Background: an optimization exercise with open tools, aiming at small area, a short achievable clock period and few clock cycles per item. Do not read the settings as production practice. At most, simulation tests tie the RTL to the original design; equivalence was not proved. Not every run is shown, and edits may drop behaviour that the tests do not exercise. The RTL of runs 3, 6 and 7 was laid out without a check of its function.

==> flow/design.v <==
`timescale 1ns / 1ps
`default_nettype none
module Nbit_reg #(parameter n=1, r=0)
   (input  wire [n-1:0] in,
    output wire [n-1:0] out,
    input  wire         clk,
    input  wire         we,
    input  wire         gwe,
    input  wire         rst
    );
   reg [n-1:0] state;
   assign out = state;
   always @(posedge clk) 
     begin 
       if (gwe & rst) 
         state <= r;
       else if (gwe & we) 
         state <= in; 
     end
endmodule
`timescale 1ns / 1ps
`default_nettype none
module lc4_decoder(input  wire [15:0] insn,                
                   output wire [ 2:0] r1sel,               
                   output wire        r1re,                
                   output wire [ 2:0] r2sel,               
                   output wire        r2re,                
                   output wire [ 2:0] wsel,                
                   output wire        regfile_we,          
                   output wire        nzp_we,              
                   output wire        select_pc_plus_one,  
                   output wire        is_load,             
                   output wire        is_store,            
                   output wire        is_branch,           
                   output wire        is_control_insn      
                   );
   wire [3:0] opcode = insn[15:12];
   assign     is_branch = (opcode == 4'b0000 & insn != 0);
   wire       is_arith = (opcode == 4'b0001);
   wire       is_add = (is_arith & (insn[5:3] == 3'b000));
   wire       is_mul = (is_arith & (insn[5:3] == 3'b001));
   wire       is_sub = (is_arith & (insn[5:3] == 3'b010));
   wire       is_div = (is_arith & (insn[5:3] == 3'b011));
   wire       is_addi = (is_arith & insn[5]);
   wire       is_compare = (opcode == 4'b0010);
   wire       is_cmp = (is_compare & (insn[8:7] == 2'b00));
   wire       is_cmpu = (is_compare & (insn[8:7] == 2'b01));
   wire       is_cmpi = (is_compare & (insn[8:7] == 2'b10));
   wire       is_cmpiu = (is_compare & (insn[8:7] == 2'b11));
   wire       is_jsr = (insn[15:11] == 5'b01001);
   wire       is_jsrr = (insn[15:11] == 5'b01000);
   wire       is_logic = (opcode == 4'b0101);
   wire       is_and = (is_logic & (insn[5:3] == 3'b000));
   wire       is_not = (is_logic & (insn[5:3] == 3'b001));
   wire       is_or = (is_logic & (insn[5:3] == 3'b010));
   wire       is_xor = (is_logic & (insn[5:3] == 3'b011));
   wire       is_andi = (is_logic & insn[5]);
   wire       is_ldr = (opcode == 4'b0110);
   wire       is_str = (opcode == 4'b0111);
   wire       is_rti = (opcode == 4'b1000);
   wire       is_const = (opcode == 4'b1001);
   wire       is_shift = (opcode == 4'b1010);
   wire       is_sll = (is_shift & (insn[5:4] == 2'b00));
   wire       is_sra = (is_shift & (insn[5:4] == 2'b01));
   wire       is_srl = (is_shift & (insn[5:4] == 2'b10));
   wire       is_mod = (is_shift & (insn[5:4] == 2'b11));
   wire       is_jmpr = (insn[15:11] == 5'b11000);
   wire       is_jmp = (insn[15:11] == 5'b11001);
   wire       is_hiconst = (opcode == 4'b1101);
   wire       is_trap = (opcode == 4'b1111);
   assign r1sel = (is_compare | is_hiconst) ? insn[11:9] :   
                  (is_rti) ? 3'd7 : insn[8:6];
   assign r1re = is_arith | 
                 is_compare | 
                 is_jsrr | 
                 is_logic | 
                 is_ldr | 
                 is_str | 
                 is_rti | 
                 is_shift | 
                 is_jmpr |
                 is_hiconst
                 ;
   assign r2sel = (is_str) ? insn[11:9] : insn[2:0];  
   assign r2re = is_add | is_mul |  is_sub | is_div |
                 is_cmp | is_cmpu |
                 is_and | is_or | is_xor |
                 is_str |
                 is_mod;
   assign wsel = (is_jsr | is_jsrr | is_trap) ? 3'd7 : insn[11:9];   
   assign regfile_we = is_arith | is_jsr | is_jsrr | is_logic | is_ldr | is_const | is_shift | is_hiconst | is_trap;
   assign nzp_we = regfile_we | is_compare;
   assign select_pc_plus_one = is_trap | is_jsrr | is_jsr;
   assign is_load = is_ldr;
   assign is_store = is_str;
   assign is_control_insn =  is_jsr | is_jsrr | is_rti | is_jmpr | is_jmp | is_trap;
endmodule
`timescale 1ns / 1ps
`default_nettype none
module lc4_divider_one_iter(input  wire [15:0] i_dividend,
                            input  wire [15:0] i_divisor,
                            input  wire [15:0] i_remainder,
                            input  wire [15:0] i_quotient, 
                            output wire [15:0] o_dividend,
                            output wire [15:0] o_remainder,
                            output wire [15:0] o_quotient);
   wire [15:0] remainder_shift;
   wire [15:0] remainder_intermediate;
   wire [15:0] quotient_shift;
   wire dividend_msb;
   wire remainder_lt_divisor;
   assign remainder_shift = {i_remainder[14:0], 1'd0};
   assign dividend_msb = i_dividend[15];
   assign remainder_intermediate = remainder_shift | dividend_msb;
   assign quotient_shift = {i_quotient[14:0], 1'd0};
   assign remainder_lt_divisor = remainder_intermediate < i_divisor;
   assign o_quotient = remainder_lt_divisor ? (quotient_shift | 1'd0) : (quotient_shift | 1'd1);
   assign o_remainder = remainder_lt_divisor ? remainder_intermediate : remainder_intermediate - i_divisor;
   assign o_dividend = {i_dividend[14:0], 1'd0};
endmodule
module lc4_divider(input  wire [15:0] i_dividend,
                   input  wire [15:0] i_divisor,
                   output wire [15:0] o_remainder,
                   output wire [15:0] o_quotient);
   wire divisor_is_zero;
   wire [15:0] dividend_1, dividend_2, dividend_3, dividend_4, dividend_5, dividend_6, dividend_7, dividend_8,
               dividend_9, dividend_10, dividend_11, dividend_12, dividend_13, dividend_14, dividend_15, dividend_16;
   wire [15:0] remainder_1, remainder_2, remainder_3, remainder_4, remainder_5, remainder_6, remainder_7, remainder_8,
               remainder_9, remainder_10, remainder_11, remainder_12, remainder_13, remainder_14, remainder_15, remainder_16;
   wire [15:0] quotient_1, quotient_2, quotient_3, quotient_4, quotient_5, quotient_6, quotient_7, quotient_8,
               quotient_9, quotient_10, quotient_11, quotient_12, quotient_13, quotient_14, quotient_15, quotient_16;
   assign divisor_is_zero = i_divisor == 1'd0;
   assign o_remainder = divisor_is_zero ? 1'd0 : remainder_16;
   assign o_quotient = divisor_is_zero ? 1'd0 : quotient_16;
   lc4_divider_one_iter div1  (i_dividend, i_divisor, 1'd0, 1'd0, dividend_1, remainder_1, quotient_1);
   lc4_divider_one_iter div2  (dividend_1, i_divisor, remainder_1, quotient_1, dividend_2, remainder_2, quotient_2);
   lc4_divider_one_iter div3  (dividend_2, i_divisor, remainder_2, quotient_2, dividend_3, remainder_3, quotient_3);
   lc4_divider_one_iter div4  (dividend_3, i_divisor, remainder_3, quotient_3, dividend_4, remainder_4, quotient_4);
   lc4_divider_one_iter div5  (dividend_4, i_divisor, remainder_4, quotient_4, dividend_5, remainder_5, quotient_5);
   lc4_divider_one_iter div6  (dividend_5, i_divisor, remainder_5, quotient_5, dividend_6, remainder_6, quotient_6);
   lc4_divider_one_iter div7  (dividend_6, i_divisor, remainder_6, quotient_6, dividend_7, remainder_7, quotient_7);
   lc4_divider_one_iter div8  (dividend_7, i_divisor, remainder_7, quotient_7, dividend_8, remainder_8, quotient_8);
   lc4_divider_one_iter div9  (dividend_8, i_divisor, remainder_8, quotient_8, dividend_9, remainder_9, quotient_9);
   lc4_divider_one_iter div10 (dividend_9, i_divisor, remainder_9, quotient_9, dividend_10, remainder_10, quotient_10);
   lc4_divider_one_iter div11 (dividend_10, i_divisor, remainder_10, quotient_10, dividend_11, remainder_11, quotient_11);
   lc4_divider_one_iter div12 (dividend_11, i_divisor, remainder_11, quotient_11, dividend_12, remainder_12, quotient_12);
   lc4_divider_one_iter div13 (dividend_12, i_divisor, remainder_12, quotient_12, dividend_13, remainder_13, quotient_13);
   lc4_divider_one_iter div14 (dividend_13, i_divisor, remainder_13, quotient_13, dividend_14, remainder_14, quotient_14);
   lc4_divider_one_iter div15 (dividend_14, i_divisor, remainder_14, quotient_14, dividend_15, remainder_15, quotient_15);
   lc4_divider_one_iter div16 (dividend_15, i_divisor, remainder_15, quotient_15, dividend_16, remainder_16, quotient_16);
endmodule
`timescale 1ns / 1ps
`default_nettype none
module lc4_alu( input wire [15:0] i_isn,
                input wire [15:0] i_pc,
                input wire [15:0] i_r1data,
                input wire [15:0] i_r2data,
                output wire [15:0] o_result);
wire [3:0] opcode = i_isn[15:12];
wire [5:0] test = i_isn[5:0];
wire [2:0] subcode = i_isn[5:3];
wire add2_code = i_isn[5];
wire is_br = (opcode == 4'b0000);
wire is_arith = (opcode == 4'b0001);
wire is_add = is_arith ? (subcode == 3'b000) : 0;
wire is_mul = is_arith ? (subcode == 3'b001) : 0;
wire is_sub = is_arith ? (subcode == 3'b010) : 0;
wire is_div = is_arith ? (subcode == 3'b011) : 0;
wire is_add2 = is_arith ? (subcode[2] == 1) : 0; 
wire is_com = (opcode == 4'b0010);
wire [8:7] comcode = i_isn[8:7];
wire is_cmp = is_com ? (comcode == 3'b00) : 0;
wire is_cmpu = is_com ? (comcode == 3'b01) : 0;
wire is_cmpi = is_com ? (comcode == 3'b10) : 0;
wire is_cmpiu = is_com ? (comcode == 3'b11) : 0;
wire is_subrout = (opcode == 4'b0100);
wire is_jsrr = is_subrout ? (i_isn[11] == 0) : 0;
wire is_jsr = is_subrout ? (i_isn[11] == 1) : 0;
wire is_logic = (opcode == 4'b0101);
wire is_and = is_logic ? (subcode == 3'b000) : 0;
wire is_not = is_logic ? (subcode == 3'b001) : 0;
wire is_or = is_logic ? (subcode == 3'b010) : 0;
wire is_xor = is_logic ? (subcode == 3'b011) : 0;
wire is_and2 = is_logic ? (subcode[2] == 1) : 0;
wire is_shift = (opcode == 4'b1010);
wire [1:0] shift_code = subcode[2:1];
wire is_sll = is_shift ? (subcode[2:1] == 2'b00) : 0;
wire is_sra = is_shift ? (shift_code == 2'b01) : 0;
wire is_srl = is_shift ? (shift_code == 2'b10) : 0;
wire is_mod = is_shift ? (shift_code == 2'b11) : 0;
wire is_ldr = (opcode == 4'b0110);
wire is_str = (opcode == 4'b0111);
wire is_rti = (opcode == 4'b1000);
wire is_const = (opcode == 4'b1001);
wire is_jmpr = (opcode == 4'b1100) && (i_isn[11] == 0);
wire is_jmp = (opcode == 4'b1100) && (i_isn[11] == 1);
wire is_hicon = (opcode == 4'b1101);
wire is_trap = (opcode == 4'b1111); 
wire [15:0] calc_div;
wire [15:0] calc_mod;
lc4_divider divider (i_r1data, i_r2data, calc_mod, calc_div);                                                
wire [15:0] cmp_inst = {{9{i_isn[6]}},i_isn[6:0]};
wire [15:0] cmp_instu = {{9{1'b0}},i_isn[6:0]};
wire [15:0] calc_cmpu = (i_r1data > i_r2data) ? 1 :
                        (i_r2data > i_r1data) ? -1 :
                        0;
wire [15:0] calc_cmpiu =    (i_r1data > cmp_instu) ? 1 :
                            (cmp_instu > i_r1data) ? -1 :
                            0;
wire [15:0] calc_cmpii =   (i_r1data > cmp_inst) ? 1 :
                            (cmp_inst > i_r1data) ? -1 :
                            0;
wire [15:0] calc_cmpu_inv = (i_r2data > i_r1data) ? 1 :
                            (i_r1data > i_r2data) ? -1 :
                            0;                        
wire [15:0] calc_cmp = (i_r1data[15] == 0 && i_r2data[15] == 1) ? 1 :
                       (i_r1data[15] == 1 && i_r2data[15] == 0) ? -1 :
                       (i_r1data[15] == 0 && i_r2data[15] == 0) ? calc_cmpu : calc_cmpu;
wire [15:0] calc_cmpi = (i_r1data[15] == 0 && cmp_inst[15] == 1) ? 1 :
                        (i_r1data[15] == 1 && cmp_inst[15] == 0) ? -1 :
                        (i_r1data[15] == 0 && cmp_inst[15] == 0) ? (calc_cmpii) : calc_cmpii;
wire [15:0] calc_jsr;
lc4_sll jsr_sll({{5{1'b0}},i_isn[10:0]},16'b0000000000000100, calc_jsr);
wire [15:0] calc_sra;
lc4_sra sra(i_r1data,{{12{1'b0}},i_isn[3:0]},calc_sra);
wire [15:0] calc_srl;
lc4_srl srl(i_r1data,{{12{1'b0}},i_isn[3:0]},calc_srl);
wire [15:0] calc_sll;
lc4_sll sll(i_r1data,{{12{1'b0}},i_isn[3:0]},calc_sll);
wire [15:0] calc_hicon_sll;
lc4_sll hicon_sll({{8{1'b0}},i_isn[7:0]},16'b0000000000001000,calc_hicon_sll);
assign o_result =   (is_br)     ?   (i_pc + 1 + {{7{i_isn[8]}},i_isn[8:0]}) :
                    (is_add)    ?   (i_r1data + i_r2data) :
                    (is_mul)    ?   (i_r1data * i_r2data) :
                    (is_sub)    ?   (i_r1data - i_r2data) :
                    (is_div)    ?   (calc_div) :
                    (is_add2)   ?   (i_r1data + {{11{i_isn[4]}},i_isn[4:0]}) :                    
                    (is_cmp)    ?   (calc_cmp) :
                    (is_cmpu)   ?   (calc_cmpu) :
                    (is_cmpi)   ?   (calc_cmpi) :
                    (is_cmpiu)  ?   (calc_cmpiu) :
                    (is_jsrr)   ?   (i_r1data) :
                    (is_jsr)    ?   ({i_pc[15],calc_jsr[14:0]}) :
                    (is_and)    ?   (i_r1data & i_r2data) :
                    (is_not)    ?   (~ i_r1data) :
                    (is_or)     ?   (i_r1data | i_r2data) :
                    (is_xor)    ?   (i_r1data ^ i_r2data) :
                    (is_and2)   ?   (i_r1data & {{11{i_isn[4]}},i_isn[4:0]}) :
                    (is_ldr)    ?   (i_r1data + {{10{i_isn[5]}},i_isn[5:0]}) :
                    (is_str)    ?   (i_r1data + {{10{i_isn[5]}},i_isn[5:0]}) :
                    (is_rti)    ?   (i_r1data) :
                    (is_const)  ?   ({{7{i_isn[8]}},i_isn[8:0]}) :
                    (is_sll)    ?   (calc_sll) :
                    (is_sra)    ?   (calc_sra) :
                    (is_srl)    ?   (calc_srl) :  
                    (is_mod)    ?   (calc_mod) :
                    (is_jmpr)   ?   (i_r1data) :
                    (is_jmp)    ?   (i_pc + 1 + {{5{i_isn[10]}},i_isn[10:0]}) :
                    (is_hicon)  ?   ((i_r1data & 16'b0000000011111111) | calc_hicon_sll) :
                    (is_trap)   ?   (16'b1000000000000000 | {{8{1'b0}},i_isn[7:0]}) :
                        0;
endmodule
module lc4_sll( input wire [15:0] i_val,
                input wire [15:0] i_bit,
                output wire [15:0] o_shift);
wire [15:0] b1 = i_bit[3] ? {i_val[7:0],{8{1'b0}}} : i_val;
wire [15:0] b2 = i_bit[2] ? {b1[11:0], {4{1'b0}}} : b1; 
wire [15:0] b3 = i_bit[1] ? {b2[13:0], {2{1'b0}}} : b2;
wire [15:0] b4 = i_bit[0] ? {b3[14:0], {1{1'b0}}} : b3;
assign o_shift = b4;
endmodule
module lc4_srl( input wire [15:0] i_val,
                input wire [15:0] i_bit,
                output wire [15:0] o_shift);
wire [15:0] b1 = i_bit[3] ? {{8{1'b0}}, i_val[15:8]} : i_val;
wire [15:0] b2 = i_bit[2] ? {{4{1'b0}}, b1[15:4]} : b1; 
wire [15:0] b3 = i_bit[1] ? {{2{1'b0}}, b2[15:2]} : b2;
wire [15:0] b4 = i_bit[0] ? {{1{1'b0}}, b3[15:1]} : b3;
assign o_shift = b4;
endmodule
module lc4_sra( input wire [15:0] i_val,
                input wire [15:0] i_bit,
                output wire [15:0] o_shift);
wire [15:0] b1 = i_bit[3] ? {{8{i_val[15]}}, i_val[15:8]} : i_val;
wire [15:0] b2 = i_bit[2] ? {{4{b1[15]}}, b1[15:4]} : b1; 
wire [15:0] b3 = i_bit[1] ? {{2{b2[15]}}, b2[15:2]} : b2;
wire [15:0] b4 = i_bit[0] ? {{1{b3[15]}}, b3[15:1]} : b3;
assign o_shift = b4;
endmodule
`timescale 1ns / 1ps
`default_nettype none
module lc4_regfile #(parameter n = 16)
   (input  wire         clk,
    input  wire         gwe,
    input  wire         rst,
    input  wire [  2:0] i_rs,       
    output wire [n-1:0] o_rs_data,  
    input  wire [  2:0] i_rt,       
    output wire [n-1:0] o_rt_data,  
    input  wire [  2:0] i_rd,       
    input  wire [n-1:0] i_wdata,    
    input  wire         i_rd_we     
    );
   wire [n-1:0] r0v, r1v, r2v, r3v, r4v, r5v, r6v, r7v;
   Nbit_reg #(n) r0 (i_wdata, r0v, clk, (i_rd == 3'd0) & i_rd_we, gwe, rst);
   Nbit_reg #(n) r1 (i_wdata, r1v, clk, (i_rd == 3'd1) & i_rd_we, gwe, rst);
   Nbit_reg #(n) r2 (i_wdata, r2v, clk, (i_rd == 3'd2) & i_rd_we, gwe, rst);
   Nbit_reg #(n) r3 (i_wdata, r3v, clk, (i_rd == 3'd3) & i_rd_we, gwe, rst);
   Nbit_reg #(n) r4 (i_wdata, r4v, clk, (i_rd == 3'd4) & i_rd_we, gwe, rst);
   Nbit_reg #(n) r5 (i_wdata, r5v, clk, (i_rd == 3'd5) & i_rd_we, gwe, rst);
   Nbit_reg #(n) r6 (i_wdata, r6v, clk, (i_rd == 3'd6) & i_rd_we, gwe, rst);
   Nbit_reg #(n) r7 (i_wdata, r7v, clk, (i_rd == 3'd7) & i_rd_we, gwe, rst);
   Nbit_mux8to1 #(n) mux1 (i_rs, r0v, r1v, r2v, r3v, r4v, r5v, r6v, r7v, o_rs_data);
   Nbit_mux8to1 #(n) mux2 (i_rt, r0v, r1v, r2v, r3v, r4v, r5v, r6v, r7v, o_rt_data);
endmodule
module Nbit_mux8to1 #(parameter n = 16)
   (input  wire [  2:0] i_r,
    input  wire [n-1:0] r0v,
    input  wire [n-1:0] r1v,
    input  wire [n-1:0] r2v,
    input  wire [n-1:0] r3v,
    input  wire [n-1:0] r4v,
    input  wire [n-1:0] r5v,
    input  wire [n-1:0] r6v,
    input  wire [n-1:0] r7v,
    output wire [n-1:0] o_r_data
    );
    assign o_r_data = (i_r == 3'd0) ? r0v :
                      (i_r == 3'd1) ? r1v :
                      (i_r == 3'd2) ? r2v :
                      (i_r == 3'd3) ? r3v :
                      (i_r == 3'd4) ? r4v :
                      (i_r == 3'd5) ? r5v :
                      (i_r == 3'd6) ? r6v : r7v;
endmodule
`timescale 1ns / 1ps
`default_nettype none
module lc4_processor
(input  wire        clk,                 
 input  wire        rst,                 
 input  wire        gwe,                 
 output wire [15:0] o_cur_pc,            
 input  wire [15:0] i_cur_insn,          
 output wire [15:0] o_dmem_addr,         
 input  wire [15:0] i_cur_dmem_data,     
 output wire        o_dmem_we,           
 output wire [15:0] o_dmem_towrite,      
 output wire [1:0]  test_stall,          
 output wire [15:0] test_cur_pc,         
 output wire [15:0] test_cur_insn,       
 output wire        test_regfile_we,     
 output wire [2:0]  test_regfile_wsel,   
 output wire [15:0] test_regfile_data,   
 output wire        test_nzp_we,         
 output wire [2:0]  test_nzp_new_bits,   
 output wire        test_dmem_we,        
 output wire [15:0] test_dmem_addr,      
 output wire [15:0] test_dmem_data,      
 input  wire [7:0]  switch_data,         
 output wire [15:0] seven_segment_data,  
 output wire [7:0]  led_data             
 );
 wire [1:0] is_stall = 0;
 wire is_flush ;  
 wire [1:0] f_stall = 0;
 wire load_to_use_stall;
 wire [2:0]     w_wsel;
 wire           x_is_load;
 wire [2:0]     m_wsel;
 wire           m_nzp_we;
 wire           w_nzp_we;
 wire           w_regfile_we;
 wire [15:0] f_pc;
 wire [15:0] f_insn;
 wire [15:0] next_pc;
 Nbit_reg #(16, 16'h8200) f_pc_reg       (.in(next_pc), .out(f_pc), .clk(clk), .we(1'b1), .gwe(gwe), .rst(rst));  
 assign next_pc = (load_to_use_stall) ? f_pc : (is_flush) ? o_alu : f_pc + 1;   
 assign f_insn = (is_stall || load_to_use_stall) ? (d_insn) : 
 (is_flush) ? (16'h0000) : i_cur_insn;
 wire [15:0] f_temp_pc = (is_stall || load_to_use_stall) ? d_pc : f_pc;
 assign o_cur_pc = f_pc;
 wire [15:0] d_pc;
 wire [15:0] d_insn;    
 wire [1:0] d_stall;
 Nbit_reg #(16, 16'h0000)    d_pc_reg    (.in(f_temp_pc), .out(d_pc), .clk(clk), .we(1'b1), .gwe(gwe), .rst(rst));
 Nbit_reg #(16, 16'h0000)    d_insn_reg  (.in(f_insn), .out(d_insn), .clk(clk), .we(1'b1), .gwe(gwe), .rst(rst));
 wire [1:0] f_temp_stall = ( is_flush ) ? 2'd2 : f_stall;
 Nbit_reg #(2, 2'b10)        d_stall_reg (.in(f_temp_stall), .out(d_stall), .clk(clk), .we(1'b1), .gwe(gwe), .rst(rst));
 wire [2:0]     d_r1sel;
 wire [2:0]     d_r2sel;
 wire           d_r1re;
 wire           d_r2re;
 wire           d_select_pc_plus_one;
 wire           d_is_load;
 wire           d_is_store;
 wire           d_is_control_insn;
 wire           d_is_branch;
 wire [2:0]     d_wsel;
 wire           d_regfile_we;
 wire           d_nzp_we;
 wire [0:15]    d_ort_data;
 wire [0:15]    d_ors_data;
 wire [0:15]    d_rt_data;
 wire [0:15]    d_rs_data;
 lc4_decoder decoder (d_insn, d_r1sel, d_r1re, d_r2sel, d_r2re, d_wsel, d_regfile_we, d_nzp_we, d_select_pc_plus_one, d_is_load, d_is_store, d_is_branch, d_is_control_insn);
 lc4_regfile regfile (clk, gwe, rst, d_r1sel, d_ors_data, d_r2sel, d_ort_data, w_wsel, w_result, w_regfile_we);
 assign d_rs_data = (d_r1sel == w_wsel && w_regfile_we) ? w_result : d_ors_data;
 assign d_rt_data = (d_r2sel == w_wsel && w_regfile_we) ? w_result : d_ort_data;
 assign load_to_use_stall = ( x_is_load ) && (( d_r1sel == x_wsel && d_r1re ) || (( d_r2sel == x_wsel && d_r2re ) && (!d_is_store)) || d_is_branch);
 wire [15:0]    x_pc;
 wire [15:0]    x_insn;
 wire [2:0]     x_r1sel;
 wire [2:0]     x_r2sel;
 wire           x_r1re;
 wire           x_r2re;
 wire           x_select_pc_plus_one;
 wire           x_is_store;
 wire           x_is_control_insn;
 wire           x_is_branch;
 wire [2:0]     x_wsel;
 wire           x_regfile_we;
 wire           x_nzp_we;
 wire [15:0]    x_r1data;
 wire [15:0]    x_r2data;
 wire [1:0]     x_stall;
 wire [15:0] d_temp_insn =  ( d_stall ) ? (x_insn) : 
 (is_flush || load_to_use_stall) ? (16'h0000) : d_insn;
 wire xt_r1re = (is_flush || load_to_use_stall) ? 1'b0 : d_r1re;
 wire xt_r2re = (is_flush || load_to_use_stall) ? 1'b0 : d_r2re;
 wire xt_select_pc_plus_one  = (is_flush || load_to_use_stall) ? 1'b0 : d_select_pc_plus_one;
 wire xt_is_load = (is_flush || load_to_use_stall) ? 1'b0 : d_is_load;
 wire xt_is_store = (is_flush || load_to_use_stall) ? 1'b0 : d_is_store;
 wire xt_is_control_insn = (is_flush || load_to_use_stall) ? 1'b0 : d_is_control_insn;
 wire xt_is_branch = (is_flush || load_to_use_stall) ? 1'b0 : d_is_branch;
 wire xt_regfile_we = (is_flush || load_to_use_stall) ? 1'b0 : d_regfile_we;
 wire xt_nzp_we = (is_flush || load_to_use_stall) ? 1'b0 : d_nzp_we;
 Nbit_reg #(16, 16'h0000)    x_pc_reg                    (.in(d_pc), .out(x_pc), .clk(clk), .we(1'b1), .gwe(gwe), .rst(rst));
 Nbit_reg #(16, 16'h0000)    x_insn_reg                  (.in(d_temp_insn), .out(x_insn), .clk(clk), .we(1'b1), .gwe(gwe), .rst(rst));
 Nbit_reg #(3, 3'b000)       x_r1sel_reg                 (.in(d_r1sel), .out(x_r1sel), .clk(clk), .we(1'b1), .gwe(gwe), .rst(rst));
 Nbit_reg #(3, 3'b000)       x_r2sel_reg                 (.in(d_r2sel), .out(x_r2sel), .clk(clk), .we(1'b1), .gwe(gwe), .rst(rst));
 Nbit_reg #(1, 1'b0)         x_r1re_reg                  (.in(xt_r1re), .out(x_r1re), .clk(clk), .we(1'b1), .gwe(gwe), .rst(rst));
 Nbit_reg #(1, 1'b0)         x_r2re_reg                  (.in(xt_r2re), .out(x_r2re), .clk(clk), .we(1'b1), .gwe(gwe), .rst(rst));
 Nbit_reg #(1, 1'b0)         x_select_pc_plus_one_reg    (.in(xt_select_pc_plus_one), .out(x_select_pc_plus_one), .clk(clk), .we(1'b1), .gwe(gwe), .rst(rst));
 Nbit_reg #(1, 1'b0)         x_is_load_reg               (.in(xt_is_load), .out(x_is_load), .clk(clk), .we(1'b1), .gwe(gwe), .rst(rst));
 Nbit_reg #(1, 1'b0)         x_is_store_reg              (.in(xt_is_store), .out(x_is_store), .clk(clk), .we(1'b1), .gwe(gwe), .rst(rst));
 Nbit_reg #(1, 1'b0)         x_is_control_insn_reg       (.in(xt_is_control_insn), .out(x_is_control_insn), .clk(clk), .we(1'b1), .gwe(gwe), .rst(rst));
 Nbit_reg #(1, 1'b0)         x_is_branch_reg             (.in(xt_is_branch), .out(x_is_branch), .clk(clk), .we(1'b1), .gwe(gwe), .rst(rst));
 Nbit_reg #(3, 3'b000)       x_wsel_reg                  (.in(d_wsel), .out(x_wsel), .clk(clk), .we(1'b1), .gwe(gwe), .rst(rst));
 Nbit_reg #(3, 3'b000)       x_regfile_we_reg            (.in(xt_regfile_we), .out(x_regfile_we), .clk(clk), .we(1'b1), .gwe(gwe), .rst(rst));
 Nbit_reg #(1, 1'b0)         x_nzp_we_reg                (.in(xt_nzp_we), .out(x_nzp_we), .clk(clk), .we(1'b1), .gwe(gwe), .rst(rst));
 Nbit_reg #(16, 16'h0000)    x_r1data_reg                (.in(d_rs_data), .out(x_r1data), .clk(clk), .we(1'b1), .gwe(gwe), .rst(rst));
 Nbit_reg #(16, 16'h0000)    x_r2data_reg                (.in(d_rt_data), .out(x_r2data), .clk(clk), .we(1'b1), .gwe(gwe), .rst(rst));
 wire [1:0] d_temp_stall = ( load_to_use_stall ) ? 2'd3 : ( is_flush ) ? 2'd2 : d_stall;
 Nbit_reg #(2, 2'b10)         x_stall_reg                 (.in(d_temp_stall), .out(x_stall), .clk(clk), .we(1'b1), .gwe(gwe), .rst(rst));
 wire [2:0] curr_nzp;  
 wire [15:0] x_pc_plus_one = x_pc+1;
 wire [15:0] o_alu;
 wire [15:0] alu_1;
 assign alu_1 =  ( (x_r1sel == m_wsel) && (m_regfile_we) ) ? m_oresult : 
                 ( (x_r1sel == w_wsel) && (w_regfile_we) ) ? w_result : x_r1data;
 wire [15:0] alu_2;
 assign alu_2 = ( (x_r2sel == m_wsel) && (m_regfile_we) ) ? m_oresult :
                ( (x_r2sel == w_wsel) && (w_regfile_we) ) ? w_result : x_r2data;
 lc4_alu alu (x_insn, x_pc, alu_1, alu_2, o_alu);
 wire [15:0] x_oresult = ( x_select_pc_plus_one ) ? ( x_pc_plus_one ) : ( o_alu ); 
 wire [2:0] br_nzp;  
 assign br_nzp = ( m_nzp_we ) ? ( m_nzp_bits ) : 
 ( w_nzp_we ) ? ( w_temp_nzp_bits ) : ( curr_nzp );
 wire o_branch = !( ( x_insn[11:9] & br_nzp ) == 3'b000);
 assign is_flush = (( o_branch & x_is_branch ) | x_is_control_insn);  
 wire [2:0] x_nzp_bits;
 assign x_nzp_bits[2] = x_oresult[15];
 assign x_nzp_bits[1] = (x_oresult == 16'h0000);
 assign x_nzp_bits[0] = (!x_oresult[15]) & (!x_nzp_bits[1]);
 wire [15:0] x_temp_r2data = (x_is_store && x_r2sel == m_wsel && m_regfile_we) ? w_result : x_r2data;
 wire [15:0]    m_pc;
 wire [15:0]    m_insn;
 wire [2:0]     m_r1sel;
 wire [2:0]     m_r2sel;
 wire           m_is_load;
 wire           m_is_store;
  wire           m_regfile_we;
 wire [15:0]    m_r1data;
 wire [15:0]    m_r2data;
 wire [2:0]     m_nzp_bits;
 wire [15:0]    m_oresult;
 wire [15:0]    m_oalu;
 wire [15:0]    m_wdata;
 wire [1:0]     m_stall;
 Nbit_reg #(16, 16'h0000)    m_pc_reg                   (.in(x_pc), .out(m_pc), .clk(clk), .we(1'b1), .gwe(gwe), .rst(rst));
 Nbit_reg #(16, 16'h0000)    m_insn_reg                 (.in(x_insn), .out(m_insn), .clk(clk), .we(1'b1), .gwe(gwe), .rst(rst));
 Nbit_reg #(3, 3'b000)       m_r1sel_reg                (.in(x_r1sel), .out(m_r1sel), .clk(clk), .we(1'b1), .gwe(gwe), .rst(rst));
 Nbit_reg #(3, 3'b000)       m_r2sel_reg                (.in(x_r2sel), .out(m_r2sel), .clk(clk), .we(1'b1), .gwe(gwe), .rst(rst));
 Nbit_reg #(1, 1'b0)         m_is_load_reg              (.in(x_is_load), .out(m_is_load), .clk(clk), .we(1'b1), .gwe(gwe), .rst(rst));
 Nbit_reg #(1, 1'b0)         m_is_store_reg             (.in(x_is_store), .out(m_is_store), .clk(clk), .we(1'b1), .gwe(gwe), .rst(rst));
 Nbit_reg #(3, 3'b000)       m_wsel_reg                 (.in(x_wsel), .out(m_wsel), .clk(clk), .we(1'b1), .gwe(gwe), .rst(rst));
 Nbit_reg #(3, 3'b000)       m_regfile_we_reg           (.in(x_regfile_we), .out(m_regfile_we), .clk(clk), .we(1'b1), .gwe(gwe), .rst(rst));
 Nbit_reg #(1, 1'b0)         m_nzp_we_reg               (.in(x_nzp_we), .out(m_nzp_we), .clk(clk), .we(1'b1), .gwe(gwe), .rst(rst));
 Nbit_reg #(16, 16'h0000)    m_r1data_reg               (.in(alu_1), .out(m_r1data), .clk(clk), .we(1'b1), .gwe(gwe), .rst(rst));
 Nbit_reg #(16, 16'h0000)    m_r2data_reg               (.in(alu_2), .out(m_r2data), .clk(clk), .we(1'b1), .gwe(gwe), .rst(rst));
 Nbit_reg #(3, 3'b000)       m_nzp_reg                  (.in(x_nzp_bits), .out(m_nzp_bits), .clk(clk), .we(1'b1), .gwe(gwe), .rst(rst));
 Nbit_reg #(2, 2'b10)        m_stall_reg                (.in(x_stall), .out(m_stall), .clk(clk), .we(1'b1), .gwe(gwe), .rst(rst));
 Nbit_reg #(16, 16'h0000)    m_oresult_reg              (.in(x_oresult), .out(m_oresult), .clk(clk), .we(1'b1), .gwe(gwe), .rst(rst));
 Nbit_reg #(16, 16'h0000)    m_oalu_reg                 (.in(o_alu), .out(m_oalu), .clk(clk), .we(1'b1), .gwe(gwe), .rst(rst));
 wire [15:0]    m_dmem_data; 
 wire [15:0]    m_dmem_addr;
 wire [15:0]    m_dmem_towrite;
 wire           m_dmem_we;
 assign o_dmem_towrite = ( m_is_store ) ? ( ( w_regfile_we && ( w_wsel == m_r2sel ) ) ? w_result : m_r2data ) : 16'h0000;
 assign o_dmem_addr = ( m_is_load | m_is_store ) ? m_oalu : 16'h0000;
 assign o_dmem_we = m_is_store;
 assign m_dmem_towrite = o_dmem_towrite;
 assign m_dmem_data = ( m_is_load ) ? i_cur_dmem_data : 16'h0000;
 assign m_dmem_addr = o_dmem_addr;
 assign m_dmem_we = o_dmem_we;
 wire [15:0]    w_pc;
 wire [15:0]    w_insn;
 wire [2:0]     w_r1sel;
 wire [2:0]     w_r2sel;
 wire           w_is_load;
 wire [15:0]    w_r1data;
 wire [15:0]    w_r2data;
 wire [15:0]    w_wdata;
 wire [15:0]    w_oresult;
 wire [15:0]    w_result;
 wire [2:0]     w_nzp_bits;
 wire [15:0]    w_dmem_data; 
 wire [15:0]    w_dmem_towrite; 
 wire [15:0]    w_dmem_addr;
 wire           w_dmem_we;
 wire [1:0]     w_stall;
 Nbit_reg #(16, 16'h0000)    w_pc_reg                   (.in(m_pc), .out(w_pc), .clk(clk), .we(1'b1), .gwe(gwe), .rst(rst));
 Nbit_reg #(16, 16'h0000)    w_insn_reg                 (.in(m_insn), .out(w_insn), .clk(clk), .we(1'b1), .gwe(gwe), .rst(rst));
 Nbit_reg #(3, 3'b000)       w_r1sel_reg                (.in(m_r1sel), .out(w_r1sel), .clk(clk), .we(1'b1), .gwe(gwe), .rst(rst));
 Nbit_reg #(3, 3'b000)       w_r2sel_reg                (.in(m_r2sel), .out(w_r2sel), .clk(clk), .we(1'b1), .gwe(gwe), .rst(rst));
 Nbit_reg #(1, 1'b0)         w_is_load_reg              (.in(m_is_load), .out(w_is_load), .clk(clk), .we(1'b1), .gwe(gwe), .rst(rst));
 Nbit_reg #(3, 3'b000)       w_wsel_reg                 (.in(m_wsel), .out(w_wsel), .clk(clk), .we(1'b1), .gwe(gwe), .rst(rst));
 Nbit_reg #(3, 3'b000)       w_regfile_we_reg           (.in(m_regfile_we), .out(w_regfile_we), .clk(clk), .we(1'b1), .gwe(gwe), .rst(rst));
 Nbit_reg #(1, 1'b0)         w_nzp_we_reg               (.in(m_nzp_we), .out(w_nzp_we), .clk(clk), .we(1'b1), .gwe(gwe), .rst(rst));
 Nbit_reg #(16, 16'h0000)    w_r1data_reg               (.in(m_r1data), .out(w_r1data), .clk(clk), .we(1'b1), .gwe(gwe), .rst(rst));
 Nbit_reg #(16, 16'h0000)    w_r2data_reg               (.in(m_r2data), .out(w_r2data), .clk(clk), .we(1'b1), .gwe(gwe), .rst(rst));
 Nbit_reg #(3, 3'b000)       w_nzp_reg                  (.in(m_nzp_bits), .out(w_nzp_bits), .clk(clk), .we(1'b1), .gwe(gwe), .rst(rst));
 Nbit_reg #(2, 2'b10)        w_stall_reg                (.in(m_stall), .out(w_stall), .clk(clk), .we(1'b1), .gwe(gwe), .rst(rst));
 Nbit_reg #(16, 16'h0000)   w_oresult_reg               (.in(m_oresult), .out(w_oresult), .clk(clk), .we(1'b1), .gwe(gwe), .rst(rst));
 Nbit_reg #(16, 16'h0000)   w_dmem_data_reg             (.in(m_dmem_data), .out(w_dmem_data), .clk(clk), .we(1'b1), .gwe(gwe), .rst(rst));
 Nbit_reg #(16, 16'h0000)   w_dmem_towrite_reg          (.in(m_dmem_towrite), .out(w_dmem_towrite), .clk(clk), .we(1'b1), .gwe(gwe), .rst(rst));
 Nbit_reg #(16, 16'h0000)   w_dmem_addr_reg             (.in(m_dmem_addr), .out(w_dmem_addr), .clk(clk), .we(1'b1), .gwe(gwe), .rst(rst));
 Nbit_reg #(1, 1'b0)        w_dmem_we_reg               (.in(m_dmem_we), .out(w_dmem_we), .clk(clk), .we(1'b1), .gwe(gwe), .rst(rst));
 assign w_result = ( w_is_load ) ? w_dmem_data : w_oresult;
 wire [2:0] w_temp_nzp_bits;
 assign w_temp_nzp_bits[2] = ( w_is_load ) ? (w_result[15]) : (w_nzp_bits[2]);
 assign w_temp_nzp_bits[1] = ( w_is_load ) ? (w_result == 16'h0000) : w_nzp_bits[1];
 assign w_temp_nzp_bits[0] = ( w_is_load ) ? ((!w_result[15]) & (!w_temp_nzp_bits[1])) : w_nzp_bits[0];
 Nbit_reg #(3, 3'b000) nzp_reg (.in(w_temp_nzp_bits), .out(curr_nzp), .clk(clk), .we(w_nzp_we), .gwe(gwe), .rst(rst));    
 assign  test_stall = w_stall;                                       
 assign  test_cur_pc = w_pc;                                         
 assign  test_cur_insn = w_insn;                                     
 assign  test_regfile_we = w_regfile_we;                             
 assign  test_regfile_wsel = w_wsel;                                 
 assign  test_regfile_data = w_result;                               
 assign  test_nzp_we = w_nzp_we;                                     
 assign  test_nzp_new_bits[2] = w_temp_nzp_bits[2];                       
 assign  test_nzp_new_bits[1] = w_temp_nzp_bits[1];
 assign  test_nzp_new_bits[0] = w_temp_nzp_bits[0];
 assign  test_dmem_we = w_dmem_we;                                   
 assign  test_dmem_addr = w_dmem_addr;                               
 assign  test_dmem_data = w_is_load ? w_dmem_data : w_dmem_towrite;  
 assign seven_segment_data = 16'h0000;
 assign led_data = 8'h00;
 endmodule
==> flow/run.sh <==
#!/bin/bash
# synth_recipe.tcl (not shown) runs the flow's synth.tcl, then flattens the netlist and writes it again
# the make line also repeats each setting of config.mk as NAME=value (left out here)
make -C /OpenROAD-flow-scripts/flow DESIGN_CONFIG=/design/flow/config.mk WORK_HOME=/design/flow/orfs CLKGATE_MAP_FILE= SYNTH_SCRIPT=/design/flow/synth_recipe.tcl finish
==> flow/config.mk <==
export PLATFORM = sky130hd
export DESIGN_NAME = lc4_processor
export DESIGN_NICKNAME = lc4_processor
export VERILOG_FILES = /design/flow/design.v
export SDC_FILE = /design/flow/constraint.sdc
export NUM_CORES = 4
export LEC_CHECK = 0
export CAP_MARGIN = 20
export CORE_MARGIN = 2
export CORE_UTILIZATION = 40
export SLEW_MARGIN = 20
==> flow/constraint.sdc <==
create_clock -name core_clock -period 38.0 [get_ports {clk}]
set_input_delay 7.6000 -clock core_clock [delete_from_list [all_inputs] [get_ports {clk}]]
set_output_delay 7.6000 -clock core_clock [all_outputs]
set_load 0.01 [all_outputs]
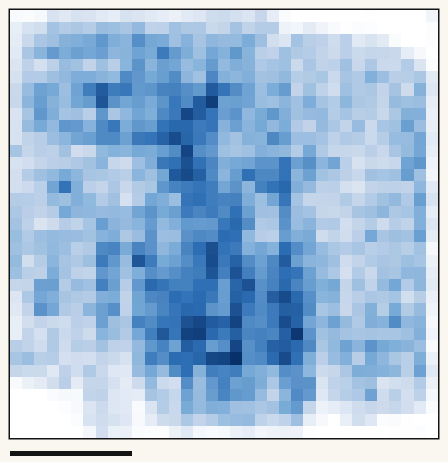
Run 1: wiring heat map
Bar = 100 um. The die is cut into 35 by 35 equal tiles; white is low, dark blue is high, scaled to the fullest tile. Values are wire area over tile area, all layers added.
mean over tiles: 0.31
densest ninth of the die: centre
nearly empty tiles: 5.0%
tiles over half the peak: 31%
fullest tile: 0.79

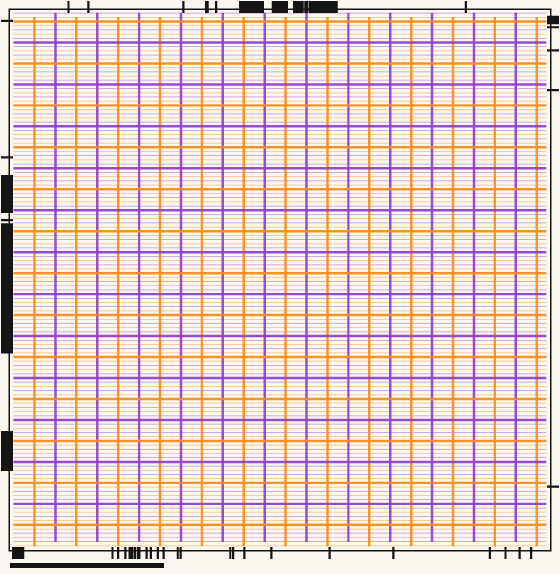
Run 1: supply network
Bar = 100 um. Pins as bars on the die edge.
| net | colour |
|---|---|
| VSS | orange |
| VDD | purple |
rows: 127
signal pins: 207
met1 rails: 128

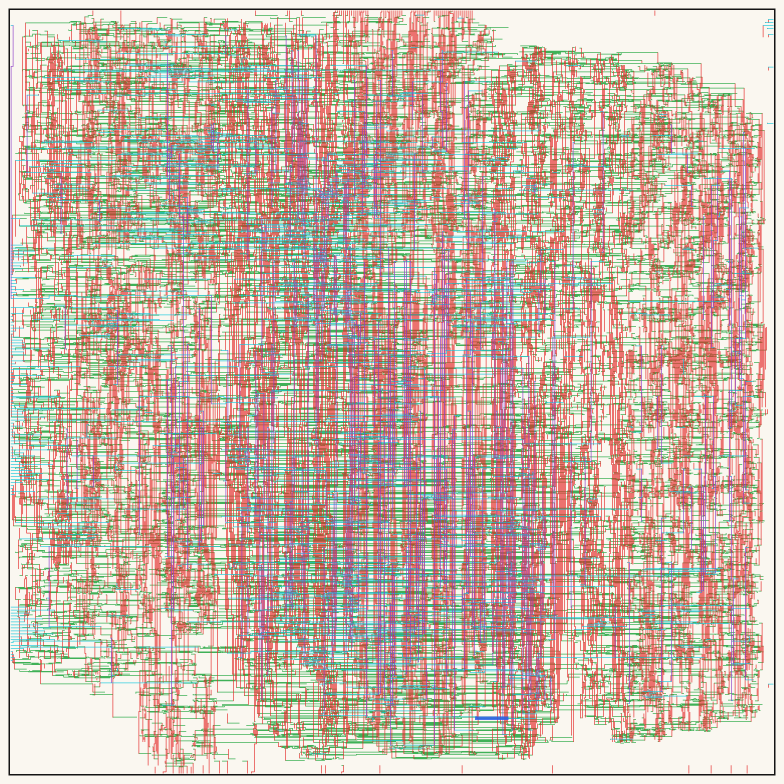
Run 1: signal wires by layer
| layer | colour | wire length |
|---|---|---|
| met3 | cyan | 18200 um |
| met1 | green | 93.5 mm |
| met2 | red | 102 mm |
| met5 | blue | 13.8 um |
| met4 | purple | 14700 um |

==> key figures, run 1 <==
Critical path
  – WP data required: 38.45 ns
  – R2r startpoint: w_is_load_reg.state
  – Crit path largest cell delay: 0.62 ns
  – Slowest cell on crit path: o311ai_0
  – CP top delay family: compound AO/OA/AOI/OAI gates
  – Worst Setup SP: w_is_load_reg.state
  – Reg2Reg Depth: 167
  – Top cell by count, worst path: o21ai_0
  – Worst Path Class, Setup: flip-flop to flip-flop
  – Crit-path max FO: 16
  – RR Endpoint: m_nzp_reg.state[0]
  – Crit path DAT: 36.18 ns
  – Reg2reg setup slack: 2.27 ns
  – Crit path launch type: flip-flop
  – Crit. path cell count: 167
  – Worst setup endpoint: m_nzp_reg.state[0]
  – Buf+Inv Stages, Crit Path: 18
  – Critical path capture point type: flip-flop

GRT
  – Global routing's busiest layer: met2
  – Tot GR Track Use: 36.0%
  – Initial antenna violation count: 9
  – Met1 global-route usage: 45.7%
  – Largest net degree at the start of global routing: 146
  – Number of global-route vias before repair: 50063
  – Total grt overflow: 0
  – Grt met3 use: 6.05%
  – First-pass GRT wire length: 332 mm
  – M2 GR Usage: 58.1%

Final layout
  – Layout net count: 7498
  – Signal buffers share of area: 12.5%
  – Area occupied by multi-input gates: 0.0362 mm^2
  – Clock buf/inv share: 2.87%
  – Register share of the cell area: 16.1%
  – Sequential cells: 463
  – Post-route cell area: 0.0577 mm^2
  – Clk_buf instances: 68
  – Buffers excl. clock: 896
  – Max-area cell class: multi-input combinational cells
  – Sequential cell area: 0.00929 mm^2
  – Fillcell total: 11946
  – Comb_multi_in: 5178
  – Synth-to-layout area growth: 20.5%
  – Final cell count without fillers: 8590
  – Share of cells above drive strength 1: 14.8%
  – Diodes inserted: 5
  – Final core utilization: 48.4%
  – Fraction of area in multi-input gates: 62.7%
  – Inverters: 349

Clock tree
  – TritonCTS clock tree: built
  – Postcts setup bufs: 0
  – Clock root buffer: clkbuf_16
  – Clock sinks: 463
  – Clk buf depth: 3
  – Post-CTS sizing: 0
  – Clk slew on worst S/H paths: 0.06 ns
  – Hold_buf cts: 0
  – Total CTS buffers: 47
  – H-Tree Level Count: 2
  – Clk latency of the worst-skew pair: 0.62 ns

Place
  – Dpl ws: 0.590 ns
  – IO buf count: 174
  – DP HPWL: 171 mm
  – Placement-stage cell area: 0.0555 mm^2
  – RePlAce Congestion: 1.04
  – Placed insts: 8465

Detailed routing
  – DRT iter0 DRCs: 5555
  – Drt pass-1 iters: 6
  – WL met1: 93.5 mm
  – Vias per cell: 6.16
  – Routed len/inst: 26.6 um
  – Number of remaining DRC errors: 0
  – Met3 wire length: 18.2 mm
  – Via count: 52911
  – DRT Wirelength: 229 mm
  – Metal2 WL: 102 mm
  – Post-route ant nets: 0
  – Top sig layer: met5

Logic synthesis
  – Count leader, synth: nand2_1
  – Post-synthesis mux area share: 3.12%
  – Synth top area cells: dfxtp_1 (19%), ha_1 (11%), nand2_1 (6.1%)
  – Post-synthesis xor/xnor area fraction: 5.43%
  – Area share of fa/ha/maj cells after synthesis: 15.1%
  – Most frequent cells after synthesis: nand2_1 (778), nor2_1 (603), dfxtp_1 (463), ha_1 (421), a21oi_1 (401)
  – Largest family of logic cells by synthesized area: compound AO/OA/AOI/OAI gates
  – Number of synthesized flops with an enable pin: 0
  – Cell count after synthesis: 6379
  – Post-synth ARST share: 0%
  – Syn. warnings: 12
  – Main flop type after synthesis: dfxtp_1
  – Synthesized area: 0.0479 mm^2
  – Compound-Gate Fraction of Synth Area: 31.7%
  – Register area share after synthesis: 19.3%
  – Post-Synth Simple-Gate Area: 19.0%
  – Post-synth top area share: 19.3%
  – Yosys reg bits: 463
  – Distinct cells, synth: 106
  – Synth area leader: dfxtp_1
  – Mean Syn Cell Area: 7.51 um^2

Die
  – Area of the core: 0.119 mm^2
  – Initial core utilization: 40.2%
  – DIE AREA: 0.123 mm^2
  – # IOs: 207
  – Die X-Extent: 350 um
  – Number of core rows: 127
  – Die H: 350 um
  – Tapcell Cnt: 1612

Hold path
  – HP Class: flip-flop to flip-flop
  – Worst hold endpoint: x_insn_reg.state[3]
  – Min-delay src: x_insn_reg.state[3]
  – Worst hold stages: 2

Timing
  – Final TNS setup: 0 ns
  – Min Tclk post-route: 35.73 ns
  – Final period utilization: 94.0%
  – Hold Vio Cnt, Final: 0
  – Final setup viols: 0
  – Max-slew headroom: 12.9%
  – Fmax: 0.0280 GHz
  – Clock Skews: 0.0420 ns
  – Hold Worst Slack: 0.451 ns
  – Pins over their slew limit: 0
  – Worst-margin pin slew: 1.30 ns
  – Final setup margin: 2.27 ns

Outcome
  – Status: no timing/DRC/antenna violations

Job
  – MaxCap Viol Count: 0
Testbench counts for the RTL of run 1, summed over its fixed seeds: cycles 81,432, instructions 64,000.
[run 1: cell usage in the layout, fill, tap and decap left out, types with 30 or more instances in the layout]
cell and instances:
a41oi_1 30, and2_1 30, or2_2 30, xnor2_1 192, nor2b_1 54, nand2_1 777
o21ai_0 367, clkdlybuf4s50_1 172, o221ai_1 46, o211ai_1 59, o2bb2ai_1 126, a31oi_1 61
and3_1 59, o22ai_1 69, a221oi_1 32, a21o_1 119, nor3_1 111, o31ai_1 31
mux2i_1 56, a22o_1 124, clkbuf_16 47, o21bai_1 34, buf_4 712, fa_1 99
conb_1 31, nor4_1 30, mux2_2 49, a22oi_1 31, nand3_1 151, nor2_1 597
a211oi_1 206, xor2_1 89, ha_1 421, nand2b_1 38, a21oi_1 396, o21a_1 92
dfxtp_1 456, inv_1 323
[run 1: cells by family after synthesis]
family,after synthesis
fa+ha+maj,520
simple gates,2031
compound gates,2178
xor+xnor,290
flops,463
mux,127
other cells,1
buf+inv,769
Run 1, clock nets:
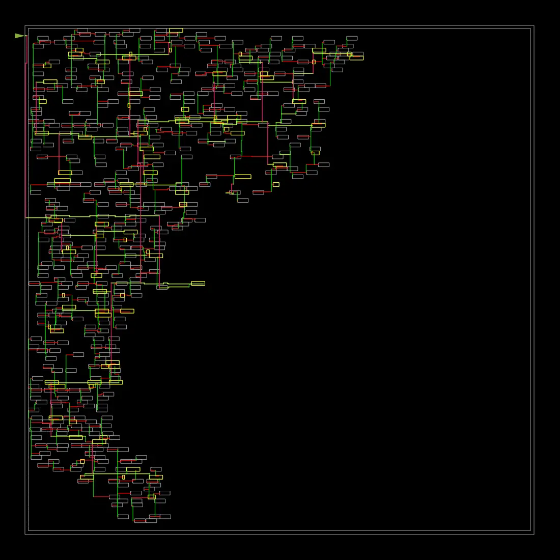

==> run 2: a larger rewrite; changed files in full <==
==> flow/design.v <==
`timescale 1ns / 1ps
`default_nettype none
`timescale 1ns / 1ps
`default_nettype none
module lc4_wdecode(input  wire [15:0] insn,
                   output wire        regfile_we,
                   output wire [2:0]  wsel,
                   output wire        nzp_we,
                   output wire        is_load,
                   output wire        is_store);
   wire [3:0] op = insn[15:12];
   wire       to_r7 = (op == 4'b0100) | (op == 4'b1111);      
   assign regfile_we = (op == 4'b0001) | (op == 4'b0101) | (op == 4'b0110) | (op == 4'b1001) |
                       (op == 4'b1010) | (op == 4'b1101) | to_r7;
   assign wsel   = to_r7 ? 3'd7 : insn[11:9];
   assign nzp_we = regfile_we | (op == 4'b0010);
   assign is_load  = (op == 4'b0110);
   assign is_store = (op == 4'b0111);
endmodule
module lc4_rdecode(input  wire [15:0] insn,
                   output wire [2:0]  r1sel,
                   output wire        r1re,
                   output wire [2:0]  r2sel,
                   output wire        r2re);
   wire [3:0] op = insn[15:12];
   wire is_arith = (op == 4'b0001);
   wire is_cmp   = (op == 4'b0010);
   wire is_jsrr  = (op == 4'b0100) & ~insn[11];
   wire is_logic = (op == 4'b0101);
   wire is_ldr   = (op == 4'b0110);
   wire is_str   = (op == 4'b0111);
   wire is_rti   = (op == 4'b1000);
   wire is_shift = (op == 4'b1010);
   wire is_jmpr  = (op == 4'b1100) & ~insn[11];
   wire is_hic   = (op == 4'b1101);
   assign r1sel = (is_cmp | is_hic) ? insn[11:9] : is_rti ? 3'd7 : insn[8:6];
   assign r2sel = is_str ? insn[11:9] : insn[2:0];
   assign r1re  = is_arith | is_cmp | is_jsrr | is_logic | is_ldr | is_str | is_rti |
                  is_shift | is_jmpr | is_hic;
   assign r2re  = (is_arith & ~insn[5]) | (is_cmp & ~insn[8]) | (is_logic & ~insn[5]) |
                  is_str | (is_shift & (insn[5:4] == 2'b11));
endmodule
`timescale 1ns / 1ps
`default_nettype none
module lc4_div_steps #(parameter K = 4)
   (input  wire [15:0]  r_in,
    input  wire [K-1:0] a_bits,
    input  wire [15:0]  b,
    output wire [15:0]  r_out,
    output wire [K-1:0] q_bits);
   wire [15:0] r [0:K];
   assign r[0] = r_in;
   genvar j;
   generate
      for (j = 0; j < K; j = j + 1) begin : step
         wire [16:0] sh = {r[j], a_bits[K-1-j]};
         wire [17:0] df = {1'b0, sh} - {2'b00, b};
         assign q_bits[K-1-j] = ~df[17];
         assign r[j+1] = df[17] ? sh[15:0] : df[15:0];
      end
   endgenerate
   assign r_out = r[K];
endmodule
`timescale 1ns / 1ps
`default_nettype none
module lc4_alu(input  wire [15:0] i_insn,
               input  wire [15:0] i_pc1,       
               input  wire [15:0] i_a,         
               input  wire [15:0] i_b,         
               output reg  [15:0] o_result);
   wire [3:0] op  = i_insn[15:12];
   wire [2:0] sub = i_insn[5:3];
   wire is_cmp   = (op == 4'b0010);
   wire cmp_sgn  = ~i_insn[7];
   wire [15:0] cmp_imm = {{9{i_insn[6] & cmp_sgn}}, i_insn[6:0]};
   wire [15:0] cmp_b   = i_insn[8] ? cmp_imm : i_b;
   wire do_sub = is_cmp | ((op == 4'b0001) & (sub == 3'b010));
   reg  [15:0] addb;
   always @(*) begin
      if (is_cmp)                   addb = cmp_b;
      else if (op == 4'b0001)       addb = i_insn[5] ? {{11{i_insn[4]}}, i_insn[4:0]} : i_b;
      else                          addb = {{10{i_insn[5]}}, i_insn[5:0]};
   end
   wire ea = is_cmp & cmp_sgn & i_a[15];
   wire eb = is_cmp & cmp_sgn & addb[15];
   wire [16:0] bx  = {eb, addb} ^ {17{do_sub}};
   wire [16:0] sum = {ea, i_a} + bx + {16'd0, do_sub};
   wire lt = sum[16];
   wire eq = (i_a == cmp_b);
   wire [15:0] cmp_res = lt ? 16'hFFFF : {15'd0, ~eq};
   wire left = (i_insn[5:4] == 2'b00);
   wire [15:0] a_rev, s_rev;
   genvar g;
   generate
      for (g = 0; g < 16; g = g + 1) begin : rev
         assign a_rev[g] = i_a[15-g];
      end
   endgenerate
   wire [15:0] s_in  = left ? a_rev : i_a;
   wire        fill  = (i_insn[5:4] == 2'b01) & i_a[15];
   wire [31:0] s_ext = {{16{fill}}, s_in} >> i_insn[3:0];
   wire [15:0] s_out = s_ext[15:0];
   generate
      for (g = 0; g < 16; g = g + 1) begin : rev2
         assign s_rev[g] = s_out[15-g];
      end
   endgenerate
   wire [15:0] shf = left ? s_rev : s_out;
   always @(*) begin
      case (op)
         4'b0001: o_result = (sub == 3'b001) ? i_a * i_b : sum[15:0];
         4'b0010: o_result = cmp_res;
         4'b0101: o_result = i_insn[5] ? (i_a & {{11{i_insn[4]}}, i_insn[4:0]}) :
                             (sub[1:0] == 2'b00) ? (i_a & i_b) :
                             (sub[1:0] == 2'b01) ? ~i_a :
                             (sub[1:0] == 2'b10) ? (i_a | i_b) : (i_a ^ i_b);
         4'b0110, 4'b0111: o_result = sum[15:0];
         4'b1001: o_result = {{7{i_insn[8]}}, i_insn[8:0]};
         4'b1010: o_result = shf;
         4'b1101: o_result = {i_insn[7:0], i_a[7:0]};
         default: o_result = i_pc1;         
      endcase
   end
endmodule
`timescale 1ns / 1ps
`default_nettype none
module lc4_regfile(input  wire        clk,
                   input  wire        gwe,
                   input  wire        rst,
                   input  wire [2:0]  i_rs,
                   output wire [15:0] o_rs_data,
                   input  wire [2:0]  i_rt,
                   output wire [15:0] o_rt_data,
                   input  wire [2:0]  i_rd,
                   input  wire [15:0] i_wdata,
                   input  wire        i_rd_we);
   reg [15:0] r [0:7];
   integer i;
   always @(posedge clk) begin
      if (gwe) begin
         for (i = 0; i < 8; i = i + 1) begin
            if (rst) r[i] <= 16'h0000;
            else if (i_rd_we && i_rd == i) r[i] <= i_wdata;
         end
      end
   end
   assign o_rs_data = r[i_rs];
   assign o_rt_data = r[i_rt];
endmodule
`timescale 1ns / 1ps
`default_nettype none
module lc4_processor
(input  wire        clk,
 input  wire        rst,
 input  wire        gwe,
 output wire [15:0] o_cur_pc,
 input  wire [15:0] i_cur_insn,
 output wire [15:0] o_dmem_addr,
 input  wire [15:0] i_cur_dmem_data,
 output wire        o_dmem_we,
 output wire [15:0] o_dmem_towrite,
 output wire [1:0]  test_stall,
 output wire [15:0] test_cur_pc,
 output wire [15:0] test_cur_insn,
 output wire        test_regfile_we,
 output wire [2:0]  test_regfile_wsel,
 output wire [15:0] test_regfile_data,
 output wire        test_nzp_we,
 output wire [2:0]  test_nzp_new_bits,
 output wire        test_dmem_we,
 output wire [15:0] test_dmem_addr,
 output wire [15:0] test_dmem_data,
 input  wire [7:0]  switch_data,
 output wire [15:0] seven_segment_data,
 output wire [7:0]  led_data);
   reg  [15:0] pc_f;
   reg         x_v;
   reg  [15:0] x_ir;
   reg  [2:0]  x_r1sel, x_r2sel;
   reg         x_r1re, x_r2re;
   reg         hit_a, hit_b;           
   reg         m_v;
   reg  [15:0] m_ir, m_pc, m_res, m_sd;
   reg         m_late;                 
   reg         m_dfast;                
   reg  [1:0]  m_alo, m_qhi;
   reg         w_v;
   reg  [15:0] w_ir, w_pc, w_data, w_addr;
   reg  [2:0]  nzp;
   reg  [3:0]  d_cnt;
   wire [2:0] f_r1sel, f_r2sel;
   wire       f_r1re, f_r2re;
   lc4_rdecode fdec (.insn(i_cur_insn), .r1sel(f_r1sel), .r1re(f_r1re),
                     .r2sel(f_r2sel), .r2re(f_r2re));
   wire [3:0] op = x_ir[15:12];
   wire is_br    = (op == 4'b0000);
   wire is_jsr   = (op == 4'b0100) &  x_ir[11];
   wire is_jsrr  = (op == 4'b0100) & ~x_ir[11];
   wire is_ldr   = (op == 4'b0110);
   wire is_rti   = (op == 4'b1000);
   wire is_jmpr  = (op == 4'b1100) & ~x_ir[11];
   wire is_jmp   = (op == 4'b1100) &  x_ir[11];
   wire is_trap  = (op == 4'b1111);
   wire is_div   = (op == 4'b0001) & (x_ir[5:3] == 3'b011);
   wire is_mod   = (op == 4'b1010) & (x_ir[5:4] == 2'b11);
   wire is_dm    = is_div | is_mod;
   wire is_ctl   = is_jsr | is_jsrr | is_rti | is_jmpr | is_jmp | is_trap;
   wire x_we, x_nzp_we, x_ld, x_st;
   wire [2:0] x_wsel;
   lc4_wdecode xdec (.insn(x_ir), .regfile_we(x_we), .wsel(x_wsel), .nzp_we(x_nzp_we),
                     .is_load(x_ld), .is_store(x_st));
   wire        m_we, m_nzp_we, m_ld, m_st;
   wire [2:0]  m_wsel;
   lc4_wdecode mdec (.insn(m_ir), .regfile_we(m_we), .wsel(m_wsel), .nzp_we(m_nzp_we),
                     .is_load(m_ld), .is_store(m_st));
   wire [15:0] mdv_r;
   wire [1:0]  mdv_q;
   lc4_div_steps #(2) mdv (.r_in(m_res), .a_bits(m_alo), .b(m_sd), .r_out(mdv_r), .q_bits(mdv_q));
   wire [15:0] m_div = (m_sd == 16'd0) ? 16'd0 :
                       (m_ir[15:12] == 4'b0001) ? {12'd0, m_qhi, mdv_q} : mdv_r;
   wire [15:0] m_alu = m_dfast ? m_div : m_res;
   wire [15:0] m_val = m_ld ? i_cur_dmem_data : m_alu;
   wire        wb_en = m_v & m_we;
   wire [15:0] rf_a, rf_b;
   lc4_regfile rf (.clk(clk), .gwe(gwe), .rst(rst),
                   .i_rs(x_r1sel), .o_rs_data(rf_a), .i_rt(x_r2sel), .o_rt_data(rf_b),
                   .i_rd(m_wsel), .i_wdata(m_val), .i_rd_we(wb_en));
   wire [15:0] opa = hit_a ? m_res : rf_a;
   wire [15:0] opb = hit_b ? m_res : rf_b;
   wire ld_stall = m_late & ((x_r1re & hit_a) | (x_r2re & hit_b) | is_br);
   wire first  = (d_cnt == 4'd0);
   wire last   = (d_cnt == 4'd8);
   wire b_zero = (opb == 16'd0);
   wire fast   = (opa[15:4] < opb) | b_zero;
   reg  [1:0] abits;
   always @(*) begin
      case (d_cnt[2:0])
         3'd1:    abits = opa[15:14];
         3'd2:    abits = opa[13:12];
         3'd3:    abits = opa[11:10];
         3'd4:    abits = opa[9:8];
         3'd5:    abits = opa[7:6];
         3'd6:    abits = opa[5:4];
         3'd7:    abits = opa[3:2];
         default: abits = first ? opa[3:2] : opa[1:0];
      endcase
   end
   wire [15:0] xdv_r;
   wire [1:0]  xdv_q;
   lc4_div_steps #(2) xdv (.r_in(first ? {4'd0, opa[15:4]} : m_res), .a_bits(abits), .b(opb),
                           .r_out(xdv_r), .q_bits(xdv_q));
   wire dm_done  = first ? fast : last;
   wire dm_stall = is_dm & ~dm_done;
   wire [15:0] pc1 = pc_f;
   wire [15:0] alu_res;
   lc4_alu alu (.i_insn(x_ir), .i_pc1(pc1), .i_a(opa), .i_b(opb), .o_result(alu_res));
   wire [15:0] x_res = ~is_dm ? alu_res :
                       first  ? xdv_r :
                       is_div ? {m_sd[13:0], xdv_q} : xdv_r;
   wire [2:0] cur_nzp = (m_v & m_nzp_we) ? {m_res[15], m_res == 16'd0, ~m_res[15] & (m_res != 16'd0)} : nzp;
   wire br_taken = |(x_ir[11:9] & cur_nzp);
   wire [15:0] rel = is_br ? {{7{x_ir[8]}}, x_ir[8:0]} : {{5{x_ir[10]}}, x_ir[10:0]};
   wire [15:0] rel_tgt = pc1 + rel;
   wire [15:0] x_pc = pc_f - 16'd1;
   reg  [15:0] target;
   always @(*) begin
      if (is_br | is_jmp)  target = rel_tgt;
      else if (is_jsr)     target = {x_pc[15], x_ir[10:0], 4'b0000};
      else if (is_trap)    target = {8'h80, x_ir[7:0]};
      else                 target = opa;                    
   end
   wire x_stall  = x_v & (ld_stall | dm_stall);
   wire x_go     = x_v & ~ld_stall & ~dm_stall;            
   wire redirect = x_go & (is_ctl | (is_br & br_taken));
   wire x_dm_run = x_v & is_dm & ~ld_stall;                 
   always @(posedge clk) begin
      if (gwe) begin
         if (rst) begin
            pc_f  <= 16'h8200;
            x_v   <= 1'b0;
            m_v   <= 1'b0;
            w_v   <= 1'b0;
            nzp   <= 3'b000;
            d_cnt <= 4'd0;
            hit_a <= 1'b0;
            hit_b <= 1'b0;
         end else begin
            if (redirect) begin
               pc_f <= target;
               x_v  <= 1'b0;
            end else if (!x_stall) begin
               pc_f <= pc_f + 16'd1;
               x_v  <= 1'b1;
            end
            if (x_dm_run)
               d_cnt <= dm_done ? 4'd0 : d_cnt + 4'd1;
            hit_a <= x_go & x_we & (x_wsel == f_r1sel);
            hit_b <= x_go & x_we & (x_wsel == f_r2sel);
            m_v <= x_go;
            w_v <= m_v;
            if (m_v & m_nzp_we) nzp <= {m_val[15], m_val == 16'd0, ~m_val[15] & (m_val != 16'd0)};
         end
         if (!x_stall) begin
            x_ir    <= i_cur_insn;
            x_r1sel <= f_r1sel;
            x_r2sel <= f_r2sel;
            x_r1re  <= f_r1re;
            x_r2re  <= f_r2re;
         end
         m_ir    <= x_ir;
         m_pc    <= x_pc;
         m_dfast <= x_go & is_dm & first;
         m_late  <= x_go & (x_ld | (is_dm & first));
         m_alo   <= opa[1:0];
         m_qhi   <= xdv_q;
         if (x_dm_run & ~first & ~dm_done) begin           
            m_res <= xdv_r;
            m_sd  <= {m_sd[13:0], xdv_q};
         end else if (x_dm_run & ~dm_done) begin  
            m_res <= 16'd0;
            m_sd  <= 16'd0;
         end else begin
            m_res <= x_res;
            m_sd  <= opb;
         end
         w_ir   <= m_ir;
         w_pc   <= m_pc;
         w_data <= m_st ? m_sd : m_val;
         w_addr <= (m_ld | m_st) ? m_res : 16'd0;
      end
   end
   assign o_cur_pc       = pc_f;
   assign o_dmem_addr    = m_res;
   assign o_dmem_we      = m_v & m_st;
   assign o_dmem_towrite = m_sd;
   wire w_we, w_nzp_we, w_ld, w_st;
   wire [2:0] w_wsel;
   lc4_wdecode wdec (.insn(w_ir), .regfile_we(w_we), .wsel(w_wsel), .nzp_we(w_nzp_we),
                     .is_load(w_ld), .is_store(w_st));
   assign test_stall        = w_v ? 2'd0 : 2'd2;
   assign test_cur_pc       = w_pc;
   assign test_cur_insn     = w_ir;
   assign test_regfile_we   = w_we;
   assign test_regfile_wsel = w_wsel;
   assign test_regfile_data = w_data;
   assign test_nzp_we       = w_nzp_we;
   assign test_nzp_new_bits = {w_data[15], w_data == 16'd0, ~w_data[15] & (w_data != 16'd0)};
   assign test_dmem_we      = w_st;
   assign test_dmem_addr    = w_addr;
   assign test_dmem_data    = (w_ld | w_st) ? w_data : 16'd0;
   assign seven_segment_data = 16'h0000;
   assign led_data = 8'h00;
endmodule
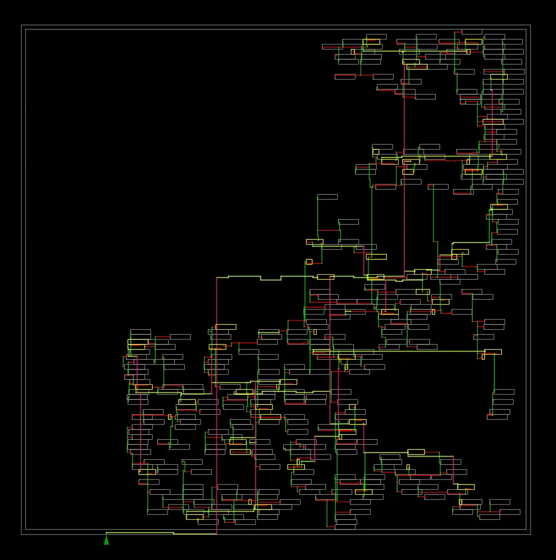
Run 2: clock nets
total CTS buffers: 36
clk latency of the worst-skew pair: 0.57 ns

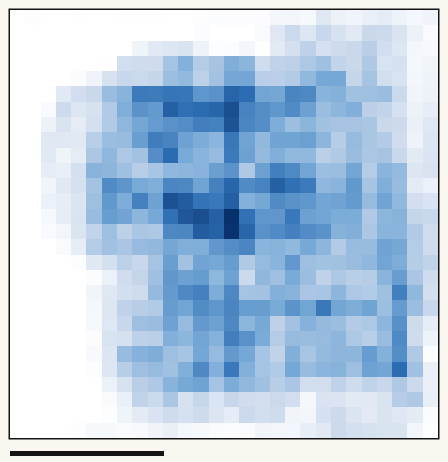
Run 2: wiring heat map
Bar = 100 um. The die is cut into 28 by 28 equal tiles; white is low, dark blue is high, scaled to the fullest tile. Values are wire area over tile area, all layers added.
nearly empty tiles: 19%
emptiest ninth of the die: south-west
tiles over half the peak: 22%

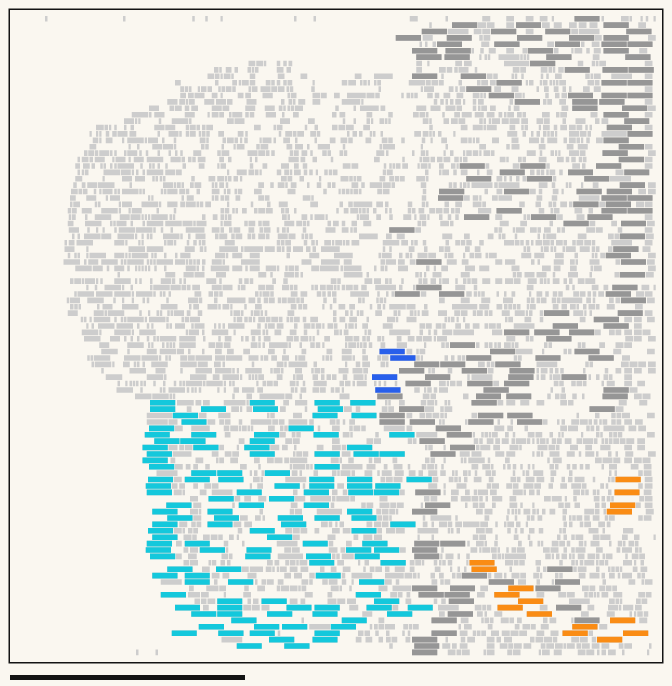
Run 2: sequential cells coloured by netlist name
Bar = 100 um. Other sequential cells in the stronger grey, the rest of the logic in the fainter grey.
| name in the netlist | colour | sequential cells |
|---|---|---|
| rf.r | cyan | 128 |
| w_data | orange | 16 |
| d_cnt | blue | 4 |

==> run 2 against run 1 <==
  * First-iteration DRC count decreased by 33%
  * Non-clock buffer count decreased by 630
  * Worst hold slack got worse by 0.032 ns
  * Critical path depth decreased by 163
  * Via count decreased by 48%
  * Final cell count decreased by 49%
  * Routed wire length decreased by 48%
  * Final area decreased by 41%
  * Fmax increased to 3.3 times the previous value
  * Register-to-register slack improved by 26 ns
  * Count of clock-buffer cells in the layout decreased by 29
  * Setup slack improved by 25 ns
  * Critical endpoint is now o_dmem_we
==> key figures, run 2 <==
Outcome
  – Status: no timing/DRC/antenna violations (unchanged)

Die
  – Die H: 277 um (was 350 um)
  – Tapcell Cnt: 969 (was 1612)
  – Initial core utilization: 40.3% (was 40.2%)
  – Area of the core: 0.0741 mm^2 (was 0.119 mm^2)
  – Die X-Extent: 277 um (was 350 um)

Logic synthesis
  – Cell count after synthesis: 3274 (was 6379)
  – Distinct cells, synth: 114 (was 106)
  – Number of synthesized flops with an enable pin: 314 (was 0)
  – Yosys reg bits: 314 (was 463)
  – Most frequent cells after synthesis: edfxtp_1 (314), nor2_1 (308), nand2_1 (259), inv_1 (240), a21oi_1 (204) (was nand2_1 (778), nor2_1 (603), dfxtp_1 (463), ha_1 (421), a21oi_1 (401))
  – Post-synth top area share: 31.6% (was 19.3%)
  – Synthesized area: 0.0298 mm^2 (was 0.0479 mm^2)
  – Syn. warnings: 5 (was 12)
  – Count leader, synth: edfxtp_1 (was nand2_1)
  – Compound-Gate Fraction of Synth Area: 21.0% (was 31.7%)
  – Main flop type after synthesis: edfxtp_1 (was dfxtp_1)

Final layout
  – Buffers excl. clock: 266 (was 896)
  – Signal buffers share of area: 7.17% (was 12.5%)
  – Most frequent cells in the layout: edfxtp_1 (314), nor2_1 (307), nand2_1 (259) (was nand2_1 (777), buf_4 (712), nor2_1 (597))
  – Fraction of area in multi-input gates: 54.8% (was 62.7%)
  – Most common cell after layout, fill and taps aside: edfxtp_1 (was nand2_1)
  – Diodes inserted: 1 (was 5)
  – Post-route cell area: 0.0338 mm^2 (was 0.0577 mm^2)
  – Clock buf/inv share: 3.65% (was 2.87%)
  – Sequential cell area: 0.00943 mm^2 (was 0.00929 mm^2)
  – Layout net count: 3716 (was 7498)

Timing
  – Final TNS setup: 0 ns (unchanged)
  – Max-slew headroom: 19.2% (was 12.9%)
  – Fmax: 0.0936 GHz (was 0.0280 GHz)
  – Clock Skews: 0.0284 ns (was 0.0420 ns)
  – Pins over their slew limit: 0 (unchanged)

Detailed routing
  – DRT iter0 DRCs: 3706 (was 5555)
  – Number of remaining DRC errors: 0 (unchanged)
  – WL met1: 47.0 mm (was 93.5 mm)
  – Metal2 WL: 51.2 mm (was 102 mm)
  – Drt pass-1 iters: 12 (was 6)

Place
  – IO buf count: 173 (was 174)
  – DP HPWL: 85.3 mm (was 171 mm)
  – Placement-stage cell area: 0.0326 mm^2 (was 0.0555 mm^2)

GRT
  – Initial antenna violation count: 6 (was 9)
  – Grt met3 use: 6.09% (was 6.05%)
  – Global routing's busiest layer: met2 (unchanged)
  – M2 GR Usage: 45.3% (was 58.1%)
  – Number of global-route vias before repair: 25881 (was 50063)

Critical path
  – WP data required: 30.40 ns (was 38.45 ns)
  – Crit path launch type: flip-flop (unchanged)
  – Reg2Reg Depth: 25 (was 167)
  – Worst Setup SP: m_ir[15] (was w_is_load_reg.state)
  – Crit-path max FO: 12 (was 16)
  – RR Endpoint: m_res[15] (was m_nzp_reg.state[0])

Clock tree
  – Clock root buffer: clkbuf_16 (unchanged)
  – Post-CTS sizing: 0 (unchanged)
  – Postcts setup bufs: 0 (unchanged)
  – Hold_buf cts: 0 (unchanged)
  – Clock sinks: 314 (was 463)

Hold path
  – Worst hold stages: 0 (was 2)
  – HP Class: flip-flop to flip-flop (unchanged)
Testbench counts for the RTL of run 2, summed over its fixed seeds: cycles 73,498, instructions 64,000.
run 2: cell types whose count changed after synthesis, sizes merged, moves of 114 or more:
cell     delta
nor2      -295
a22o      -114
o21ai     -180
ha        -222
dfxtp     -463
nand2     -517
o2bb2ai   -123
a21oi     -194
a211oi    -166
clkbuf    -208
edfxtp    +314
run 2: worst min path at each step:
stage,endpoint,startpoint
final,w_pc[15],m_pc[15]
after global routing,w_pc[10],m_pc[10]
after CTS,w_pc[9],m_pc[9]
after detailed placement,w_ir[8],m_ir[8]
after global placement,w_ir[6],m_ir[6]
after floorplan,w_ir[0],m_ir[0]
run 2: stage by stage:
| step | setup WS [ns] | hold slack (ns) |
|---|---|---|
| finish | 27.32 | 0.418 |
| global placement | 27.61 | 0.400 |
| detailed placement | 27.64 | 0.405 |
| global route | 27.13 | 0.426 |
| floorplan | 27.54 | 0.400 |
| CTS | 27.25 | 0.419 |
run 2: worst max-delay path: cells and delay by family (launching register included):
kind / cells / cell delay [ns]
and+or+nand+nor: 3 / 1.49
DFF: 1 / 0.48
buffers and inverters: 1 / 0.54
Run 2, signal wires by layer:
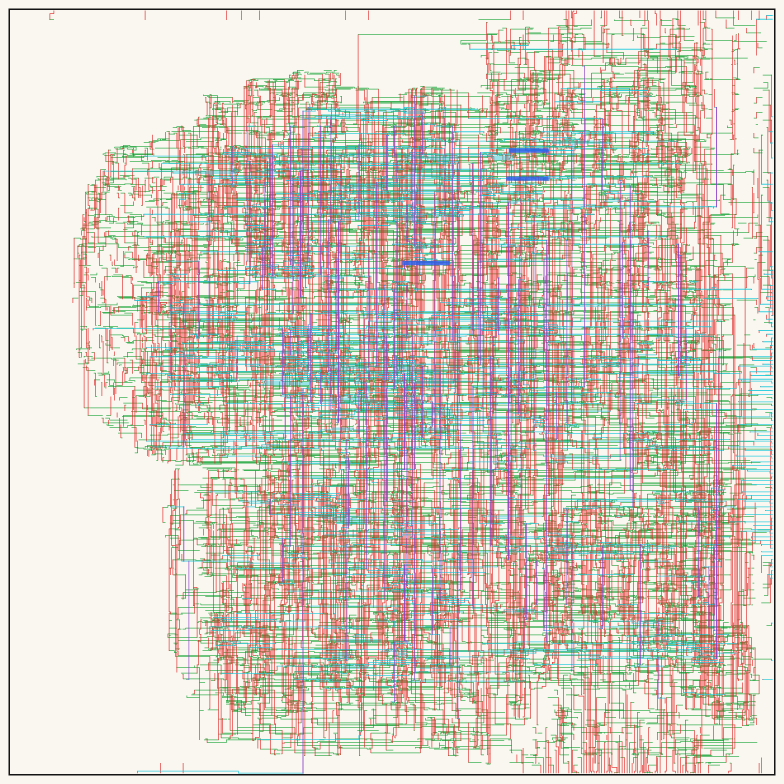

==> run 3: a larger rewrite; changed files in full <==
removed: flow/run.sh
==> flow/design.v <==
`timescale 1ns / 1ps
`default_nettype none
`timescale 1ns / 1ps
`default_nettype none
module lc4_wdecode(input  wire [15:0] insn,
                   output wire        regfile_we,
                   output wire [2:0]  wsel,
                   output wire        nzp_we,
                   output wire        is_load,
                   output wire        is_store);
   wire [3:0] op = insn[15:12];
   wire       to_r7 = (op == 4'b0100) | (op == 4'b1111);      
   assign regfile_we = (op == 4'b0001) | (op == 4'b0101) | (op == 4'b0110) | (op == 4'b1001) |
                       (op == 4'b1010) | (op == 4'b1101) | to_r7;
   assign wsel   = to_r7 ? 3'd7 : insn[11:9];
   assign nzp_we = regfile_we | (op == 4'b0010);
   assign is_load  = (op == 4'b0110);
   assign is_store = (op == 4'b0111);
endmodule
module lc4_rdecode(input  wire [15:0] insn,
                   output wire [2:0]  r1sel,
                   output wire        r1re,
                   output wire [2:0]  r2sel,
                   output wire        r2re);
   wire [3:0] op = insn[15:12];
   wire is_arith = (op == 4'b0001);
   wire is_cmp   = (op == 4'b0010);
   wire is_jsrr  = (op == 4'b0100) & ~insn[11];
   wire is_logic = (op == 4'b0101);
   wire is_ldr   = (op == 4'b0110);
   wire is_str   = (op == 4'b0111);
   wire is_rti   = (op == 4'b1000);
   wire is_shift = (op == 4'b1010);
   wire is_jmpr  = (op == 4'b1100) & ~insn[11];
   wire is_hic   = (op == 4'b1101);
   assign r1sel = (is_cmp | is_hic) ? insn[11:9] : is_rti ? 3'd7 : insn[8:6];
   assign r2sel = is_str ? insn[11:9] : insn[2:0];
   assign r1re  = is_arith | is_cmp | is_jsrr | is_logic | is_ldr | is_str | is_rti |
                  is_shift | is_jmpr | is_hic;
   assign r2re  = (is_arith & ~insn[5]) | (is_cmp & ~insn[8]) | (is_logic & ~insn[5]) |
                  is_str | (is_shift & (insn[5:4] == 2'b11));
endmodule
`timescale 1ns / 1ps
`default_nettype none
module lc4_div_steps #(parameter K = 4)
   (input  wire [15:0]  r_in,
    input  wire [K-1:0] a_bits,
    input  wire [15:0]  b,
    output wire [15:0]  r_out,
    output wire [K-1:0] q_bits);
   wire [15:0] r [0:K];
   assign r[0] = r_in;
   genvar j;
   generate
      for (j = 0; j < K; j = j + 1) begin : step
         wire [16:0] sh = {r[j], a_bits[K-1-j]};
         wire [17:0] df = {1'b0, sh} - {2'b00, b};
         assign q_bits[K-1-j] = ~df[17];
         assign r[j+1] = df[17] ? sh[15:0] : df[15:0];
      end
   endgenerate
   assign r_out = r[K];
endmodule
`timescale 1ns / 1ps
`default_nettype none
module lc4_alu(input  wire [15:0] i_insn,
               input  wire [15:0] i_pc1,       
               input  wire [15:0] i_a,         
               input  wire [15:0] i_b,         
               output reg  [15:0] o_result);
   wire [3:0] op  = i_insn[15:12];
   wire [2:0] sub = i_insn[5:3];
   wire is_cmp   = (op == 4'b0010);
   wire cmp_sgn  = ~i_insn[7];
   wire [15:0] cmp_imm = {{9{i_insn[6] & cmp_sgn}}, i_insn[6:0]};
   wire [15:0] cmp_b   = i_insn[8] ? cmp_imm : i_b;
   wire do_sub = is_cmp | ((op == 4'b0001) & (sub == 3'b010));
   reg  [15:0] addb;
   always @(*) begin
      if (is_cmp)                   addb = cmp_b;
      else if (op == 4'b0001)       addb = i_insn[5] ? {{11{i_insn[4]}}, i_insn[4:0]} : i_b;
      else                          addb = {{10{i_insn[5]}}, i_insn[5:0]};
   end
   wire ea = is_cmp & cmp_sgn & i_a[15];
   wire eb = is_cmp & cmp_sgn & addb[15];
   wire [16:0] bx  = {eb, addb} ^ {17{do_sub}};
   wire [16:0] sum = {ea, i_a} + bx + {16'd0, do_sub};
   wire lt = sum[16];
   wire eq = (i_a == cmp_b);
   wire [15:0] cmp_res = lt ? 16'hFFFF : {15'd0, ~eq};
   wire left = (i_insn[5:4] == 2'b00);
   wire [15:0] a_rev, s_rev;
   genvar g;
   generate
      for (g = 0; g < 16; g = g + 1) begin : rev
         assign a_rev[g] = i_a[15-g];
      end
   endgenerate
   wire [15:0] s_in  = left ? a_rev : i_a;
   wire        fill  = (i_insn[5:4] == 2'b01) & i_a[15];
   wire [31:0] s_ext = {{16{fill}}, s_in} >> i_insn[3:0];
   wire [15:0] s_out = s_ext[15:0];
   generate
      for (g = 0; g < 16; g = g + 1) begin : rev2
         assign s_rev[g] = s_out[15-g];
      end
   endgenerate
   wire [15:0] shf = left ? s_rev : s_out;
   always @(*) begin
      case (op)
         4'b0001: o_result = sum[15:0];      
         4'b0010: o_result = cmp_res;
         4'b0101: o_result = i_insn[5] ? (i_a & {{11{i_insn[4]}}, i_insn[4:0]}) :
                             (sub[1:0] == 2'b00) ? (i_a & i_b) :
                             (sub[1:0] == 2'b01) ? ~i_a :
                             (sub[1:0] == 2'b10) ? (i_a | i_b) : (i_a ^ i_b);
         4'b0110, 4'b0111: o_result = sum[15:0];
         4'b1001: o_result = {{7{i_insn[8]}}, i_insn[8:0]};
         4'b1010: o_result = shf;
         4'b1101: o_result = {i_insn[7:0], i_a[7:0]};
         default: o_result = i_pc1;         
      endcase
   end
endmodule
module lc4_mul_csa(input wire [15:0] a, input wire [15:0] b,
                   output wire [15:0] x, output wire [15:0] y);
   wire [15:0] pp0 = a[15:0] & {16{b[0]}};
   wire [14:0] pp1 = a[14:0] & {15{b[1]}};
   wire [13:0] pp2 = a[13:0] & {14{b[2]}};
   wire [12:0] pp3 = a[12:0] & {13{b[3]}};
   wire [11:0] pp4 = a[11:0] & {12{b[4]}};
   wire [10:0] pp5 = a[10:0] & {11{b[5]}};
   wire [9:0] pp6 = a[9:0] & {10{b[6]}};
   wire [8:0] pp7 = a[8:0] & {9{b[7]}};
   wire [7:0] pp8 = a[7:0] & {8{b[8]}};
   wire [6:0] pp9 = a[6:0] & {7{b[9]}};
   wire [5:0] pp10 = a[5:0] & {6{b[10]}};
   wire [4:0] pp11 = a[4:0] & {5{b[11]}};
   wire [3:0] pp12 = a[3:0] & {4{b[12]}};
   wire [2:0] pp13 = a[2:0] & {3{b[13]}};
   wire [1:0] pp14 = a[1:0] & {2{b[14]}};
   wire [0:0] pp15 = a[0:0] & {1{b[15]}};
   wire t1;
   wire t2;
   wire t3;
   wire t4;
   wire t5;
   wire t6;
   wire t7;
   wire t8;
   wire t9;
   wire t10;
   wire t11;
   wire t12;
   wire t13;
   wire t14;
   wire t15;
   wire t16;
   wire t17;
   wire t18;
   wire t19;
   wire t20;
   wire t21;
   wire t22;
   wire t23;
   wire t24;
   wire t25;
   wire t26;
   wire t27;
   wire t28;
   wire t29;
   wire t30;
   wire t31;
   wire t32;
   wire t33;
   wire t34;
   wire t35;
   wire t36;
   wire t37;
   wire t38;
   wire t39;
   wire t40;
   wire t41;
   wire t42;
   wire t43;
   wire t44;
   wire t45;
   wire t46;
   wire t47;
   wire t48;
   wire t49;
   wire t50;
   wire t51;
   wire t52;
   wire t53;
   wire t54;
   wire t55;
   wire t56;
   wire t57;
   wire t58;
   wire t59;
   wire t60;
   wire t61;
   wire t62;
   wire t63;
   wire t64;
   wire t65;
   wire t66;
   wire t67;
   wire t68;
   wire t69;
   wire t70;
   wire t71;
   wire t72;
   wire t73;
   wire t74;
   wire t75;
   wire t76;
   wire t77;
   wire t78;
   wire t79;
   wire t80;
   wire t81;
   wire t82;
   wire t83;
   wire t84;
   wire t85;
   wire t86;
   wire t87;
   wire t88;
   wire t89;
   wire t90;
   wire t91;
   wire t92;
   wire t93;
   wire t94;
   wire t95;
   wire t96;
   wire t97;
   wire t98;
   wire t99;
   wire t100;
   wire t101;
   wire t102;
   wire t103;
   wire t104;
   wire t105;
   wire t106;
   wire t107;
   wire t108;
   wire t109;
   wire t110;
   wire t111;
   wire t112;
   wire t113;
   wire t114;
   wire t115;
   wire t116;
   wire t117;
   wire t118;
   wire t119;
   wire t120;
   wire t121;
   wire t122;
   wire t123;
   wire t124;
   wire t125;
   wire t126;
   wire t127;
   wire t128;
   wire t129;
   wire t130;
   wire t131;
   wire t132;
   wire t133;
   wire t134;
   wire t135;
   wire t136;
   wire t137;
   wire t138;
   wire t139;
   wire t140;
   wire t141;
   wire t142;
   wire t143;
   wire t144;
   wire t145;
   wire t146;
   wire t147;
   wire t148;
   wire t149;
   wire t150;
   wire t151;
   wire t152;
   wire t153;
   wire t154;
   wire t155;
   wire t156;
   wire t157;
   wire t158;
   wire t159;
   wire t160;
   wire t161;
   wire t162;
   wire t163;
   wire t164;
   wire t165;
   wire t166;
   wire t167;
   wire t168;
   wire t169;
   wire t170;
   wire t171;
   wire t172;
   wire t173;
   wire t174;
   wire t175;
   wire t176;
   wire t177;
   wire t178;
   wire t179;
   wire t180;
   wire t181;
   wire t182;
   wire t183;
   wire t184;
   wire t185;
   wire t186;
   wire t187;
   wire t188;
   wire t189;
   wire t190;
   wire t191;
   wire t192;
   wire t193;
   wire t194;
   wire t195;
   wire t196;
   wire t197;
   wire t198;
   wire t199;
   wire t200;
   wire t201;
   wire t202;
   assign t1 = pp0[2] ^ pp1[1] ^ pp2[0];
   assign t2 = (pp0[2] & pp1[1]) | (pp0[2] & pp2[0]) | (pp1[1] & pp2[0]);
   assign t3 = pp0[3] ^ pp1[2] ^ pp2[1];
   assign t4 = (pp0[3] & pp1[2]) | (pp0[3] & pp2[1]) | (pp1[2] & pp2[1]);
   assign t5 = pp0[4] ^ pp1[3] ^ pp2[2];
   assign t6 = (pp0[4] & pp1[3]) | (pp0[4] & pp2[2]) | (pp1[3] & pp2[2]);
   assign t7 = pp3[1] ^ pp4[0];
   assign t8 = pp3[1] & pp4[0];
   assign t9 = pp0[5] ^ pp1[4] ^ pp2[3];
   assign t10 = (pp0[5] & pp1[4]) | (pp0[5] & pp2[3]) | (pp1[4] & pp2[3]);
   assign t11 = pp3[2] ^ pp4[1] ^ pp5[0];
   assign t12 = (pp3[2] & pp4[1]) | (pp3[2] & pp5[0]) | (pp4[1] & pp5[0]);
   assign t13 = pp0[6] ^ pp1[5] ^ pp2[4];
   assign t14 = (pp0[6] & pp1[5]) | (pp0[6] & pp2[4]) | (pp1[5] & pp2[4]);
   assign t15 = pp3[3] ^ pp4[2] ^ pp5[1];
   assign t16 = (pp3[3] & pp4[2]) | (pp3[3] & pp5[1]) | (pp4[2] & pp5[1]);
   assign t17 = pp0[7] ^ pp1[6] ^ pp2[5];
   assign t18 = (pp0[7] & pp1[6]) | (pp0[7] & pp2[5]) | (pp1[6] & pp2[5]);
   assign t19 = pp3[4] ^ pp4[3] ^ pp5[2];
   assign t20 = (pp3[4] & pp4[3]) | (pp3[4] & pp5[2]) | (pp4[3] & pp5[2]);
   assign t21 = pp6[1] ^ pp7[0];
   assign t22 = pp6[1] & pp7[0];
   assign t23 = pp0[8] ^ pp1[7] ^ pp2[6];
   assign t24 = (pp0[8] & pp1[7]) | (pp0[8] & pp2[6]) | (pp1[7] & pp2[6]);
   assign t25 = pp3[5] ^ pp4[4] ^ pp5[3];
   assign t26 = (pp3[5] & pp4[4]) | (pp3[5] & pp5[3]) | (pp4[4] & pp5[3]);
   assign t27 = pp6[2] ^ pp7[1] ^ pp8[0];
   assign t28 = (pp6[2] & pp7[1]) | (pp6[2] & pp8[0]) | (pp7[1] & pp8[0]);
   assign t29 = pp0[9] ^ pp1[8] ^ pp2[7];
   assign t30 = (pp0[9] & pp1[8]) | (pp0[9] & pp2[7]) | (pp1[8] & pp2[7]);
   assign t31 = pp3[6] ^ pp4[5] ^ pp5[4];
   assign t32 = (pp3[6] & pp4[5]) | (pp3[6] & pp5[4]) | (pp4[5] & pp5[4]);
   assign t33 = pp6[3] ^ pp7[2] ^ pp8[1];
   assign t34 = (pp6[3] & pp7[2]) | (pp6[3] & pp8[1]) | (pp7[2] & pp8[1]);
   assign t35 = pp0[10] ^ pp1[9] ^ pp2[8];
   assign t36 = (pp0[10] & pp1[9]) | (pp0[10] & pp2[8]) | (pp1[9] & pp2[8]);
   assign t37 = pp3[7] ^ pp4[6] ^ pp5[5];
   assign t38 = (pp3[7] & pp4[6]) | (pp3[7] & pp5[5]) | (pp4[6] & pp5[5]);
   assign t39 = pp6[4] ^ pp7[3] ^ pp8[2];
   assign t40 = (pp6[4] & pp7[3]) | (pp6[4] & pp8[2]) | (pp7[3] & pp8[2]);
   assign t41 = pp9[1] ^ pp10[0];
   assign t42 = pp9[1] & pp10[0];
   assign t43 = pp0[11] ^ pp1[10] ^ pp2[9];
   assign t44 = (pp0[11] & pp1[10]) | (pp0[11] & pp2[9]) | (pp1[10] & pp2[9]);
   assign t45 = pp3[8] ^ pp4[7] ^ pp5[6];
   assign t46 = (pp3[8] & pp4[7]) | (pp3[8] & pp5[6]) | (pp4[7] & pp5[6]);
   assign t47 = pp6[5] ^ pp7[4] ^ pp8[3];
   assign t48 = (pp6[5] & pp7[4]) | (pp6[5] & pp8[3]) | (pp7[4] & pp8[3]);
   assign t49 = pp9[2] ^ pp10[1] ^ pp11[0];
   assign t50 = (pp9[2] & pp10[1]) | (pp9[2] & pp11[0]) | (pp10[1] & pp11[0]);
   assign t51 = pp0[12] ^ pp1[11] ^ pp2[10];
   assign t52 = (pp0[12] & pp1[11]) | (pp0[12] & pp2[10]) | (pp1[11] & pp2[10]);
   assign t53 = pp3[9] ^ pp4[8] ^ pp5[7];
   assign t54 = (pp3[9] & pp4[8]) | (pp3[9] & pp5[7]) | (pp4[8] & pp5[7]);
   assign t55 = pp6[6] ^ pp7[5] ^ pp8[4];
   assign t56 = (pp6[6] & pp7[5]) | (pp6[6] & pp8[4]) | (pp7[5] & pp8[4]);
   assign t57 = pp9[3] ^ pp10[2] ^ pp11[1];
   assign t58 = (pp9[3] & pp10[2]) | (pp9[3] & pp11[1]) | (pp10[2] & pp11[1]);
   assign t59 = pp0[13] ^ pp1[12] ^ pp2[11];
   assign t60 = (pp0[13] & pp1[12]) | (pp0[13] & pp2[11]) | (pp1[12] & pp2[11]);
   assign t61 = pp3[10] ^ pp4[9] ^ pp5[8];
   assign t62 = (pp3[10] & pp4[9]) | (pp3[10] & pp5[8]) | (pp4[9] & pp5[8]);
   assign t63 = pp6[7] ^ pp7[6] ^ pp8[5];
   assign t64 = (pp6[7] & pp7[6]) | (pp6[7] & pp8[5]) | (pp7[6] & pp8[5]);
   assign t65 = pp9[4] ^ pp10[3] ^ pp11[2];
   assign t66 = (pp9[4] & pp10[3]) | (pp9[4] & pp11[2]) | (pp10[3] & pp11[2]);
   assign t67 = pp12[1] ^ pp13[0];
   assign t68 = pp12[1] & pp13[0];
   assign t69 = pp0[14] ^ pp1[13] ^ pp2[12];
   assign t70 = (pp0[14] & pp1[13]) | (pp0[14] & pp2[12]) | (pp1[13] & pp2[12]);
   assign t71 = pp3[11] ^ pp4[10] ^ pp5[9];
   assign t72 = (pp3[11] & pp4[10]) | (pp3[11] & pp5[9]) | (pp4[10] & pp5[9]);
   assign t73 = pp6[8] ^ pp7[7] ^ pp8[6];
   assign t74 = (pp6[8] & pp7[7]) | (pp6[8] & pp8[6]) | (pp7[7] & pp8[6]);
   assign t75 = pp9[5] ^ pp10[4] ^ pp11[3];
   assign t76 = (pp9[5] & pp10[4]) | (pp9[5] & pp11[3]) | (pp10[4] & pp11[3]);
   assign t77 = pp12[2] ^ pp13[1] ^ pp14[0];
   assign t78 = (pp12[2] & pp13[1]) | (pp12[2] & pp14[0]) | (pp13[1] & pp14[0]);
   assign t79 = pp0[15] ^ pp1[14] ^ pp2[13];
   assign t80 = pp3[12] ^ pp4[11] ^ pp5[10];
   assign t81 = pp6[9] ^ pp7[8] ^ pp8[7];
   assign t82 = pp9[6] ^ pp10[5] ^ pp11[4];
   assign t83 = pp12[3] ^ pp13[2] ^ pp14[1];
   assign t84 = t2 ^ t3 ^ pp3[0];
   assign t85 = (t2 & t3) | (t2 & pp3[0]) | (t3 & pp3[0]);
   assign t86 = t4 ^ t5 ^ t7;
   assign t87 = (t4 & t5) | (t4 & t7) | (t5 & t7);
   assign t88 = t6 ^ t8 ^ t9;
   assign t89 = (t6 & t8) | (t6 & t9) | (t8 & t9);
   assign t90 = t10 ^ t12 ^ t13;
   assign t91 = (t10 & t12) | (t10 & t13) | (t12 & t13);
   assign t92 = t15 ^ pp6[0];
   assign t93 = t15 & pp6[0];
   assign t94 = t14 ^ t16 ^ t17;
   assign t95 = (t14 & t16) | (t14 & t17) | (t16 & t17);
   assign t96 = t19 ^ t21;
   assign t97 = t19 & t21;
   assign t98 = t18 ^ t20 ^ t22;
   assign t99 = (t18 & t20) | (t18 & t22) | (t20 & t22);
   assign t100 = t23 ^ t25 ^ t27;
   assign t101 = (t23 & t25) | (t23 & t27) | (t25 & t27);
   assign t102 = t24 ^ t26 ^ t28;
   assign t103 = (t24 & t26) | (t24 & t28) | (t26 & t28);
   assign t104 = t29 ^ t31 ^ t33;
   assign t105 = (t29 & t31) | (t29 & t33) | (t31 & t33);
   assign t106 = t30 ^ t32 ^ t34;
   assign t107 = (t30 & t32) | (t30 & t34) | (t32 & t34);
   assign t108 = t35 ^ t37 ^ t39;
   assign t109 = (t35 & t37) | (t35 & t39) | (t37 & t39);
   assign t110 = t36 ^ t38 ^ t40;
   assign t111 = (t36 & t38) | (t36 & t40) | (t38 & t40);
   assign t112 = t42 ^ t43 ^ t45;
   assign t113 = (t42 & t43) | (t42 & t45) | (t43 & t45);
   assign t114 = t47 ^ t49;
   assign t115 = t47 & t49;
   assign t116 = t44 ^ t46 ^ t48;
   assign t117 = (t44 & t46) | (t44 & t48) | (t46 & t48);
   assign t118 = t50 ^ t51 ^ t53;
   assign t119 = (t50 & t51) | (t50 & t53) | (t51 & t53);
   assign t120 = t55 ^ t57 ^ pp12[0];
   assign t121 = (t55 & t57) | (t55 & pp12[0]) | (t57 & pp12[0]);
   assign t122 = t52 ^ t54 ^ t56;
   assign t123 = (t52 & t54) | (t52 & t56) | (t54 & t56);
   assign t124 = t58 ^ t59 ^ t61;
   assign t125 = (t58 & t59) | (t58 & t61) | (t59 & t61);
   assign t126 = t63 ^ t65 ^ t67;
   assign t127 = (t63 & t65) | (t63 & t67) | (t65 & t67);
   assign t128 = t60 ^ t62 ^ t64;
   assign t129 = (t60 & t62) | (t60 & t64) | (t62 & t64);
   assign t130 = t66 ^ t68 ^ t69;
   assign t131 = (t66 & t68) | (t66 & t69) | (t68 & t69);
   assign t132 = t71 ^ t73 ^ t75;
   assign t133 = (t71 & t73) | (t71 & t75) | (t73 & t75);
   assign t134 = t70 ^ t72 ^ t74;
   assign t135 = t76 ^ t78 ^ t79;
   assign t136 = t80 ^ t81 ^ t82;
   assign t137 = t87 ^ t88 ^ t11;
   assign t138 = (t87 & t88) | (t87 & t11) | (t88 & t11);
   assign t139 = t89 ^ t90 ^ t92;
   assign t140 = (t89 & t90) | (t89 & t92) | (t90 & t92);
   assign t141 = t91 ^ t93 ^ t94;
   assign t142 = (t91 & t93) | (t91 & t94) | (t93 & t94);
   assign t143 = t95 ^ t97 ^ t98;
   assign t144 = (t95 & t97) | (t95 & t98) | (t97 & t98);
   assign t145 = t99 ^ t101 ^ t102;
   assign t146 = (t99 & t101) | (t99 & t102) | (t101 & t102);
   assign t147 = t104 ^ pp9[0];
   assign t148 = t104 & pp9[0];
   assign t149 = t103 ^ t105 ^ t106;
   assign t150 = (t103 & t105) | (t103 & t106) | (t105 & t106);
   assign t151 = t108 ^ t41;
   assign t152 = t108 & t41;
   assign t153 = t107 ^ t109 ^ t110;
   assign t154 = (t107 & t109) | (t107 & t110) | (t109 & t110);
   assign t155 = t112 ^ t114;
   assign t156 = t112 & t114;
   assign t157 = t111 ^ t113 ^ t115;
   assign t158 = (t111 & t113) | (t111 & t115) | (t113 & t115);
   assign t159 = t116 ^ t118 ^ t120;
   assign t160 = (t116 & t118) | (t116 & t120) | (t118 & t120);
   assign t161 = t117 ^ t119 ^ t121;
   assign t162 = (t117 & t119) | (t117 & t121) | (t119 & t121);
   assign t163 = t122 ^ t124 ^ t126;
   assign t164 = (t122 & t124) | (t122 & t126) | (t124 & t126);
   assign t165 = t123 ^ t125 ^ t127;
   assign t166 = (t123 & t125) | (t123 & t127) | (t125 & t127);
   assign t167 = t128 ^ t130 ^ t132;
   assign t168 = (t128 & t130) | (t128 & t132) | (t130 & t132);
   assign t169 = t129 ^ t131 ^ t133;
   assign t170 = t134 ^ t135 ^ t136;
   assign t171 = t140 ^ t141 ^ t96;
   assign t172 = (t140 & t141) | (t140 & t96) | (t141 & t96);
   assign t173 = t142 ^ t143 ^ t100;
   assign t174 = (t142 & t143) | (t142 & t100) | (t143 & t100);
   assign t175 = t144 ^ t145 ^ t147;
   assign t176 = (t144 & t145) | (t144 & t147) | (t145 & t147);
   assign t177 = t146 ^ t148 ^ t149;
   assign t178 = (t146 & t148) | (t146 & t149) | (t148 & t149);
   assign t179 = t150 ^ t152 ^ t153;
   assign t180 = (t150 & t152) | (t150 & t153) | (t152 & t153);
   assign t181 = t154 ^ t156 ^ t157;
   assign t182 = (t154 & t156) | (t154 & t157) | (t156 & t157);
   assign t183 = t158 ^ t160 ^ t161;
   assign t184 = (t158 & t160) | (t158 & t161) | (t160 & t161);
   assign t185 = t162 ^ t164 ^ t165;
   assign t186 = (t162 & t164) | (t162 & t165) | (t164 & t165);
   assign t187 = t167 ^ t77;
   assign t188 = t167 & t77;
   assign t189 = t166 ^ t168 ^ t169;
   assign t190 = t170 ^ t83 ^ pp15[0];
   assign t191 = t176 ^ t177 ^ t151;
   assign t192 = (t176 & t177) | (t176 & t151) | (t177 & t151);
   assign t193 = t178 ^ t179 ^ t155;
   assign t194 = (t178 & t179) | (t178 & t155) | (t179 & t155);
   assign t195 = t180 ^ t181 ^ t159;
   assign t196 = (t180 & t181) | (t180 & t159) | (t181 & t159);
   assign t197 = t182 ^ t183 ^ t163;
   assign t198 = (t182 & t183) | (t182 & t163) | (t183 & t163);
   assign t199 = t184 ^ t185 ^ t187;
   assign t200 = (t184 & t185) | (t184 & t187) | (t185 & t187);
   assign t201 = t186 ^ t188 ^ t189;
   assign t202 = t200 ^ t201 ^ t190;
   assign x = {t202, t198, t196, t194, t192, t191, t174, t172, t171, t138, t137, t85, t84, t1, pp0[1], pp0[0]};
   assign y = {1'b0, t199, t197, t195, t193, 1'b0, t175, t173, 1'b0, t139, 1'b0, t86, 1'b0, 1'b0, pp1[0], 1'b0};
endmodule
`timescale 1ns / 1ps
`default_nettype none
module lc4_regfile(input  wire        clk,
                   input  wire        gwe,
                   input  wire        rst,
                   input  wire [2:0]  i_rs,
                   output wire [15:0] o_rs_data,
                   input  wire [2:0]  i_rt,
                   output wire [15:0] o_rt_data,
                   input  wire [2:0]  i_rd,
                   input  wire [15:0] i_wdata,
                   input  wire        i_rd_we);
   reg [15:0] r [0:7];
   integer i;
   always @(posedge clk) begin
      if (gwe) begin
         for (i = 0; i < 8; i = i + 1) begin
            if (rst) r[i] <= 16'h0000;
            else if (i_rd_we && i_rd == i) r[i] <= i_wdata;
         end
      end
   end
   assign o_rs_data = r[i_rs];
   assign o_rt_data = r[i_rt];
endmodule
`timescale 1ns / 1ps
`default_nettype none
module lc4_processor
(input  wire        clk,
 input  wire        rst,
 input  wire        gwe,
 output wire [15:0] o_cur_pc,
 input  wire [15:0] i_cur_insn,
 output wire [15:0] o_dmem_addr,
 input  wire [15:0] i_cur_dmem_data,
 output wire        o_dmem_we,
 output wire [15:0] o_dmem_towrite,
 output wire [1:0]  test_stall,
 output wire [15:0] test_cur_pc,
 output wire [15:0] test_cur_insn,
 output wire        test_regfile_we,
 output wire [2:0]  test_regfile_wsel,
 output wire [15:0] test_regfile_data,
 output wire        test_nzp_we,
 output wire [2:0]  test_nzp_new_bits,
 output wire        test_dmem_we,
 output wire [15:0] test_dmem_addr,
 output wire [15:0] test_dmem_data,
 input  wire [7:0]  switch_data,
 output wire [15:0] seven_segment_data,
 output wire [7:0]  led_data);
   reg  [15:0] pc_f;
   reg         x_v;
   reg  [15:0] x_pc1;                  
   reg         x_pred;                 
   reg  [15:0] x_ir;
   reg  [2:0]  x_r1sel, x_r2sel;
   reg         x_r1re, x_r2re;
   reg         hit_a, hit_b;           
   reg         m_v;
   reg  [15:0] m_ir, m_pc, m_res, m_sd;
   reg         m_stw;                  
   reg         m_late;                 
   reg         m_mul, m_dfast;
   reg         m_alo;
   reg  [1:0]  m_qhi;
   reg         w_v;
   reg  [15:0] w_ir, w_pc, w_data, w_addr;
   reg         w_we, w_nzp_we, w_st, w_mem;
   reg  [2:0]  w_wsel, w_nzp;
   reg  [2:0]  nzp;
   reg  [3:0]  d_cnt;
   wire [2:0] f_r1sel, f_r2sel;
   wire       f_r1re, f_r2re;
   lc4_rdecode fdec (.insn(i_cur_insn), .r1sel(f_r1sel), .r1re(f_r1re),
                     .r2sel(f_r2sel), .r2re(f_r2re));
   wire [3:0]  f_op   = i_cur_insn[15:12];
   wire        f_trap = (f_op == 4'b1111);
   wire        f_jsr  = (f_op == 4'b0100) & i_cur_insn[11];
   wire        f_jmp  = (f_op == 4'b1100) & i_cur_insn[11];
   wire        f_brb  = (f_op == 4'b0000) & i_cur_insn[8] & (i_cur_insn[11:9] != 3'b000);
   wire [15:0] f_rel  = f_jmp ? {{5{i_cur_insn[10]}}, i_cur_insn[10:0]} : {{7{i_cur_insn[8]}}, i_cur_insn[8:0]};
   wire [15:0] f_pc1  = pc_f + 16'd1;
   wire [15:0] f_rtgt = f_pc1 + f_rel;
   wire        f_er   = f_trap | f_jsr | f_jmp | f_brb;
   wire [15:0] f_tgt  = f_trap ? {8'h80, i_cur_insn[7:0]} :
                        f_jsr  ? {pc_f[15], i_cur_insn[10:0], 4'b0000} : f_rtgt;
   wire [3:0] op = x_ir[15:12];
   wire is_br    = (op == 4'b0000);
   wire is_jsr   = (op == 4'b0100) &  x_ir[11];
   wire is_jsrr  = (op == 4'b0100) & ~x_ir[11];
   wire is_rti   = (op == 4'b1000);
   wire is_jmpr  = (op == 4'b1100) & ~x_ir[11];
   wire is_jmp   = (op == 4'b1100) &  x_ir[11];
   wire is_trap  = (op == 4'b1111);
   wire is_mul   = (op == 4'b0001) & (x_ir[5:3] == 3'b001);
   wire is_div   = (op == 4'b0001) & (x_ir[5:3] == 3'b011);
   wire is_mod   = (op == 4'b1010) & (x_ir[5:4] == 2'b11);
   wire is_dm    = is_div | is_mod;
   wire is_xctl  = is_jsrr | is_rti | is_jmpr;            
   wire x_we, x_nzp_we, x_ld, x_st;
   wire [2:0] x_wsel;
   lc4_wdecode xdec (.insn(x_ir), .regfile_we(x_we), .wsel(x_wsel), .nzp_we(x_nzp_we),
                     .is_load(x_ld), .is_store(x_st));
   wire        m_we, m_nzp_we, m_ld, m_st;
   wire [2:0]  m_wsel;
   lc4_wdecode mdec (.insn(m_ir), .regfile_we(m_we), .wsel(m_wsel), .nzp_we(m_nzp_we),
                     .is_load(m_ld), .is_store(m_st));
   wire [15:0] mdv_r;
   wire        mdv_q;
   lc4_div_steps #(1) mdv (.r_in(m_res), .a_bits(m_alo), .b(m_sd), .r_out(mdv_r), .q_bits(mdv_q));
   wire [15:0] m_div = (m_sd == 16'd0) ? 16'd0 :
                       (m_ir[15:12] == 4'b0001) ? {13'd0, m_qhi, mdv_q} : mdv_r;
   wire [15:0] m_alu = m_dfast ? m_div : m_mul ? m_res + m_sd : m_res;
   wire [15:0] m_val = m_ld ? i_cur_dmem_data : m_alu;
   wire        wb_en = m_v & m_we;
   wire [15:0] rf_a, rf_b;
   lc4_regfile rf (.clk(clk), .gwe(gwe), .rst(rst),
                   .i_rs(x_r1sel), .o_rs_data(rf_a), .i_rt(x_r2sel), .o_rt_data(rf_b),
                   .i_rd(m_wsel), .i_wdata(m_val), .i_rd_we(wb_en));
   wire [15:0] opa = hit_a ? m_res : rf_a;
   wire [15:0] opb = hit_b ? m_res : rf_b;
   wire ld_stall = m_late & ((x_r1re & hit_a) | (x_r2re & hit_b) | is_br);
   wire first  = (d_cnt == 4'd0);
   wire last   = (d_cnt == 4'd8);
   wire b_zero = (opb == 16'd0);
   wire fast   = (opa[15:3] < opb) | b_zero;
   reg  [1:0] abits;
   always @(*) begin
      case (d_cnt[2:0])
         3'd1:    abits = opa[15:14];
         3'd2:    abits = opa[13:12];
         3'd3:    abits = opa[11:10];
         3'd4:    abits = opa[9:8];
         3'd5:    abits = opa[7:6];
         3'd6:    abits = opa[5:4];
         3'd7:    abits = opa[3:2];
         default: abits = first ? opa[2:1] : opa[1:0];
      endcase
   end
   wire [15:0] xdv_r;
   wire [1:0]  xdv_q;
   lc4_div_steps #(2) xdv (.r_in(first ? {3'd0, opa[15:3]} : m_res), .a_bits(abits), .b(opb),
                           .r_out(xdv_r), .q_bits(xdv_q));
   wire dm_done  = first ? fast : last;
   wire dm_stall = is_dm & ~dm_done;
   wire [15:0] pc1 = x_pc1;
   wire [15:0] x_pc = x_pc1 - 16'd1;
   wire [15:0] alu_res, mul_x, mul_y;
   lc4_alu alu (.i_insn(x_ir), .i_pc1(pc1), .i_a(opa), .i_b(opb), .o_result(alu_res));
   lc4_mul_csa mul (.a(opa), .b(opb), .x(mul_x), .y(mul_y));
   wire [2:0] cur_nzp = (m_v & m_nzp_we) ? {m_res[15], m_res == 16'd0, ~m_res[15] & (m_res != 16'd0)} : nzp;
   wire br_taken = |(x_ir[11:9] & cur_nzp);
   wire [15:0] rel_tgt = pc1 + {{7{x_ir[8]}}, x_ir[8:0]};
   wire [15:0] target = is_br ? (x_pred ? pc1 : rel_tgt) : opa;    
   wire x_stall  = x_v & (ld_stall | dm_stall);
   wire x_go     = x_v & ~ld_stall & ~dm_stall;            
   wire redirect = x_go & (is_xctl | (is_br & (br_taken != x_pred)));
   wire x_dm_run = x_v & is_dm & ~ld_stall;                 
   always @(posedge clk) begin
      if (gwe) begin
         if (rst) begin
            pc_f  <= 16'h8200;
            x_v   <= 1'b0;
            m_v   <= 1'b0;
            m_stw <= 1'b0;
            w_v   <= 1'b0;
            nzp   <= 3'b000;
            d_cnt <= 4'd0;
            hit_a <= 1'b0;
            hit_b <= 1'b0;
         end else begin
            if (redirect) begin
               pc_f <= target;
               x_v  <= 1'b0;
            end else if (!x_stall) begin
               pc_f <= f_er ? f_tgt : f_pc1;
               x_v  <= 1'b1;
            end
            if (x_dm_run)
               d_cnt <= dm_done ? 4'd0 : d_cnt + 4'd1;
            hit_a <= x_go & x_we & (x_wsel == f_r1sel);
            hit_b <= x_go & x_we & (x_wsel == f_r2sel);
            m_v   <= x_go;
            m_stw <= x_go & x_st;
            w_v   <= m_v;
            if (m_v & m_nzp_we) nzp <= {m_val[15], m_val == 16'd0, ~m_val[15] & (m_val != 16'd0)};
         end
         if (!x_stall) begin
            x_ir    <= i_cur_insn;
            x_pc1   <= f_pc1;
            x_pred  <= f_brb;
            x_r1sel <= f_r1sel;
            x_r2sel <= f_r2sel;
            x_r1re  <= f_r1re;
            x_r2re  <= f_r2re;
         end
         m_ir    <= x_ir;
         m_pc    <= x_pc;
         m_mul   <= is_mul;
         m_dfast <= is_dm & first;
         m_late  <= x_go & (x_ld | is_mul | (is_dm & first));
         m_alo   <= opa[0];
         m_qhi   <= xdv_q;
         if (x_dm_run & ~first & ~dm_done) begin    
            m_res <= xdv_r;
            m_sd  <= {m_sd[13:0], xdv_q};
         end else if (x_dm_run & ~dm_done) begin    
            m_res <= 16'd0;
            m_sd  <= 16'd0;
         end else if (is_dm) begin                  
            m_res <= first ? xdv_r : is_div ? {m_sd[13:0], xdv_q} : xdv_r;
            m_sd  <= opb;
         end else if (is_mul) begin
            m_res <= mul_x;
            m_sd  <= mul_y;
         end else begin
            m_res <= alu_res;
            m_sd  <= opb;
         end
         w_ir     <= m_ir;
         w_pc     <= m_pc;
         w_data   <= m_st ? m_sd : m_val;
         w_addr   <= (m_ld | m_st) ? m_res : 16'd0;
         w_we     <= m_we;
         w_wsel   <= m_wsel;
         w_nzp_we <= m_nzp_we;
         w_st     <= m_st;
         w_mem    <= m_ld | m_st;
         w_nzp    <= {m_val[15], m_val == 16'd0, ~m_val[15] & (m_val != 16'd0)};
      end
   end
   assign o_cur_pc       = pc_f;
   assign o_dmem_addr    = m_res;
   assign o_dmem_we      = m_stw;
   assign o_dmem_towrite = m_sd;
   assign test_stall        = {~w_v, 1'b0};
   assign test_cur_pc       = w_pc;
   assign test_cur_insn     = w_ir;
   assign test_regfile_we   = w_we;
   assign test_regfile_wsel = w_wsel;
   assign test_regfile_data = w_data;
   assign test_nzp_we       = w_nzp_we;
   assign test_nzp_new_bits = w_nzp;
   assign test_dmem_we      = w_st;
   assign test_dmem_addr    = w_addr;
   assign test_dmem_data    = w_mem ? w_data : 16'd0;
   assign seven_segment_data = 16'h0000;
   assign led_data = 8'h00;
endmodule
==> flow/flow/run.sh <==
#!/bin/bash
set -o pipefail
export SETUP_SLACK_MARGIN=${FLOW_MARGIN:-29}
bash standard.sh > standard.log 2>&1
==> flow/standard.sh <==
#!/bin/bash
# synth_recipe.tcl (not shown) runs the flow's synth.tcl, then flattens the netlist and writes it again
# the make line also repeats each setting of config.mk as NAME=value (left out here)
make -C /OpenROAD-flow-scripts/flow DESIGN_CONFIG=/design/flow/config.mk WORK_HOME=/design/flow/orfs CLKGATE_MAP_FILE= SYNTH_SCRIPT=/design/flow/synth_recipe.tcl "${@:-finish}"
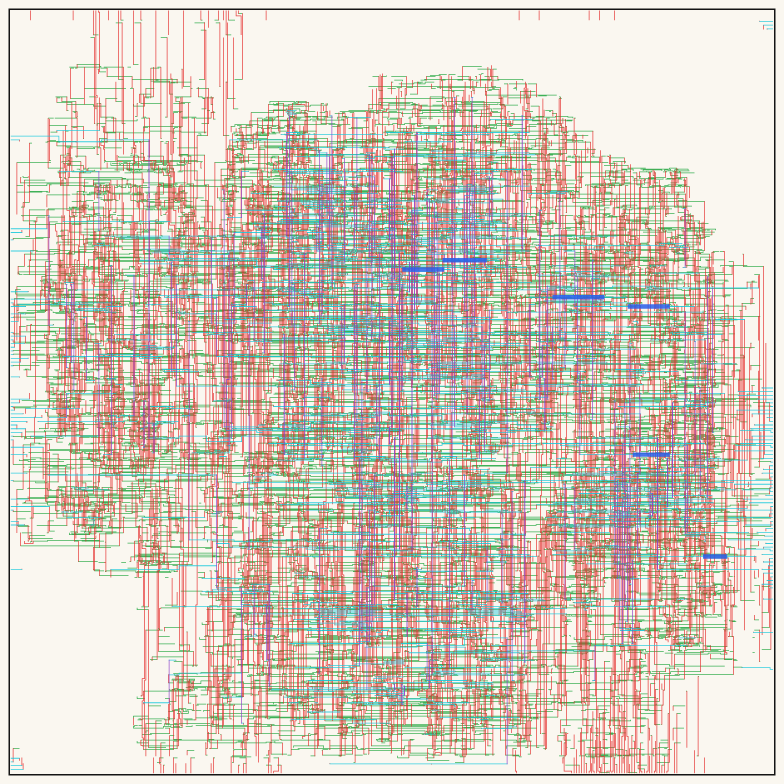
Run 3: signal wires by layer
| layer | colour | wire length |
|---|---|---|
| met5 | blue | 79.1 um |
| met1 | green | 48.1 mm |
| met3 | cyan | 14200 um |
| met2 | red | 55.2 mm |
| met4 | purple | 6570 um |

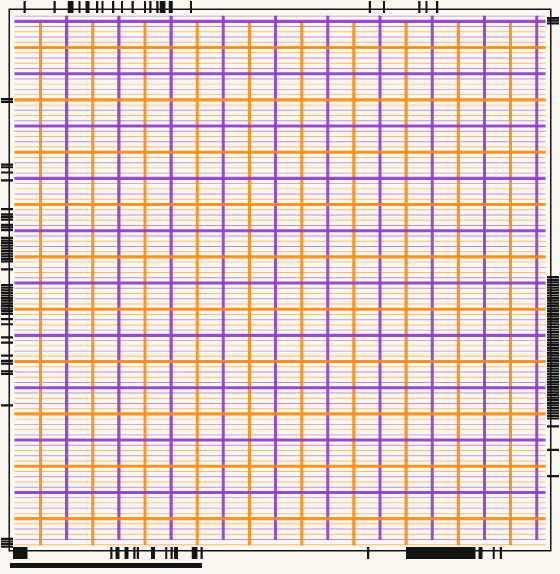
Run 3: supply network
Bar = 100 um. Pins as bars on the die edge.
| net | colour |
|---|---|
| VDD | purple |
| VSS | orange |
met5 straps: 20
met4 straps: 20
signal pins: 207
met1 rails: 102
rows: 101

==> run 3 against run 2 <==
  * Fmax is 7.9% higher
  * Sequential share of layout area rose by 0.39 points
  * Clock skew up 0.014 ns
  * Setup slack gained 0.78 ns
  * Largest cell class unchanged
==> key figures, run 3 <==
Logic synthesis
  – Most frequent cells after synthesis: edfxtp_1 (342), nor2_1 (324), nand2_1 (289), inv_1 (211), a21oi_1 (180) (was edfxtp_1 (314), nor2_1 (308), nand2_1 (259), inv_1 (240), a21oi_1 (204))
  – Cell count after synthesis: 3296 (was 3274)
  – Register area share after synthesis: 33.6% (was 31.6%)
  – Number of synthesized flops with an enable pin: 342 (was 314)
  – Main flop type after synthesis: edfxtp_1 (unchanged)
  – Post-synth ARST share: 0% (unchanged)
  – Distinct cells, synth: 109 (was 114)

GRT
  – First-pass GRT wire length: 181 mm (was 173 mm)
  – Largest net degree at the start of global routing: 81 (was 68)
  – Tot GR Track Use: 31.0% (was 30.0%)
  – Number of global-route vias before repair: 27417 (was 25881)
  – Initial antenna violation count: 7 (was 6)

Place
  – Dpl ws: 26.72 ns (was 27.64 ns)
  – Placement-stage cell area: 0.0336 mm^2 (was 0.0326 mm^2)
  – Placed insts: 4360 (was 4319)
  – RePlAce Congestion: 0.985 (was 1.02)
  – DP HPWL: 87.1 mm (was 85.3 mm)

Timing
  – Final period utilization: 26.1% (was 28.1%)
  – Clock Skews: 0.0429 ns (was 0.0284 ns)
  – Min Tclk post-route: 9.90 ns (was 10.68 ns)
  – Final setup margin: 28.10 ns (was 27.32 ns)
  – Final setup viols: 0 (unchanged)

Detailed routing
  – Vias per cell: 6.34 (was 6.31)
  – Drt pass-1 iters: 8 (was 12)
  – Post-route ant nets: 0 (unchanged)
  – Via count: 28685 (was 27666)
  – Routed len/inst: 27.4 um (was 27.1 um)
  – DRT iter0 DRCs: 3635 (was 3706)
  – DRT Wirelength: 124 mm (was 119 mm)

Clock tree
  – Clock sinks: 342 (was 314)
  – H-Tree Level Count: 2 (unchanged)
  – Postcts setup bufs: 64 (was 0)
  – Total CTS buffers: 42 (was 36)
  – Clk buf depth: 3 (unchanged)
  – Clock root buffer: clkbuf_16 (unchanged)
  – Clk slew on worst S/H paths: 0.06 ns (about the same)
  – Hold_buf cts: 0 (unchanged)
  – Post-CTS sizing: 361 (was 0)
  – TritonCTS clock tree: built (unchanged)

Critical path
  – Crit path largest cell delay: 0.42 ns (was 0.83 ns)
  – Crit. path cell count: 15 (was 4)
  – R2r startpoint: x_r1sel[0] (was x_r2sel[1])
  – Buf+Inv Stages, Crit Path: 3 (was 1)
  – RR Endpoint: m_res[14] (was m_res[15])
  – Top cell by count, worst path: nor2_4
  – Worst setup endpoint: pc_f[15] (was o_dmem_we)
  – Worst Setup SP: i_cur_insn[13] (was m_ir[15])
  – Crit path launch type: primary input (was flip-flop)
  – Worst Path Class, Setup: primary input to flip-flop (was flip-flop to primary output)
  – Slowest cell on crit path: o41ai_4 (was nor2_1)
  – Crit-path max FO: 11 (was 12)
  – WP data required: 38.33 ns (was 30.40 ns)
  – CP top delay family: compound AO/OA/AOI/OAI gates (was simple AND/OR/NAND/NOR gates)

Final layout
  – Post-route cell area: 0.0363 mm^2 (was 0.0338 mm^2)
  – Clk_buf instances: 46 (was 39)
  – Buffers excl. clock: 357 (was 266)
  – Most frequent cells in the layout: edfxtp_1 (342), nor2_1 (318), nand2_1 (286) (was edfxtp_1 (314), nor2_1 (307), nand2_1 (259))
  – Register share of the cell area: 28.3% (was 27.9%)
  – Sequential cells: 342 (was 314)
  – Clock buf/inv share: 4.10% (was 3.65%)
  – Max-area cell class: multi-input combinational cells (unchanged)
  – Synth-to-layout area growth: 18.7% (was 13.4%)
  – Final core utilization: 47.9% (was 45.7%)
  – Area occupied by multi-input gates: 0.0193 mm^2 (was 0.0185 mm^2)
  – Signal buffers share of area: 8.82% (was 7.17%)
  – Inverters: 230 (was 258)
  – Share of cells above drive strength 1: 14.8% (was 8.88%)
  – Most common cell after layout, fill and taps aside: edfxtp_1 (unchanged)
  – Diodes inserted: 1 (unchanged)

Outcome
  – Status: no timing/DRC/antenna violations (unchanged)

Die
  – # IOs: 207 (unchanged)
  – DIE AREA: 0.0787 mm^2 (was 0.0768 mm^2)
  – Die H: 281 um (was 277 um)
  – Area of the core: 0.0758 mm^2 (was 0.0741 mm^2)
  – Die X-Extent: 281 um (was 277 um)
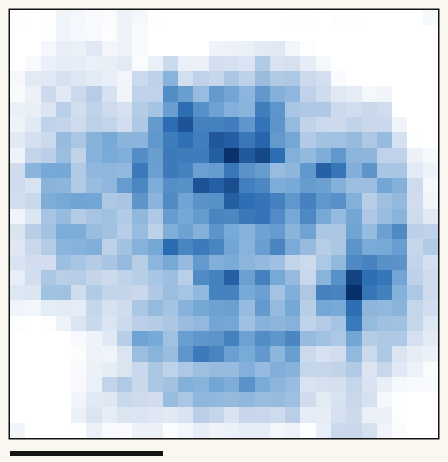
Run 3: wiring heat map
Bar = 100 um. The die is cut into 28 by 28 equal tiles; white is low, dark blue is high, scaled to the fullest tile. Values are wire area over tile area, all layers added.
densest ninth of the die: centre
mean over tiles: 0.27
tiles over half the peak: 22%
nearly empty tiles: 16%

[run 3: cell types whose count changed after synthesis, sizes merged, moves of 17 or more]
cell,before,now
a21oi,209,180
and3,23,43
edfxtp,314,342
ha,199,177
inv,249,224
nand2,261,289
nor2,310,327
o21ai,211,178
[run 3: cells by family after synthesis]
kind of cell / after synthesis / synth area share (%)
AOI/OAI and AO/OA: 914 / 21.1
xor gates and xnor gates: 147 / 4.25
adders and majority gates: 267 / 13.1
buffers and inverters: 441 / 6.24
DFF: 342 / 33.6
muxes: 120 / 5.10
other: 1 / 0.0123
and+or+nand+nor: 1064 / 16.6
[run 3: worst min-delay path by stage]
stage,from,cells after the start,endpoint
4_1_cts,m_ir[7],0,w_ir[7]
2_1_floorplan,m_ir[0],0,w_ir[0]
6_report,m_pc[10],0,w_pc[10]
3_3_place_gp,m_ir[5],0,w_ir[5]
3_5_place_dp,m_pc[0],0,w_pc[0]
5_1_grt,m_ir[6],0,w_ir[6]
[run 3: routing by layer]
layer  vias up  part of all wire (%)  wire length (um)  track usage (%)
met5         -                 0.064                79                0
met4        12                   5.3              6570             14.4
met3       384                    11             14200             7.99
met2      1757                    44             55200             48.6
met1     13910                    39             48100             39.8
li1      12622                     -                 -                -
Run 3, sequential cells coloured by netlist name:
Bar = 100 um. Other sequential cells in the stronger grey, the rest of the logic in the fainter grey.
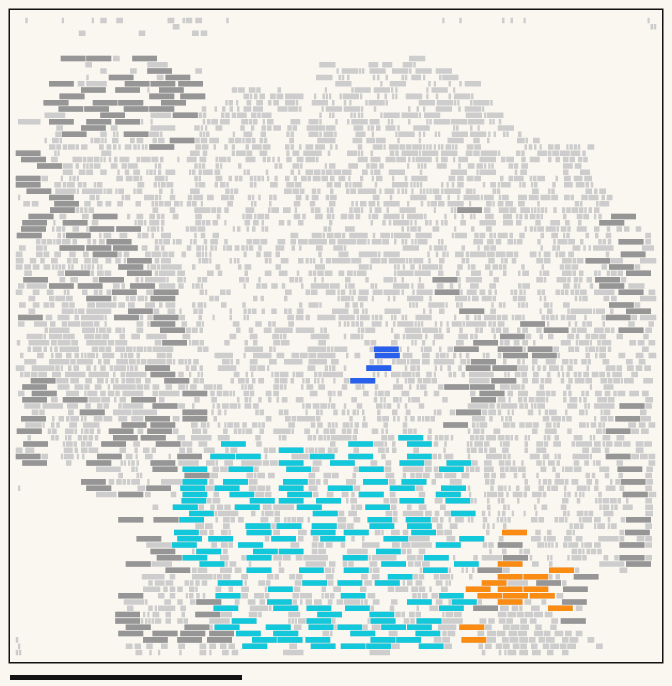

==> run 4, diff against run 3 <==
--- a/flow/design.v
+++ b/flow/design.v
@@ -600,8 +600,6 @@
  output wire [7:0]  led_data);
    reg  [15:0] pc_f;
    reg         x_v;
-   reg  [15:0] x_pc1;                  
-   reg         x_pred;                 
    reg  [15:0] x_ir;
    reg  [2:0]  x_r1sel, x_r2sel;
    reg         x_r1re, x_r2re;
@@ -623,17 +621,6 @@
    wire       f_r1re, f_r2re;
    lc4_rdecode fdec (.insn(i_cur_insn), .r1sel(f_r1sel), .r1re(f_r1re),
                      .r2sel(f_r2sel), .r2re(f_r2re));
-   wire [3:0]  f_op   = i_cur_insn[15:12];
-   wire        f_trap = (f_op == 4'b1111);
-   wire        f_jsr  = (f_op == 4'b0100) & i_cur_insn[11];
-   wire        f_jmp  = (f_op == 4'b1100) & i_cur_insn[11];
-   wire        f_brb  = (f_op == 4'b0000) & i_cur_insn[8] & (i_cur_insn[11:9] != 3'b000);
-   wire [15:0] f_rel  = f_jmp ? {{5{i_cur_insn[10]}}, i_cur_insn[10:0]} : {{7{i_cur_insn[8]}}, i_cur_insn[8:0]};
-   wire [15:0] f_pc1  = pc_f + 16'd1;
-   wire [15:0] f_rtgt = f_pc1 + f_rel;
-   wire        f_er   = f_trap | f_jsr | f_jmp | f_brb;
-   wire [15:0] f_tgt  = f_trap ? {8'h80, i_cur_insn[7:0]} :
-                        f_jsr  ? {pc_f[15], i_cur_insn[10:0], 4'b0000} : f_rtgt;
    wire [3:0] op = x_ir[15:12];
    wire is_br    = (op == 4'b0000);
    wire is_jsr   = (op == 4'b0100) &  x_ir[11];
@@ -646,7 +633,7 @@
    wire is_div   = (op == 4'b0001) & (x_ir[5:3] == 3'b011);
    wire is_mod   = (op == 4'b1010) & (x_ir[5:4] == 2'b11);
    wire is_dm    = is_div | is_mod;
-   wire is_xctl  = is_jsrr | is_rti | is_jmpr;            
+   wire is_ctl   = is_jsr | is_jsrr | is_rti | is_jmpr | is_jmp | is_trap;
    wire x_we, x_nzp_we, x_ld, x_st;
    wire [2:0] x_wsel;
    lc4_wdecode xdec (.insn(x_ir), .regfile_we(x_we), .wsel(x_wsel), .nzp_we(x_nzp_we),
@@ -693,18 +680,25 @@
                            .r_out(xdv_r), .q_bits(xdv_q));
    wire dm_done  = first ? fast : last;
    wire dm_stall = is_dm & ~dm_done;
-   wire [15:0] pc1 = x_pc1;
-   wire [15:0] x_pc = x_pc1 - 16'd1;
+   wire [15:0] pc1 = pc_f;
    wire [15:0] alu_res, mul_x, mul_y;
    lc4_alu alu (.i_insn(x_ir), .i_pc1(pc1), .i_a(opa), .i_b(opb), .o_result(alu_res));
    lc4_mul_csa mul (.a(opa), .b(opb), .x(mul_x), .y(mul_y));
    wire [2:0] cur_nzp = (m_v & m_nzp_we) ? {m_res[15], m_res == 16'd0, ~m_res[15] & (m_res != 16'd0)} : nzp;
    wire br_taken = |(x_ir[11:9] & cur_nzp);
-   wire [15:0] rel_tgt = pc1 + {{7{x_ir[8]}}, x_ir[8:0]};
-   wire [15:0] target = is_br ? (x_pred ? pc1 : rel_tgt) : opa;    
+   wire [15:0] rel = is_br ? {{7{x_ir[8]}}, x_ir[8:0]} : {{5{x_ir[10]}}, x_ir[10:0]};
+   wire [15:0] rel_tgt = pc1 + rel;
+   wire [15:0] x_pc = pc_f - 16'd1;
+   reg  [15:0] target;
+   always @(*) begin
+      if (is_br | is_jmp)  target = rel_tgt;
+      else if (is_jsr)     target = {x_pc[15], x_ir[10:0], 4'b0000};
+      else if (is_trap)    target = {8'h80, x_ir[7:0]};
+      else                 target = opa;                    
+   end
    wire x_stall  = x_v & (ld_stall | dm_stall);
    wire x_go     = x_v & ~ld_stall & ~dm_stall;            
-   wire redirect = x_go & (is_xctl | (is_br & (br_taken != x_pred)));
+   wire redirect = x_go & (is_ctl | (is_br & br_taken));
    wire x_dm_run = x_v & is_dm & ~ld_stall;                 
    always @(posedge clk) begin
       if (gwe) begin
@@ -723,7 +717,7 @@
                pc_f <= target;
                x_v  <= 1'b0;
             end else if (!x_stall) begin
-               pc_f <= f_er ? f_tgt : f_pc1;
+               pc_f <= pc_f + 16'd1;
                x_v  <= 1'b1;
             end
             if (x_dm_run)
@@ -737,8 +731,6 @@
          end
          if (!x_stall) begin
             x_ir    <= i_cur_insn;
-            x_pc1   <= f_pc1;
-            x_pred  <= f_brb;
             x_r1sel <= f_r1sel;
             x_r2sel <= f_r2sel;
             x_r1re  <= f_r1re;
==> flow/flow/run.sh (replaced) <==
#!/bin/bash
set -o pipefail
export SETUP_SLACK_MARGIN=${FLOW_MARGIN:-29.2}
export BUFFER_PORTS_ARGS="-buffer_cell sky130_fd_sc_hd__buf_2"
bash standard.sh > standard.log 2>&1
--- a/flow/config.mk
+++ b/flow/config.mk
@@ -7,5 +7,5 @@
 export LEC_CHECK = 0
 export CAP_MARGIN = 20
 export CORE_MARGIN = 2
-export CORE_UTILIZATION = 40
+export CORE_UTILIZATION = 55
 export SLEW_MARGIN = 20
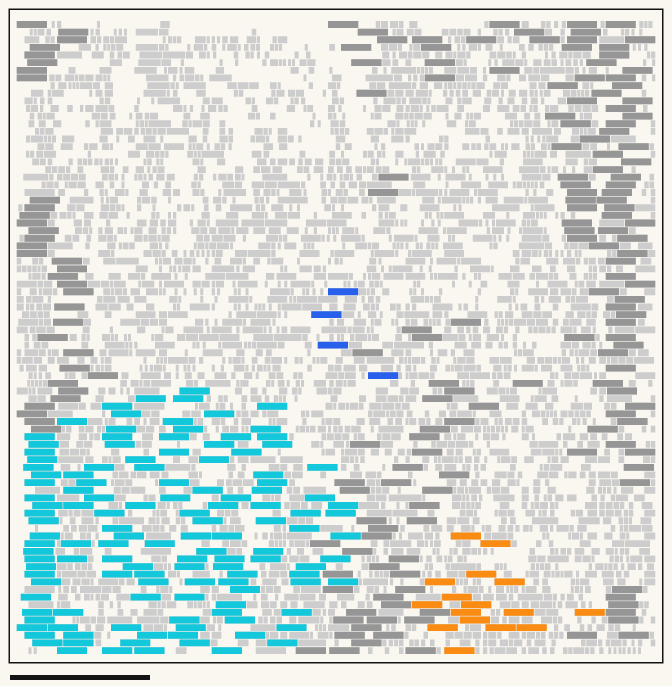
Run 4: sequential cells coloured by netlist name
Bar = 50 um. Other sequential cells in the stronger grey, the rest of the logic in the fainter grey.
| name in the netlist | colour | sequential cells |
|---|---|---|
| d_cnt | blue | 4 |
| w_data | orange | 16 |
| rf.r | cyan | 128 |

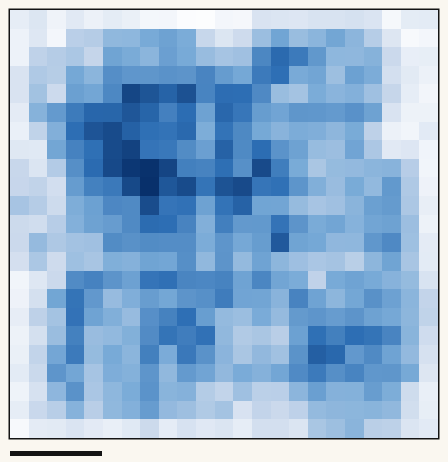
Run 4: wiring heat map
Bar = 50 um. The die is cut into 23 by 23 equal tiles; white is low, dark blue is high, scaled to the fullest tile. Values are wire area over tile area, all layers added.
mean over tiles: 0.40
densest ninth of the die: centre
nearly empty tiles: 0.40%
fullest tile: 0.89

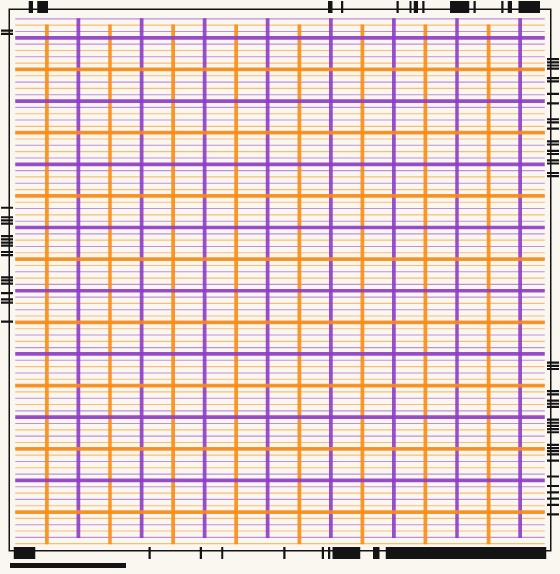
Run 4: supply network
Bar = 50 um. Pins as bars on the die edge.
| net | colour |
|---|---|
| VDD | purple |
| VSS | orange |
met5 straps: 16
met4 straps: 16
signal pins: 207
rows: 83
met1 rails: 84

==> run 4 against run 3 <==
  * Fmax grew 9.8%
  * Register-to-register slack improved by 0.24 ns
  * Global-route usage grew 13 points
  * Clock skew fell by 0.014 ns
  * Final area down 8.2%
  * Synthesized cell count is 6.3% lower
  * Core utilization up 17 points
  * Final cell count fell by 11%
  * Die area shrank 31%
  * Non-clock buffer count increased by 1
  * Critical path type is now flip-flop to primary output
  * Largest cell class unchanged
  * Highest routed layer unchanged
==> key figures, run 4 <==
Logic synthesis
  – Distinct cells, synth: 99 (was 109)
  – Count leader, synth: nor2_1 (was edfxtp_1)
  – Post-Synth Simple-Gate Area: 15.8% (was 16.6%)
  – Post-synthesis mux area share: 6.50% (was 5.10%)
  – Area share of fa/ha/maj cells after synthesis: 13.3% (was 13.1%)
  – Cell count after synthesis: 3088 (was 3296)
  – Synthesized area: 0.0287 mm^2 (was 0.0306 mm^2)
  – Syn. warnings: 6 (unchanged)
  – Mean Syn Cell Area: 9.28 um^2 (was 9.29 um^2)
  – Yosys reg bits: 325 (was 342)
  – Post-synth top area share: 34.0% (was 33.6%)
  – Register area share after synthesis: 34.0% (was 33.6%)
  – Main flop type after synthesis: edfxtp_1 (unchanged)
  – Post-synth ARST share: 0% (unchanged)
  – Number of synthesized flops with an enable pin: 325 (was 342)

Die
  – # IOs: 207 (unchanged)
  – Die X-Extent: 232 um (was 281 um)
  – Die H: 232 um (was 281 um)
  – DIE AREA: 0.0540 mm^2 (was 0.0787 mm^2)

Place
  – IO buf count: 173 (unchanged)
  – Placed insts: 3863 (was 4360)
  – Placement-stage cell area: 0.0305 mm^2 (was 0.0336 mm^2)
  – Dpl ws: 27.59 ns (was 26.72 ns)
  – RePlAce Congestion: 1.01 (was 0.985)

Critical path
  – WP data required: 30.40 ns (was 38.33 ns)
  – Critical path capture point type: primary output (was flip-flop)
  – Crit path largest cell delay: 0.42 ns (about the same)
  – Reg2reg setup slack: 29.46 ns (was 29.22 ns)
  – RR Endpoint: m_res[0] (was m_res[14])
  – Reg2Reg Depth: 27 (was 30)

Timing
  – Final period utilization: 23.7% (was 26.1%)
  – Final setup margin: 28.98 ns (was 28.10 ns)
  – Final TNS setup: 0 ns (unchanged)
  – Fmax: 0.111 GHz (was 0.101 GHz)
  – Hold Worst Slack: 0.416 ns (was 0.418 ns)
  – Max-slew headroom: 33.0% (was 31.0%)
  – Hold Vio Cnt, Final: 0 (unchanged)
  – Final setup viols: 0 (unchanged)

Hold path
  – Worst hold endpoint: w_pc[4] (was w_pc[10])
  – Min-delay src: m_pc[4] (was m_pc[10])

Detailed routing
  – Top sig layer: met5 (unchanged)
  – Via count: 27847 (was 28685)
  – Vias per cell: 6.93 (was 6.34)
  – WL met1: 43.9 mm (was 48.1 mm)
  – DRT Wirelength: 120 mm (was 124 mm)
  – Drt pass-1 iters: 8 (unchanged)
  – Metal2 WL: 50.7 mm (was 55.2 mm)
  – Number of remaining DRC errors: 0 (unchanged)
  – DRT iter0 DRCs: 4095 (was 3635)
  – Post-route ant nets: 0 (unchanged)

Final layout
  – Area occupied by multi-input gates: 0.0177 mm^2 (was 0.0193 mm^2)
  – Fillcell total: 4175 (was 7176)
  – Most common cell after layout, fill and taps aside: nor2_1 (was edfxtp_1)
  – Post-route cell area: 0.0333 mm^2 (was 0.0363 mm^2)
  – Layout net count: 3599 (was 3820)
  – Share of cells above drive strength 1: 18.4% (was 14.8%)
  – Synth-to-layout area growth: 16.3% (was 18.7%)

Clock tree
  – Hold_buf cts: 0 (unchanged)
  – Clock root buffer: clkbuf_16 (unchanged)
  – Clk slew on worst S/H paths: 0.05 ns (was 0.06 ns)
  – Clk latency of the worst-skew pair: 0.60 ns (about the same)
  – Clock sinks: 325 (was 342)

GRT
  – Tot GR Track Use: 43.7% (was 31.0%)
  – Global routing's busiest layer: met2 (unchanged)
  – Met1 global-route usage: 56.8% (was 39.8%)
  – M2 GR Usage: 63.8% (was 48.6%)

Outcome
  – Status: no timing/DRC/antenna violations (unchanged)
Testbench counts for the RTL of run 4, summed over its fixed seeds: cycles 73,652, instructions 64,000.
-- run 4: cell count changes after synthesis, moves of 15 or more --
cell      change
nand2_1      -18
nor2_1       +17
a221o_1      -23
a22oi_1      +15
or3_1        -20
edfxtp_1     -17
inv_1        -20
ha_1         -15
nor3_1       -20
mux2i_1      +18
-- run 4: layout make-up --
cell class              count  share of cell area [%]
inverters                 209                    2.41
well taps                 680                    2.55
clock inverters            27                    1.05
clock buffers              43                    2.97
diodes                      5                  0.0375
flip-flops and latches    325                    29.3
multi-input cells        2372                    53.1
repair buffers            358                    8.56
-- run 4: worst max-delay path by stage --
stage	depth (start not counted)	start	to	slack, ns
final	3	w_mem	test_dmem_data[7]	28.98
after global routing	3	w_mem	test_dmem_data[10]	28.96
after CTS	3	w_mem	test_dmem_data[2]	28.99
after detailed placement	5	gwe	rf.r[1][15]	27.59
after global placement	5	gwe	rf.r[7][4]	27.65
after floorplan	11	i_cur_insn[12]	hit_a	28.77
-- run 4: timing repair --
action	CTS	global route
buffers inserted	61	16
gates resized for setup	108	75
gates cloned	2	1
pin swaps	6	7
setup endpoints to repair	235	132
Run 4, signal wires by layer:
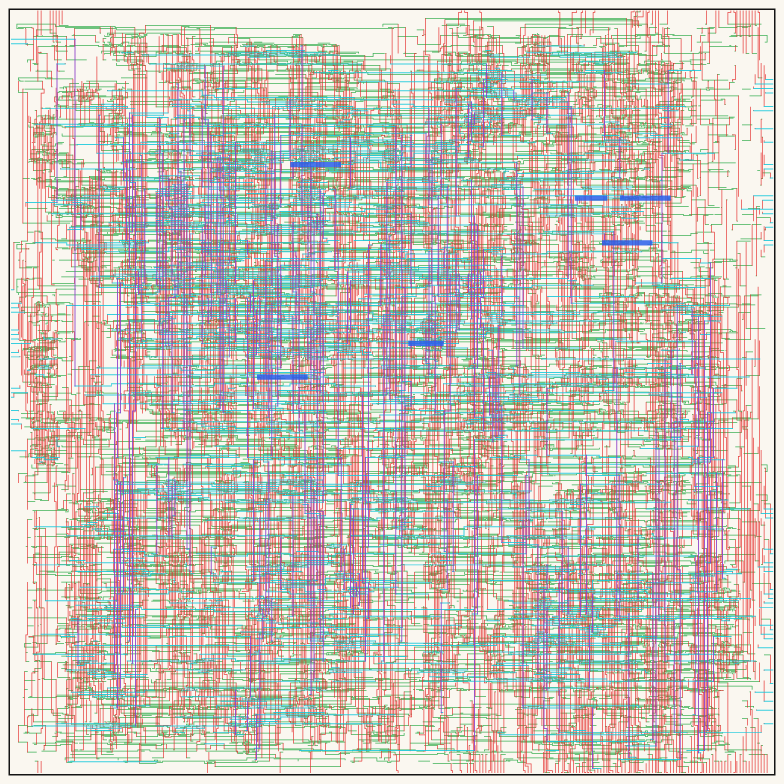

==> run 5, diff against run 4 <==
==> flow/flow/run.sh (replaced) <==
#!/bin/bash
set -o pipefail
export SETUP_SLACK_MARGIN=${FLOW_MARGIN:-29}
bash standard.sh > standard.log 2>&1
--- a/flow/config.mk
+++ b/flow/config.mk
@@ -7,5 +7,5 @@
 export LEC_CHECK = 0
 export CAP_MARGIN = 20
 export CORE_MARGIN = 2
-export CORE_UTILIZATION = 55
+export CORE_UTILIZATION = 40
 export SLEW_MARGIN = 20
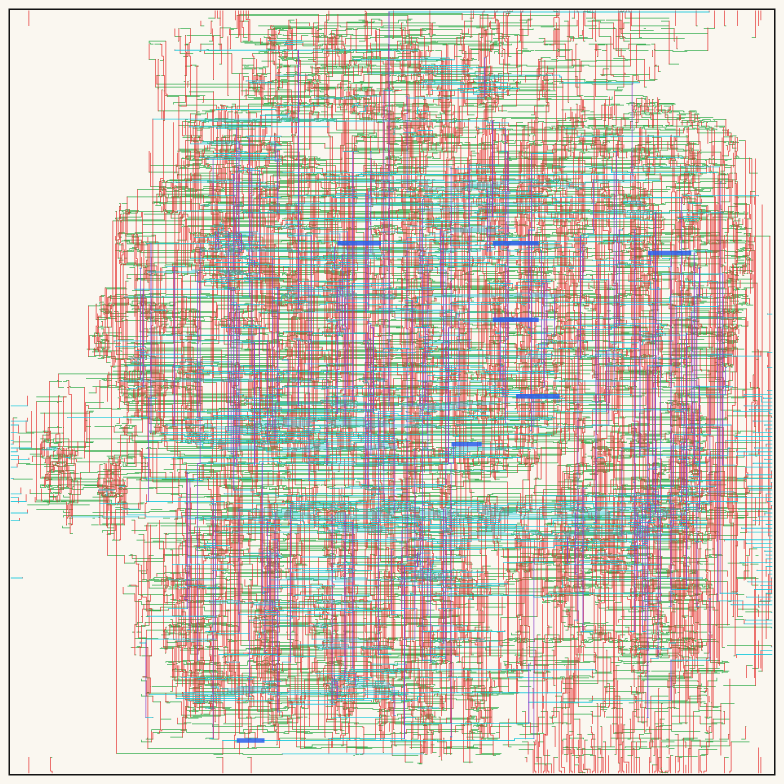
Run 5: signal wires by layer
| layer | colour | wire length |
|---|---|---|
| met1 | green | 49.1 mm |
| met3 | cyan | 15300 um |
| met4 | purple | 7840 um |
| met5 | blue | 88.3 um |
| met2 | red | 54.8 mm |

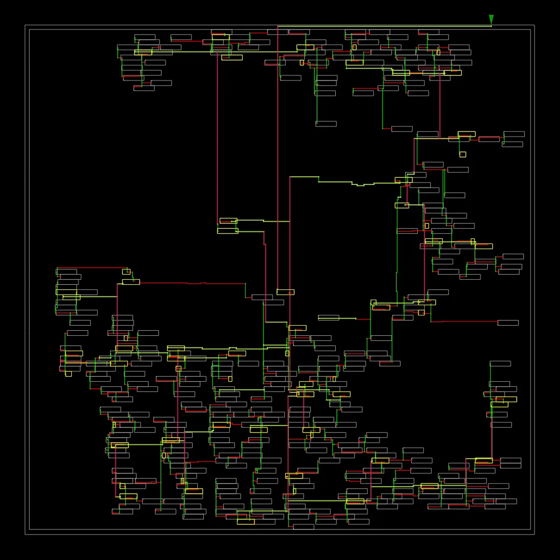
Run 5: clock nets
clk latency of the worst-skew pair: 0.60 ns
sequential cells: 325

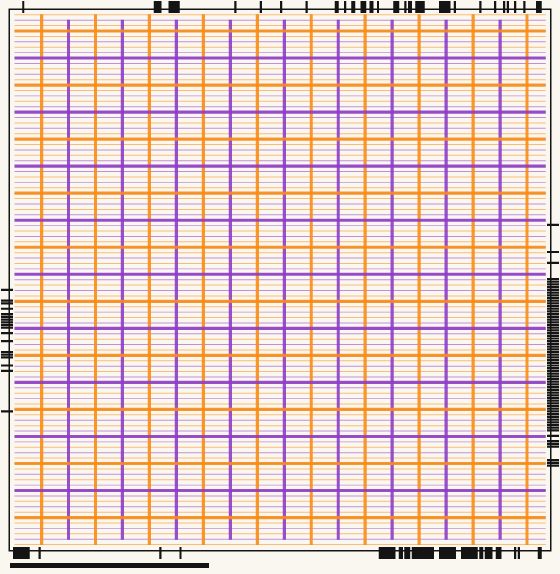
Run 5: supply network
Bar = 100 um. Pins as bars on the die edge.
| net | colour |
|---|---|
| VDD | purple |
| VSS | orange |
met4 straps: 19
met5 straps: 19
met1 rails: 99
rows: 98
signal pins: 207

==> run 5 against run 4 <==
  * Still clean on timing, DRC and antenna
  * Setup slack worse by 0.13 ns
  * Critical path depth unchanged
  * Sequential share of layout area down 0.38 points
==> key figures, run 5 <==
Timing
  – Clock Skews: 0.0157 ns (was 0.0293 ns)
  – Final setup margin: 28.85 ns (was 28.98 ns)
  – Final setup viols: 0 (unchanged)
  – Pins over their slew limit: 0 (unchanged)
  – Final TNS setup: 0 ns (unchanged)
  – Min Tclk post-route: 9.15 ns (was 9.02 ns)
  – RSZ-0062 raised after global routing: true (unchanged)
  – Worst-margin pin slew: 1.07 ns (was 1.00 ns)
  – Hold Worst Slack: 0.417 ns (was 0.416 ns)
  – Max-slew headroom: 28.4% (was 33.0%)
  – Final period utilization: 24.1% (was 23.7%)
  – Hold Vio Cnt, Final: 0 (unchanged)
  – Fmax: 0.109 GHz (was 0.111 GHz)

Detailed routing
  – Drt pass-1 iters: 9 (was 8)
  – WL met1: 49.1 mm (was 43.9 mm)
  – Met3 wire length: 15.3 mm (was 16.7 mm)
  – Metal2 WL: 54.8 mm (was 50.7 mm)
  – Routed len/inst: 29.7 um (was 29.8 um)
  – Via count: 27482 (was 27847)
  – Post-route ant nets: 0 (unchanged)
  – DRT iter0 DRCs: 3991 (was 4095)
  – Top sig layer: met5 (unchanged)
  – Number of remaining DRC errors: 0 (unchanged)
  – DRT Wirelength: 127 mm (was 120 mm)
  – Vias per cell: 6.42 (was 6.93)

Clock tree
  – Clk slew on worst S/H paths: 0.06 ns (was 0.05 ns)
  – Clock root buffer: clkbuf_16 (unchanged)
  – TritonCTS clock tree: built (unchanged)
  – H-Tree Level Count: 2 (unchanged)
  – Clock sinks: 325 (unchanged)
  – Clk buf depth: 3 (unchanged)
  – Hold_buf cts: 0 (unchanged)
  – Total CTS buffers: 39 (unchanged)

Outcome
  – Status: no timing/DRC/antenna violations (unchanged)

Place
  – Placed insts: 4145 (was 3863)
  – DP HPWL: 87.6 mm (was 80.8 mm)
  – IO buf count: 173 (unchanged)
  – Placement-stage cell area: 0.0317 mm^2 (was 0.0305 mm^2)
  – RePlAce Congestion: 1.04 (was 1.01)
  – Dpl ws: 27.39 ns (was 27.59 ns)

GRT
  – Initial antenna violation count: 9 (was 10)
  – Number of global-route vias before repair: 26197 (was 26094)
  – First-pass GRT wire length: 181 mm (was 173 mm)
  – Largest net degree at the start of global routing: 68 (was 70)
  – Total grt overflow: 0 (unchanged)
  – Tot GR Track Use: 33.5% (was 43.7%)

Critical path
  – Crit path launch type: flip-flop (unchanged)
  – Crit path largest cell delay: 0.50 ns (was 0.42 ns)
  – Critical path capture point type: primary output (unchanged)
  – Crit-path max FO: 6 (was 8)
  – Crit path DAT: 1.55 ns (was 1.42 ns)
  – Worst path cell trace: clkbuf_16 > and2_4 > buf_6 (was buf_6 > and2_4 > buf_6)
  – Reg2reg setup slack: 29.32 ns (was 29.46 ns)
  – Slowest cell on crit path: edfxtp_1 (unchanged)
  – Worst Path Class, Setup: flip-flop to primary output (unchanged)
  – WP data required: 30.40 ns (about the same)

Final layout
  – Post-route cell area: 0.0338 mm^2 (was 0.0333 mm^2)
  – Buffers excl. clock: 354 (was 358)
  – Final cell count without fillers: 4282 (was 4019)
  – Signal buffers share of area: 9.36% (was 8.56%)
  – Register share of the cell area: 28.9% (was 29.3%)
  – Comb_multi_in: 2372 (unchanged)
  – Synth-to-layout area growth: 17.8% (was 16.3%)
  – Sequential cell area: 0.00976 mm^2 (unchanged)
  – Top reg by flops: rf.r (unchanged)
  – Layout net count: 3595 (was 3599)
  – Diodes inserted: 6 (was 5)
  – Most common cell after layout, fill and taps aside: nor2_1 (unchanged)
  – Final core utilization: 47.4% (was 64.8%)
  – Share of cells above drive strength 1: 13.8% (was 18.4%)
  – Area occupied by multi-input gates: 0.0176 mm^2 (was 0.0177 mm^2)
  – Number of flip-flops in the largest register: 128 (unchanged)
  – Fraction of area in multi-input gates: 52.1% (was 53.1%)
  – Clock buf/inv share: 3.73% (was 4.02%)
  – Most frequent cells in the layout: nor2_1 (337), edfxtp_1 (325), nand2_1 (268) (was nor2_1 (336), edfxtp_1 (325), nand2_1 (269))
  – Fillcell total: 6756 (was 4175)
  – Clk_buf instances: 41 (was 43)
  – Max-area cell class: multi-input combinational cells (unchanged)
  – Inverters: 209 (unchanged)

Die
  – Die H: 272 um (was 232 um)
  – Die X-Extent: 272 um (was 232 um)
  – Number of core rows: 98 (was 83)
  – DIE AREA: 0.0738 mm^2 (was 0.0540 mm^2)
  – Area of the core: 0.0712 mm^2 (was 0.0514 mm^2)
  – # IOs: 207 (unchanged)
  – Initial core utilization: 40.2% (was 55.8%)
  – Tapcell Cnt: 950 (was 680)

Job
  – MaxCap Viol Count: 0 (unchanged)

Logic synthesis
  – Cell count after synthesis: 3088 (unchanged)
  – Yosys reg bits: 325 (unchanged)
  – Post-synth top area share: 34.0% (unchanged)
  – Most frequent cells after synthesis: nor2_1 (341), edfxtp_1 (325), nand2_1 (271), inv_1 (191), o21ai_0 (179) (unchanged)
  – Synthesized area: 0.0287 mm^2 (unchanged)
  – Register area share after synthesis: 34.0% (unchanged)
  – Count leader, synth: nor2_1 (unchanged)
  – Syn. warnings: 6 (unchanged)
  – Main flop type after synthesis: edfxtp_1 (unchanged)
  – Post-synth ARST share: 0% (unchanged)
  – Number of synthesized flops with an enable pin: 325 (unchanged)
  – Distinct cells, synth: 99 (unchanged)
  – Mean Syn Cell Area: 9.28 um^2 (unchanged)
  – Synth top area cells: edfxtp_1 (34%), ha_1 (7.1%), fa_1 (6.2%) (unchanged)
  – Synth area leader: edfxtp_1 (unchanged)

Hold path
  – HP Class: flip-flop to flip-flop (unchanged)
==> run 5: cells by family after synthesis <==
group	Yosys count	synth area share [%]
xor+xnor	141	4.40
flops	325	34.0
fa+ha+maj	251	13.3
buf+inv	416	6.23
compound gates	831	19.7
mux	144	6.50
simple gates	979	15.8
other cells	1	0.0131
==> run 5: what timing repair did <==
item                                    CTS  global route
gates resized for setup                 279           110
gates cloned                              2             1
endpoints found under the setup margin  333            71
pin swaps                                15             7
buffers inserted                         59             3
==> run 5: worst max-delay path: cells and delay by family (launching register included) <==
family,cells,cell delay (ns)
AND/OR/NAND/NOR,1,0.13
flip-flops,1,0.50
buffers and inverters,2,0.32
==> run 5: worst paths after layout <==
| path | from | depth (start not counted) | endpoint |
|---|---|---|---|
| max | w_mem | 3 | test_dmem_data[11] |
| max reg2reg | x_r2sel[0] | 27 | m_res[0] |
| min reg2reg | m_pc[2] | 0 | w_pc[2] |
| min | m_pc[2] | 0 | w_pc[2] |
==> run 5: routing by layer <==
layer / global-route usage [%] / vias up
li1: - / 11755
met1: 43.0 / 13416
met2: 51.0 / 1863
met3: 10.3 / 434
met4: 16.7 / 14
met5: 0.770 / -
Run 5, wiring heat map:
Bar = 100 um. The die is cut into 27 by 27 equal tiles; white is low, dark blue is high, scaled to the fullest tile. Values are wire area over tile area, all layers added.
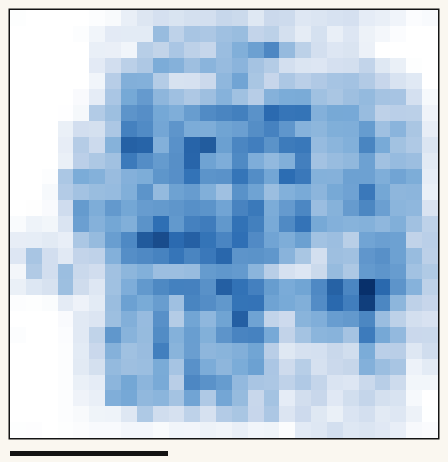

==> run 6, diff against run 5 <==
--- a/flow/design.v
+++ b/flow/design.v
@@ -86,7 +86,7 @@
    wire [16:0] bx  = {eb, addb} ^ {17{do_sub}};
    wire [16:0] sum = {ea, i_a} + bx + {16'd0, do_sub};
    wire lt = sum[16];
-   wire eq = (i_a == cmp_b);
+   wire eq = (sum[15:0] == 16'd0);      
    wire [15:0] cmp_res = lt ? 16'hFFFF : {15'd0, ~eq};
    wire left = (i_insn[5:4] == 2'b00);
    wire [15:0] a_rev, s_rev;
@@ -552,10 +552,10 @@
 module lc4_regfile(input  wire        clk,
                    input  wire        gwe,
                    input  wire        rst,
-                   input  wire [2:0]  i_rs,
-                   output wire [15:0] o_rs_data,
-                   input  wire [2:0]  i_rt,
-                   output wire [15:0] o_rt_data,
+                   input  wire [7:0]  i_rs,       
+                   output reg  [15:0] o_rs_data,
+                   input  wire [7:0]  i_rt,       
+                   output reg  [15:0] o_rt_data,
                    input  wire [2:0]  i_rd,
                    input  wire [15:0] i_wdata,
                    input  wire        i_rd_we);
@@ -569,8 +569,14 @@
          end
       end
    end
-   assign o_rs_data = r[i_rs];
-   assign o_rt_data = r[i_rt];
+   always @(*) begin
+      o_rs_data = 16'h0000;
+      o_rt_data = 16'h0000;
+      for (i = 0; i < 8; i = i + 1) begin
+         o_rs_data = o_rs_data | (r[i] & {16{i_rs[i]}});
+         o_rt_data = o_rt_data | (r[i] & {16{i_rt[i]}});
+      end
+   end
 endmodule
 `timescale 1ns / 1ps
 `default_nettype none
@@ -604,6 +610,7 @@
    reg  [2:0]  x_r1sel, x_r2sel;
    reg         x_r1re, x_r2re;
    reg         hit_a, hit_b;           
+   reg  [7:0]  x_s1, x_s2;             
    reg         m_v;
    reg  [15:0] m_ir, m_pc, m_res, m_sd;
    reg         m_stw;                  
@@ -652,10 +659,10 @@
    wire        wb_en = m_v & m_we;
    wire [15:0] rf_a, rf_b;
    lc4_regfile rf (.clk(clk), .gwe(gwe), .rst(rst),
-                   .i_rs(x_r1sel), .o_rs_data(rf_a), .i_rt(x_r2sel), .o_rt_data(rf_b),
+                   .i_rs(x_s1), .o_rs_data(rf_a), .i_rt(x_s2), .o_rt_data(rf_b),
                    .i_rd(m_wsel), .i_wdata(m_val), .i_rd_we(wb_en));
-   wire [15:0] opa = hit_a ? m_res : rf_a;
-   wire [15:0] opb = hit_b ? m_res : rf_b;
+   wire [15:0] opa = (m_res & {16{hit_a}}) | rf_a;
+   wire [15:0] opb = (m_res & {16{hit_b}}) | rf_b;
    wire ld_stall = m_late & ((x_r1re & hit_a) | (x_r2re & hit_b) | is_br);
    wire first  = (d_cnt == 4'd0);
    wire last   = (d_cnt == 4'd8);
@@ -700,6 +707,10 @@
    wire x_go     = x_v & ~ld_stall & ~dm_stall;            
    wire redirect = x_go & (is_ctl | (is_br & br_taken));
    wire x_dm_run = x_v & is_dm & ~ld_stall;                 
+   wire [2:0] n_r1sel = x_stall ? x_r1sel : f_r1sel;
+   wire [2:0] n_r2sel = x_stall ? x_r2sel : f_r2sel;
+   wire nhit_a = x_go & x_we & (x_wsel == f_r1sel);
+   wire nhit_b = x_go & x_we & (x_wsel == f_r2sel);
    always @(posedge clk) begin
       if (gwe) begin
          if (rst) begin
@@ -712,6 +723,8 @@
             d_cnt <= 4'd0;
             hit_a <= 1'b0;
             hit_b <= 1'b0;
+            x_s1  <= 8'd0;
+            x_s2  <= 8'd0;
          end else begin
             if (redirect) begin
                pc_f <= target;
@@ -722,8 +735,10 @@
             end
             if (x_dm_run)
                d_cnt <= dm_done ? 4'd0 : d_cnt + 4'd1;
-            hit_a <= x_go & x_we & (x_wsel == f_r1sel);
-            hit_b <= x_go & x_we & (x_wsel == f_r2sel);
+            hit_a <= nhit_a;
+            hit_b <= nhit_b;
+            x_s1  <= nhit_a ? 8'd0 : (8'd1 << n_r1sel);
+            x_s2  <= nhit_b ? 8'd0 : (8'd1 << n_r2sel);
             m_v   <= x_go;
             m_stw <= x_go & x_st;
             w_v   <= m_v;
==> flow/flow/run.sh (replaced) <==
#!/bin/bash
set -o pipefail
export SETUP_SLACK_MARGIN=${FLOW_MARGIN:-29.2}
export BUFFER_PORTS_ARGS="-buffer_cell sky130_fd_sc_hd__buf_2"
bash standard.sh > standard.log 2>&1
--- a/flow/config.mk
+++ b/flow/config.mk
@@ -7,5 +7,5 @@
 export LEC_CHECK = 0
 export CAP_MARGIN = 20
 export CORE_MARGIN = 2
-export CORE_UTILIZATION = 40
+export CORE_UTILIZATION = 55
 export SLEW_MARGIN = 20
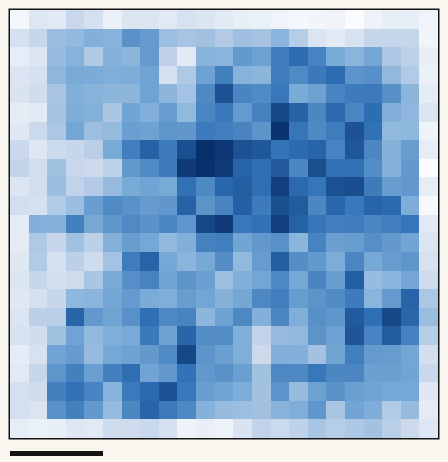
Run 6: wiring heat map
Bar = 50 um. The die is cut into 23 by 23 equal tiles; white is low, dark blue is high, scaled to the fullest tile. Values are wire area over tile area, all layers added.
mean over tiles: 0.39
tiles over half the peak: 52%
densest ninth of the die: centre
fullest tile: 0.81

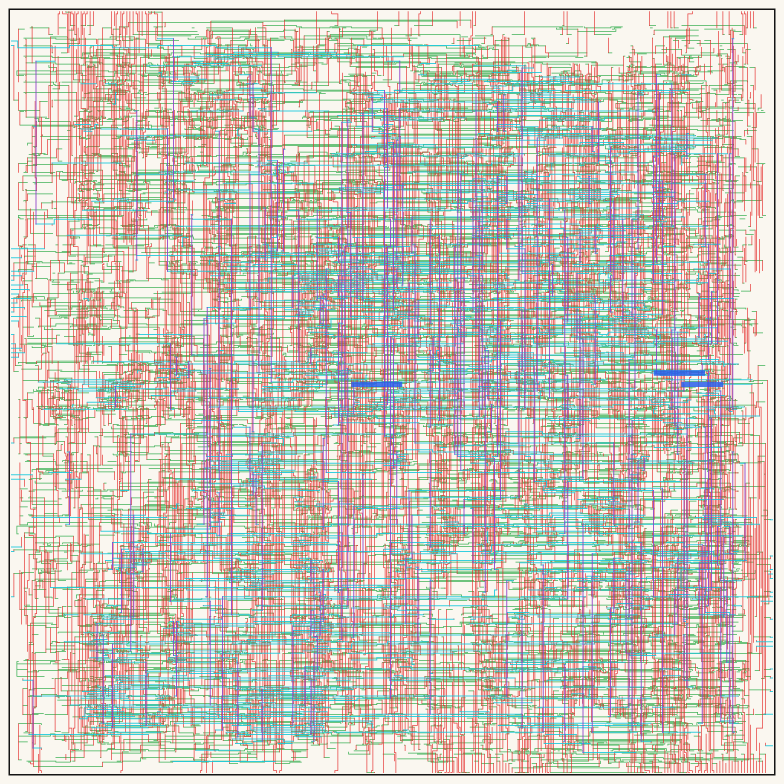
Run 6: signal wires by layer
| layer | colour | wire length |
|---|---|---|
| met3 | cyan | 16100 um |
| met4 | purple | 7320 um |
| met1 | green | 42.8 mm |
| met2 | red | 50.2 mm |
| met5 | blue | 38.6 um |

==> run 6 against run 5 <==
  * Final area shrank 3.0%
  * Synthesized cell count shrank 6.0%
  * Die area decreased by 28%
  * Sequential share of layout area rose by 2.3 points
  * First-iteration DRC count is 3.2% higher
  * Largest cell class unchanged
  * Highest routed layer unchanged
  * Global-route usage grew 9.3 points
  * Register-to-register slack improved by 0.13 ns
  * Critical path type unchanged
==> key figures, run 6 <==
Place
  – Placed insts: 3656 (was 4145)
  – Placement-stage cell area: 0.0299 mm^2 (was 0.0317 mm^2)
  – Dpl ws: 28.09 ns (was 27.39 ns)
  – DP HPWL: 77.8 mm (was 87.6 mm)
  – RePlAce Congestion: 0.993 (was 1.04)

Clock tree
  – H-Tree Level Count: 2 (unchanged)
  – Clk latency of the worst-skew pair: 0.61 ns (was 0.60 ns)
  – Clock root buffer: clkbuf_16 (unchanged)
  – Clock sinks: 341 (was 325)
  – TritonCTS clock tree: built (unchanged)
  – Total CTS buffers: 40 (was 39)
  – Clk slew on worst S/H paths: 0.06 ns (about the same)

Detailed routing
  – Met3 wire length: 16.1 mm (was 15.3 mm)
  – Number of remaining DRC errors: 0 (unchanged)
  – DRT iter0 DRCs: 4120 (was 3991)
  – WL met1: 42.8 mm (was 49.1 mm)
  – Post-route ant nets: 0 (unchanged)
  – Top sig layer: met5 (unchanged)
  – Metal2 WL: 50.2 mm (was 54.8 mm)
  – Routed len/inst: 30.3 um (was 29.7 um)
  – Drt pass-1 iters: 9 (unchanged)
  – Vias per cell: 6.95 (was 6.42)
  – Via count: 26739 (was 27482)
  – DRT Wirelength: 116 mm (was 127 mm)

Logic synthesis
  – Post-synth ARST share: 0% (unchanged)
  – Area share of fa/ha/maj cells after synthesis: 13.6% (was 13.3%)
  – Post-synth top area share: 36.5% (was 34.0%)
  – Post-synthesis mux area share: 5.72% (was 6.50%)
  – Largest family of logic cells by synthesized area: compound AO/OA/AOI/OAI gates (unchanged)
  – Post-Synth Simple-Gate Area: 13.9% (was 15.8%)
  – Main flop type after synthesis: edfxtp_1 (unchanged)
  – Post-synthesis xor/xnor area fraction: 4.46% (was 4.40%)
  – Count leader, synth: edfxtp_1 (was nor2_1)
  – Synth area leader: edfxtp_1 (unchanged)
  – Yosys reg bits: 341 (was 325)
  – Compound-Gate Fraction of Synth Area: 19.8% (was 19.7%)
  – Syn. warnings: 6 (unchanged)
  – Number of synthesized flops with an enable pin: 341 (was 325)
  – Distinct cells, synth: 89 (was 99)
  – Register area share after synthesis: 36.5% (was 34.0%)
  – Cell count after synthesis: 2903 (was 3088)
  – Most frequent cells after synthesis: edfxtp_1 (341), nor2_1 (274), nand2_1 (206), inv_1 (201), a21oi_1 (163) (was nor2_1 (341), edfxtp_1 (325), nand2_1 (271), inv_1 (191), o21ai_0 (179))

GRT
  – M2 GR Usage: 63.0% (was 51.0%)
  – Global routing's busiest layer: met2 (unchanged)
  – First-pass GRT wire length: 166 mm (was 181 mm)
  – Tot GR Track Use: 42.8% (was 33.5%)
  – Grt met3 use: 12.0% (was 10.3%)
  – Total grt overflow: 0 (unchanged)
  – Initial antenna violation count: 6 (was 9)

Timing
  – Hold Vio Cnt, Final: 0 (unchanged)
  – Final TNS setup: 0 ns (unchanged)
  – RSZ-0062 raised after global routing: true (unchanged)
  – Hold Worst Slack: 0.416 ns (was 0.417 ns)
  – Worst-margin pin slew: 1.00 ns (was 1.07 ns)
  – Final setup viols: 0 (unchanged)
  – Pins over their slew limit: 0 (unchanged)
  – Final setup margin: 28.94 ns (was 28.85 ns)
  – Min Tclk post-route: 9.06 ns (was 9.15 ns)
  – Clock Skews: 0.0458 ns (was 0.0157 ns)
  – Max-slew headroom: 33.2% (was 28.4%)

Critical path
  – CP top delay family: flip-flops (unchanged)
  – Worst Path Class, Setup: flip-flop to primary output (unchanged)
  – RR Endpoint: m_res[10] (was m_res[0])
  – Worst path cell trace: buf_6 > and2_1 > buf_2 (was clkbuf_16 > and2_4 > buf_6)
  – Worst Setup SP: w_mem (unchanged)
  – Slowest cell on crit path: edfxtp_1 (unchanged)
  – Buf+Inv Stages, Crit Path: 2 (unchanged)
  – Critical path capture point type: primary output (unchanged)
  – R2r startpoint: m_res[3] (was x_r2sel[0])
  – Crit. path cell count: 3 (unchanged)
  – Reg2Reg Depth: 31 (was 27)
  – Crit path DAT: 1.46 ns (was 1.55 ns)
  – WP data required: 30.40 ns (about the same)
  – Crit-path max FO: 16 (was 6)
  – Crit path launch type: flip-flop (unchanged)

Die
  – DIE AREA: 0.0529 mm^2 (was 0.0738 mm^2)
  – Die H: 230 um (was 272 um)
  – Die X-Extent: 230 um (was 272 um)
  – Initial core utilization: 55.9% (was 40.2%)
  – Area of the core: 0.0503 mm^2 (was 0.0712 mm^2)
  – # IOs: 207 (unchanged)
  – Number of core rows: 82 (was 98)

Final layout
  – Area occupied by multi-input gates: 0.0168 mm^2 (was 0.0176 mm^2)
  – Final core utilization: 65.2% (was 47.4%)
  – Most frequent cells in the layout: edfxtp_1 (341), nor2_1 (272), nand2_1 (202) (was nor2_1 (337), edfxtp_1 (325), nand2_1 (268))
  – Number of flip-flops in the largest register: 128 (unchanged)
  – Post-route cell area: 0.0328 mm^2 (was 0.0338 mm^2)
  – Synth-to-layout area growth: 16.7% (was 17.8%)
  – Fillcell total: 4107 (was 6756)
  – Share of cells above drive strength 1: 19.5% (was 13.8%)
  – Final cell count without fillers: 3845 (was 4282)

Hold path
  – Worst hold stages: 0 (unchanged)
  – HP Class: flip-flop to flip-flop (unchanged)

Outcome
  – Status: no timing/DRC/antenna violations (unchanged)
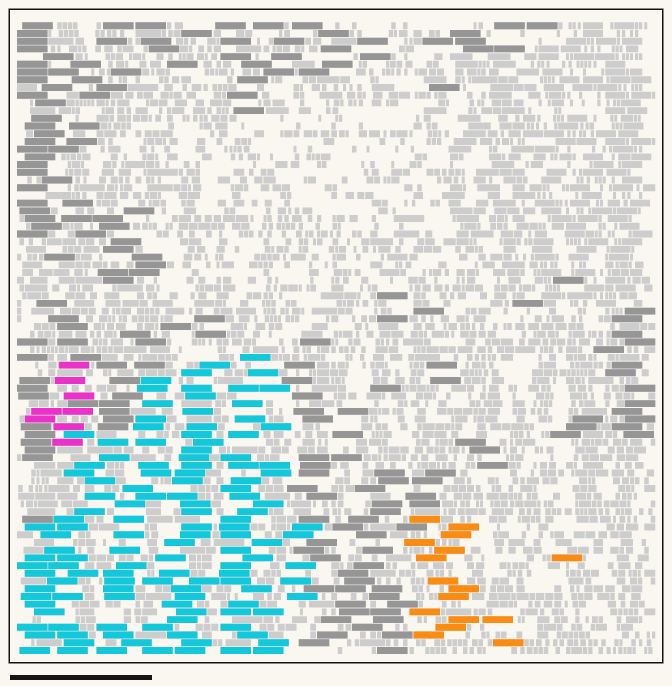
Run 6: sequential cells coloured by netlist name
Bar = 50 um. Other sequential cells in the stronger grey, the rest of the logic in the fainter grey.
| name in the netlist | colour | sequential cells |
|---|---|---|
| x_s2 | magenta | 8 |
| rf.r | cyan | 128 |
| w_data | orange | 16 |

## run 6: cell count changes in the layout (fill, tap and decap cells not counted), moves of 20 or more
cell and change:
nand2_1 -66, mux2i_1 -29, dlygate4sd2_1 -109, nand3_1 +34
nor2_1 -65, a221o_1 +25, a22oi_1 +39, buf_2 +139
o21ai_0 -35, buf_4 +20, o211ai_1 -20
## run 6: worst min-delay path by stage
stage | start | endpoint | slack, ns
floorplan | m_ir[0] | w_ir[0] | 0.40
global placement | m_pc[12] | w_pc[12] | 0.40
detailed placement | m_pc[13] | w_pc[13] | 0.40
CTS | m_ir[8] | w_ir[8] | 0.42
global route | m_ir[8] | w_ir[8] | 0.42
finish | m_pc[11] | w_pc[11] | 0.42
## run 6: cell type report
cell class                      count  share of cell area [%]
Antenna cell                        6                  0.0458
Clock buffer                       41                    3.07
Clock inverter                     31                    1.07
Inverter                          211                    2.47
Multi-Input combinational cell   2167                    51.1
Sequential cell                   341                    31.2
Tap cell                          672                    2.57
Timing Repair Buffer              376                    8.41
## run 6: repair_timing
action | CTS | global route
setup buffers | 78 | 33
resized for setup | 88 | 29
pin swaps | 24 | 17
hold buffers | 0 | 0
endpoints found under the setup margin | 219 | 141
Run 6, clock nets:
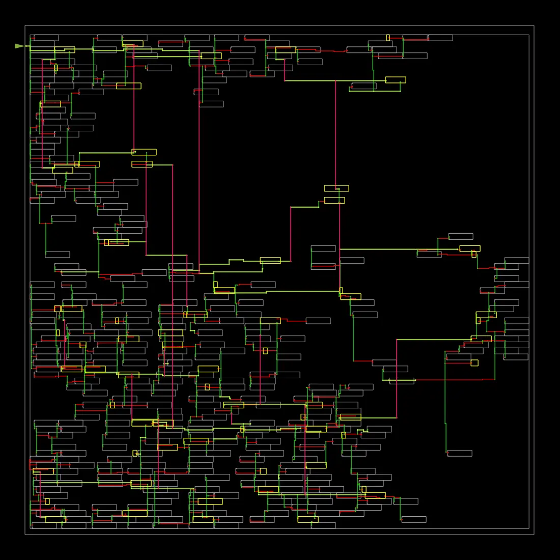

==> run 7, diff against run 6 <==
--- a/flow/config.mk
+++ b/flow/config.mk
@@ -8,4 +8,5 @@
 export CAP_MARGIN = 20
 export CORE_MARGIN = 2
 export CORE_UTILIZATION = 55
+export CTS_BUF_LIST = sky130_fd_sc_hd__clkbuf_4 sky130_fd_sc_hd__clkbuf_8
 export SLEW_MARGIN = 20
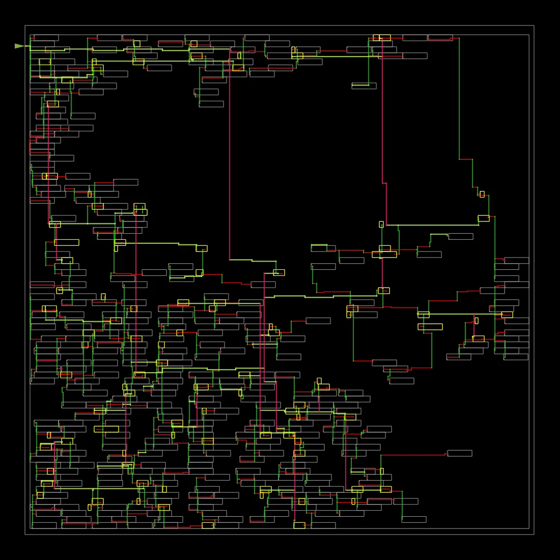
Run 7: clock nets
sequential cells: 341
clock sinks: 341
Clock Skews: 0.0389 ns
clk latency of the worst-skew pair: 0.70 ns
clk_buf instances: 69

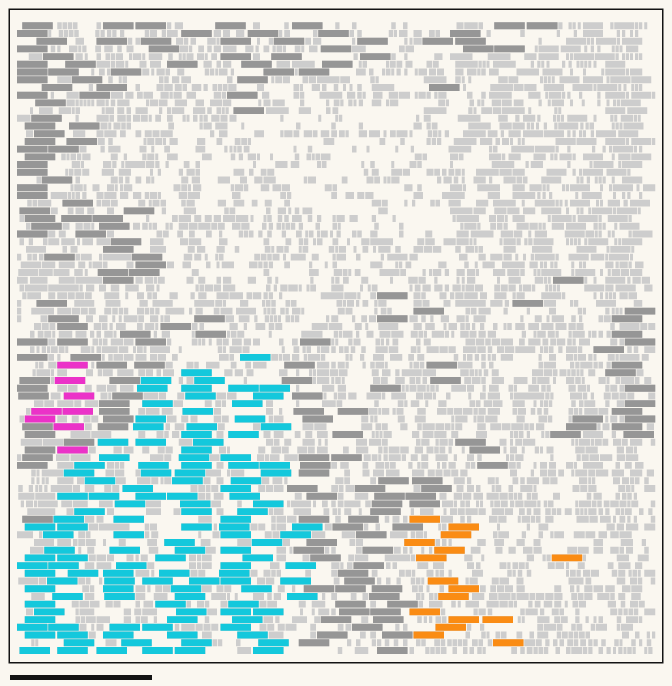
Run 7: sequential cells coloured by netlist name
Bar = 50 um. Other sequential cells in the stronger grey, the rest of the logic in the fainter grey.
| name in the netlist | colour | sequential cells |
|---|---|---|
| w_data | orange | 16 |
| rf.r | cyan | 128 |
| x_s2 | magenta | 8 |
not coloured: 189

==> run 7 against run 6 <==
  * Clock skew decreased by 0.0069 ns
  * Via count grew 0.60%
  * Final cell count rose by 0.88%
  * Critical path depth did not move
  * Worst hold slack worse by 0.020 ns
  * Sequential share of layout area is 0.17 points higher
  * Count of clock-buffer cells in the layout is 28 higher
==> key figures, run 7 <==
Final layout
  – Share of cells above drive strength 1: 19.9% (was 19.5%)
  – Signal buffers share of area: 8.49% (was 8.41%)
  – Most frequent cells in the layout: edfxtp_1 (341), nor2_1 (271), nand2_1 (203) (was edfxtp_1 (341), nor2_1 (272), nand2_1 (202))
  – Top reg by flops: rf.r (unchanged)
  – Sequential cell area: 0.0102 mm^2 (unchanged)
  – Fraction of area in multi-input gates: 51.4% (was 51.1%)
  – Comb_multi_in: 2167 (unchanged)
  – Post-route cell area: 0.0326 mm^2 (was 0.0328 mm^2)
  – Diodes inserted: 6 (unchanged)
  – Most common cell after layout, fill and taps aside: edfxtp_1 (unchanged)
  – Inverters: 211 (unchanged)

Detailed routing
  – DRT Wirelength: 116 mm (about the same)
  – Post-route ant nets: 0 (unchanged)
  – Vias per cell: 6.93 (was 6.95)
  – Routed len/inst: 30.0 um (was 30.3 um)
  – DRT iter0 DRCs: 4184 (was 4120)
  – Via count: 26899 (was 26739)

Outcome
  – Status: no timing/DRC/antenna violations (unchanged)

Timing
  – Hold Worst Slack: 0.396 ns (was 0.416 ns)
  – Final TNS setup: 0 ns (unchanged)
  – Final setup margin: 28.85 ns (was 28.94 ns)
  – Max-slew headroom: 33.9% (was 33.2%)
  – Final period utilization: 24.1% (was 23.8%)
  – Worst-margin pin slew: 0.990 ns (was 1.00 ns)
  – Fmax: 0.109 GHz (was 0.110 GHz)
  – Hold Vio Cnt, Final: 0 (unchanged)

Critical path
  – Buf+Inv Stages, Crit Path: 2 (unchanged)
  – Critical path capture point type: primary output (unchanged)
  – Reg2Reg Depth: 31 (unchanged)
  – CP top delay family: flip-flops (unchanged)
  – Crit path launch type: flip-flop (unchanged)
  – Worst setup endpoint: test_dmem_data[2] (unchanged)
  – Crit path largest cell delay: 0.40 ns (was 0.39 ns)
  – Worst Setup SP: w_mem (unchanged)
  – Worst path cell trace: buf_6 > and2_1 > buf_2 (unchanged)
  – Worst Path Class, Setup: flip-flop to primary output (unchanged)
  – Slowest cell on crit path: edfxtp_1 (unchanged)
  – WP data required: 30.40 ns (about the same)

GRT
  – Global routing's busiest layer: met2 (unchanged)
  – First-pass GRT wire length: 167 mm (was 166 mm)
  – Met1 global-route usage: 57.5% (was 57.1%)
  – Grt met3 use: 11.6% (was 12.0%)
  – Largest net degree at the start of global routing: 88 (unchanged)
  – Total grt overflow: 0 (unchanged)
  – M2 GR Usage: 62.9% (was 63.0%)

Place
  – Placed insts: 3656 (unchanged)

Job
  – MaxCap Viol Count: 0 (unchanged)

Die
  – Initial core utilization: 55.9% (unchanged)
  – Die X-Extent: 230 um (unchanged)

Clock tree
  – TritonCTS clock tree: built (unchanged)
  – Clock root buffer: clkbuf_8 (was clkbuf_16)
  – Hold_buf cts: 0 (unchanged)
  – H-Tree Level Count: 2 (unchanged)
  – Post-CTS sizing: 78 (was 88)

Logic synthesis
  – Register area share after synthesis: 36.5% (unchanged)
  – Mean Syn Cell Area: 9.67 um^2 (unchanged)
  – Post-synth top area share: 36.5% (unchanged)
  – Count leader, synth: edfxtp_1 (unchanged)
  – Main flop type after synthesis: edfxtp_1 (unchanged)
  – Cell count after synthesis: 2903 (unchanged)
  – Syn. warnings: 6 (unchanged)
  – Most frequent cells after synthesis: edfxtp_1 (341), nor2_1 (274), nand2_1 (206), inv_1 (201), a21oi_1 (163) (unchanged)

Hold path
  – HP Class: flip-flop to flip-flop (unchanged)
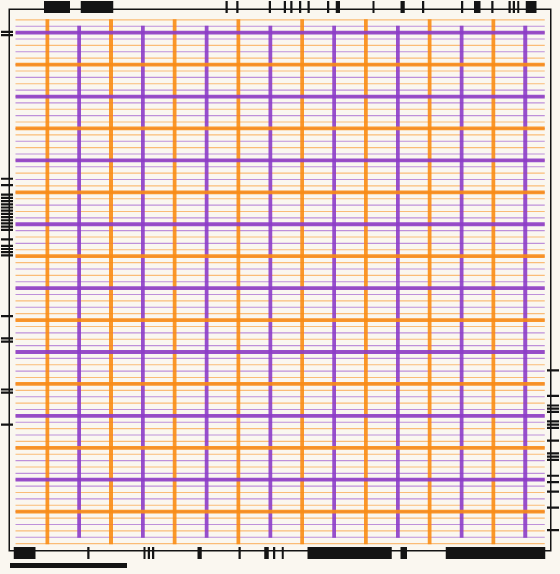
Run 7: supply network
Bar = 50 um. Pins as bars on the die edge.
| net | colour |
|---|---|
| VSS | orange |
| VDD | purple |
rows: 82
met1 rails: 83
signal pins: 207

==> run 7: cell counts after synthesis <==
No cell type changed its count.
==> run 7: cells by family after synthesis <==
group	share of synthesized area [%]
simple gates	13.9
compound gates	19.8
buf+inv	6.17
flops	36.5
fa+ha+maj	13.6
xor+xnor	4.46
mux	5.72
other cells	0.0134
==> run 7: worst min path at each step <==
stage / startpoint / endpoint / slack [ns] / cells past startpoint
3_5_place_dp: m_pc[13] / w_pc[13] / 0.40 / 0
5_1_grt: m_pc[12] / w_pc[12] / 0.41 / 0
3_3_place_gp: m_pc[12] / w_pc[12] / 0.40 / 0
6_report: m_pc[12] / w_pc[12] / 0.40 / 0
4_1_cts: m_pc[12] / w_pc[12] / 0.40 / 0
2_1_floorplan: m_ir[0] / w_ir[0] / 0.40 / 0
==> run 7: per-layer routing <==
metal | part of all wire, % | vias up | wire length [um]
met4 | 6.2 | 8 | 7250
met3 | 14 | 479 | 15700
met2 | 43 | 2111 | 50200
met1 | 37 | 13025 | 43000
li1 | - | 11276 | -
met5 | 0.046 | - | 53
Run 7, wiring heat map:
Bar = 50 um. The die is cut into 23 by 23 equal tiles; white is low, dark blue is high, scaled to the fullest tile. Values are wire area over tile area, all layers added.
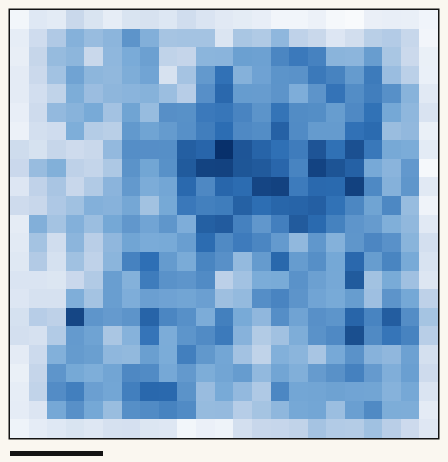

==> run 8, diff against run 7 <==
--- a/flow/design.v
+++ b/flow/design.v
@@ -709,8 +709,9 @@
    wire x_dm_run = x_v & is_dm & ~ld_stall;                 
    wire [2:0] n_r1sel = x_stall ? x_r1sel : f_r1sel;
    wire [2:0] n_r2sel = x_stall ? x_r2sel : f_r2sel;
-   wire nhit_a = x_go & x_we & (x_wsel == f_r1sel);
-   wire nhit_b = x_go & x_we & (x_wsel == f_r2sel);
+   wire [7:0] xw_dec = (x_go & x_we) ? (8'd1 << x_wsel) : 8'd0;    
+   wire nhit_a = |((8'd1 << f_r1sel) & xw_dec);
+   wire nhit_b = |((8'd1 << f_r2sel) & xw_dec);
    always @(posedge clk) begin
       if (gwe) begin
          if (rst) begin
@@ -737,8 +738,8 @@
                d_cnt <= dm_done ? 4'd0 : d_cnt + 4'd1;
             hit_a <= nhit_a;
             hit_b <= nhit_b;
-            x_s1  <= nhit_a ? 8'd0 : (8'd1 << n_r1sel);
-            x_s2  <= nhit_b ? 8'd0 : (8'd1 << n_r2sel);
+            x_s1  <= (8'd1 << n_r1sel) & ~xw_dec;
+            x_s2  <= (8'd1 << n_r2sel) & ~xw_dec;
             m_v   <= x_go;
             m_stw <= x_go & x_st;
             w_v   <= m_v;
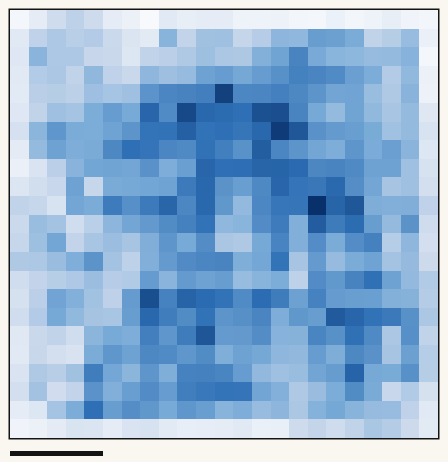
Run 8: wiring heat map
Bar = 50 um. The die is cut into 23 by 23 equal tiles; white is low, dark blue is high, scaled to the fullest tile. Values are wire area over tile area, all layers added.
densest ninth of the die: centre
tiles over half the peak: 45%
mean over tiles: 0.39
fullest tile: 0.86

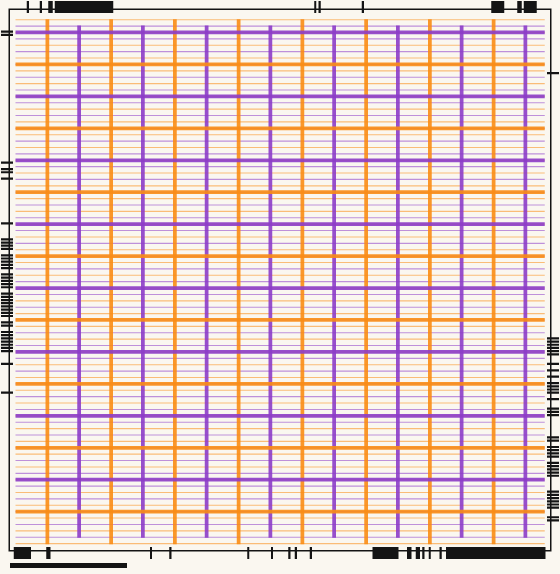
Run 8: supply network
Bar = 50 um. Pins as bars on the die edge.
| net | colour |
|---|---|
| VDD | purple |
| VSS | orange |
met5 straps: 16
rows: 82
met4 straps: 16
met1 rails: 83
signal pins: 207

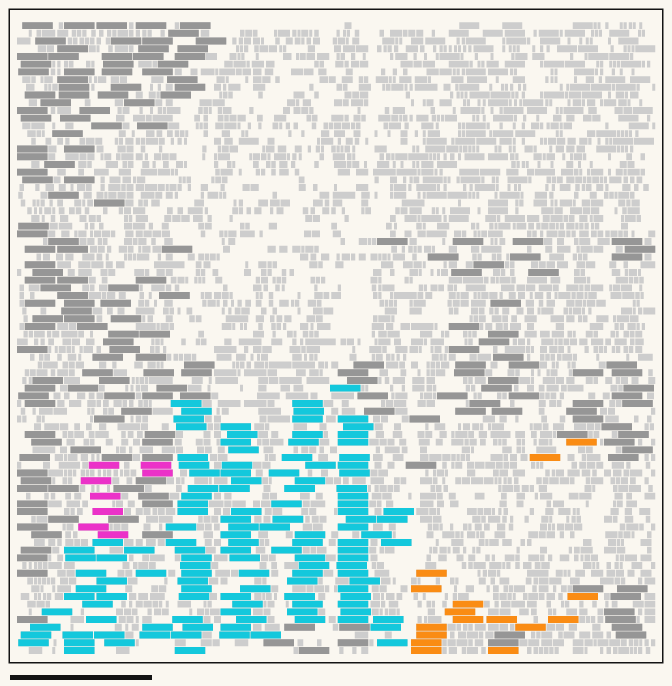
Run 8: sequential cells coloured by netlist name
Bar = 50 um. Other sequential cells in the stronger grey, the rest of the logic in the fainter grey.
| name in the netlist | colour | sequential cells |
|---|---|---|
| rf.r | cyan | 128 |
| w_data | orange | 16 |
| x_s2 | magenta | 8 |

==> run 8 against run 7 <==
  * Setup slack got worse by 0.049 ns
  * Critical path depth did not move
  * Final cell count rose by 0.67%
  * Global-route usage barely moved
  * Routed wire length barely moved
  * Fmax fell by 0.53%
  * Via count fell by 0.20%
==> key figures, run 8 <==
Outcome
  – Status: no timing/DRC/antenna violations (unchanged)

Die
  – Number of core rows: 82 (unchanged)
  – Die H: 230 um (about the same)
  – Area of the core: 0.0503 mm^2 (unchanged)
  – Die X-Extent: 230 um (about the same)
  – Initial core utilization: 55.8% (was 55.9%)
  – Tapcell Cnt: 672 (unchanged)
  – DIE AREA: 0.0529 mm^2 (about the same)
  – # IOs: 207 (unchanged)

Detailed routing
  – Post-route ant nets: 0 (unchanged)
  – Via count: 26845 (was 26899)
  – DRT iter0 DRCs: 4177 (was 4184)
  – Routed len/inst: 29.8 um (was 30.0 um)
  – DRT Wirelength: 116 mm (about the same)
  – Vias per cell: 6.87 (was 6.93)
  – Drt pass-1 iters: 9 (was 7)
  – Top sig layer: met5 (unchanged)
  – Number of remaining DRC errors: 0 (unchanged)
  – Metal2 WL: 50.2 mm (about the same)
  – WL met1: 42.3 mm (was 43.0 mm)
  – Met3 wire length: 15.9 mm (was 15.7 mm)

Critical path
  – Crit path launch type: flip-flop (unchanged)
  – Critical path capture point type: primary output (unchanged)
  – Crit-path max FO: 8 (was 16)
  – Buf+Inv Stages, Crit Path: 2 (unchanged)
  – Slowest cell on crit path: edfxtp_1 (unchanged)
  – Worst path cell trace: buf_6 > and2_4 > buf_6 (was buf_6 > and2_1 > buf_2)
  – Top cell by count, worst path: buf_6
  – WP data required: 30.40 ns (about the same)
  – Worst Path Class, Setup: flip-flop to primary output (unchanged)
  – Crit path DAT: 1.60 ns (was 1.55 ns)
  – Crit path largest cell delay: 0.46 ns (was 0.40 ns)
  – CP top delay family: flip-flops (unchanged)

Final layout
  – Diodes inserted: 5 (was 6)
  – Synth-to-layout area growth: 14.7% (was 16.1%)
  – Clk_buf instances: 73 (was 69)
  – Max-area cell class: multi-input combinational cells (unchanged)
  – Inverters: 198 (was 211)
  – Final core utilization: 64.1% (was 64.8%)
  – Final cell count without fillers: 3905 (was 3879)
  – Layout net count: 3476 (was 3448)
  – Number of flip-flops in the largest register: 128 (unchanged)
  – Most common cell after layout, fill and taps aside: edfxtp_1 (unchanged)
  – Post-route cell area: 0.0322 mm^2 (was 0.0326 mm^2)
  – Area occupied by multi-input gates: 0.0165 mm^2 (was 0.0167 mm^2)
  – Fillcell total: 4158 (was 4137)
  – Share of cells above drive strength 1: 18.8% (was 19.9%)
  – Comb_multi_in: 2223 (was 2167)
  – Buffers excl. clock: 362 (was 375)
  – Sequential cells: 341 (unchanged)
  – Signal buffers share of area: 8.47% (was 8.49%)
  – Top reg by flops: rf.r (unchanged)
  – Clock buf/inv share: 3.49% (was 3.62%)
  – Fraction of area in multi-input gates: 51.2% (was 51.4%)
  – Register share of the cell area: 31.8% (was 31.4%)
  – Most frequent cells in the layout: edfxtp_1 (341), nor2_1 (281), nand2_1 (245) (was edfxtp_1 (341), nor2_1 (271), nand2_1 (203))
  – Sequential cell area: 0.0102 mm^2 (unchanged)

Logic synthesis
  – Synthesized area: 0.0281 mm^2 (about the same)
  – Number of synthesized flops with an enable pin: 341 (unchanged)
  – Post-synth top area share: 36.5% (about the same)
  – Most frequent cells after synthesis: edfxtp_1 (341), nor2_1 (281), nand2_1 (247), inv_1 (185), o21ai_0 (184) (was edfxtp_1 (341), nor2_1 (274), nand2_1 (206), inv_1 (201), a21oi_1 (163))
  – Cell count after synthesis: 2940 (was 2903)
  – Yosys reg bits: 341 (unchanged)
  – Syn. warnings: 6 (unchanged)
  – Post-synth ARST share: 0% (unchanged)
  – Count leader, synth: edfxtp_1 (unchanged)
  – Distinct cells, synth: 93 (was 89)
  – Synth top area cells: edfxtp_1 (36%), ha_1 (7.2%), fa_1 (6.3%) (unchanged)
  – Main flop type after synthesis: edfxtp_1 (unchanged)
  – Synth area leader: edfxtp_1 (unchanged)
  – Register area share after synthesis: 36.5% (about the same)
  – Mean Syn Cell Area: 9.55 um^2 (was 9.67 um^2)

GRT
  – Tot GR Track Use: 42.9% (about the same)
  – Global routing's busiest layer: met2 (unchanged)
  – Number of global-route vias before repair: 25310 (was 25194)
  – Met1 global-route usage: 56.1% (was 57.5%)
  – Total grt overflow: 0 (unchanged)
  – Initial antenna violation count: 7 (was 10)
  – Grt met3 use: 11.9% (was 11.6%)
  – M2 GR Usage: 64.6% (was 62.9%)
  – Largest net degree at the start of global routing: 88 (unchanged)
  – First-pass GRT wire length: 167 mm (about the same)

Timing
  – Min Tclk post-route: 9.20 ns (was 9.15 ns)
  – Final period utilization: 24.2% (was 24.1%)
  – Final setup viols: 0 (unchanged)
  – Fmax: 0.109 GHz (about the same)
  – RSZ-0062 raised after global routing: true (unchanged)
  – Final TNS setup: 0 ns (unchanged)
  – Hold Worst Slack: 0.416 ns (was 0.396 ns)
  – Max-slew headroom: 18.4% (was 33.9%)
  – Hold Vio Cnt, Final: 0 (unchanged)
  – Final setup margin: 28.80 ns (was 28.85 ns)
  – Clock Skews: 0.0522 ns (was 0.0389 ns)
  – Worst-margin pin slew: 1.21 ns (was 0.990 ns)
  – Pins over their slew limit: 0 (unchanged)

Place
  – DP HPWL: 77.4 mm (was 77.8 mm)
  – Placed insts: 3698 (was 3656)
  – IO buf count: 173 (unchanged)
  – RePlAce Congestion: 1.04 (was 0.993)
  – Placement-stage cell area: 0.0298 mm^2 (was 0.0299 mm^2)
  – Dpl ws: 27.91 ns (was 28.09 ns)

Clock tree
  – Total CTS buffers: 56 (was 58)
  – Hold_buf cts: 0 (unchanged)
  – TritonCTS clock tree: built (unchanged)
  – Clock root buffer: clkbuf_8 (unchanged)
  – Clock sinks: 341 (unchanged)
  – H-Tree Level Count: 2 (unchanged)
  – Clk buf depth: 3 (unchanged)
  – Clk slew on worst S/H paths: 0.06 ns (was 0.08 ns)
  – Clk latency of the worst-skew pair: 0.72 ns (was 0.70 ns)

Hold path
  – HP Class: flip-flop to flip-flop (unchanged)

Job
  – MaxCap Viol Count: 0 (unchanged)
Testbench counts for the RTL of run 8, summed over its fixed seeds: cycles 73,652, instructions 64,000.
## run 8: cell types whose count changed after synthesis, sizes merged, moves of 14 or more
cell	delta
o21ai	+26
nand2	+41
a221o	-14
inv	-18
## run 8: timing repair
action	in CTS	in global routing
buffers inserted	89	9
resized for setup	86	41
cloned	0	0
pin swaps	1	5
endpoints found under the setup margin	196	187
endpoints found under the hold margin	0	0
## run 8: worst paths after layout
| check | cells after the start | from | slack, ns | end |
|---|---|---|---|---|
| hold reg to reg | 0 | m_pc[12] | 0.42 | w_pc[12] |
| setup / recovery | 3 | w_mem | 28.80 | test_dmem_data[4] |
| setup reg to reg | 30 | x_s1[0] | 29.35 | m_res[13] |
| hold / removal | 0 | m_pc[12] | 0.42 | w_pc[12] |
## run 8: cells by family (layout without fill, tap and decap cells)
logic type                 Yosys count  count (layout)  synth area share (%)
AOI/OAI and AO/OA                  817             817                  20.0
xor gates and xnor gates           131             131                  4.09
adders and majority gates          251             251                  13.6
buffers and inverters              400             664                  5.90
DFF                                341             341                  36.5
muxes                               99              99                  4.77
other                                1              30                0.0134
and+or+nand+nor                    900             900                  15.2
Run 8, clock nets:
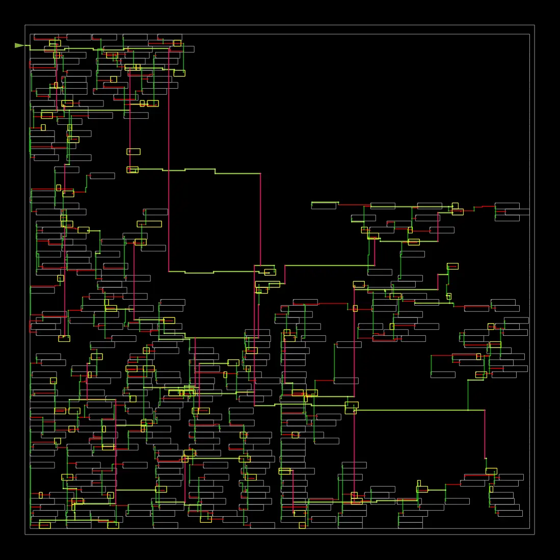

==> run 9, diff against run 8 <==
--- a/flow/config.mk
+++ b/flow/config.mk
@@ -7,6 +7,6 @@
 export LEC_CHECK = 0
 export CAP_MARGIN = 20
 export CORE_MARGIN = 2
-export CORE_UTILIZATION = 55
+export CORE_UTILIZATION = 65
 export CTS_BUF_LIST = sky130_fd_sc_hd__clkbuf_4 sky130_fd_sc_hd__clkbuf_8
 export SLEW_MARGIN = 20
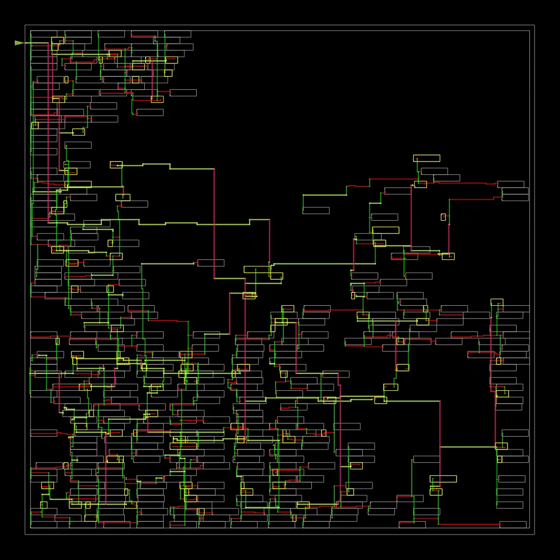
Run 9: clock nets
total CTS buffers: 55
clk_buf instances: 65
Clock Skews: 0.0680 ns
clk latency of the worst-skew pair: 0.73 ns

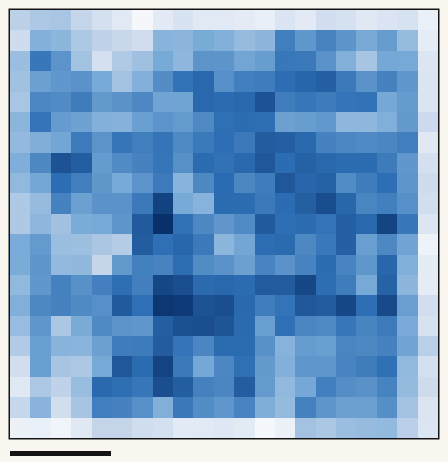
Run 9: wiring heat map
Bar = 50 um. The die is cut into 21 by 21 equal tiles; white is low, dark blue is high, scaled to the fullest tile. Values are wire area over tile area, all layers added.
densest ninth of the die: centre
mean over tiles: 0.50
tiles over half the peak: 66%
fullest tile: 0.89

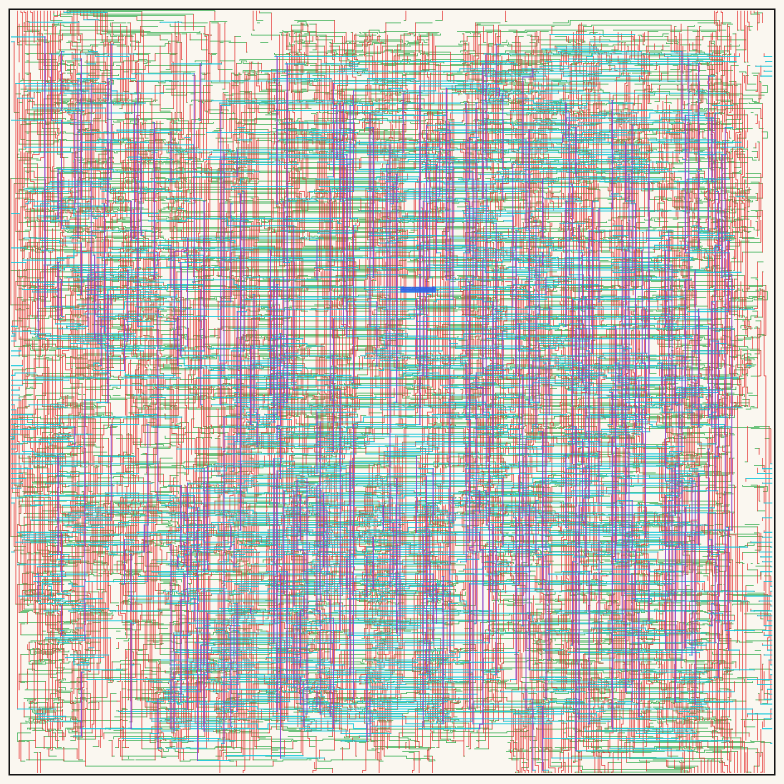
Run 9: signal wires by layer
| layer | colour | wire length |
|---|---|---|
| met3 | cyan | 20.5 mm |
| met1 | green | 38.1 mm |
| met4 | purple | 10600 um |
| met2 | red | 48.7 mm |
| met5 | blue | 8.30 um |

==> run 9 against run 8 <==
  * Setup slack improved by 0.0060 ns
  * Highest routed layer unchanged
  * Still clean on timing, DRC and antenna
  * Worst hold slack better by 0.0034 ns
  * Die area shrank 15%
==> key figures, run 9 <==
Outcome
  – Status: no timing/DRC/antenna violations (unchanged)

Critical path
  – CP top delay family: flip-flops (unchanged)
  – Buf+Inv Stages, Crit Path: 2 (unchanged)
  – Crit path DAT: 1.59 ns (was 1.60 ns)
  – Worst path cell trace: buf_12 > and2_1 > buf_2 (was buf_6 > and2_4 > buf_6)
  – Reg2Reg Depth: 31 (was 30)
  – Worst Path Class, Setup: flip-flop to primary output (unchanged)
  – Crit-path max FO: 16 (was 8)
  – Crit path largest cell delay: 0.42 ns (was 0.46 ns)
  – Critical path capture point type: primary output (unchanged)

GRT
  – Met1 global-route usage: 63.5% (was 56.1%)
  – Total grt overflow: 0 (unchanged)
  – Initial antenna violation count: 2 (was 7)
  – Tot GR Track Use: 51.0% (was 42.9%)
  – First-pass GRT wire length: 167 mm (about the same)
  – Number of global-route vias before repair: 26396 (was 25310)
  – Grt met3 use: 19.4% (was 11.9%)
  – M2 GR Usage: 72.6% (was 64.6%)
  – Global routing's busiest layer: met2 (unchanged)
  – Largest net degree at the start of global routing: 118 (was 88)

Final layout
  – Diodes inserted: 2 (was 5)
  – Sequential cells: 341 (unchanged)
  – Number of flip-flops in the largest register: 128 (unchanged)
  – Most common cell after layout, fill and taps aside: edfxtp_1 (unchanged)
  – Top reg by flops: rf.r (unchanged)
  – Comb_multi_in: 2223 (unchanged)
  – Share of cells above drive strength 1: 18.5% (was 18.8%)
  – Sequential cell area: 0.0102 mm^2 (unchanged)
  – Inverters: 198 (unchanged)
  – Layout net count: 3481 (was 3476)
  – Most frequent cells in the layout: edfxtp_1 (341), nor2_1 (281), nand2_1 (246) (was edfxtp_1 (341), nor2_1 (281), nand2_1 (245))
  – Fillcell total: 2878 (was 4158)
  – Signal buffers share of area: 8.51% (was 8.47%)
  – Fraction of area in multi-input gates: 51.3% (was 51.2%)
  – Area occupied by multi-input gates: 0.0165 mm^2 (unchanged)
  – Max-area cell class: multi-input combinational cells (unchanged)
  – Final cell count without fillers: 3821 (was 3905)

Logic synthesis
  – Cell count after synthesis: 2940 (unchanged)
  – Synthesized area: 0.0281 mm^2 (unchanged)
  – Count leader, synth: edfxtp_1 (unchanged)
  – Register area share after synthesis: 36.5% (unchanged)
  – Yosys reg bits: 341 (unchanged)
  – Synth area leader: edfxtp_1 (unchanged)
  – Syn. warnings: 6 (unchanged)
  – Post-synth ARST share: 0% (unchanged)
  – Post-synthesis mux area share: 4.77% (unchanged)
  – Distinct cells, synth: 93 (unchanged)
  – Largest family of logic cells by synthesized area: compound AO/OA/AOI/OAI gates (unchanged)
  – Compound-Gate Fraction of Synth Area: 20.0% (unchanged)
  – Number of synthesized flops with an enable pin: 341 (unchanged)
  – Synth top area cells: edfxtp_1 (36%), ha_1 (7.2%), fa_1 (6.3%) (unchanged)
  – Post-synth top area share: 36.5% (unchanged)
  – Post-synthesis xor/xnor area fraction: 4.09% (unchanged)
  – Area share of fa/ha/maj cells after synthesis: 13.6% (unchanged)
  – Post-Synth Simple-Gate Area: 15.2% (unchanged)
  – Main flop type after synthesis: edfxtp_1 (unchanged)

Timing
  – Final TNS setup: 0 ns (unchanged)
  – Max-slew headroom: 22.9% (was 18.4%)
  – RSZ-0062 raised after global routing: true (unchanged)
  – Worst-margin pin slew: 1.14 ns (was 1.21 ns)
  – Min Tclk post-route: 9.19 ns (was 9.20 ns)
  – Hold Vio Cnt, Final: 0 (unchanged)
  – Final setup viols: 0 (unchanged)
  – Fmax: 0.109 GHz (about the same)

Clock tree
  – TritonCTS clock tree: built (unchanged)
  – Hold_buf cts: 0 (unchanged)
  – Clock sinks: 341 (unchanged)
  – Clk slew on worst S/H paths: 0.07 ns (was 0.06 ns)
  – H-Tree Level Count: 2 (unchanged)
  – Clk buf depth: 3 (unchanged)

Detailed routing
  – Drt pass-1 iters: 8 (was 9)
  – Met3 wire length: 20.5 mm (was 15.9 mm)
  – Number of remaining DRC errors: 0 (unchanged)
  – DRT Wirelength: 118 mm (was 116 mm)
  – WL met1: 38.1 mm (was 42.3 mm)
  – Metal2 WL: 48.7 mm (was 50.2 mm)
  – DRT iter0 DRCs: 4802 (was 4177)

Die
  – Die X-Extent: 212 um (was 230 um)
  – Die H: 212 um (was 230 um)
  – # IOs: 207 (unchanged)
  – Number of core rows: 76 (was 82)
  – Tapcell Cnt: 585 (was 672)

Place
  – IO buf count: 173 (unchanged)
  – RePlAce Congestion: 1.07 (was 1.04)
  – Placed insts: 3608 (was 3698)

Hold path
  – Worst hold endpoint: w_ir[2] (was w_pc[12])
  – Worst hold stages: 0 (unchanged)
  – HP Class: flip-flop to flip-flop (unchanged)
[run 9: cell counts after synthesis]
No cell type changed its count.
[run 9: worst register-to-register path, delay by kind of cell (launching register included)]
kind            cells  cell delay, ns
compound gates     15            3.89
fa+ha+maj           2            0.54
buf+inv             5            1.02
flops               1            0.57
mux                 2            0.64
simple gates        7            1.42
[run 9: how the worst max path moves through the flow]
stage | from | to | slack, ns
floorplan | i_cur_insn[12] | hit_a | 28.68
global placement | rst | pc_f[0] | 28.04
detailed placement | rst | pc_f[0] | 28.00
CTS | w_mem | test_dmem_data[14] | 28.78
global route | w_mem | test_dmem_data[14] | 28.78
finish | w_mem | test_dmem_data[14] | 28.81
[run 9: through the flow]
step	worst slack (ns)	area (um^2)	hold slack, ns	utilization, %
global placement	28.04	29600	0.402	69.1
floorplan	28.68	28300	0.400	-
finish	28.81	32200	0.420	75.0
detailed placement	28.00	29600	0.405	69.1
global route	28.78	32200	0.426	75.0
CTS	28.78	31800	0.416	74.2
[run 9: repair_timing]
action	in CTS	in global routing
cloned	0	1
endpoints found under the hold margin	0	0
gates resized for setup	65	42
pin swaps	3	7
setup endpoints to repair	271	181
setup buffers	87	19
Run 9, supply network:
Bar = 50 um. Pins as bars on the die edge.
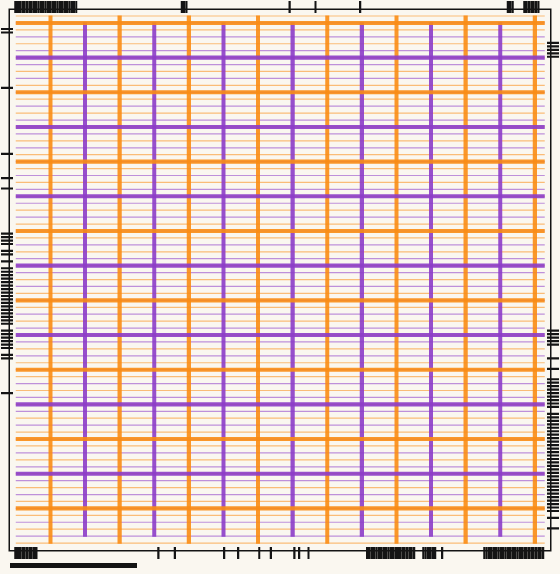

==> run 10, diff against run 9 <==
--- a/flow/design.v
+++ b/flow/design.v
@@ -619,8 +619,8 @@
    reg         m_alo;
    reg  [1:0]  m_qhi;
    reg         w_v;
-   reg  [15:0] w_ir, w_pc, w_data, w_addr;
-   reg         w_we, w_nzp_we, w_st, w_mem;
+   reg  [15:0] w_ir, w_pc, w_data, w_addr, w_dmd;
+   reg         w_we, w_nzp_we, w_st;
    reg  [2:0]  w_wsel, w_nzp;
    reg  [2:0]  nzp;
    reg  [3:0]  d_cnt;
@@ -779,11 +779,11 @@
          w_pc     <= m_pc;
          w_data   <= m_st ? m_sd : m_val;
          w_addr   <= (m_ld | m_st) ? m_res : 16'd0;
+         w_dmd    <= m_ld ? i_cur_dmem_data : m_st ? m_sd : 16'd0;
          w_we     <= m_we;
          w_wsel   <= m_wsel;
          w_nzp_we <= m_nzp_we;
          w_st     <= m_st;
-         w_mem    <= m_ld | m_st;
          w_nzp    <= {m_val[15], m_val == 16'd0, ~m_val[15] & (m_val != 16'd0)};
       end
    end
@@ -801,7 +801,7 @@
    assign test_nzp_new_bits = w_nzp;
    assign test_dmem_we      = w_st;
    assign test_dmem_addr    = w_addr;
-   assign test_dmem_data    = w_mem ? w_data : 16'd0;
+   assign test_dmem_data    = w_dmd;
    assign seven_segment_data = 16'h0000;
    assign led_data = 8'h00;
 endmodule
--- a/flow/config.mk
+++ b/flow/config.mk
@@ -7,6 +7,6 @@
 export LEC_CHECK = 0
 export CAP_MARGIN = 20
 export CORE_MARGIN = 2
-export CORE_UTILIZATION = 65
+export CORE_UTILIZATION = 55
 export CTS_BUF_LIST = sky130_fd_sc_hd__clkbuf_4 sky130_fd_sc_hd__clkbuf_8
 export SLEW_MARGIN = 20
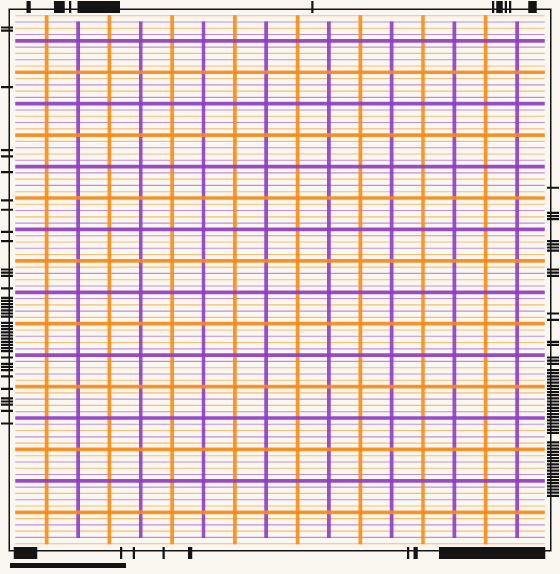
Run 10: supply network
Bar = 50 um. Pins as bars on the die edge.
| net | colour |
|---|---|
| VSS | orange |
| VDD | purple |
rows: 84
signal pins: 207
met5 straps: 16
met4 straps: 16
met1 rails: 85

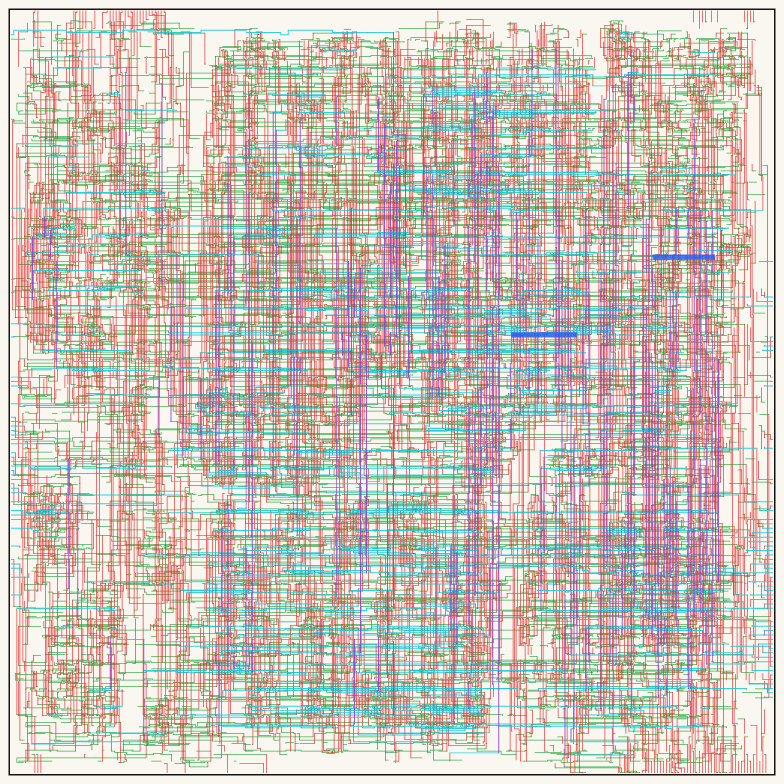
Run 10: signal wires by layer
| layer | colour | wire length |
|---|---|---|
| met4 | purple | 8250 um |
| met1 | green | 41.8 mm |
| met5 | blue | 35.9 um |
| met2 | red | 51.9 mm |
| met3 | cyan | 15500 um |

==> run 10 against run 9 <==
  * Largest cell class unchanged
  * Count of clock-buffer cells in the layout grew 12
  * Final area grew 3.6%
  * Sequential share of layout area grew 0.25 points
  * Synthesized area grew 3.4%
  * Setup slack gained 0.10 ns
  * Global-route usage shrank 8.7 points
  * Critical path type unchanged
  * Core utilization shrank 11 points
==> key figures, run 10 <==
Outcome
  – Status: no timing/DRC/antenna violations (unchanged)

Final layout
  – Sequential cell area: 0.0107 mm^2 (was 0.0102 mm^2)
  – Diodes inserted: 3 (was 2)
  – Fraction of area in multi-input gates: 51.1% (was 51.3%)
  – Clk_buf instances: 77 (was 65)
  – Final cell count without fillers: 3984 (was 3821)
  – Signal buffers share of area: 7.98% (was 8.51%)
  – Final core utilization: 63.7% (was 75.0%)
  – Comb_multi_in: 2265 (was 2223)
  – Most frequent cells in the layout: edfxtp_1 (356), nor2_1 (285), nand2_1 (239) (was edfxtp_1 (341), nor2_1 (281), nand2_1 (246))
  – Area occupied by multi-input gates: 0.0170 mm^2 (was 0.0165 mm^2)
  – Number of flip-flops in the largest register: 128 (unchanged)
  – Fillcell total: 4351 (was 2878)
  – Post-route cell area: 0.0333 mm^2 (was 0.0322 mm^2)
  – Inverters: 205 (was 198)
  – Sequential cells: 356 (was 341)
  – Buffers excl. clock: 360 (was 368)
  – Clock buf/inv share: 3.86% (was 3.71%)

Hold path
  – Worst hold stages: 0 (unchanged)
  – Min-delay src: m_pc[4] (was m_ir[2])
  – HP Class: flip-flop to flip-flop (unchanged)
  – Worst hold endpoint: w_pc[4] (was w_ir[2])

GRT
  – Largest net degree at the start of global routing: 89 (was 118)
  – Number of global-route vias before repair: 25859 (was 26396)
  – Tot GR Track Use: 42.3% (was 51.0%)
  – First-pass GRT wire length: 168 mm (was 167 mm)

Logic synthesis
  – Post-synth ARST share: 0% (unchanged)
  – Post-synth top area share: 36.8% (was 36.5%)
  – Area share of fa/ha/maj cells after synthesis: 13.1% (was 13.6%)
  – Cell count after synthesis: 3018 (was 2940)
  – Largest family of logic cells by synthesized area: compound AO/OA/AOI/OAI gates (unchanged)
  – Post-synthesis mux area share: 5.56% (was 4.77%)
  – Post-synthesis xor/xnor area fraction: 3.94% (was 4.09%)
  – Syn. warnings: 6 (unchanged)
  – Main flop type after synthesis: edfxtp_1 (unchanged)

Critical path
  – Crit path launch type: flip-flop (unchanged)
  – Crit-path max FO: 2 (was 16)
  – Worst Setup SP: m_res[9] (was w_mem)
  – Reg2Reg Depth: 27 (was 31)
  – Worst setup endpoint: o_dmem_addr[9] (was test_dmem_data[14])
  – Worst Path Class, Setup: flip-flop to primary output (unchanged)
  – Crit path DAT: 1.49 ns (was 1.59 ns)
  – R2r startpoint: x_s1[0] (was x_s1[1])

Detailed routing
  – Vias per cell: 6.89 (was 7.27)
  – Number of remaining DRC errors: 0 (unchanged)
  – Routed len/inst: 29.5 um (was 30.9 um)
  – DRT Wirelength: 117 mm (was 118 mm)

Die
  – Number of core rows: 84 (was 76)
  – Die X-Extent: 234 um (was 212 um)
  – Area of the core: 0.0523 mm^2 (was 0.0429 mm^2)
  – Initial core utilization: 55.4% (was 65.4%)
  – # IOs: 207 (unchanged)

Place
  – Placed insts: 3778 (was 3608)
  – Placement-stage cell area: 0.0307 mm^2 (was 0.0296 mm^2)
  – Dpl ws: 27.87 ns (was 28.00 ns)
  – DP HPWL: 79.1 mm (was 75.4 mm)

Clock tree
  – Clk latency of the worst-skew pair: 0.73 ns (about the same)
  – Clock sinks: 356 (was 341)
  – Clk slew on worst S/H paths: 0.06 ns (was 0.07 ns)
  – Clk buf depth: 3 (unchanged)
  – TritonCTS clock tree: built (unchanged)

Timing
  – Clock Skews: 0.0549 ns (was 0.0680 ns)
  – Final period utilization: 23.9% (was 24.2%)
  – Final TNS setup: 0 ns (unchanged)
  – Hold Worst Slack: 0.415 ns (was 0.420 ns)
  – RSZ-0062 raised after global routing: true (unchanged)
  – Hold Vio Cnt, Final: 0 (unchanged)
  – Max-slew headroom: 25.9% (was 22.9%)

Job
  – MaxCap Viol Count: 0 (unchanged)
Testbench counts for the RTL of run 10, summed over its fixed seeds: cycles 73,652, instructions 64,000.
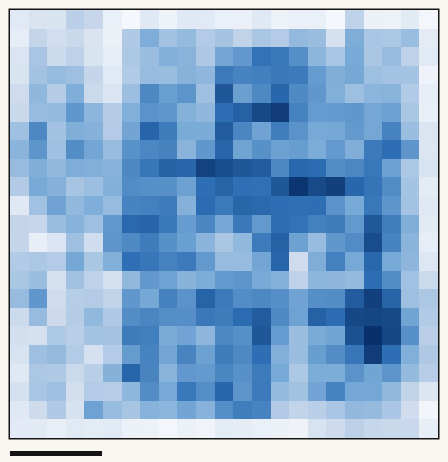
Run 10: wiring heat map
Bar = 50 um. The die is cut into 23 by 23 equal tiles; white is low, dark blue is high, scaled to the fullest tile. Values are wire area over tile area, all layers added.
fullest tile: 0.82
mean over tiles: 0.39
tiles over half the peak: 45%
densest ninth of the die: centre

-- run 10: layer usage --
| metal | global-route usage [%] | part of all wire (%) | up-vias |
|---|---|---|---|
| met2 | 64.8 | 44 | 2167 |
| met4 | 26.5 | 7.0 | 4 |
| met1 | 53.1 | 36 | 13093 |
| met3 | 11.3 | 13 | 517 |
| li1 | - | - | 11659 |
| met5 | 0 | 0.030 | - |
-- run 10: timing repair --
item / in CTS / in global routing
setup buffers: 70 / 26
resized for setup: 71 / 47
pin swaps: 5 / 11
endpoints found under the setup margin: 270 / 174
endpoints found under the hold margin: 0 / 0
-- run 10: worst max-delay path: stages (launching register included) --
cell	delay, ns
edfxtp_1	0.50
buf_6	0.19
buf_6	0.11
Run 10, sequential cells coloured by netlist name:
Bar = 50 um. Other sequential cells in the stronger grey, the rest of the logic in the fainter grey.
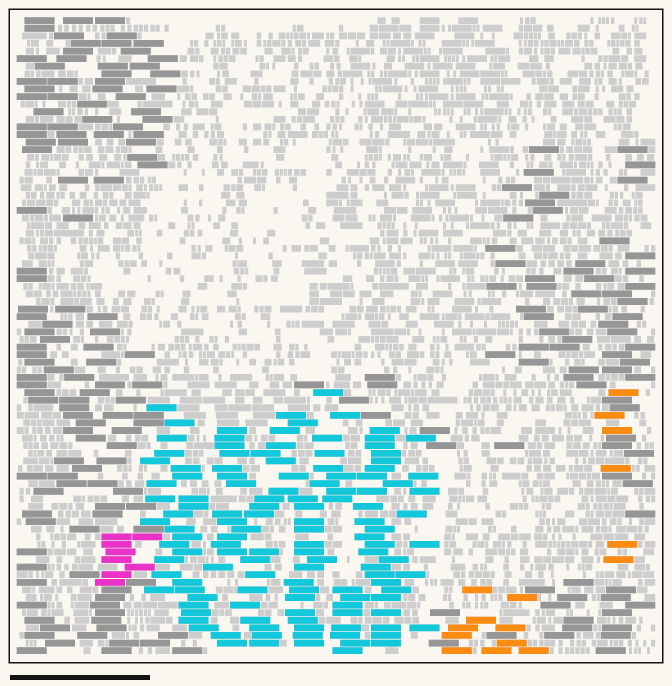

==> run 11, diff against run 10 <==
--- a/flow/design.v
+++ b/flow/design.v
@@ -606,6 +606,8 @@
  output wire [7:0]  led_data);
    reg  [15:0] pc_f;
    reg         x_v;
+   reg  [15:0] x_pc1;                  
+   reg         x_pred;                 
    reg  [15:0] x_ir;
    reg  [2:0]  x_r1sel, x_r2sel;
    reg         x_r1re, x_r2re;
@@ -628,6 +630,18 @@
    wire       f_r1re, f_r2re;
    lc4_rdecode fdec (.insn(i_cur_insn), .r1sel(f_r1sel), .r1re(f_r1re),
                      .r2sel(f_r2sel), .r2re(f_r2re));
+   wire [15:0] fi     = i_cur_insn;
+   wire [15:0] f_pc1  = pc_f + 16'd1;
+   wire        f_trap = (fi[15:12] == 4'b1111);
+   wire        f_jsr  = (fi[15:11] == 5'b01001);
+   wire        f_jmp  = (fi[15:11] == 5'b11001);
+   wire        f_brb  = (fi[15:12] == 4'b0000) & fi[8] & (fi[11:9] != 3'b000);
+   wire [9:0]  f_lo9  = {1'b0, f_pc1[8:0]} + {1'b0, fi[8:0]};
+   wire [11:0] f_lo11 = {1'b0, f_pc1[10:0]} + {1'b0, fi[10:0]};
+   wire        f_er   = f_trap | f_jsr | f_jmp | f_brb;
+   wire [15:0] f_tgt  = f_trap ? {8'h80, fi[7:0]} :
+                        f_jsr  ? {pc_f[15], fi[10:0], 4'b0000} :
+                        f_jmp  ? {f_pc1[15:11], f_lo11[10:0]} : {f_pc1[15:9], f_lo9[8:0]};
    wire [3:0] op = x_ir[15:12];
    wire is_br    = (op == 4'b0000);
    wire is_jsr   = (op == 4'b0100) &  x_ir[11];
@@ -640,7 +654,7 @@
    wire is_div   = (op == 4'b0001) & (x_ir[5:3] == 3'b011);
    wire is_mod   = (op == 4'b1010) & (x_ir[5:4] == 2'b11);
    wire is_dm    = is_div | is_mod;
-   wire is_ctl   = is_jsr | is_jsrr | is_rti | is_jmpr | is_jmp | is_trap;
+   wire is_xctl  = is_jsrr | is_rti | is_jmpr;            
    wire x_we, x_nzp_we, x_ld, x_st;
    wire [2:0] x_wsel;
    lc4_wdecode xdec (.insn(x_ir), .regfile_we(x_we), .wsel(x_wsel), .nzp_we(x_nzp_we),
@@ -687,7 +701,7 @@
                            .r_out(xdv_r), .q_bits(xdv_q));
    wire dm_done  = first ? fast : last;
    wire dm_stall = is_dm & ~dm_done;
-   wire [15:0] pc1 = pc_f;
+   wire [15:0] pc1 = x_pc1;
    wire [15:0] alu_res, mul_x, mul_y;
    lc4_alu alu (.i_insn(x_ir), .i_pc1(pc1), .i_a(opa), .i_b(opb), .o_result(alu_res));
    lc4_mul_csa mul (.a(opa), .b(opb), .x(mul_x), .y(mul_y));
@@ -695,17 +709,13 @@
    wire br_taken = |(x_ir[11:9] & cur_nzp);
    wire [15:0] rel = is_br ? {{7{x_ir[8]}}, x_ir[8:0]} : {{5{x_ir[10]}}, x_ir[10:0]};
    wire [15:0] rel_tgt = pc1 + rel;
-   wire [15:0] x_pc = pc_f - 16'd1;
-   reg  [15:0] target;
-   always @(*) begin
-      if (is_br | is_jmp)  target = rel_tgt;
-      else if (is_jsr)     target = {x_pc[15], x_ir[10:0], 4'b0000};
-      else if (is_trap)    target = {8'h80, x_ir[7:0]};
-      else                 target = opa;                    
-   end
+   wire [15:0] x_pc = x_pc1 - 16'd1;
+   wire [15:0] target = (is_br & x_pred & ~br_taken) ? pc1 : (is_br | is_jmp) ? rel_tgt : opa;   
    wire x_stall  = x_v & (ld_stall | dm_stall);
    wire x_go     = x_v & ~ld_stall & ~dm_stall;            
-   wire redirect = x_go & (is_ctl | (is_br & br_taken));
+   wire blk_miss = is_br ? (rel_tgt[15:9] != pc1[15:9]) : (rel_tgt[15:11] != pc1[15:11]);
+   wire redirect = x_go & (is_xctl | (is_br & (br_taken != x_pred)) |
+                           ((is_br & br_taken | is_jmp) & x_pred & blk_miss));
    wire x_dm_run = x_v & is_dm & ~ld_stall;                 
    wire [2:0] n_r1sel = x_stall ? x_r1sel : f_r1sel;
    wire [2:0] n_r2sel = x_stall ? x_r2sel : f_r2sel;
@@ -731,7 +741,7 @@
                pc_f <= target;
                x_v  <= 1'b0;
             end else if (!x_stall) begin
-               pc_f <= pc_f + 16'd1;
+               pc_f <= f_er ? f_tgt : f_pc1;
                x_v  <= 1'b1;
             end
             if (x_dm_run)
@@ -747,6 +757,8 @@
          end
          if (!x_stall) begin
             x_ir    <= i_cur_insn;
+            x_pc1   <= f_pc1;
+            x_pred  <= f_brb | f_jmp;
             x_r1sel <= f_r1sel;
             x_r2sel <= f_r2sel;
             x_r1re  <= f_r1re;
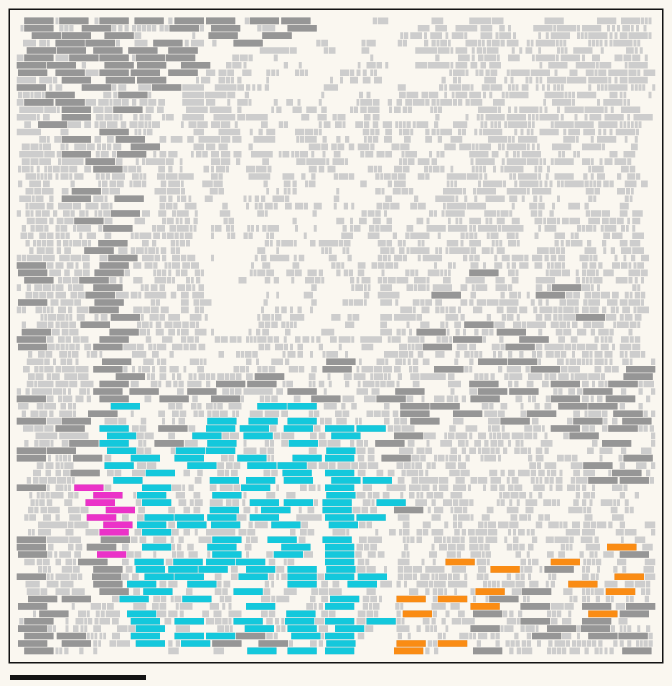
Run 11: sequential cells coloured by netlist name
Bar = 50 um. Other sequential cells in the stronger grey, the rest of the logic in the fainter grey.
| name in the netlist | colour | sequential cells |
|---|---|---|
| x_s2 | magenta | 8 |
| w_data | orange | 16 |
| rf.r | cyan | 128 |
not coloured: 221

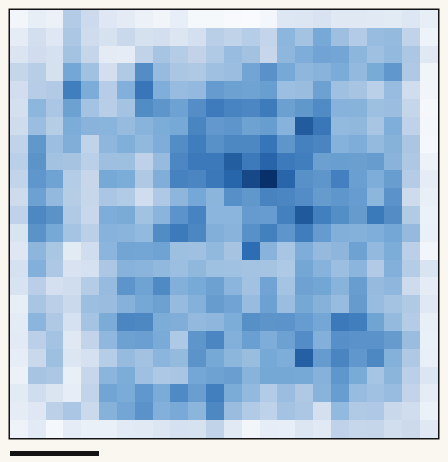
Run 11: wiring heat map
Bar = 50 um. The die is cut into 24 by 24 equal tiles; white is low, dark blue is high, scaled to the fullest tile. Values are wire area over tile area, all layers added.
densest ninth of the die: centre
mean over tiles: 0.38
fullest tile: 0.96

==> run 11 against run 10 <==
  * Still clean on timing, DRC and antenna
  * Non-clock buffer count fell by 3
  * Routed wire length rose by 4.4%
  * Synthesized area rose by 4.9%
  * Clock skew shrank 0.0011 ns
  * Die area up 4.8%
  * Register-to-register slack got worse by 0.10 ns
  * Largest cell class unchanged
  * Count of clock-buffer cells in the layout is 4 lower
  * Highest routed layer unchanged
  * Critical endpoint is now pc_f[9]
  * Critical path type is now primary input to flip-flop
  * First-iteration DRC count increased by 17%
  * Core utilization is 0.36 points lower
==> key figures, run 11 <==
Critical path
  – WP data required: 38.43 ns (was 30.40 ns)
  – Critical path capture point type: flip-flop (was primary output)
  – Crit path largest cell delay: 0.29 ns (was 0.50 ns)
  – R2r startpoint: m_res[7] (was x_s1[0])
  – Worst Setup SP: i_cur_insn[1] (was m_res[9])
  – Reg2reg setup slack: 29.45 ns (was 29.55 ns)
  – Worst path cell trace: buf_12 > ha_4 > a21o_1 > a21oi_2 > o21ai_2 > o41ai_2 > o21ai_1 > xor2_1 > o21ai_1 > a22oi_1 > o22ai_1 > nor2_1 > a311o_1 (was buf_6 > buf_6)
  – Reg2Reg Depth: 29 (was 27)
  – Top cell by count, worst path: o21ai_1 (was buf_6)
  – Worst Path Class, Setup: primary input to flip-flop (was flip-flop to primary output)
  – Crit path DAT: 9.81 ns (was 1.49 ns)
  – Crit path launch type: primary input (was flip-flop)
  – Crit-path max FO: 2 (unchanged)
  – Slowest cell on crit path: a311o_1 (was edfxtp_1)
  – Worst setup endpoint: pc_f[9] (was o_dmem_addr[9])

Logic synthesis
  – Mean Syn Cell Area: 9.56 um^2 (was 9.61 um^2)
  – Cell count after synthesis: 3183 (was 3018)
  – Main flop type after synthesis: edfxtp_1 (unchanged)
  – Syn. warnings: 6 (unchanged)
  – Number of synthesized flops with an enable pin: 373 (was 356)
  – Post-synthesis mux area share: 5.11% (was 5.56%)
  – Post-synthesis xor/xnor area fraction: 4.20% (was 3.94%)
  – Area share of fa/ha/maj cells after synthesis: 13.0% (was 13.1%)
  – Yosys reg bits: 373 (was 356)
  – Post-synth ARST share: 0% (unchanged)
  – Post-synth top area share: 36.8% (about the same)
  – Synth top area cells: edfxtp_1 (37%), ha_1 (7.1%), fa_1 (5.9%) (was edfxtp_1 (37%), ha_1 (7.0%), fa_1 (6.1%))

Detailed routing
  – Number of remaining DRC errors: 0 (unchanged)
  – DRT Wirelength: 123 mm (was 117 mm)
  – Via count: 28680 (was 27440)
  – Drt pass-1 iters: 8 (unchanged)
  – DRT iter0 DRCs: 4244 (was 3634)
  – Post-route ant nets: 0 (unchanged)
  – Routed len/inst: 29.4 um (was 29.5 um)
  – Vias per cell: 6.87 (was 6.89)

Timing
  – Final setup viols: 0 (unchanged)
  – Final TNS setup: 0 ns (unchanged)
  – Hold Worst Slack: 0.416 ns (was 0.415 ns)
  – Min Tclk post-route: 9.38 ns (was 9.09 ns)
  – RSZ-0062 raised after global routing: true (unchanged)
  – Final period utilization: 24.7% (was 23.9%)
  – Pins over their slew limit: 0 (unchanged)
  – Worst-margin pin slew: 1.11 ns (about the same)

Die
  – # IOs: 207 (unchanged)
  – Area of the core: 0.0549 mm^2 (was 0.0523 mm^2)
  – Initial core utilization: 55.5% (was 55.4%)
  – Die X-Extent: 239 um (was 234 um)
  – DIE AREA: 0.0572 mm^2 (was 0.0546 mm^2)

GRT
  – Largest net degree at the start of global routing: 90 (was 89)
  – Number of global-route vias before repair: 27384 (was 25859)
  – Tot GR Track Use: 42.1% (was 42.3%)
  – Initial antenna violation count: 6 (was 4)
  – Total grt overflow: 0 (unchanged)
  – First-pass GRT wire length: 177 mm (was 168 mm)

Final layout
  – Synth-to-layout area growth: 14.1% (was 14.9%)
  – Layout net count: 3725 (was 3542)
  – Fillcell total: 4459 (was 4351)
  – Number of flip-flops in the largest register: 128 (unchanged)
  – Most frequent cells in the layout: edfxtp_1 (373), nor2_1 (337), nand2_1 (257) (was edfxtp_1 (356), nor2_1 (285), nand2_1 (239))
  – Final cell count without fillers: 4175 (was 3984)
  – Top reg by flops: rf.r (unchanged)

Hold path
  – Worst hold endpoint: w_ir[3] (was w_pc[4])
  – Min-delay src: m_ir[3] (was m_pc[4])

Clock tree
  – Clock root buffer: clkbuf_8 (unchanged)
  – Hold_buf cts: 0 (unchanged)
  – TritonCTS clock tree: built (unchanged)
  – Post-CTS sizing: 91 (was 71)
  – Clk slew on worst S/H paths: 0.06 ns (about the same)
  – H-Tree Level Count: 2 (unchanged)
  – Postcts setup bufs: 64 (was 70)
  – Total CTS buffers: 60 (unchanged)
  – Clk latency of the worst-skew pair: 0.72 ns (was 0.73 ns)

Place
  – RePlAce Congestion: 1.05 (was 1.01)
  – IO buf count: 173 (unchanged)

Outcome
  – Status: no timing/DRC/antenna violations (unchanged)
Testbench counts for the RTL of run 11, summed over its fixed seeds: cycles 68,117, instructions 64,000.
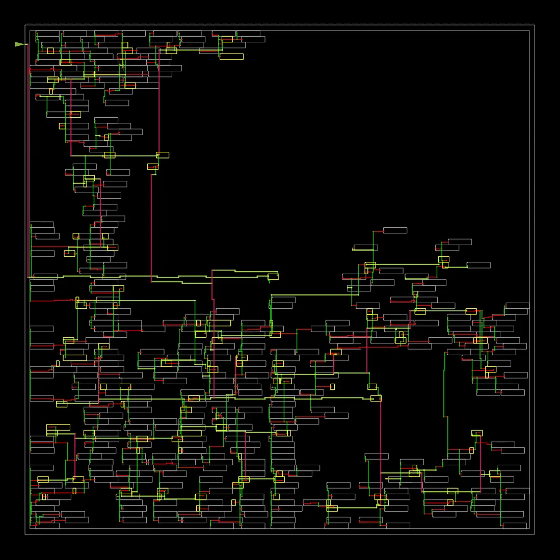
Run 11: clock nets
clk_buf instances: 73
sequential cells: 373
Clock Skews: 0.0539 ns
clock sinks: 373

==> run 11: layout make-up <==
class                   count  area (um^2)  share of cell area (%)
diodes                      1         2.50                 0.00720
repair buffers            357         2590                    7.46
flip-flops and latches    373        11200                    32.2
well taps                 704          881                    2.54
clock buffers              73          923                    2.66
clock inverters            39          315                   0.908
multi-input cells        2430        18100                    52.0
inverters                 198          747                    2.15
==> run 11: metal layers <==
layer | up-vias | global-route usage [%] | wire [um]
met5 | - | 0 | 56
met4 | 10 | 27.1 | 9500
met3 | 542 | 9.52 | 15000
met2 | 2140 | 64.2 | 53400
met1 | 13711 | 54.1 | 44500
li1 | 12277 | - | -
==> run 11: worst max-delay path: cells and delay by family <==
| kind | cells | cell delay, ns |
|---|---|---|
| xor+xnor | 1 | 0.18 |
| buf+inv | 1 | 0.10 |
| compound gates | 9 | 1.66 |
| simple gates | 1 | 0.08 |
| fa+ha+maj | 1 | 0.19 |
==> run 11: stage by stage <==
step                util (%)  setup slack (ns)  cell area, um^2
detailed placement      59.0             27.69            32400
finish                  63.3             28.62            34700
CTS                     62.8             28.69            34500
floorplan                  -             28.25            30900
global route            63.3             28.53            34700
global placement        59.0             27.75            32400
Run 11, supply network:
Bar = 50 um. Pins as bars on the die edge.
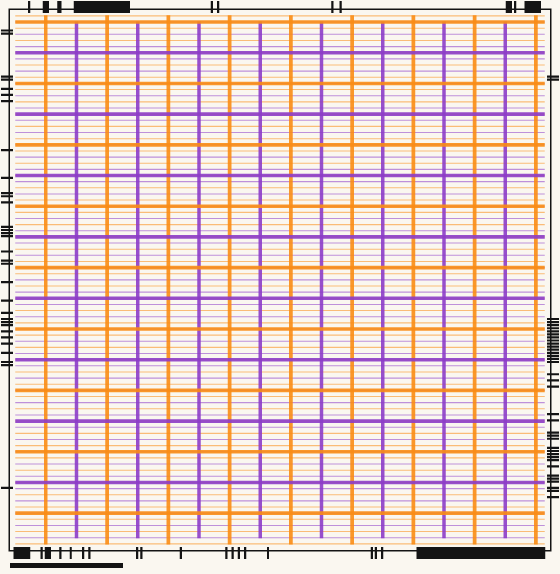

==> run 12, diff against run 11 <==
--- a/flow/design.v
+++ b/flow/design.v
@@ -621,8 +621,8 @@
    reg         m_alo;
    reg  [1:0]  m_qhi;
    reg         w_v;
-   reg  [15:0] w_ir, w_pc, w_data, w_addr, w_dmd;
-   reg         w_we, w_nzp_we, w_st;
+   reg  [15:0] w_ir, w_pc, w_data, w_addr;
+   reg         w_we, w_nzp_we, w_st, w_mem;
    reg  [2:0]  w_wsel, w_nzp;
    reg  [2:0]  nzp;
    reg  [3:0]  d_cnt;
@@ -791,11 +791,11 @@
          w_pc     <= m_pc;
          w_data   <= m_st ? m_sd : m_val;
          w_addr   <= (m_ld | m_st) ? m_res : 16'd0;
-         w_dmd    <= m_ld ? i_cur_dmem_data : m_st ? m_sd : 16'd0;
          w_we     <= m_we;
          w_wsel   <= m_wsel;
          w_nzp_we <= m_nzp_we;
          w_st     <= m_st;
+         w_mem    <= m_ld | m_st;
          w_nzp    <= {m_val[15], m_val == 16'd0, ~m_val[15] & (m_val != 16'd0)};
       end
    end
@@ -813,7 +813,7 @@
    assign test_nzp_new_bits = w_nzp;
    assign test_dmem_we      = w_st;
    assign test_dmem_addr    = w_addr;
-   assign test_dmem_data    = w_dmd;
+   assign test_dmem_data    = w_mem ? w_data : 16'd0;
    assign seven_segment_data = 16'h0000;
    assign led_data = 8'h00;
 endmodule
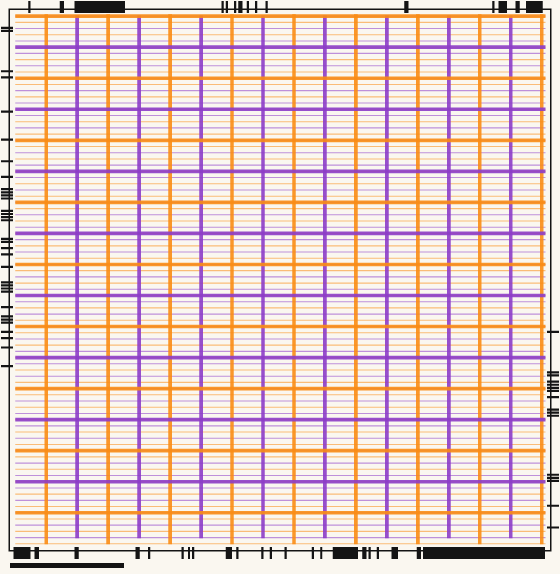
Run 12: supply network
Bar = 50 um. Pins as bars on the die edge.
| net | colour |
|---|---|
| VSS | orange |
| VDD | purple |
rows: 85
met5 straps: 17

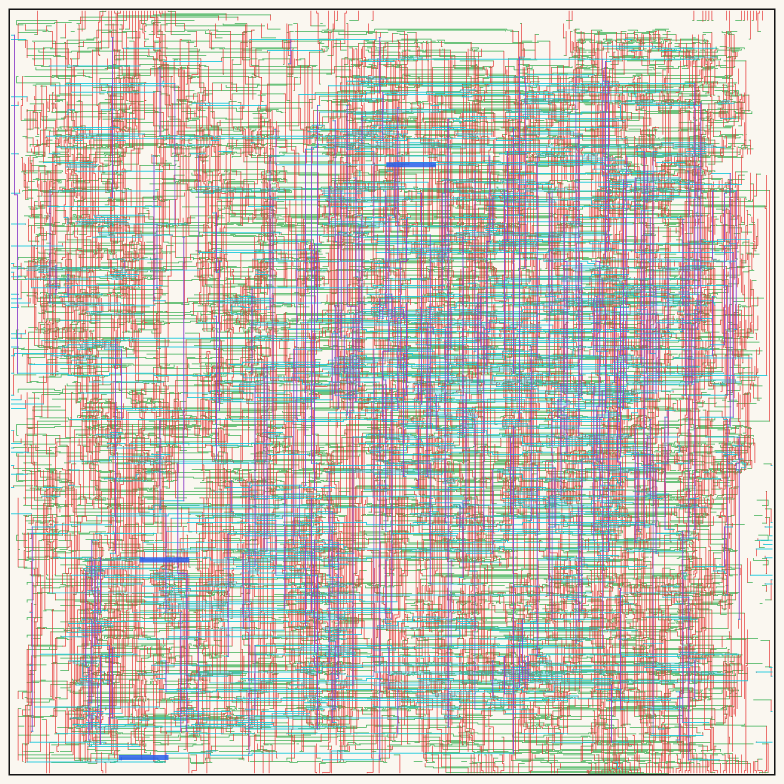
Run 12: signal wires by layer
| layer | colour | wire length |
|---|---|---|
| met3 | cyan | 17900 um |
| met1 | green | 46.2 mm |
| met5 | blue | 41.4 um |
| met2 | red | 51.4 mm |
| met4 | purple | 8700 um |

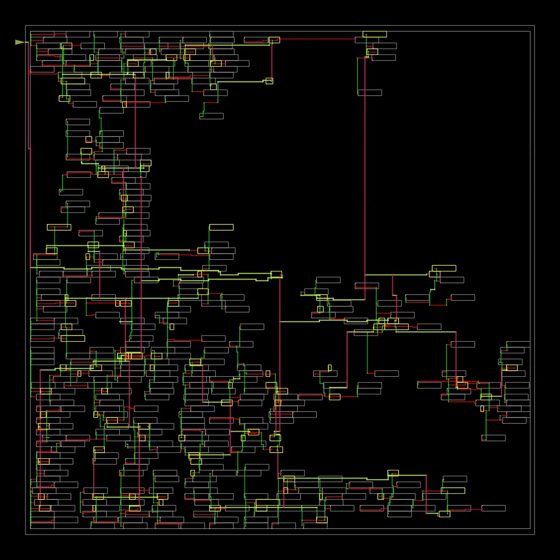
Run 12: clock nets
total CTS buffers: 60
clk_buf instances: 76
clock sinks: 358
Clock Skews: 0.0302 ns

==> run 12 against run 11 <==
  * Via count increased by 1.3%
  * Register-to-register slack got worse by 0.24 ns
  * Critical path type unchanged
==> key figures, run 12 <==
Outcome
  – Status: no timing/DRC/antenna violations (unchanged)

Detailed routing
  – Post-route ant nets: 0 (unchanged)
  – DRT iter0 DRCs: 4616 (was 4244)
  – Drt pass-1 iters: 12 (was 8)
  – DRT Wirelength: 124 mm (was 123 mm)
  – Vias per cell: 7.01 (was 6.87)
  – Routed len/inst: 29.9 um (was 29.4 um)
  – Via count: 29058 (was 28680)
  – Number of remaining DRC errors: 0 (unchanged)

Timing
  – Final period utilization: 24.2% (was 24.7%)
  – RSZ-0062 raised after global routing: true (unchanged)
  – Final setup margin: 28.79 ns (was 28.62 ns)
  – Fmax: 0.109 GHz (was 0.107 GHz)
  – Pins over their slew limit: 0 (unchanged)
  – Max-slew headroom: 26.9% (was 25.8%)
  – Hold Vio Cnt, Final: 0 (unchanged)
  – Min Tclk post-route: 9.21 ns (was 9.38 ns)
  – Final TNS setup: 0 ns (unchanged)
  – Hold Worst Slack: 0.415 ns (was 0.416 ns)
  – Worst-margin pin slew: 1.10 ns (was 1.11 ns)
  – Final setup viols: 0 (unchanged)

Place
  – Placement-stage cell area: 0.0316 mm^2 (was 0.0324 mm^2)
  – DP HPWL: 84.4 mm (was 85.2 mm)
  – Dpl ws: 27.60 ns (was 27.69 ns)
  – IO buf count: 173 (unchanged)
  – RePlAce Congestion: 1.00 (was 1.05)
  – Placed insts: 3925 (was 3980)

GRT
  – Initial antenna violation count: 8 (was 6)
  – Total grt overflow: 0 (unchanged)
  – Tot GR Track Use: 43.5% (was 42.1%)
  – M2 GR Usage: 61.8% (was 64.2%)
  – Grt met3 use: 12.2% (was 9.52%)
  – Met1 global-route usage: 59.2% (was 54.1%)
  – Number of global-route vias before repair: 27320 (was 27384)
  – Global routing's busiest layer: met2 (unchanged)
  – Largest net degree at the start of global routing: 82 (was 90)
  – First-pass GRT wire length: 180 mm (was 177 mm)

Final layout
  – Top reg by flops: rf.r (unchanged)
  – Layout net count: 3702 (was 3725)
  – Most common cell after layout, fill and taps aside: edfxtp_1 (unchanged)
  – Fillcell total: 4406 (was 4459)
  – Synth-to-layout area growth: 15.0% (was 14.1%)
  – Number of flip-flops in the largest register: 128 (unchanged)
  – Final core utilization: 63.7% (was 63.3%)
  – Post-route cell area: 0.0342 mm^2 (was 0.0347 mm^2)
  – Most frequent cells in the layout: edfxtp_1 (358), nor2_1 (290), nand2_1 (260) (was edfxtp_1 (373), nor2_1 (337), nand2_1 (257))
  – Final cell count without fillers: 4148 (was 4175)
  – Sequential cell area: 0.0108 mm^2 (was 0.0112 mm^2)
  – Area occupied by multi-input gates: 0.0177 mm^2 (was 0.0181 mm^2)
  – Share of cells above drive strength 1: 18.1% (was 18.2%)

Critical path
  – Worst setup endpoint: pc_f[10] (was pc_f[9])
  – Worst Setup SP: i_cur_insn[2] (was i_cur_insn[1])
  – Critical path capture point type: flip-flop (unchanged)
  – Crit path launch type: primary input (unchanged)
  – Reg2reg setup slack: 29.21 ns (was 29.45 ns)
  – RR Endpoint: m_res[9] (was m_res[8])
  – Crit path DAT: 9.64 ns (was 9.81 ns)
  – R2r startpoint: x_s1[4] (was m_res[7])
  – Crit-path max FO: 5 (was 2)
  – Reg2Reg Depth: 26 (was 29)
  – Worst Path Class, Setup: primary input to flip-flop (unchanged)
  – WP data required: 38.43 ns (about the same)

Hold path
  – HP Class: flip-flop to flip-flop (unchanged)
  – Worst hold stages: 0 (unchanged)
  – Worst hold endpoint: w_ir[1] (was w_ir[3])
  – Min-delay src: m_ir[1] (was m_ir[3])

Die
  – Area of the core: 0.0537 mm^2 (was 0.0549 mm^2)
  – DIE AREA: 0.0560 mm^2 (was 0.0572 mm^2)
  – Die X-Extent: 237 um (was 239 um)
  – Die H: 237 um (was 239 um)
  – Number of core rows: 85 (was 86)
  – # IOs: 207 (unchanged)
  – Initial core utilization: 55.4% (was 55.5%)

Clock tree
  – Clock root buffer: clkbuf_8 (unchanged)
  – Clk buf depth: 3 (unchanged)
  – Clk latency of the worst-skew pair: 0.72 ns (about the same)
  – Postcts setup bufs: 68 (was 64)
  – Post-CTS sizing: 75 (was 91)
  – Clk slew on worst S/H paths: 0.08 ns (was 0.06 ns)
  – Hold_buf cts: 0 (unchanged)
  – H-Tree Level Count: 2 (unchanged)
  – TritonCTS clock tree: built (unchanged)

Logic synthesis
  – Count leader, synth: edfxtp_1 (unchanged)
  – Synth area leader: edfxtp_1 (unchanged)
  – Number of synthesized flops with an enable pin: 358 (was 373)
  – Register area share after synthesis: 36.1% (was 36.8%)
  – Synth top area cells: edfxtp_1 (36%), ha_1 (7.2%), fa_1 (6.1%) (was edfxtp_1 (37%), ha_1 (7.1%), fa_1 (5.9%))
  – Post-synth top area share: 36.1% (was 36.8%)
  – Mean Syn Cell Area: 9.49 um^2 (was 9.56 um^2)
  – Most frequent cells after synthesis: edfxtp_1 (358), nor2_1 (293), nand2_1 (265), inv_1 (204), a21oi_1 (193) (was edfxtp_1 (373), nor2_1 (346), nand2_1 (262), inv_1 (183), o21ai_0 (173))
  – Syn. warnings: 6 (unchanged)
  – Distinct cells, synth: 95 (was 102)
  – Cell count after synthesis: 3137 (was 3183)
  – Synthesized area: 0.0298 mm^2 (was 0.0304 mm^2)
  – Main flop type after synthesis: edfxtp_1 (unchanged)
  – Post-synth ARST share: 0% (unchanged)
  – Yosys reg bits: 358 (was 373)

Job
  – MaxCap Viol Count: 0 (unchanged)
Testbench counts for the RTL of run 12, summed over its fixed seeds: cycles 68,117, instructions 64,000.
==> run 12: kinds of logic after synthesis <==
family	count (synthesis)	share of synthesized area [%]
AO/OA/AOI/OAI	916	21.2
XOR/XNOR	140	4.12
adder cells (fa/ha/maj)	262	13.3
buffers and inverters	416	5.72
flip-flops	358	36.1
multiplexers	100	4.73
other	1	0.0126
AND/OR/NAND/NOR	944	14.8
==> run 12: critical path, cell delays in order <==
cell and delay (ns):
buf_2 0.16, ha_4 0.27, nor2b_2 0.15, o21ai_2 0.15, a21boi_1 0.08, o21ai_1 0.20
a21oi_2 0.10, o21a_1 0.20, o311ai_2 0.24, mux2i_1 0.24, o21ai_1 0.10, nand3_1 0.09
a21oi_1 0.07
==> run 12: area by class of cell <==
class	count	area share (%)
antenna	4	0.0292
tap	696	2.54
inverter	218	2.44
sequential	358	31.4
timing repair buffer	371	7.90
timing repair inverter	1	0.0146
clock inverter	37	1.23
clock buffer	76	2.76
multi-input combinational	2387	51.7
==> run 12: metal layers <==
metal  up-vias  part of all wire, %
li1      12241                    -
met1     13858                   37
met2      2403                   41
met3       550                   14
met4         6                  7.0
met5         -                0.033
Run 12, sequential cells coloured by netlist name:
Bar = 50 um. Other sequential cells in the stronger grey, the rest of the logic in the fainter grey.
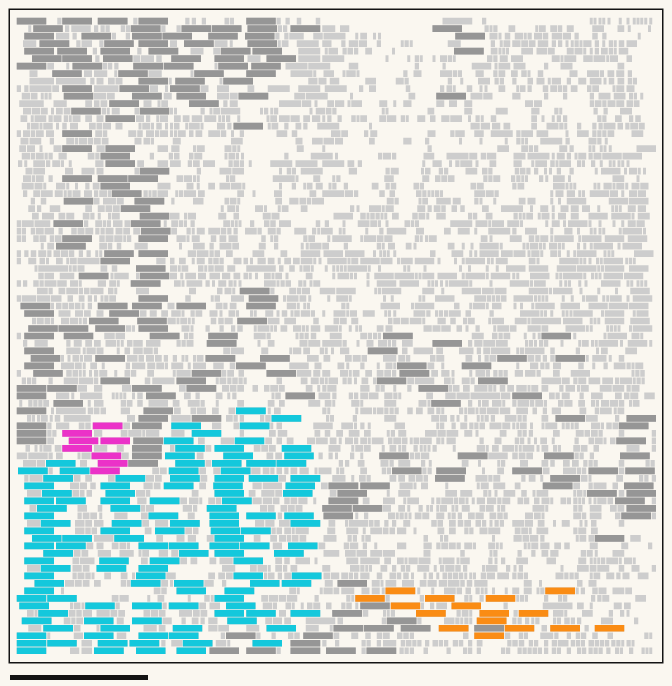

==> run 13, diff against run 12 <==
--- a/flow/config.mk
+++ b/flow/config.mk
@@ -7,6 +7,6 @@
 export LEC_CHECK = 0
 export CAP_MARGIN = 20
 export CORE_MARGIN = 2
-export CORE_UTILIZATION = 55
+export CORE_UTILIZATION = 65
 export CTS_BUF_LIST = sky130_fd_sc_hd__clkbuf_4 sky130_fd_sc_hd__clkbuf_8
 export SLEW_MARGIN = 20
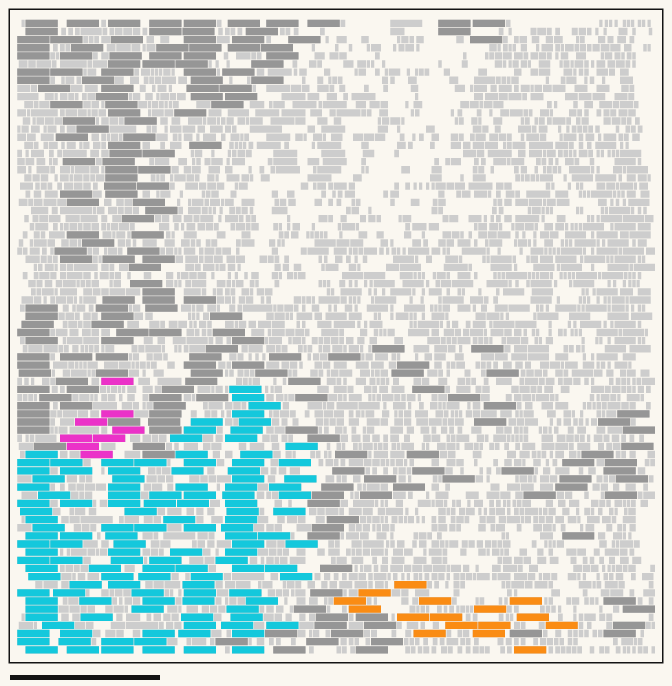
Run 13: sequential cells coloured by netlist name
Bar = 50 um. Other sequential cells in the stronger grey, the rest of the logic in the fainter grey.
| name in the netlist | colour | sequential cells |
|---|---|---|
| x_s2 | magenta | 8 |
| w_data | orange | 16 |
| rf.r | cyan | 128 |
not coloured: 206

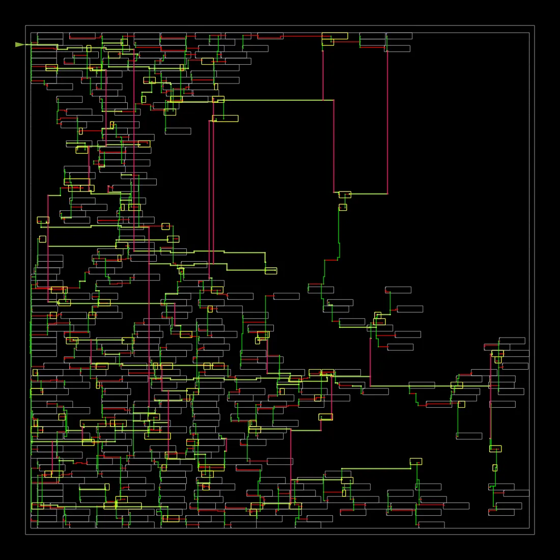
Run 13: clock nets
Clock Skews: 0.0478 ns

==> run 13 against run 12 <==
  * Global-route usage increased by 6.5 points
  * First-iteration DRC count increased by 16%
  * Flip-flop and latch count unchanged
  * Register-to-register slack improved by 0.04 ns
  * Critical endpoint is now pc_f[8]
  * Still clean on timing, DRC and antenna
  * Clock skew increased by 0.018 ns
  * Synthesized cell count unchanged
  * Via count increased by 1.7%
  * Non-clock buffer count decreased by 40
  * Final area decreased by 2.0%
==> key figures, run 13 <==
Clock tree
  – Clk latency of the worst-skew pair: 0.73 ns (was 0.72 ns)
  – Clk slew on worst S/H paths: 0.09 ns (was 0.08 ns)
  – Clock sinks: 358 (unchanged)
  – Total CTS buffers: 56 (was 60)
  – Clk buf depth: 3 (unchanged)
  – H-Tree Level Count: 2 (unchanged)
  – Clock root buffer: clkbuf_8 (unchanged)
  – TritonCTS clock tree: built (unchanged)

Place
  – RePlAce Congestion: 1.05 (was 1.00)
  – Dpl ws: 27.57 ns (was 27.60 ns)
  – IO buf count: 173 (unchanged)
  – DP HPWL: 81.0 mm (was 84.4 mm)
  – Placed insts: 3815 (was 3925)
  – Placement-stage cell area: 0.0314 mm^2 (was 0.0316 mm^2)

Timing
  – Hold Worst Slack: 0.395 ns (was 0.415 ns)
  – Final setup margin: 28.77 ns (was 28.79 ns)
  – Final period utilization: 24.3% (was 24.2%)
  – Min Tclk post-route: 9.23 ns (was 9.21 ns)
  – Hold Vio Cnt, Final: 0 (unchanged)
  – Final TNS setup: 0 ns (unchanged)
  – Pins over their slew limit: 0 (unchanged)
  – Worst-margin pin slew: 1.18 ns (was 1.10 ns)
  – RSZ-0062 raised after global routing: true (unchanged)
  – Final setup viols: 0 (unchanged)
  – Max-slew headroom: 21.4% (was 26.9%)
  – Fmax: 0.108 GHz (was 0.109 GHz)

Logic synthesis
  – Mean Syn Cell Area: 9.49 um^2 (unchanged)
  – Yosys reg bits: 358 (unchanged)
  – Count leader, synth: edfxtp_1 (unchanged)
  – Cell count after synthesis: 3137 (unchanged)
  – Area share of fa/ha/maj cells after synthesis: 13.3% (unchanged)
  – Post-Synth Simple-Gate Area: 14.8% (unchanged)
  – Syn. warnings: 6 (unchanged)
  – Synthesized area: 0.0298 mm^2 (unchanged)
  – Most frequent cells after synthesis: edfxtp_1 (358), nor2_1 (293), nand2_1 (265), inv_1 (204), a21oi_1 (193) (unchanged)
  – Synth area leader: edfxtp_1 (unchanged)
  – Synth top area cells: edfxtp_1 (36%), ha_1 (7.2%), fa_1 (6.1%) (unchanged)
  – Post-synthesis xor/xnor area fraction: 4.12% (unchanged)
  – Post-synthesis mux area share: 4.73% (unchanged)
  – Register area share after synthesis: 36.1% (unchanged)
  – Number of synthesized flops with an enable pin: 358 (unchanged)
  – Compound-Gate Fraction of Synth Area: 21.2% (unchanged)
  – Main flop type after synthesis: edfxtp_1 (unchanged)
  – Post-synth ARST share: 0% (unchanged)
  – Largest family of logic cells by synthesized area: compound AO/OA/AOI/OAI gates (unchanged)
  – Distinct cells, synth: 95 (unchanged)
  – Post-synth top area share: 36.1% (unchanged)

Die
  – Die H: 218 um (was 237 um)
  – DIE AREA: 0.0475 mm^2 (was 0.0560 mm^2)
  – Initial core utilization: 65.7% (was 55.4%)
  – # IOs: 207 (unchanged)
  – Die X-Extent: 218 um (was 237 um)
  – Area of the core: 0.0453 mm^2 (was 0.0537 mm^2)
  – Number of core rows: 78 (was 85)

GRT
  – Tot GR Track Use: 50.0% (was 43.5%)
  – Largest net degree at the start of global routing: 80 (was 82)
  – Number of global-route vias before repair: 27948 (was 27320)
  – First-pass GRT wire length: 175 mm (was 180 mm)
  – Total grt overflow: 0 (unchanged)
  – Initial antenna violation count: 12 (was 8)

Hold path
  – Worst hold endpoint: w_ir[7] (was w_ir[1])
  – Min-delay src: m_ir[7] (was m_ir[1])
  – Worst hold stages: 0 (unchanged)
  – HP Class: flip-flop to flip-flop (unchanged)

Detailed routing
  – DRT Wirelength: 121 mm (was 124 mm)
  – Via count: 29553 (was 29058)
  – Metal2 WL: 49.0 mm (was 51.4 mm)
  – Routed len/inst: 30.3 um (was 29.9 um)
  – DRT iter0 DRCs: 5357 (was 4616)
  – Met3 wire length: 21.0 mm (was 17.9 mm)
  – Drt pass-1 iters: 10 (was 12)
  – Vias per cell: 7.39 (was 7.01)
  – Top sig layer: met5 (unchanged)
  – Post-route ant nets: 0 (unchanged)
  – Number of remaining DRC errors: 0 (unchanged)
  – WL met1: 40.5 mm (was 46.2 mm)

Critical path
  – Crit path largest cell delay: 0.35 ns (was 0.27 ns)
  – Slowest cell on crit path: fa_2 (was ha_4)
  – Worst path cell trace: buf_12 > ha_4 > inv_2 > fa_2 > nor2b_1 > o21ai_1 > a21boi_1 > o21ai_2 > a21oi_2 > nor3_1 > or3_1 > a311o_1 > a21oi_1 (was buf_2 > ha_4 > nor2b_2 > o21ai_2 > a21boi_1 > o21ai_1 > a21oi_2 > o21a_1 > o311ai_2 > mux2i_1 > o21ai_1 > nand3_1 > a21oi_1)
  – R2r startpoint: x_s1[3] (was x_s1[4])
  – Crit-path max FO: 3 (was 5)
  – Crit path launch type: primary input (unchanged)
  – Reg2Reg Depth: 26 (unchanged)
  – Worst Path Class, Setup: primary input to flip-flop (unchanged)
  – Worst Setup SP: i_cur_insn[0] (was i_cur_insn[2])
  – Buf+Inv Stages, Crit Path: 2 (was 1)
  – CP top delay family: compound AO/OA/AOI/OAI gates (unchanged)
  – Critical path capture point type: flip-flop (unchanged)
  – Reg2reg setup slack: 29.25 ns (was 29.21 ns)
  – Crit path DAT: 9.77 ns (was 9.64 ns)
  – RR Endpoint: m_res[9] (unchanged)
  – WP data required: 38.55 ns (was 38.43 ns)

Final layout
  – Final core utilization: 74.1% (was 63.7%)
  – Layout net count: 3657 (was 3702)
  – Post-route cell area: 0.0336 mm^2 (was 0.0342 mm^2)
  – Most common cell after layout, fill and taps aside: edfxtp_1 (unchanged)
  – Number of flip-flops in the largest register: 128 (unchanged)
  – Final cell count without fillers: 4001 (was 4148)
  – Synth-to-layout area growth: 12.7% (was 15.0%)
  – Most frequent cells in the layout: edfxtp_1 (358), nor2_1 (290), nand2_1 (262) (was edfxtp_1 (358), nor2_1 (290), nand2_1 (260))
  – Top reg by flops: rf.r (unchanged)
  – Share of cells above drive strength 1: 16.9% (was 18.1%)

Outcome
  – Status: no timing/DRC/antenna violations (unchanged)

Job
  – MaxCap Viol Count: 0 (unchanged)
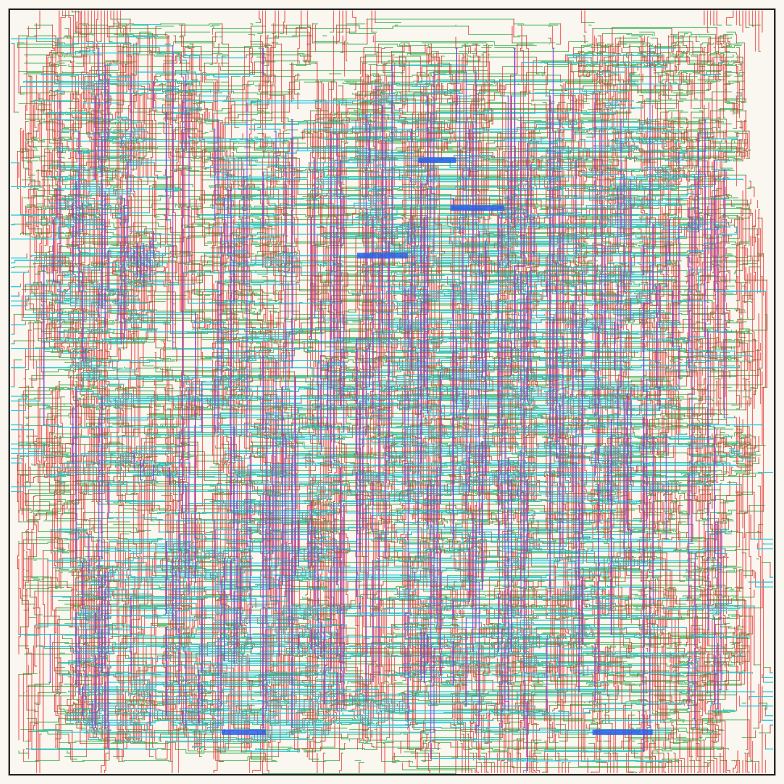
Run 13: signal wires by layer
| layer | colour | wire length |
|---|---|---|
| met2 | red | 49.0 mm |
| met3 | cyan | 21.0 mm |
| met5 | blue | 62.6 um |
| met4 | purple | 10600 um |
| met1 | green | 40.5 mm |

run 13: cell counts after synthesis:
Identical to the previous run, type by type.
run 13: cell type report:
class,count,area [um^2]
Inverter,218,832
Timing Repair Buffer,331,2260
Antenna cell,2,5.00
Clock inverter,37,383
Tap cell,600,751
Multi-Input combinational cell,2387,17700
Fill cell,3129,11700
Sequential cell,358,10800
Clock buffer,68,861
run 13: layer usage:
layer / up-vias / GRT usage (%)
li1: 12152 / -
met4: 10 / 35.5
met5: - / 0
met1: 13743 / 63.9
met3: 780 / 18.1
met2: 2868 / 70.2
run 13: what timing repair did:
action,CTS,global route
resized for setup,46,20
buffers inserted,55,24
hold buffers,0,0
gates cloned,0,0
endpoints found under the setup margin,346,192
pin swaps,17,11
run 13: how the worst max path moves through the flow:
stage,end,slack [ns],cells after the start
6_report,pc_f[8],28.77,13
3_5_place_dp,rf.r[0][11],27.57,5
5_1_grt,pc_f[10],28.68,15
2_1_floorplan,pc_f[10],28.42,14
4_1_cts,pc_f[10],28.75,15
3_3_place_gp,rf.r[0][11],27.69,5
Run 13, wiring heat map:
Bar = 50 um. The die is cut into 22 by 22 equal tiles; white is low, dark blue is high, scaled to the fullest tile. Values are wire area over tile area, all layers added.
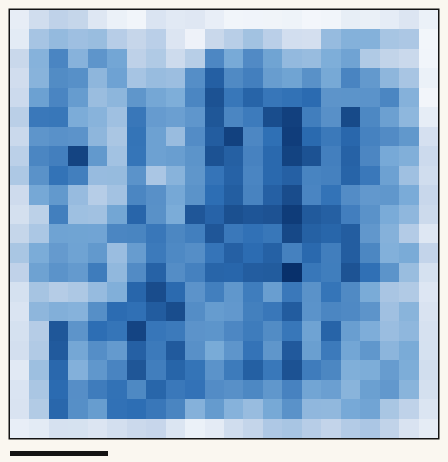

==> run 14, diff against run 13 <==
==> flow/flow/run.sh (replaced) <==
#!/bin/bash
set -o pipefail
export SETUP_SLACK_MARGIN=${FLOW_MARGIN:-29.5}
export BUFFER_PORTS_ARGS="-buffer_cell sky130_fd_sc_hd__buf_2"
bash standard.sh > standard.log 2>&1
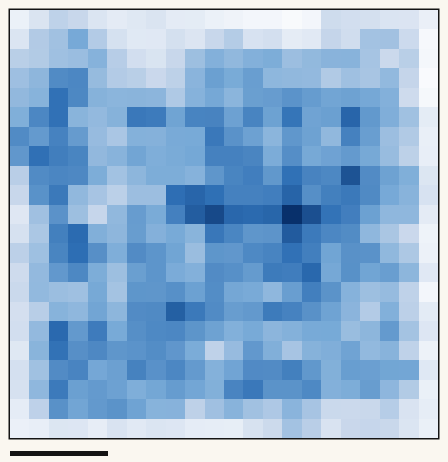
Run 14: wiring heat map
Bar = 50 um. The die is cut into 22 by 22 equal tiles; white is low, dark blue is high, scaled to the fullest tile. Values are wire area over tile area, all layers added.
mean over tiles: 0.52
densest ninth of the die: centre
tiles over half the peak: 44%

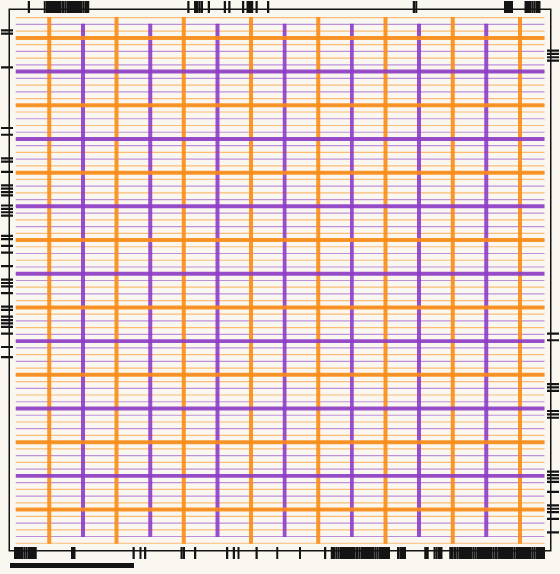
Run 14: supply network
Bar = 50 um. Pins as bars on the die edge.
| net | colour |
|---|---|
| VSS | orange |
| VDD | purple |
met5 straps: 15
signal pins: 207
met1 rails: 79
rows: 78

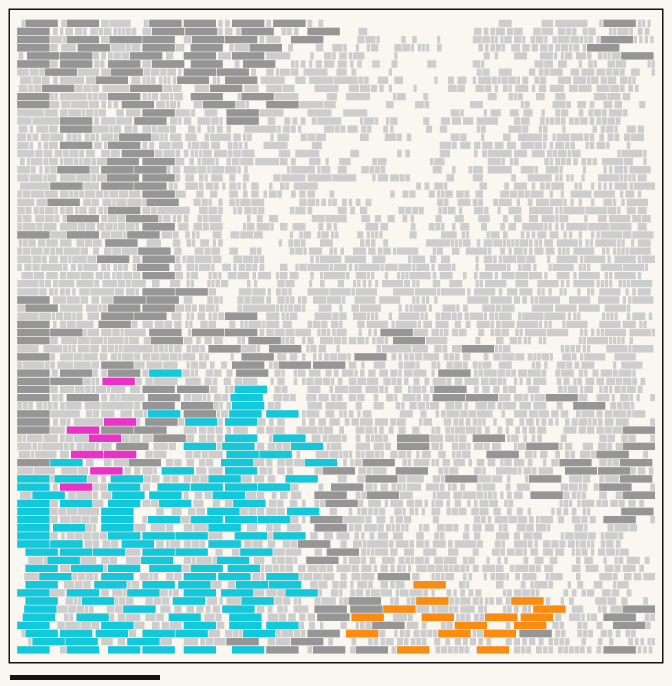
Run 14: sequential cells coloured by netlist name
Bar = 50 um. Other sequential cells in the stronger grey, the rest of the logic in the fainter grey.
| name in the netlist | colour | sequential cells |
|---|---|---|
| x_s2 | magenta | 8 |
| rf.r | cyan | 128 |
| w_data | orange | 16 |

==> run 14 against run 13 <==
  * Via count up 4.0%
  * Global-route usage grew 0.59 points
  * Final cell count increased by 1.8%
  * Count of clock-buffer cells in the layout up 4
  * Synthesized cell count unchanged
  * Still clean
  * Setup slack lost 0.19 ns
  * Worst hold slack gained 0.0027 ns
  * Non-clock buffer count up 68
  * Core utilization up 2.3 points
  * First-iteration DRC count up 9.3%
  * Clock skew down 0.0057 ns
  * Die area did not move
==> key figures, run 14 <==
Outcome
  – Status: no timing/DRC/antenna violations (unchanged)

Detailed routing
  – WL met1: 41.8 mm (was 40.5 mm)
  – Drt pass-1 iters: 10 (unchanged)
  – Post-route ant nets: 0 (unchanged)
  – DRT iter0 DRCs: 5854 (was 5357)
  – Metal2 WL: 52.0 mm (was 49.0 mm)
  – DRT Wirelength: 128 mm (was 121 mm)
  – Top sig layer: met5 (unchanged)
  – Number of remaining DRC errors: 0 (unchanged)
  – Via count: 30731 (was 29553)
  – Met3 wire length: 22.1 mm (was 21.0 mm)

Logic synthesis
  – Synth top area cells: edfxtp_1 (36%), ha_1 (7.2%), fa_1 (6.1%) (unchanged)
  – Mean Syn Cell Area: 9.49 um^2 (unchanged)
  – Number of synthesized flops with an enable pin: 358 (unchanged)
  – Cell count after synthesis: 3137 (unchanged)
  – Post-synth top area share: 36.1% (unchanged)
  – Post-synth ARST share: 0% (unchanged)
  – Main flop type after synthesis: edfxtp_1 (unchanged)
  – Synthesized area: 0.0298 mm^2 (unchanged)
  – Register area share after synthesis: 36.1% (unchanged)
  – Syn. warnings: 6 (unchanged)
  – Yosys reg bits: 358 (unchanged)

Final layout
  – Buffers excl. clock: 399 (was 331)
  – Final core utilization: 76.4% (was 74.1%)
  – Post-route cell area: 0.0346 mm^2 (was 0.0336 mm^2)
  – Layout net count: 3729 (was 3657)
  – Inverters: 219 (was 218)
  – Synth-to-layout area growth: 16.3% (was 12.7%)
  – Final cell count without fillers: 4074 (was 4001)
  – Clk_buf instances: 72 (was 68)
  – Max-area cell class: multi-input combinational cells (unchanged)
  – Share of cells above drive strength 1: 19.8% (was 16.9%)
  – Comb_multi_in: 2387 (unchanged)
  – Fraction of area in multi-input gates: 52.1% (was 52.8%)
  – Most frequent cells in the layout: edfxtp_1 (358), nor2_1 (287), nand2_1 (260) (was edfxtp_1 (358), nor2_1 (290), nand2_1 (262))
  – Fillcell total: 2998 (was 3129)
  – Sequential cells: 358 (unchanged)
  – Area occupied by multi-input gates: 0.0180 mm^2 (was 0.0177 mm^2)

Timing
  – Worst-margin pin slew: 1.05 ns (was 1.18 ns)
  – Fmax: 0.106 GHz (was 0.108 GHz)
  – Final setup viols: 0 (unchanged)
  – Hold Worst Slack: 0.397 ns (was 0.395 ns)
  – Final TNS setup: 0 ns (unchanged)
  – Clock Skews: 0.0421 ns (was 0.0478 ns)
  – Min Tclk post-route: 9.42 ns (was 9.23 ns)
  – Hold Vio Cnt, Final: 0 (unchanged)
  – Final setup margin: 28.58 ns (was 28.77 ns)

Critical path
  – WP data required: 38.57 ns (was 38.55 ns)
  – Crit path largest cell delay: 0.41 ns (was 0.35 ns)
  – Worst Setup SP: i_cur_insn[0] (unchanged)
  – Crit. path cell count: 13 (unchanged)
  – Worst Path Class, Setup: primary input to flip-flop (unchanged)
  – Worst setup endpoint: pc_f[8] (unchanged)
  – Crit path launch type: primary input (unchanged)
  – R2r startpoint: x_s1[6] (was x_s1[3])
  – Crit path DAT: 9.99 ns (was 9.77 ns)
  – Buf+Inv Stages, Crit Path: 2 (unchanged)
  – Worst path cell trace: buf_12 > ha_4 > inv_2 > fa_2 > nor2b_2 > o21ai_2 > a21boi_2 > o21ai_2 > a21oi_2 > o21a_1 > or3_1 > a311o_1 > a21oi_2 (was buf_12 > ha_4 > inv_2 > fa_2 > nor2b_1 > o21ai_1 > a21boi_1 > o21ai_2 > a21oi_2 > nor3_1 > or3_1 > a311o_1 > a21oi_1)
  – Slowest cell on crit path: or3_1 (was fa_2)

GRT
  – Largest net degree at the start of global routing: 107 (was 80)
  – Global routing's busiest layer: met2 (unchanged)
  – Grt met3 use: 20.0% (was 18.1%)
  – Met1 global-route usage: 63.5% (was 63.9%)
  – Tot GR Track Use: 50.6% (was 50.0%)
  – Total grt overflow: 0 (unchanged)
  – First-pass GRT wire length: 179 mm (was 175 mm)
  – Number of global-route vias before repair: 28702 (was 27948)

Die
  – Initial core utilization: 65.7% (unchanged)
  – DIE AREA: 0.0475 mm^2 (unchanged)
  – Area of the core: 0.0453 mm^2 (unchanged)
  – Tapcell Cnt: 600 (unchanged)
  – # IOs: 207 (unchanged)
  – Die X-Extent: 218 um (unchanged)
  – Number of core rows: 78 (unchanged)

Place
  – Placement-stage cell area: 0.0315 mm^2 (was 0.0314 mm^2)
  – DP HPWL: 81.7 mm (was 81.0 mm)
  – RePlAce Congestion: 1.06 (was 1.05)

Clock tree
  – TritonCTS clock tree: built (unchanged)
  – Clk slew on worst S/H paths: 0.09 ns (about the same)
  – Clock root buffer: clkbuf_8 (unchanged)
  – Total CTS buffers: 59 (was 56)
  – Clk latency of the worst-skew pair: 0.75 ns (was 0.73 ns)
  – H-Tree Level Count: 2 (unchanged)
  – Clk buf depth: 3 (unchanged)

Hold path
  – Min-delay src: m_ir[0] (was m_ir[7])
  – Worst hold endpoint: w_ir[0] (was w_ir[7])
  – HP Class: flip-flop to flip-flop (unchanged)
## run 14: worst reg2reg max path: cells and delay by family (launching register included)
family,cells,cell delay (ns)
buffers and inverters,4,1.45
adder cells (fa/ha/maj),2,0.70
multiplexers,1,0.35
AO/OA/AOI/OAI,17,3.71
flip-flops,1,0.96
AND/OR/NAND/NOR,5,0.99
## run 14: timing repair
| item | CTS | global route |
|---|---|---|
| pin swaps | 28 | 32 |
| gates cloned | 1 | 0 |
| hold buffers | 0 | 0 |
| gates resized for setup | 88 | 64 |
| endpoints found under the setup margin | 402 | 279 |
| buffers inserted | 77 | 70 |
## run 14: kinds of logic (layout without fill, tap and decap cells)
| kind of cell | after synthesis | in the layout | synth area share, % |
|---|---|---|---|
| mux | 100 | 100 | 4.73 |
| compound gates | 916 | 916 | 21.2 |
| fa+ha+maj | 262 | 262 | 13.3 |
| simple gates | 944 | 944 | 14.8 |
| xor+xnor | 140 | 140 | 4.12 |
| flops | 358 | 358 | 36.1 |
| buf+inv | 416 | 723 | 5.72 |
| other cells | 1 | 31 | 0.0126 |

-- port drivers added, routing unchanged --
The results above use ideal ports. As a check the final layouts listed here were re-extracted and re-timed, cells and wires unchanged. Step 1 sets driving cells, clkbuf_16 on the clock port and buf_2 on the other inputs (assumed; they add their load-dependent delay and slew). Step 2 adds t to the input delays and takes it off the output delays; t is the mean of the earliest and latest rising clock arrival at the registers after step 1. Input paths then give back, and output paths get back, about the clock's delay inside the block. Three values: ideal, step 1, step 2; two values: the first two.
| run | t, ns | setup WS [ns] | clock arrival spread, ns | slew at the worst register clock pin (ns) |
|---|---|---|---|---|
| run 1 | 0.670 | 2.275 / 2.275 / 2.275 | 0.042 / 0.042 | 0.07 / 0.07 |
| run 2 | 0.626 | 27.318 / 27.251 / 27.509 | 0.028 / 0.028 | 0.07 / 0.07 |
| run 3 | 0.643 | 28.098 / 28.119 / 27.476 | 0.043 / 0.043 | 0.06 / 0.06 |
| run 4 | 0.649 | 28.983 / 28.921 / 28.537 | 0.029 / 0.030 | 0.07 / 0.07 |
| run 5 | 0.653 | 28.852 / 28.789 / 28.361 | 0.017 / 0.017 | 0.07 / 0.07 |
| run 6 | 0.652 | 28.940 / 28.878 / 28.311 | 0.046 / 0.046 | 0.07 / 0.07 |
| run 7 | 0.743 | 28.852 / 28.794 / 28.289 | 0.039 / 0.038 | 0.08 / 0.08 |
| run 8 | 0.749 | 28.803 / 28.743 / 28.516 | 0.057 / 0.056 | 0.08 / 0.08 |
| run 9 | 0.756 | 28.809 / 28.748 / 28.344 | 0.072 / 0.073 | 0.08 / 0.08 |
| run 10 | 0.768 | 28.912 / 28.848 / 28.410 | 0.055 / 0.055 | 0.07 / 0.07 |
| run 11 | 0.755 | 28.617 / 28.627 / 27.872 | 0.056 / 0.056 | 0.07 / 0.07 |
| run 12 | 0.762 | 28.788 / 28.783 / 28.065 | 0.031 / 0.031 | 0.08 / 0.08 |
| run 13 | 0.766 | 28.772 / 28.759 / 27.993 | 0.052 / 0.052 | 0.09 / 0.09 |
| run 14 | 0.780 | 28.579 / 28.577 / 27.797 | 0.046 / 0.046 | 0.09 / 0.09 |
After both steps every run listed still meets setup and hold. The setup slack of run 14, which loses most, moves by -0.002 ns with the drivers and by -0.782 ns with both steps.
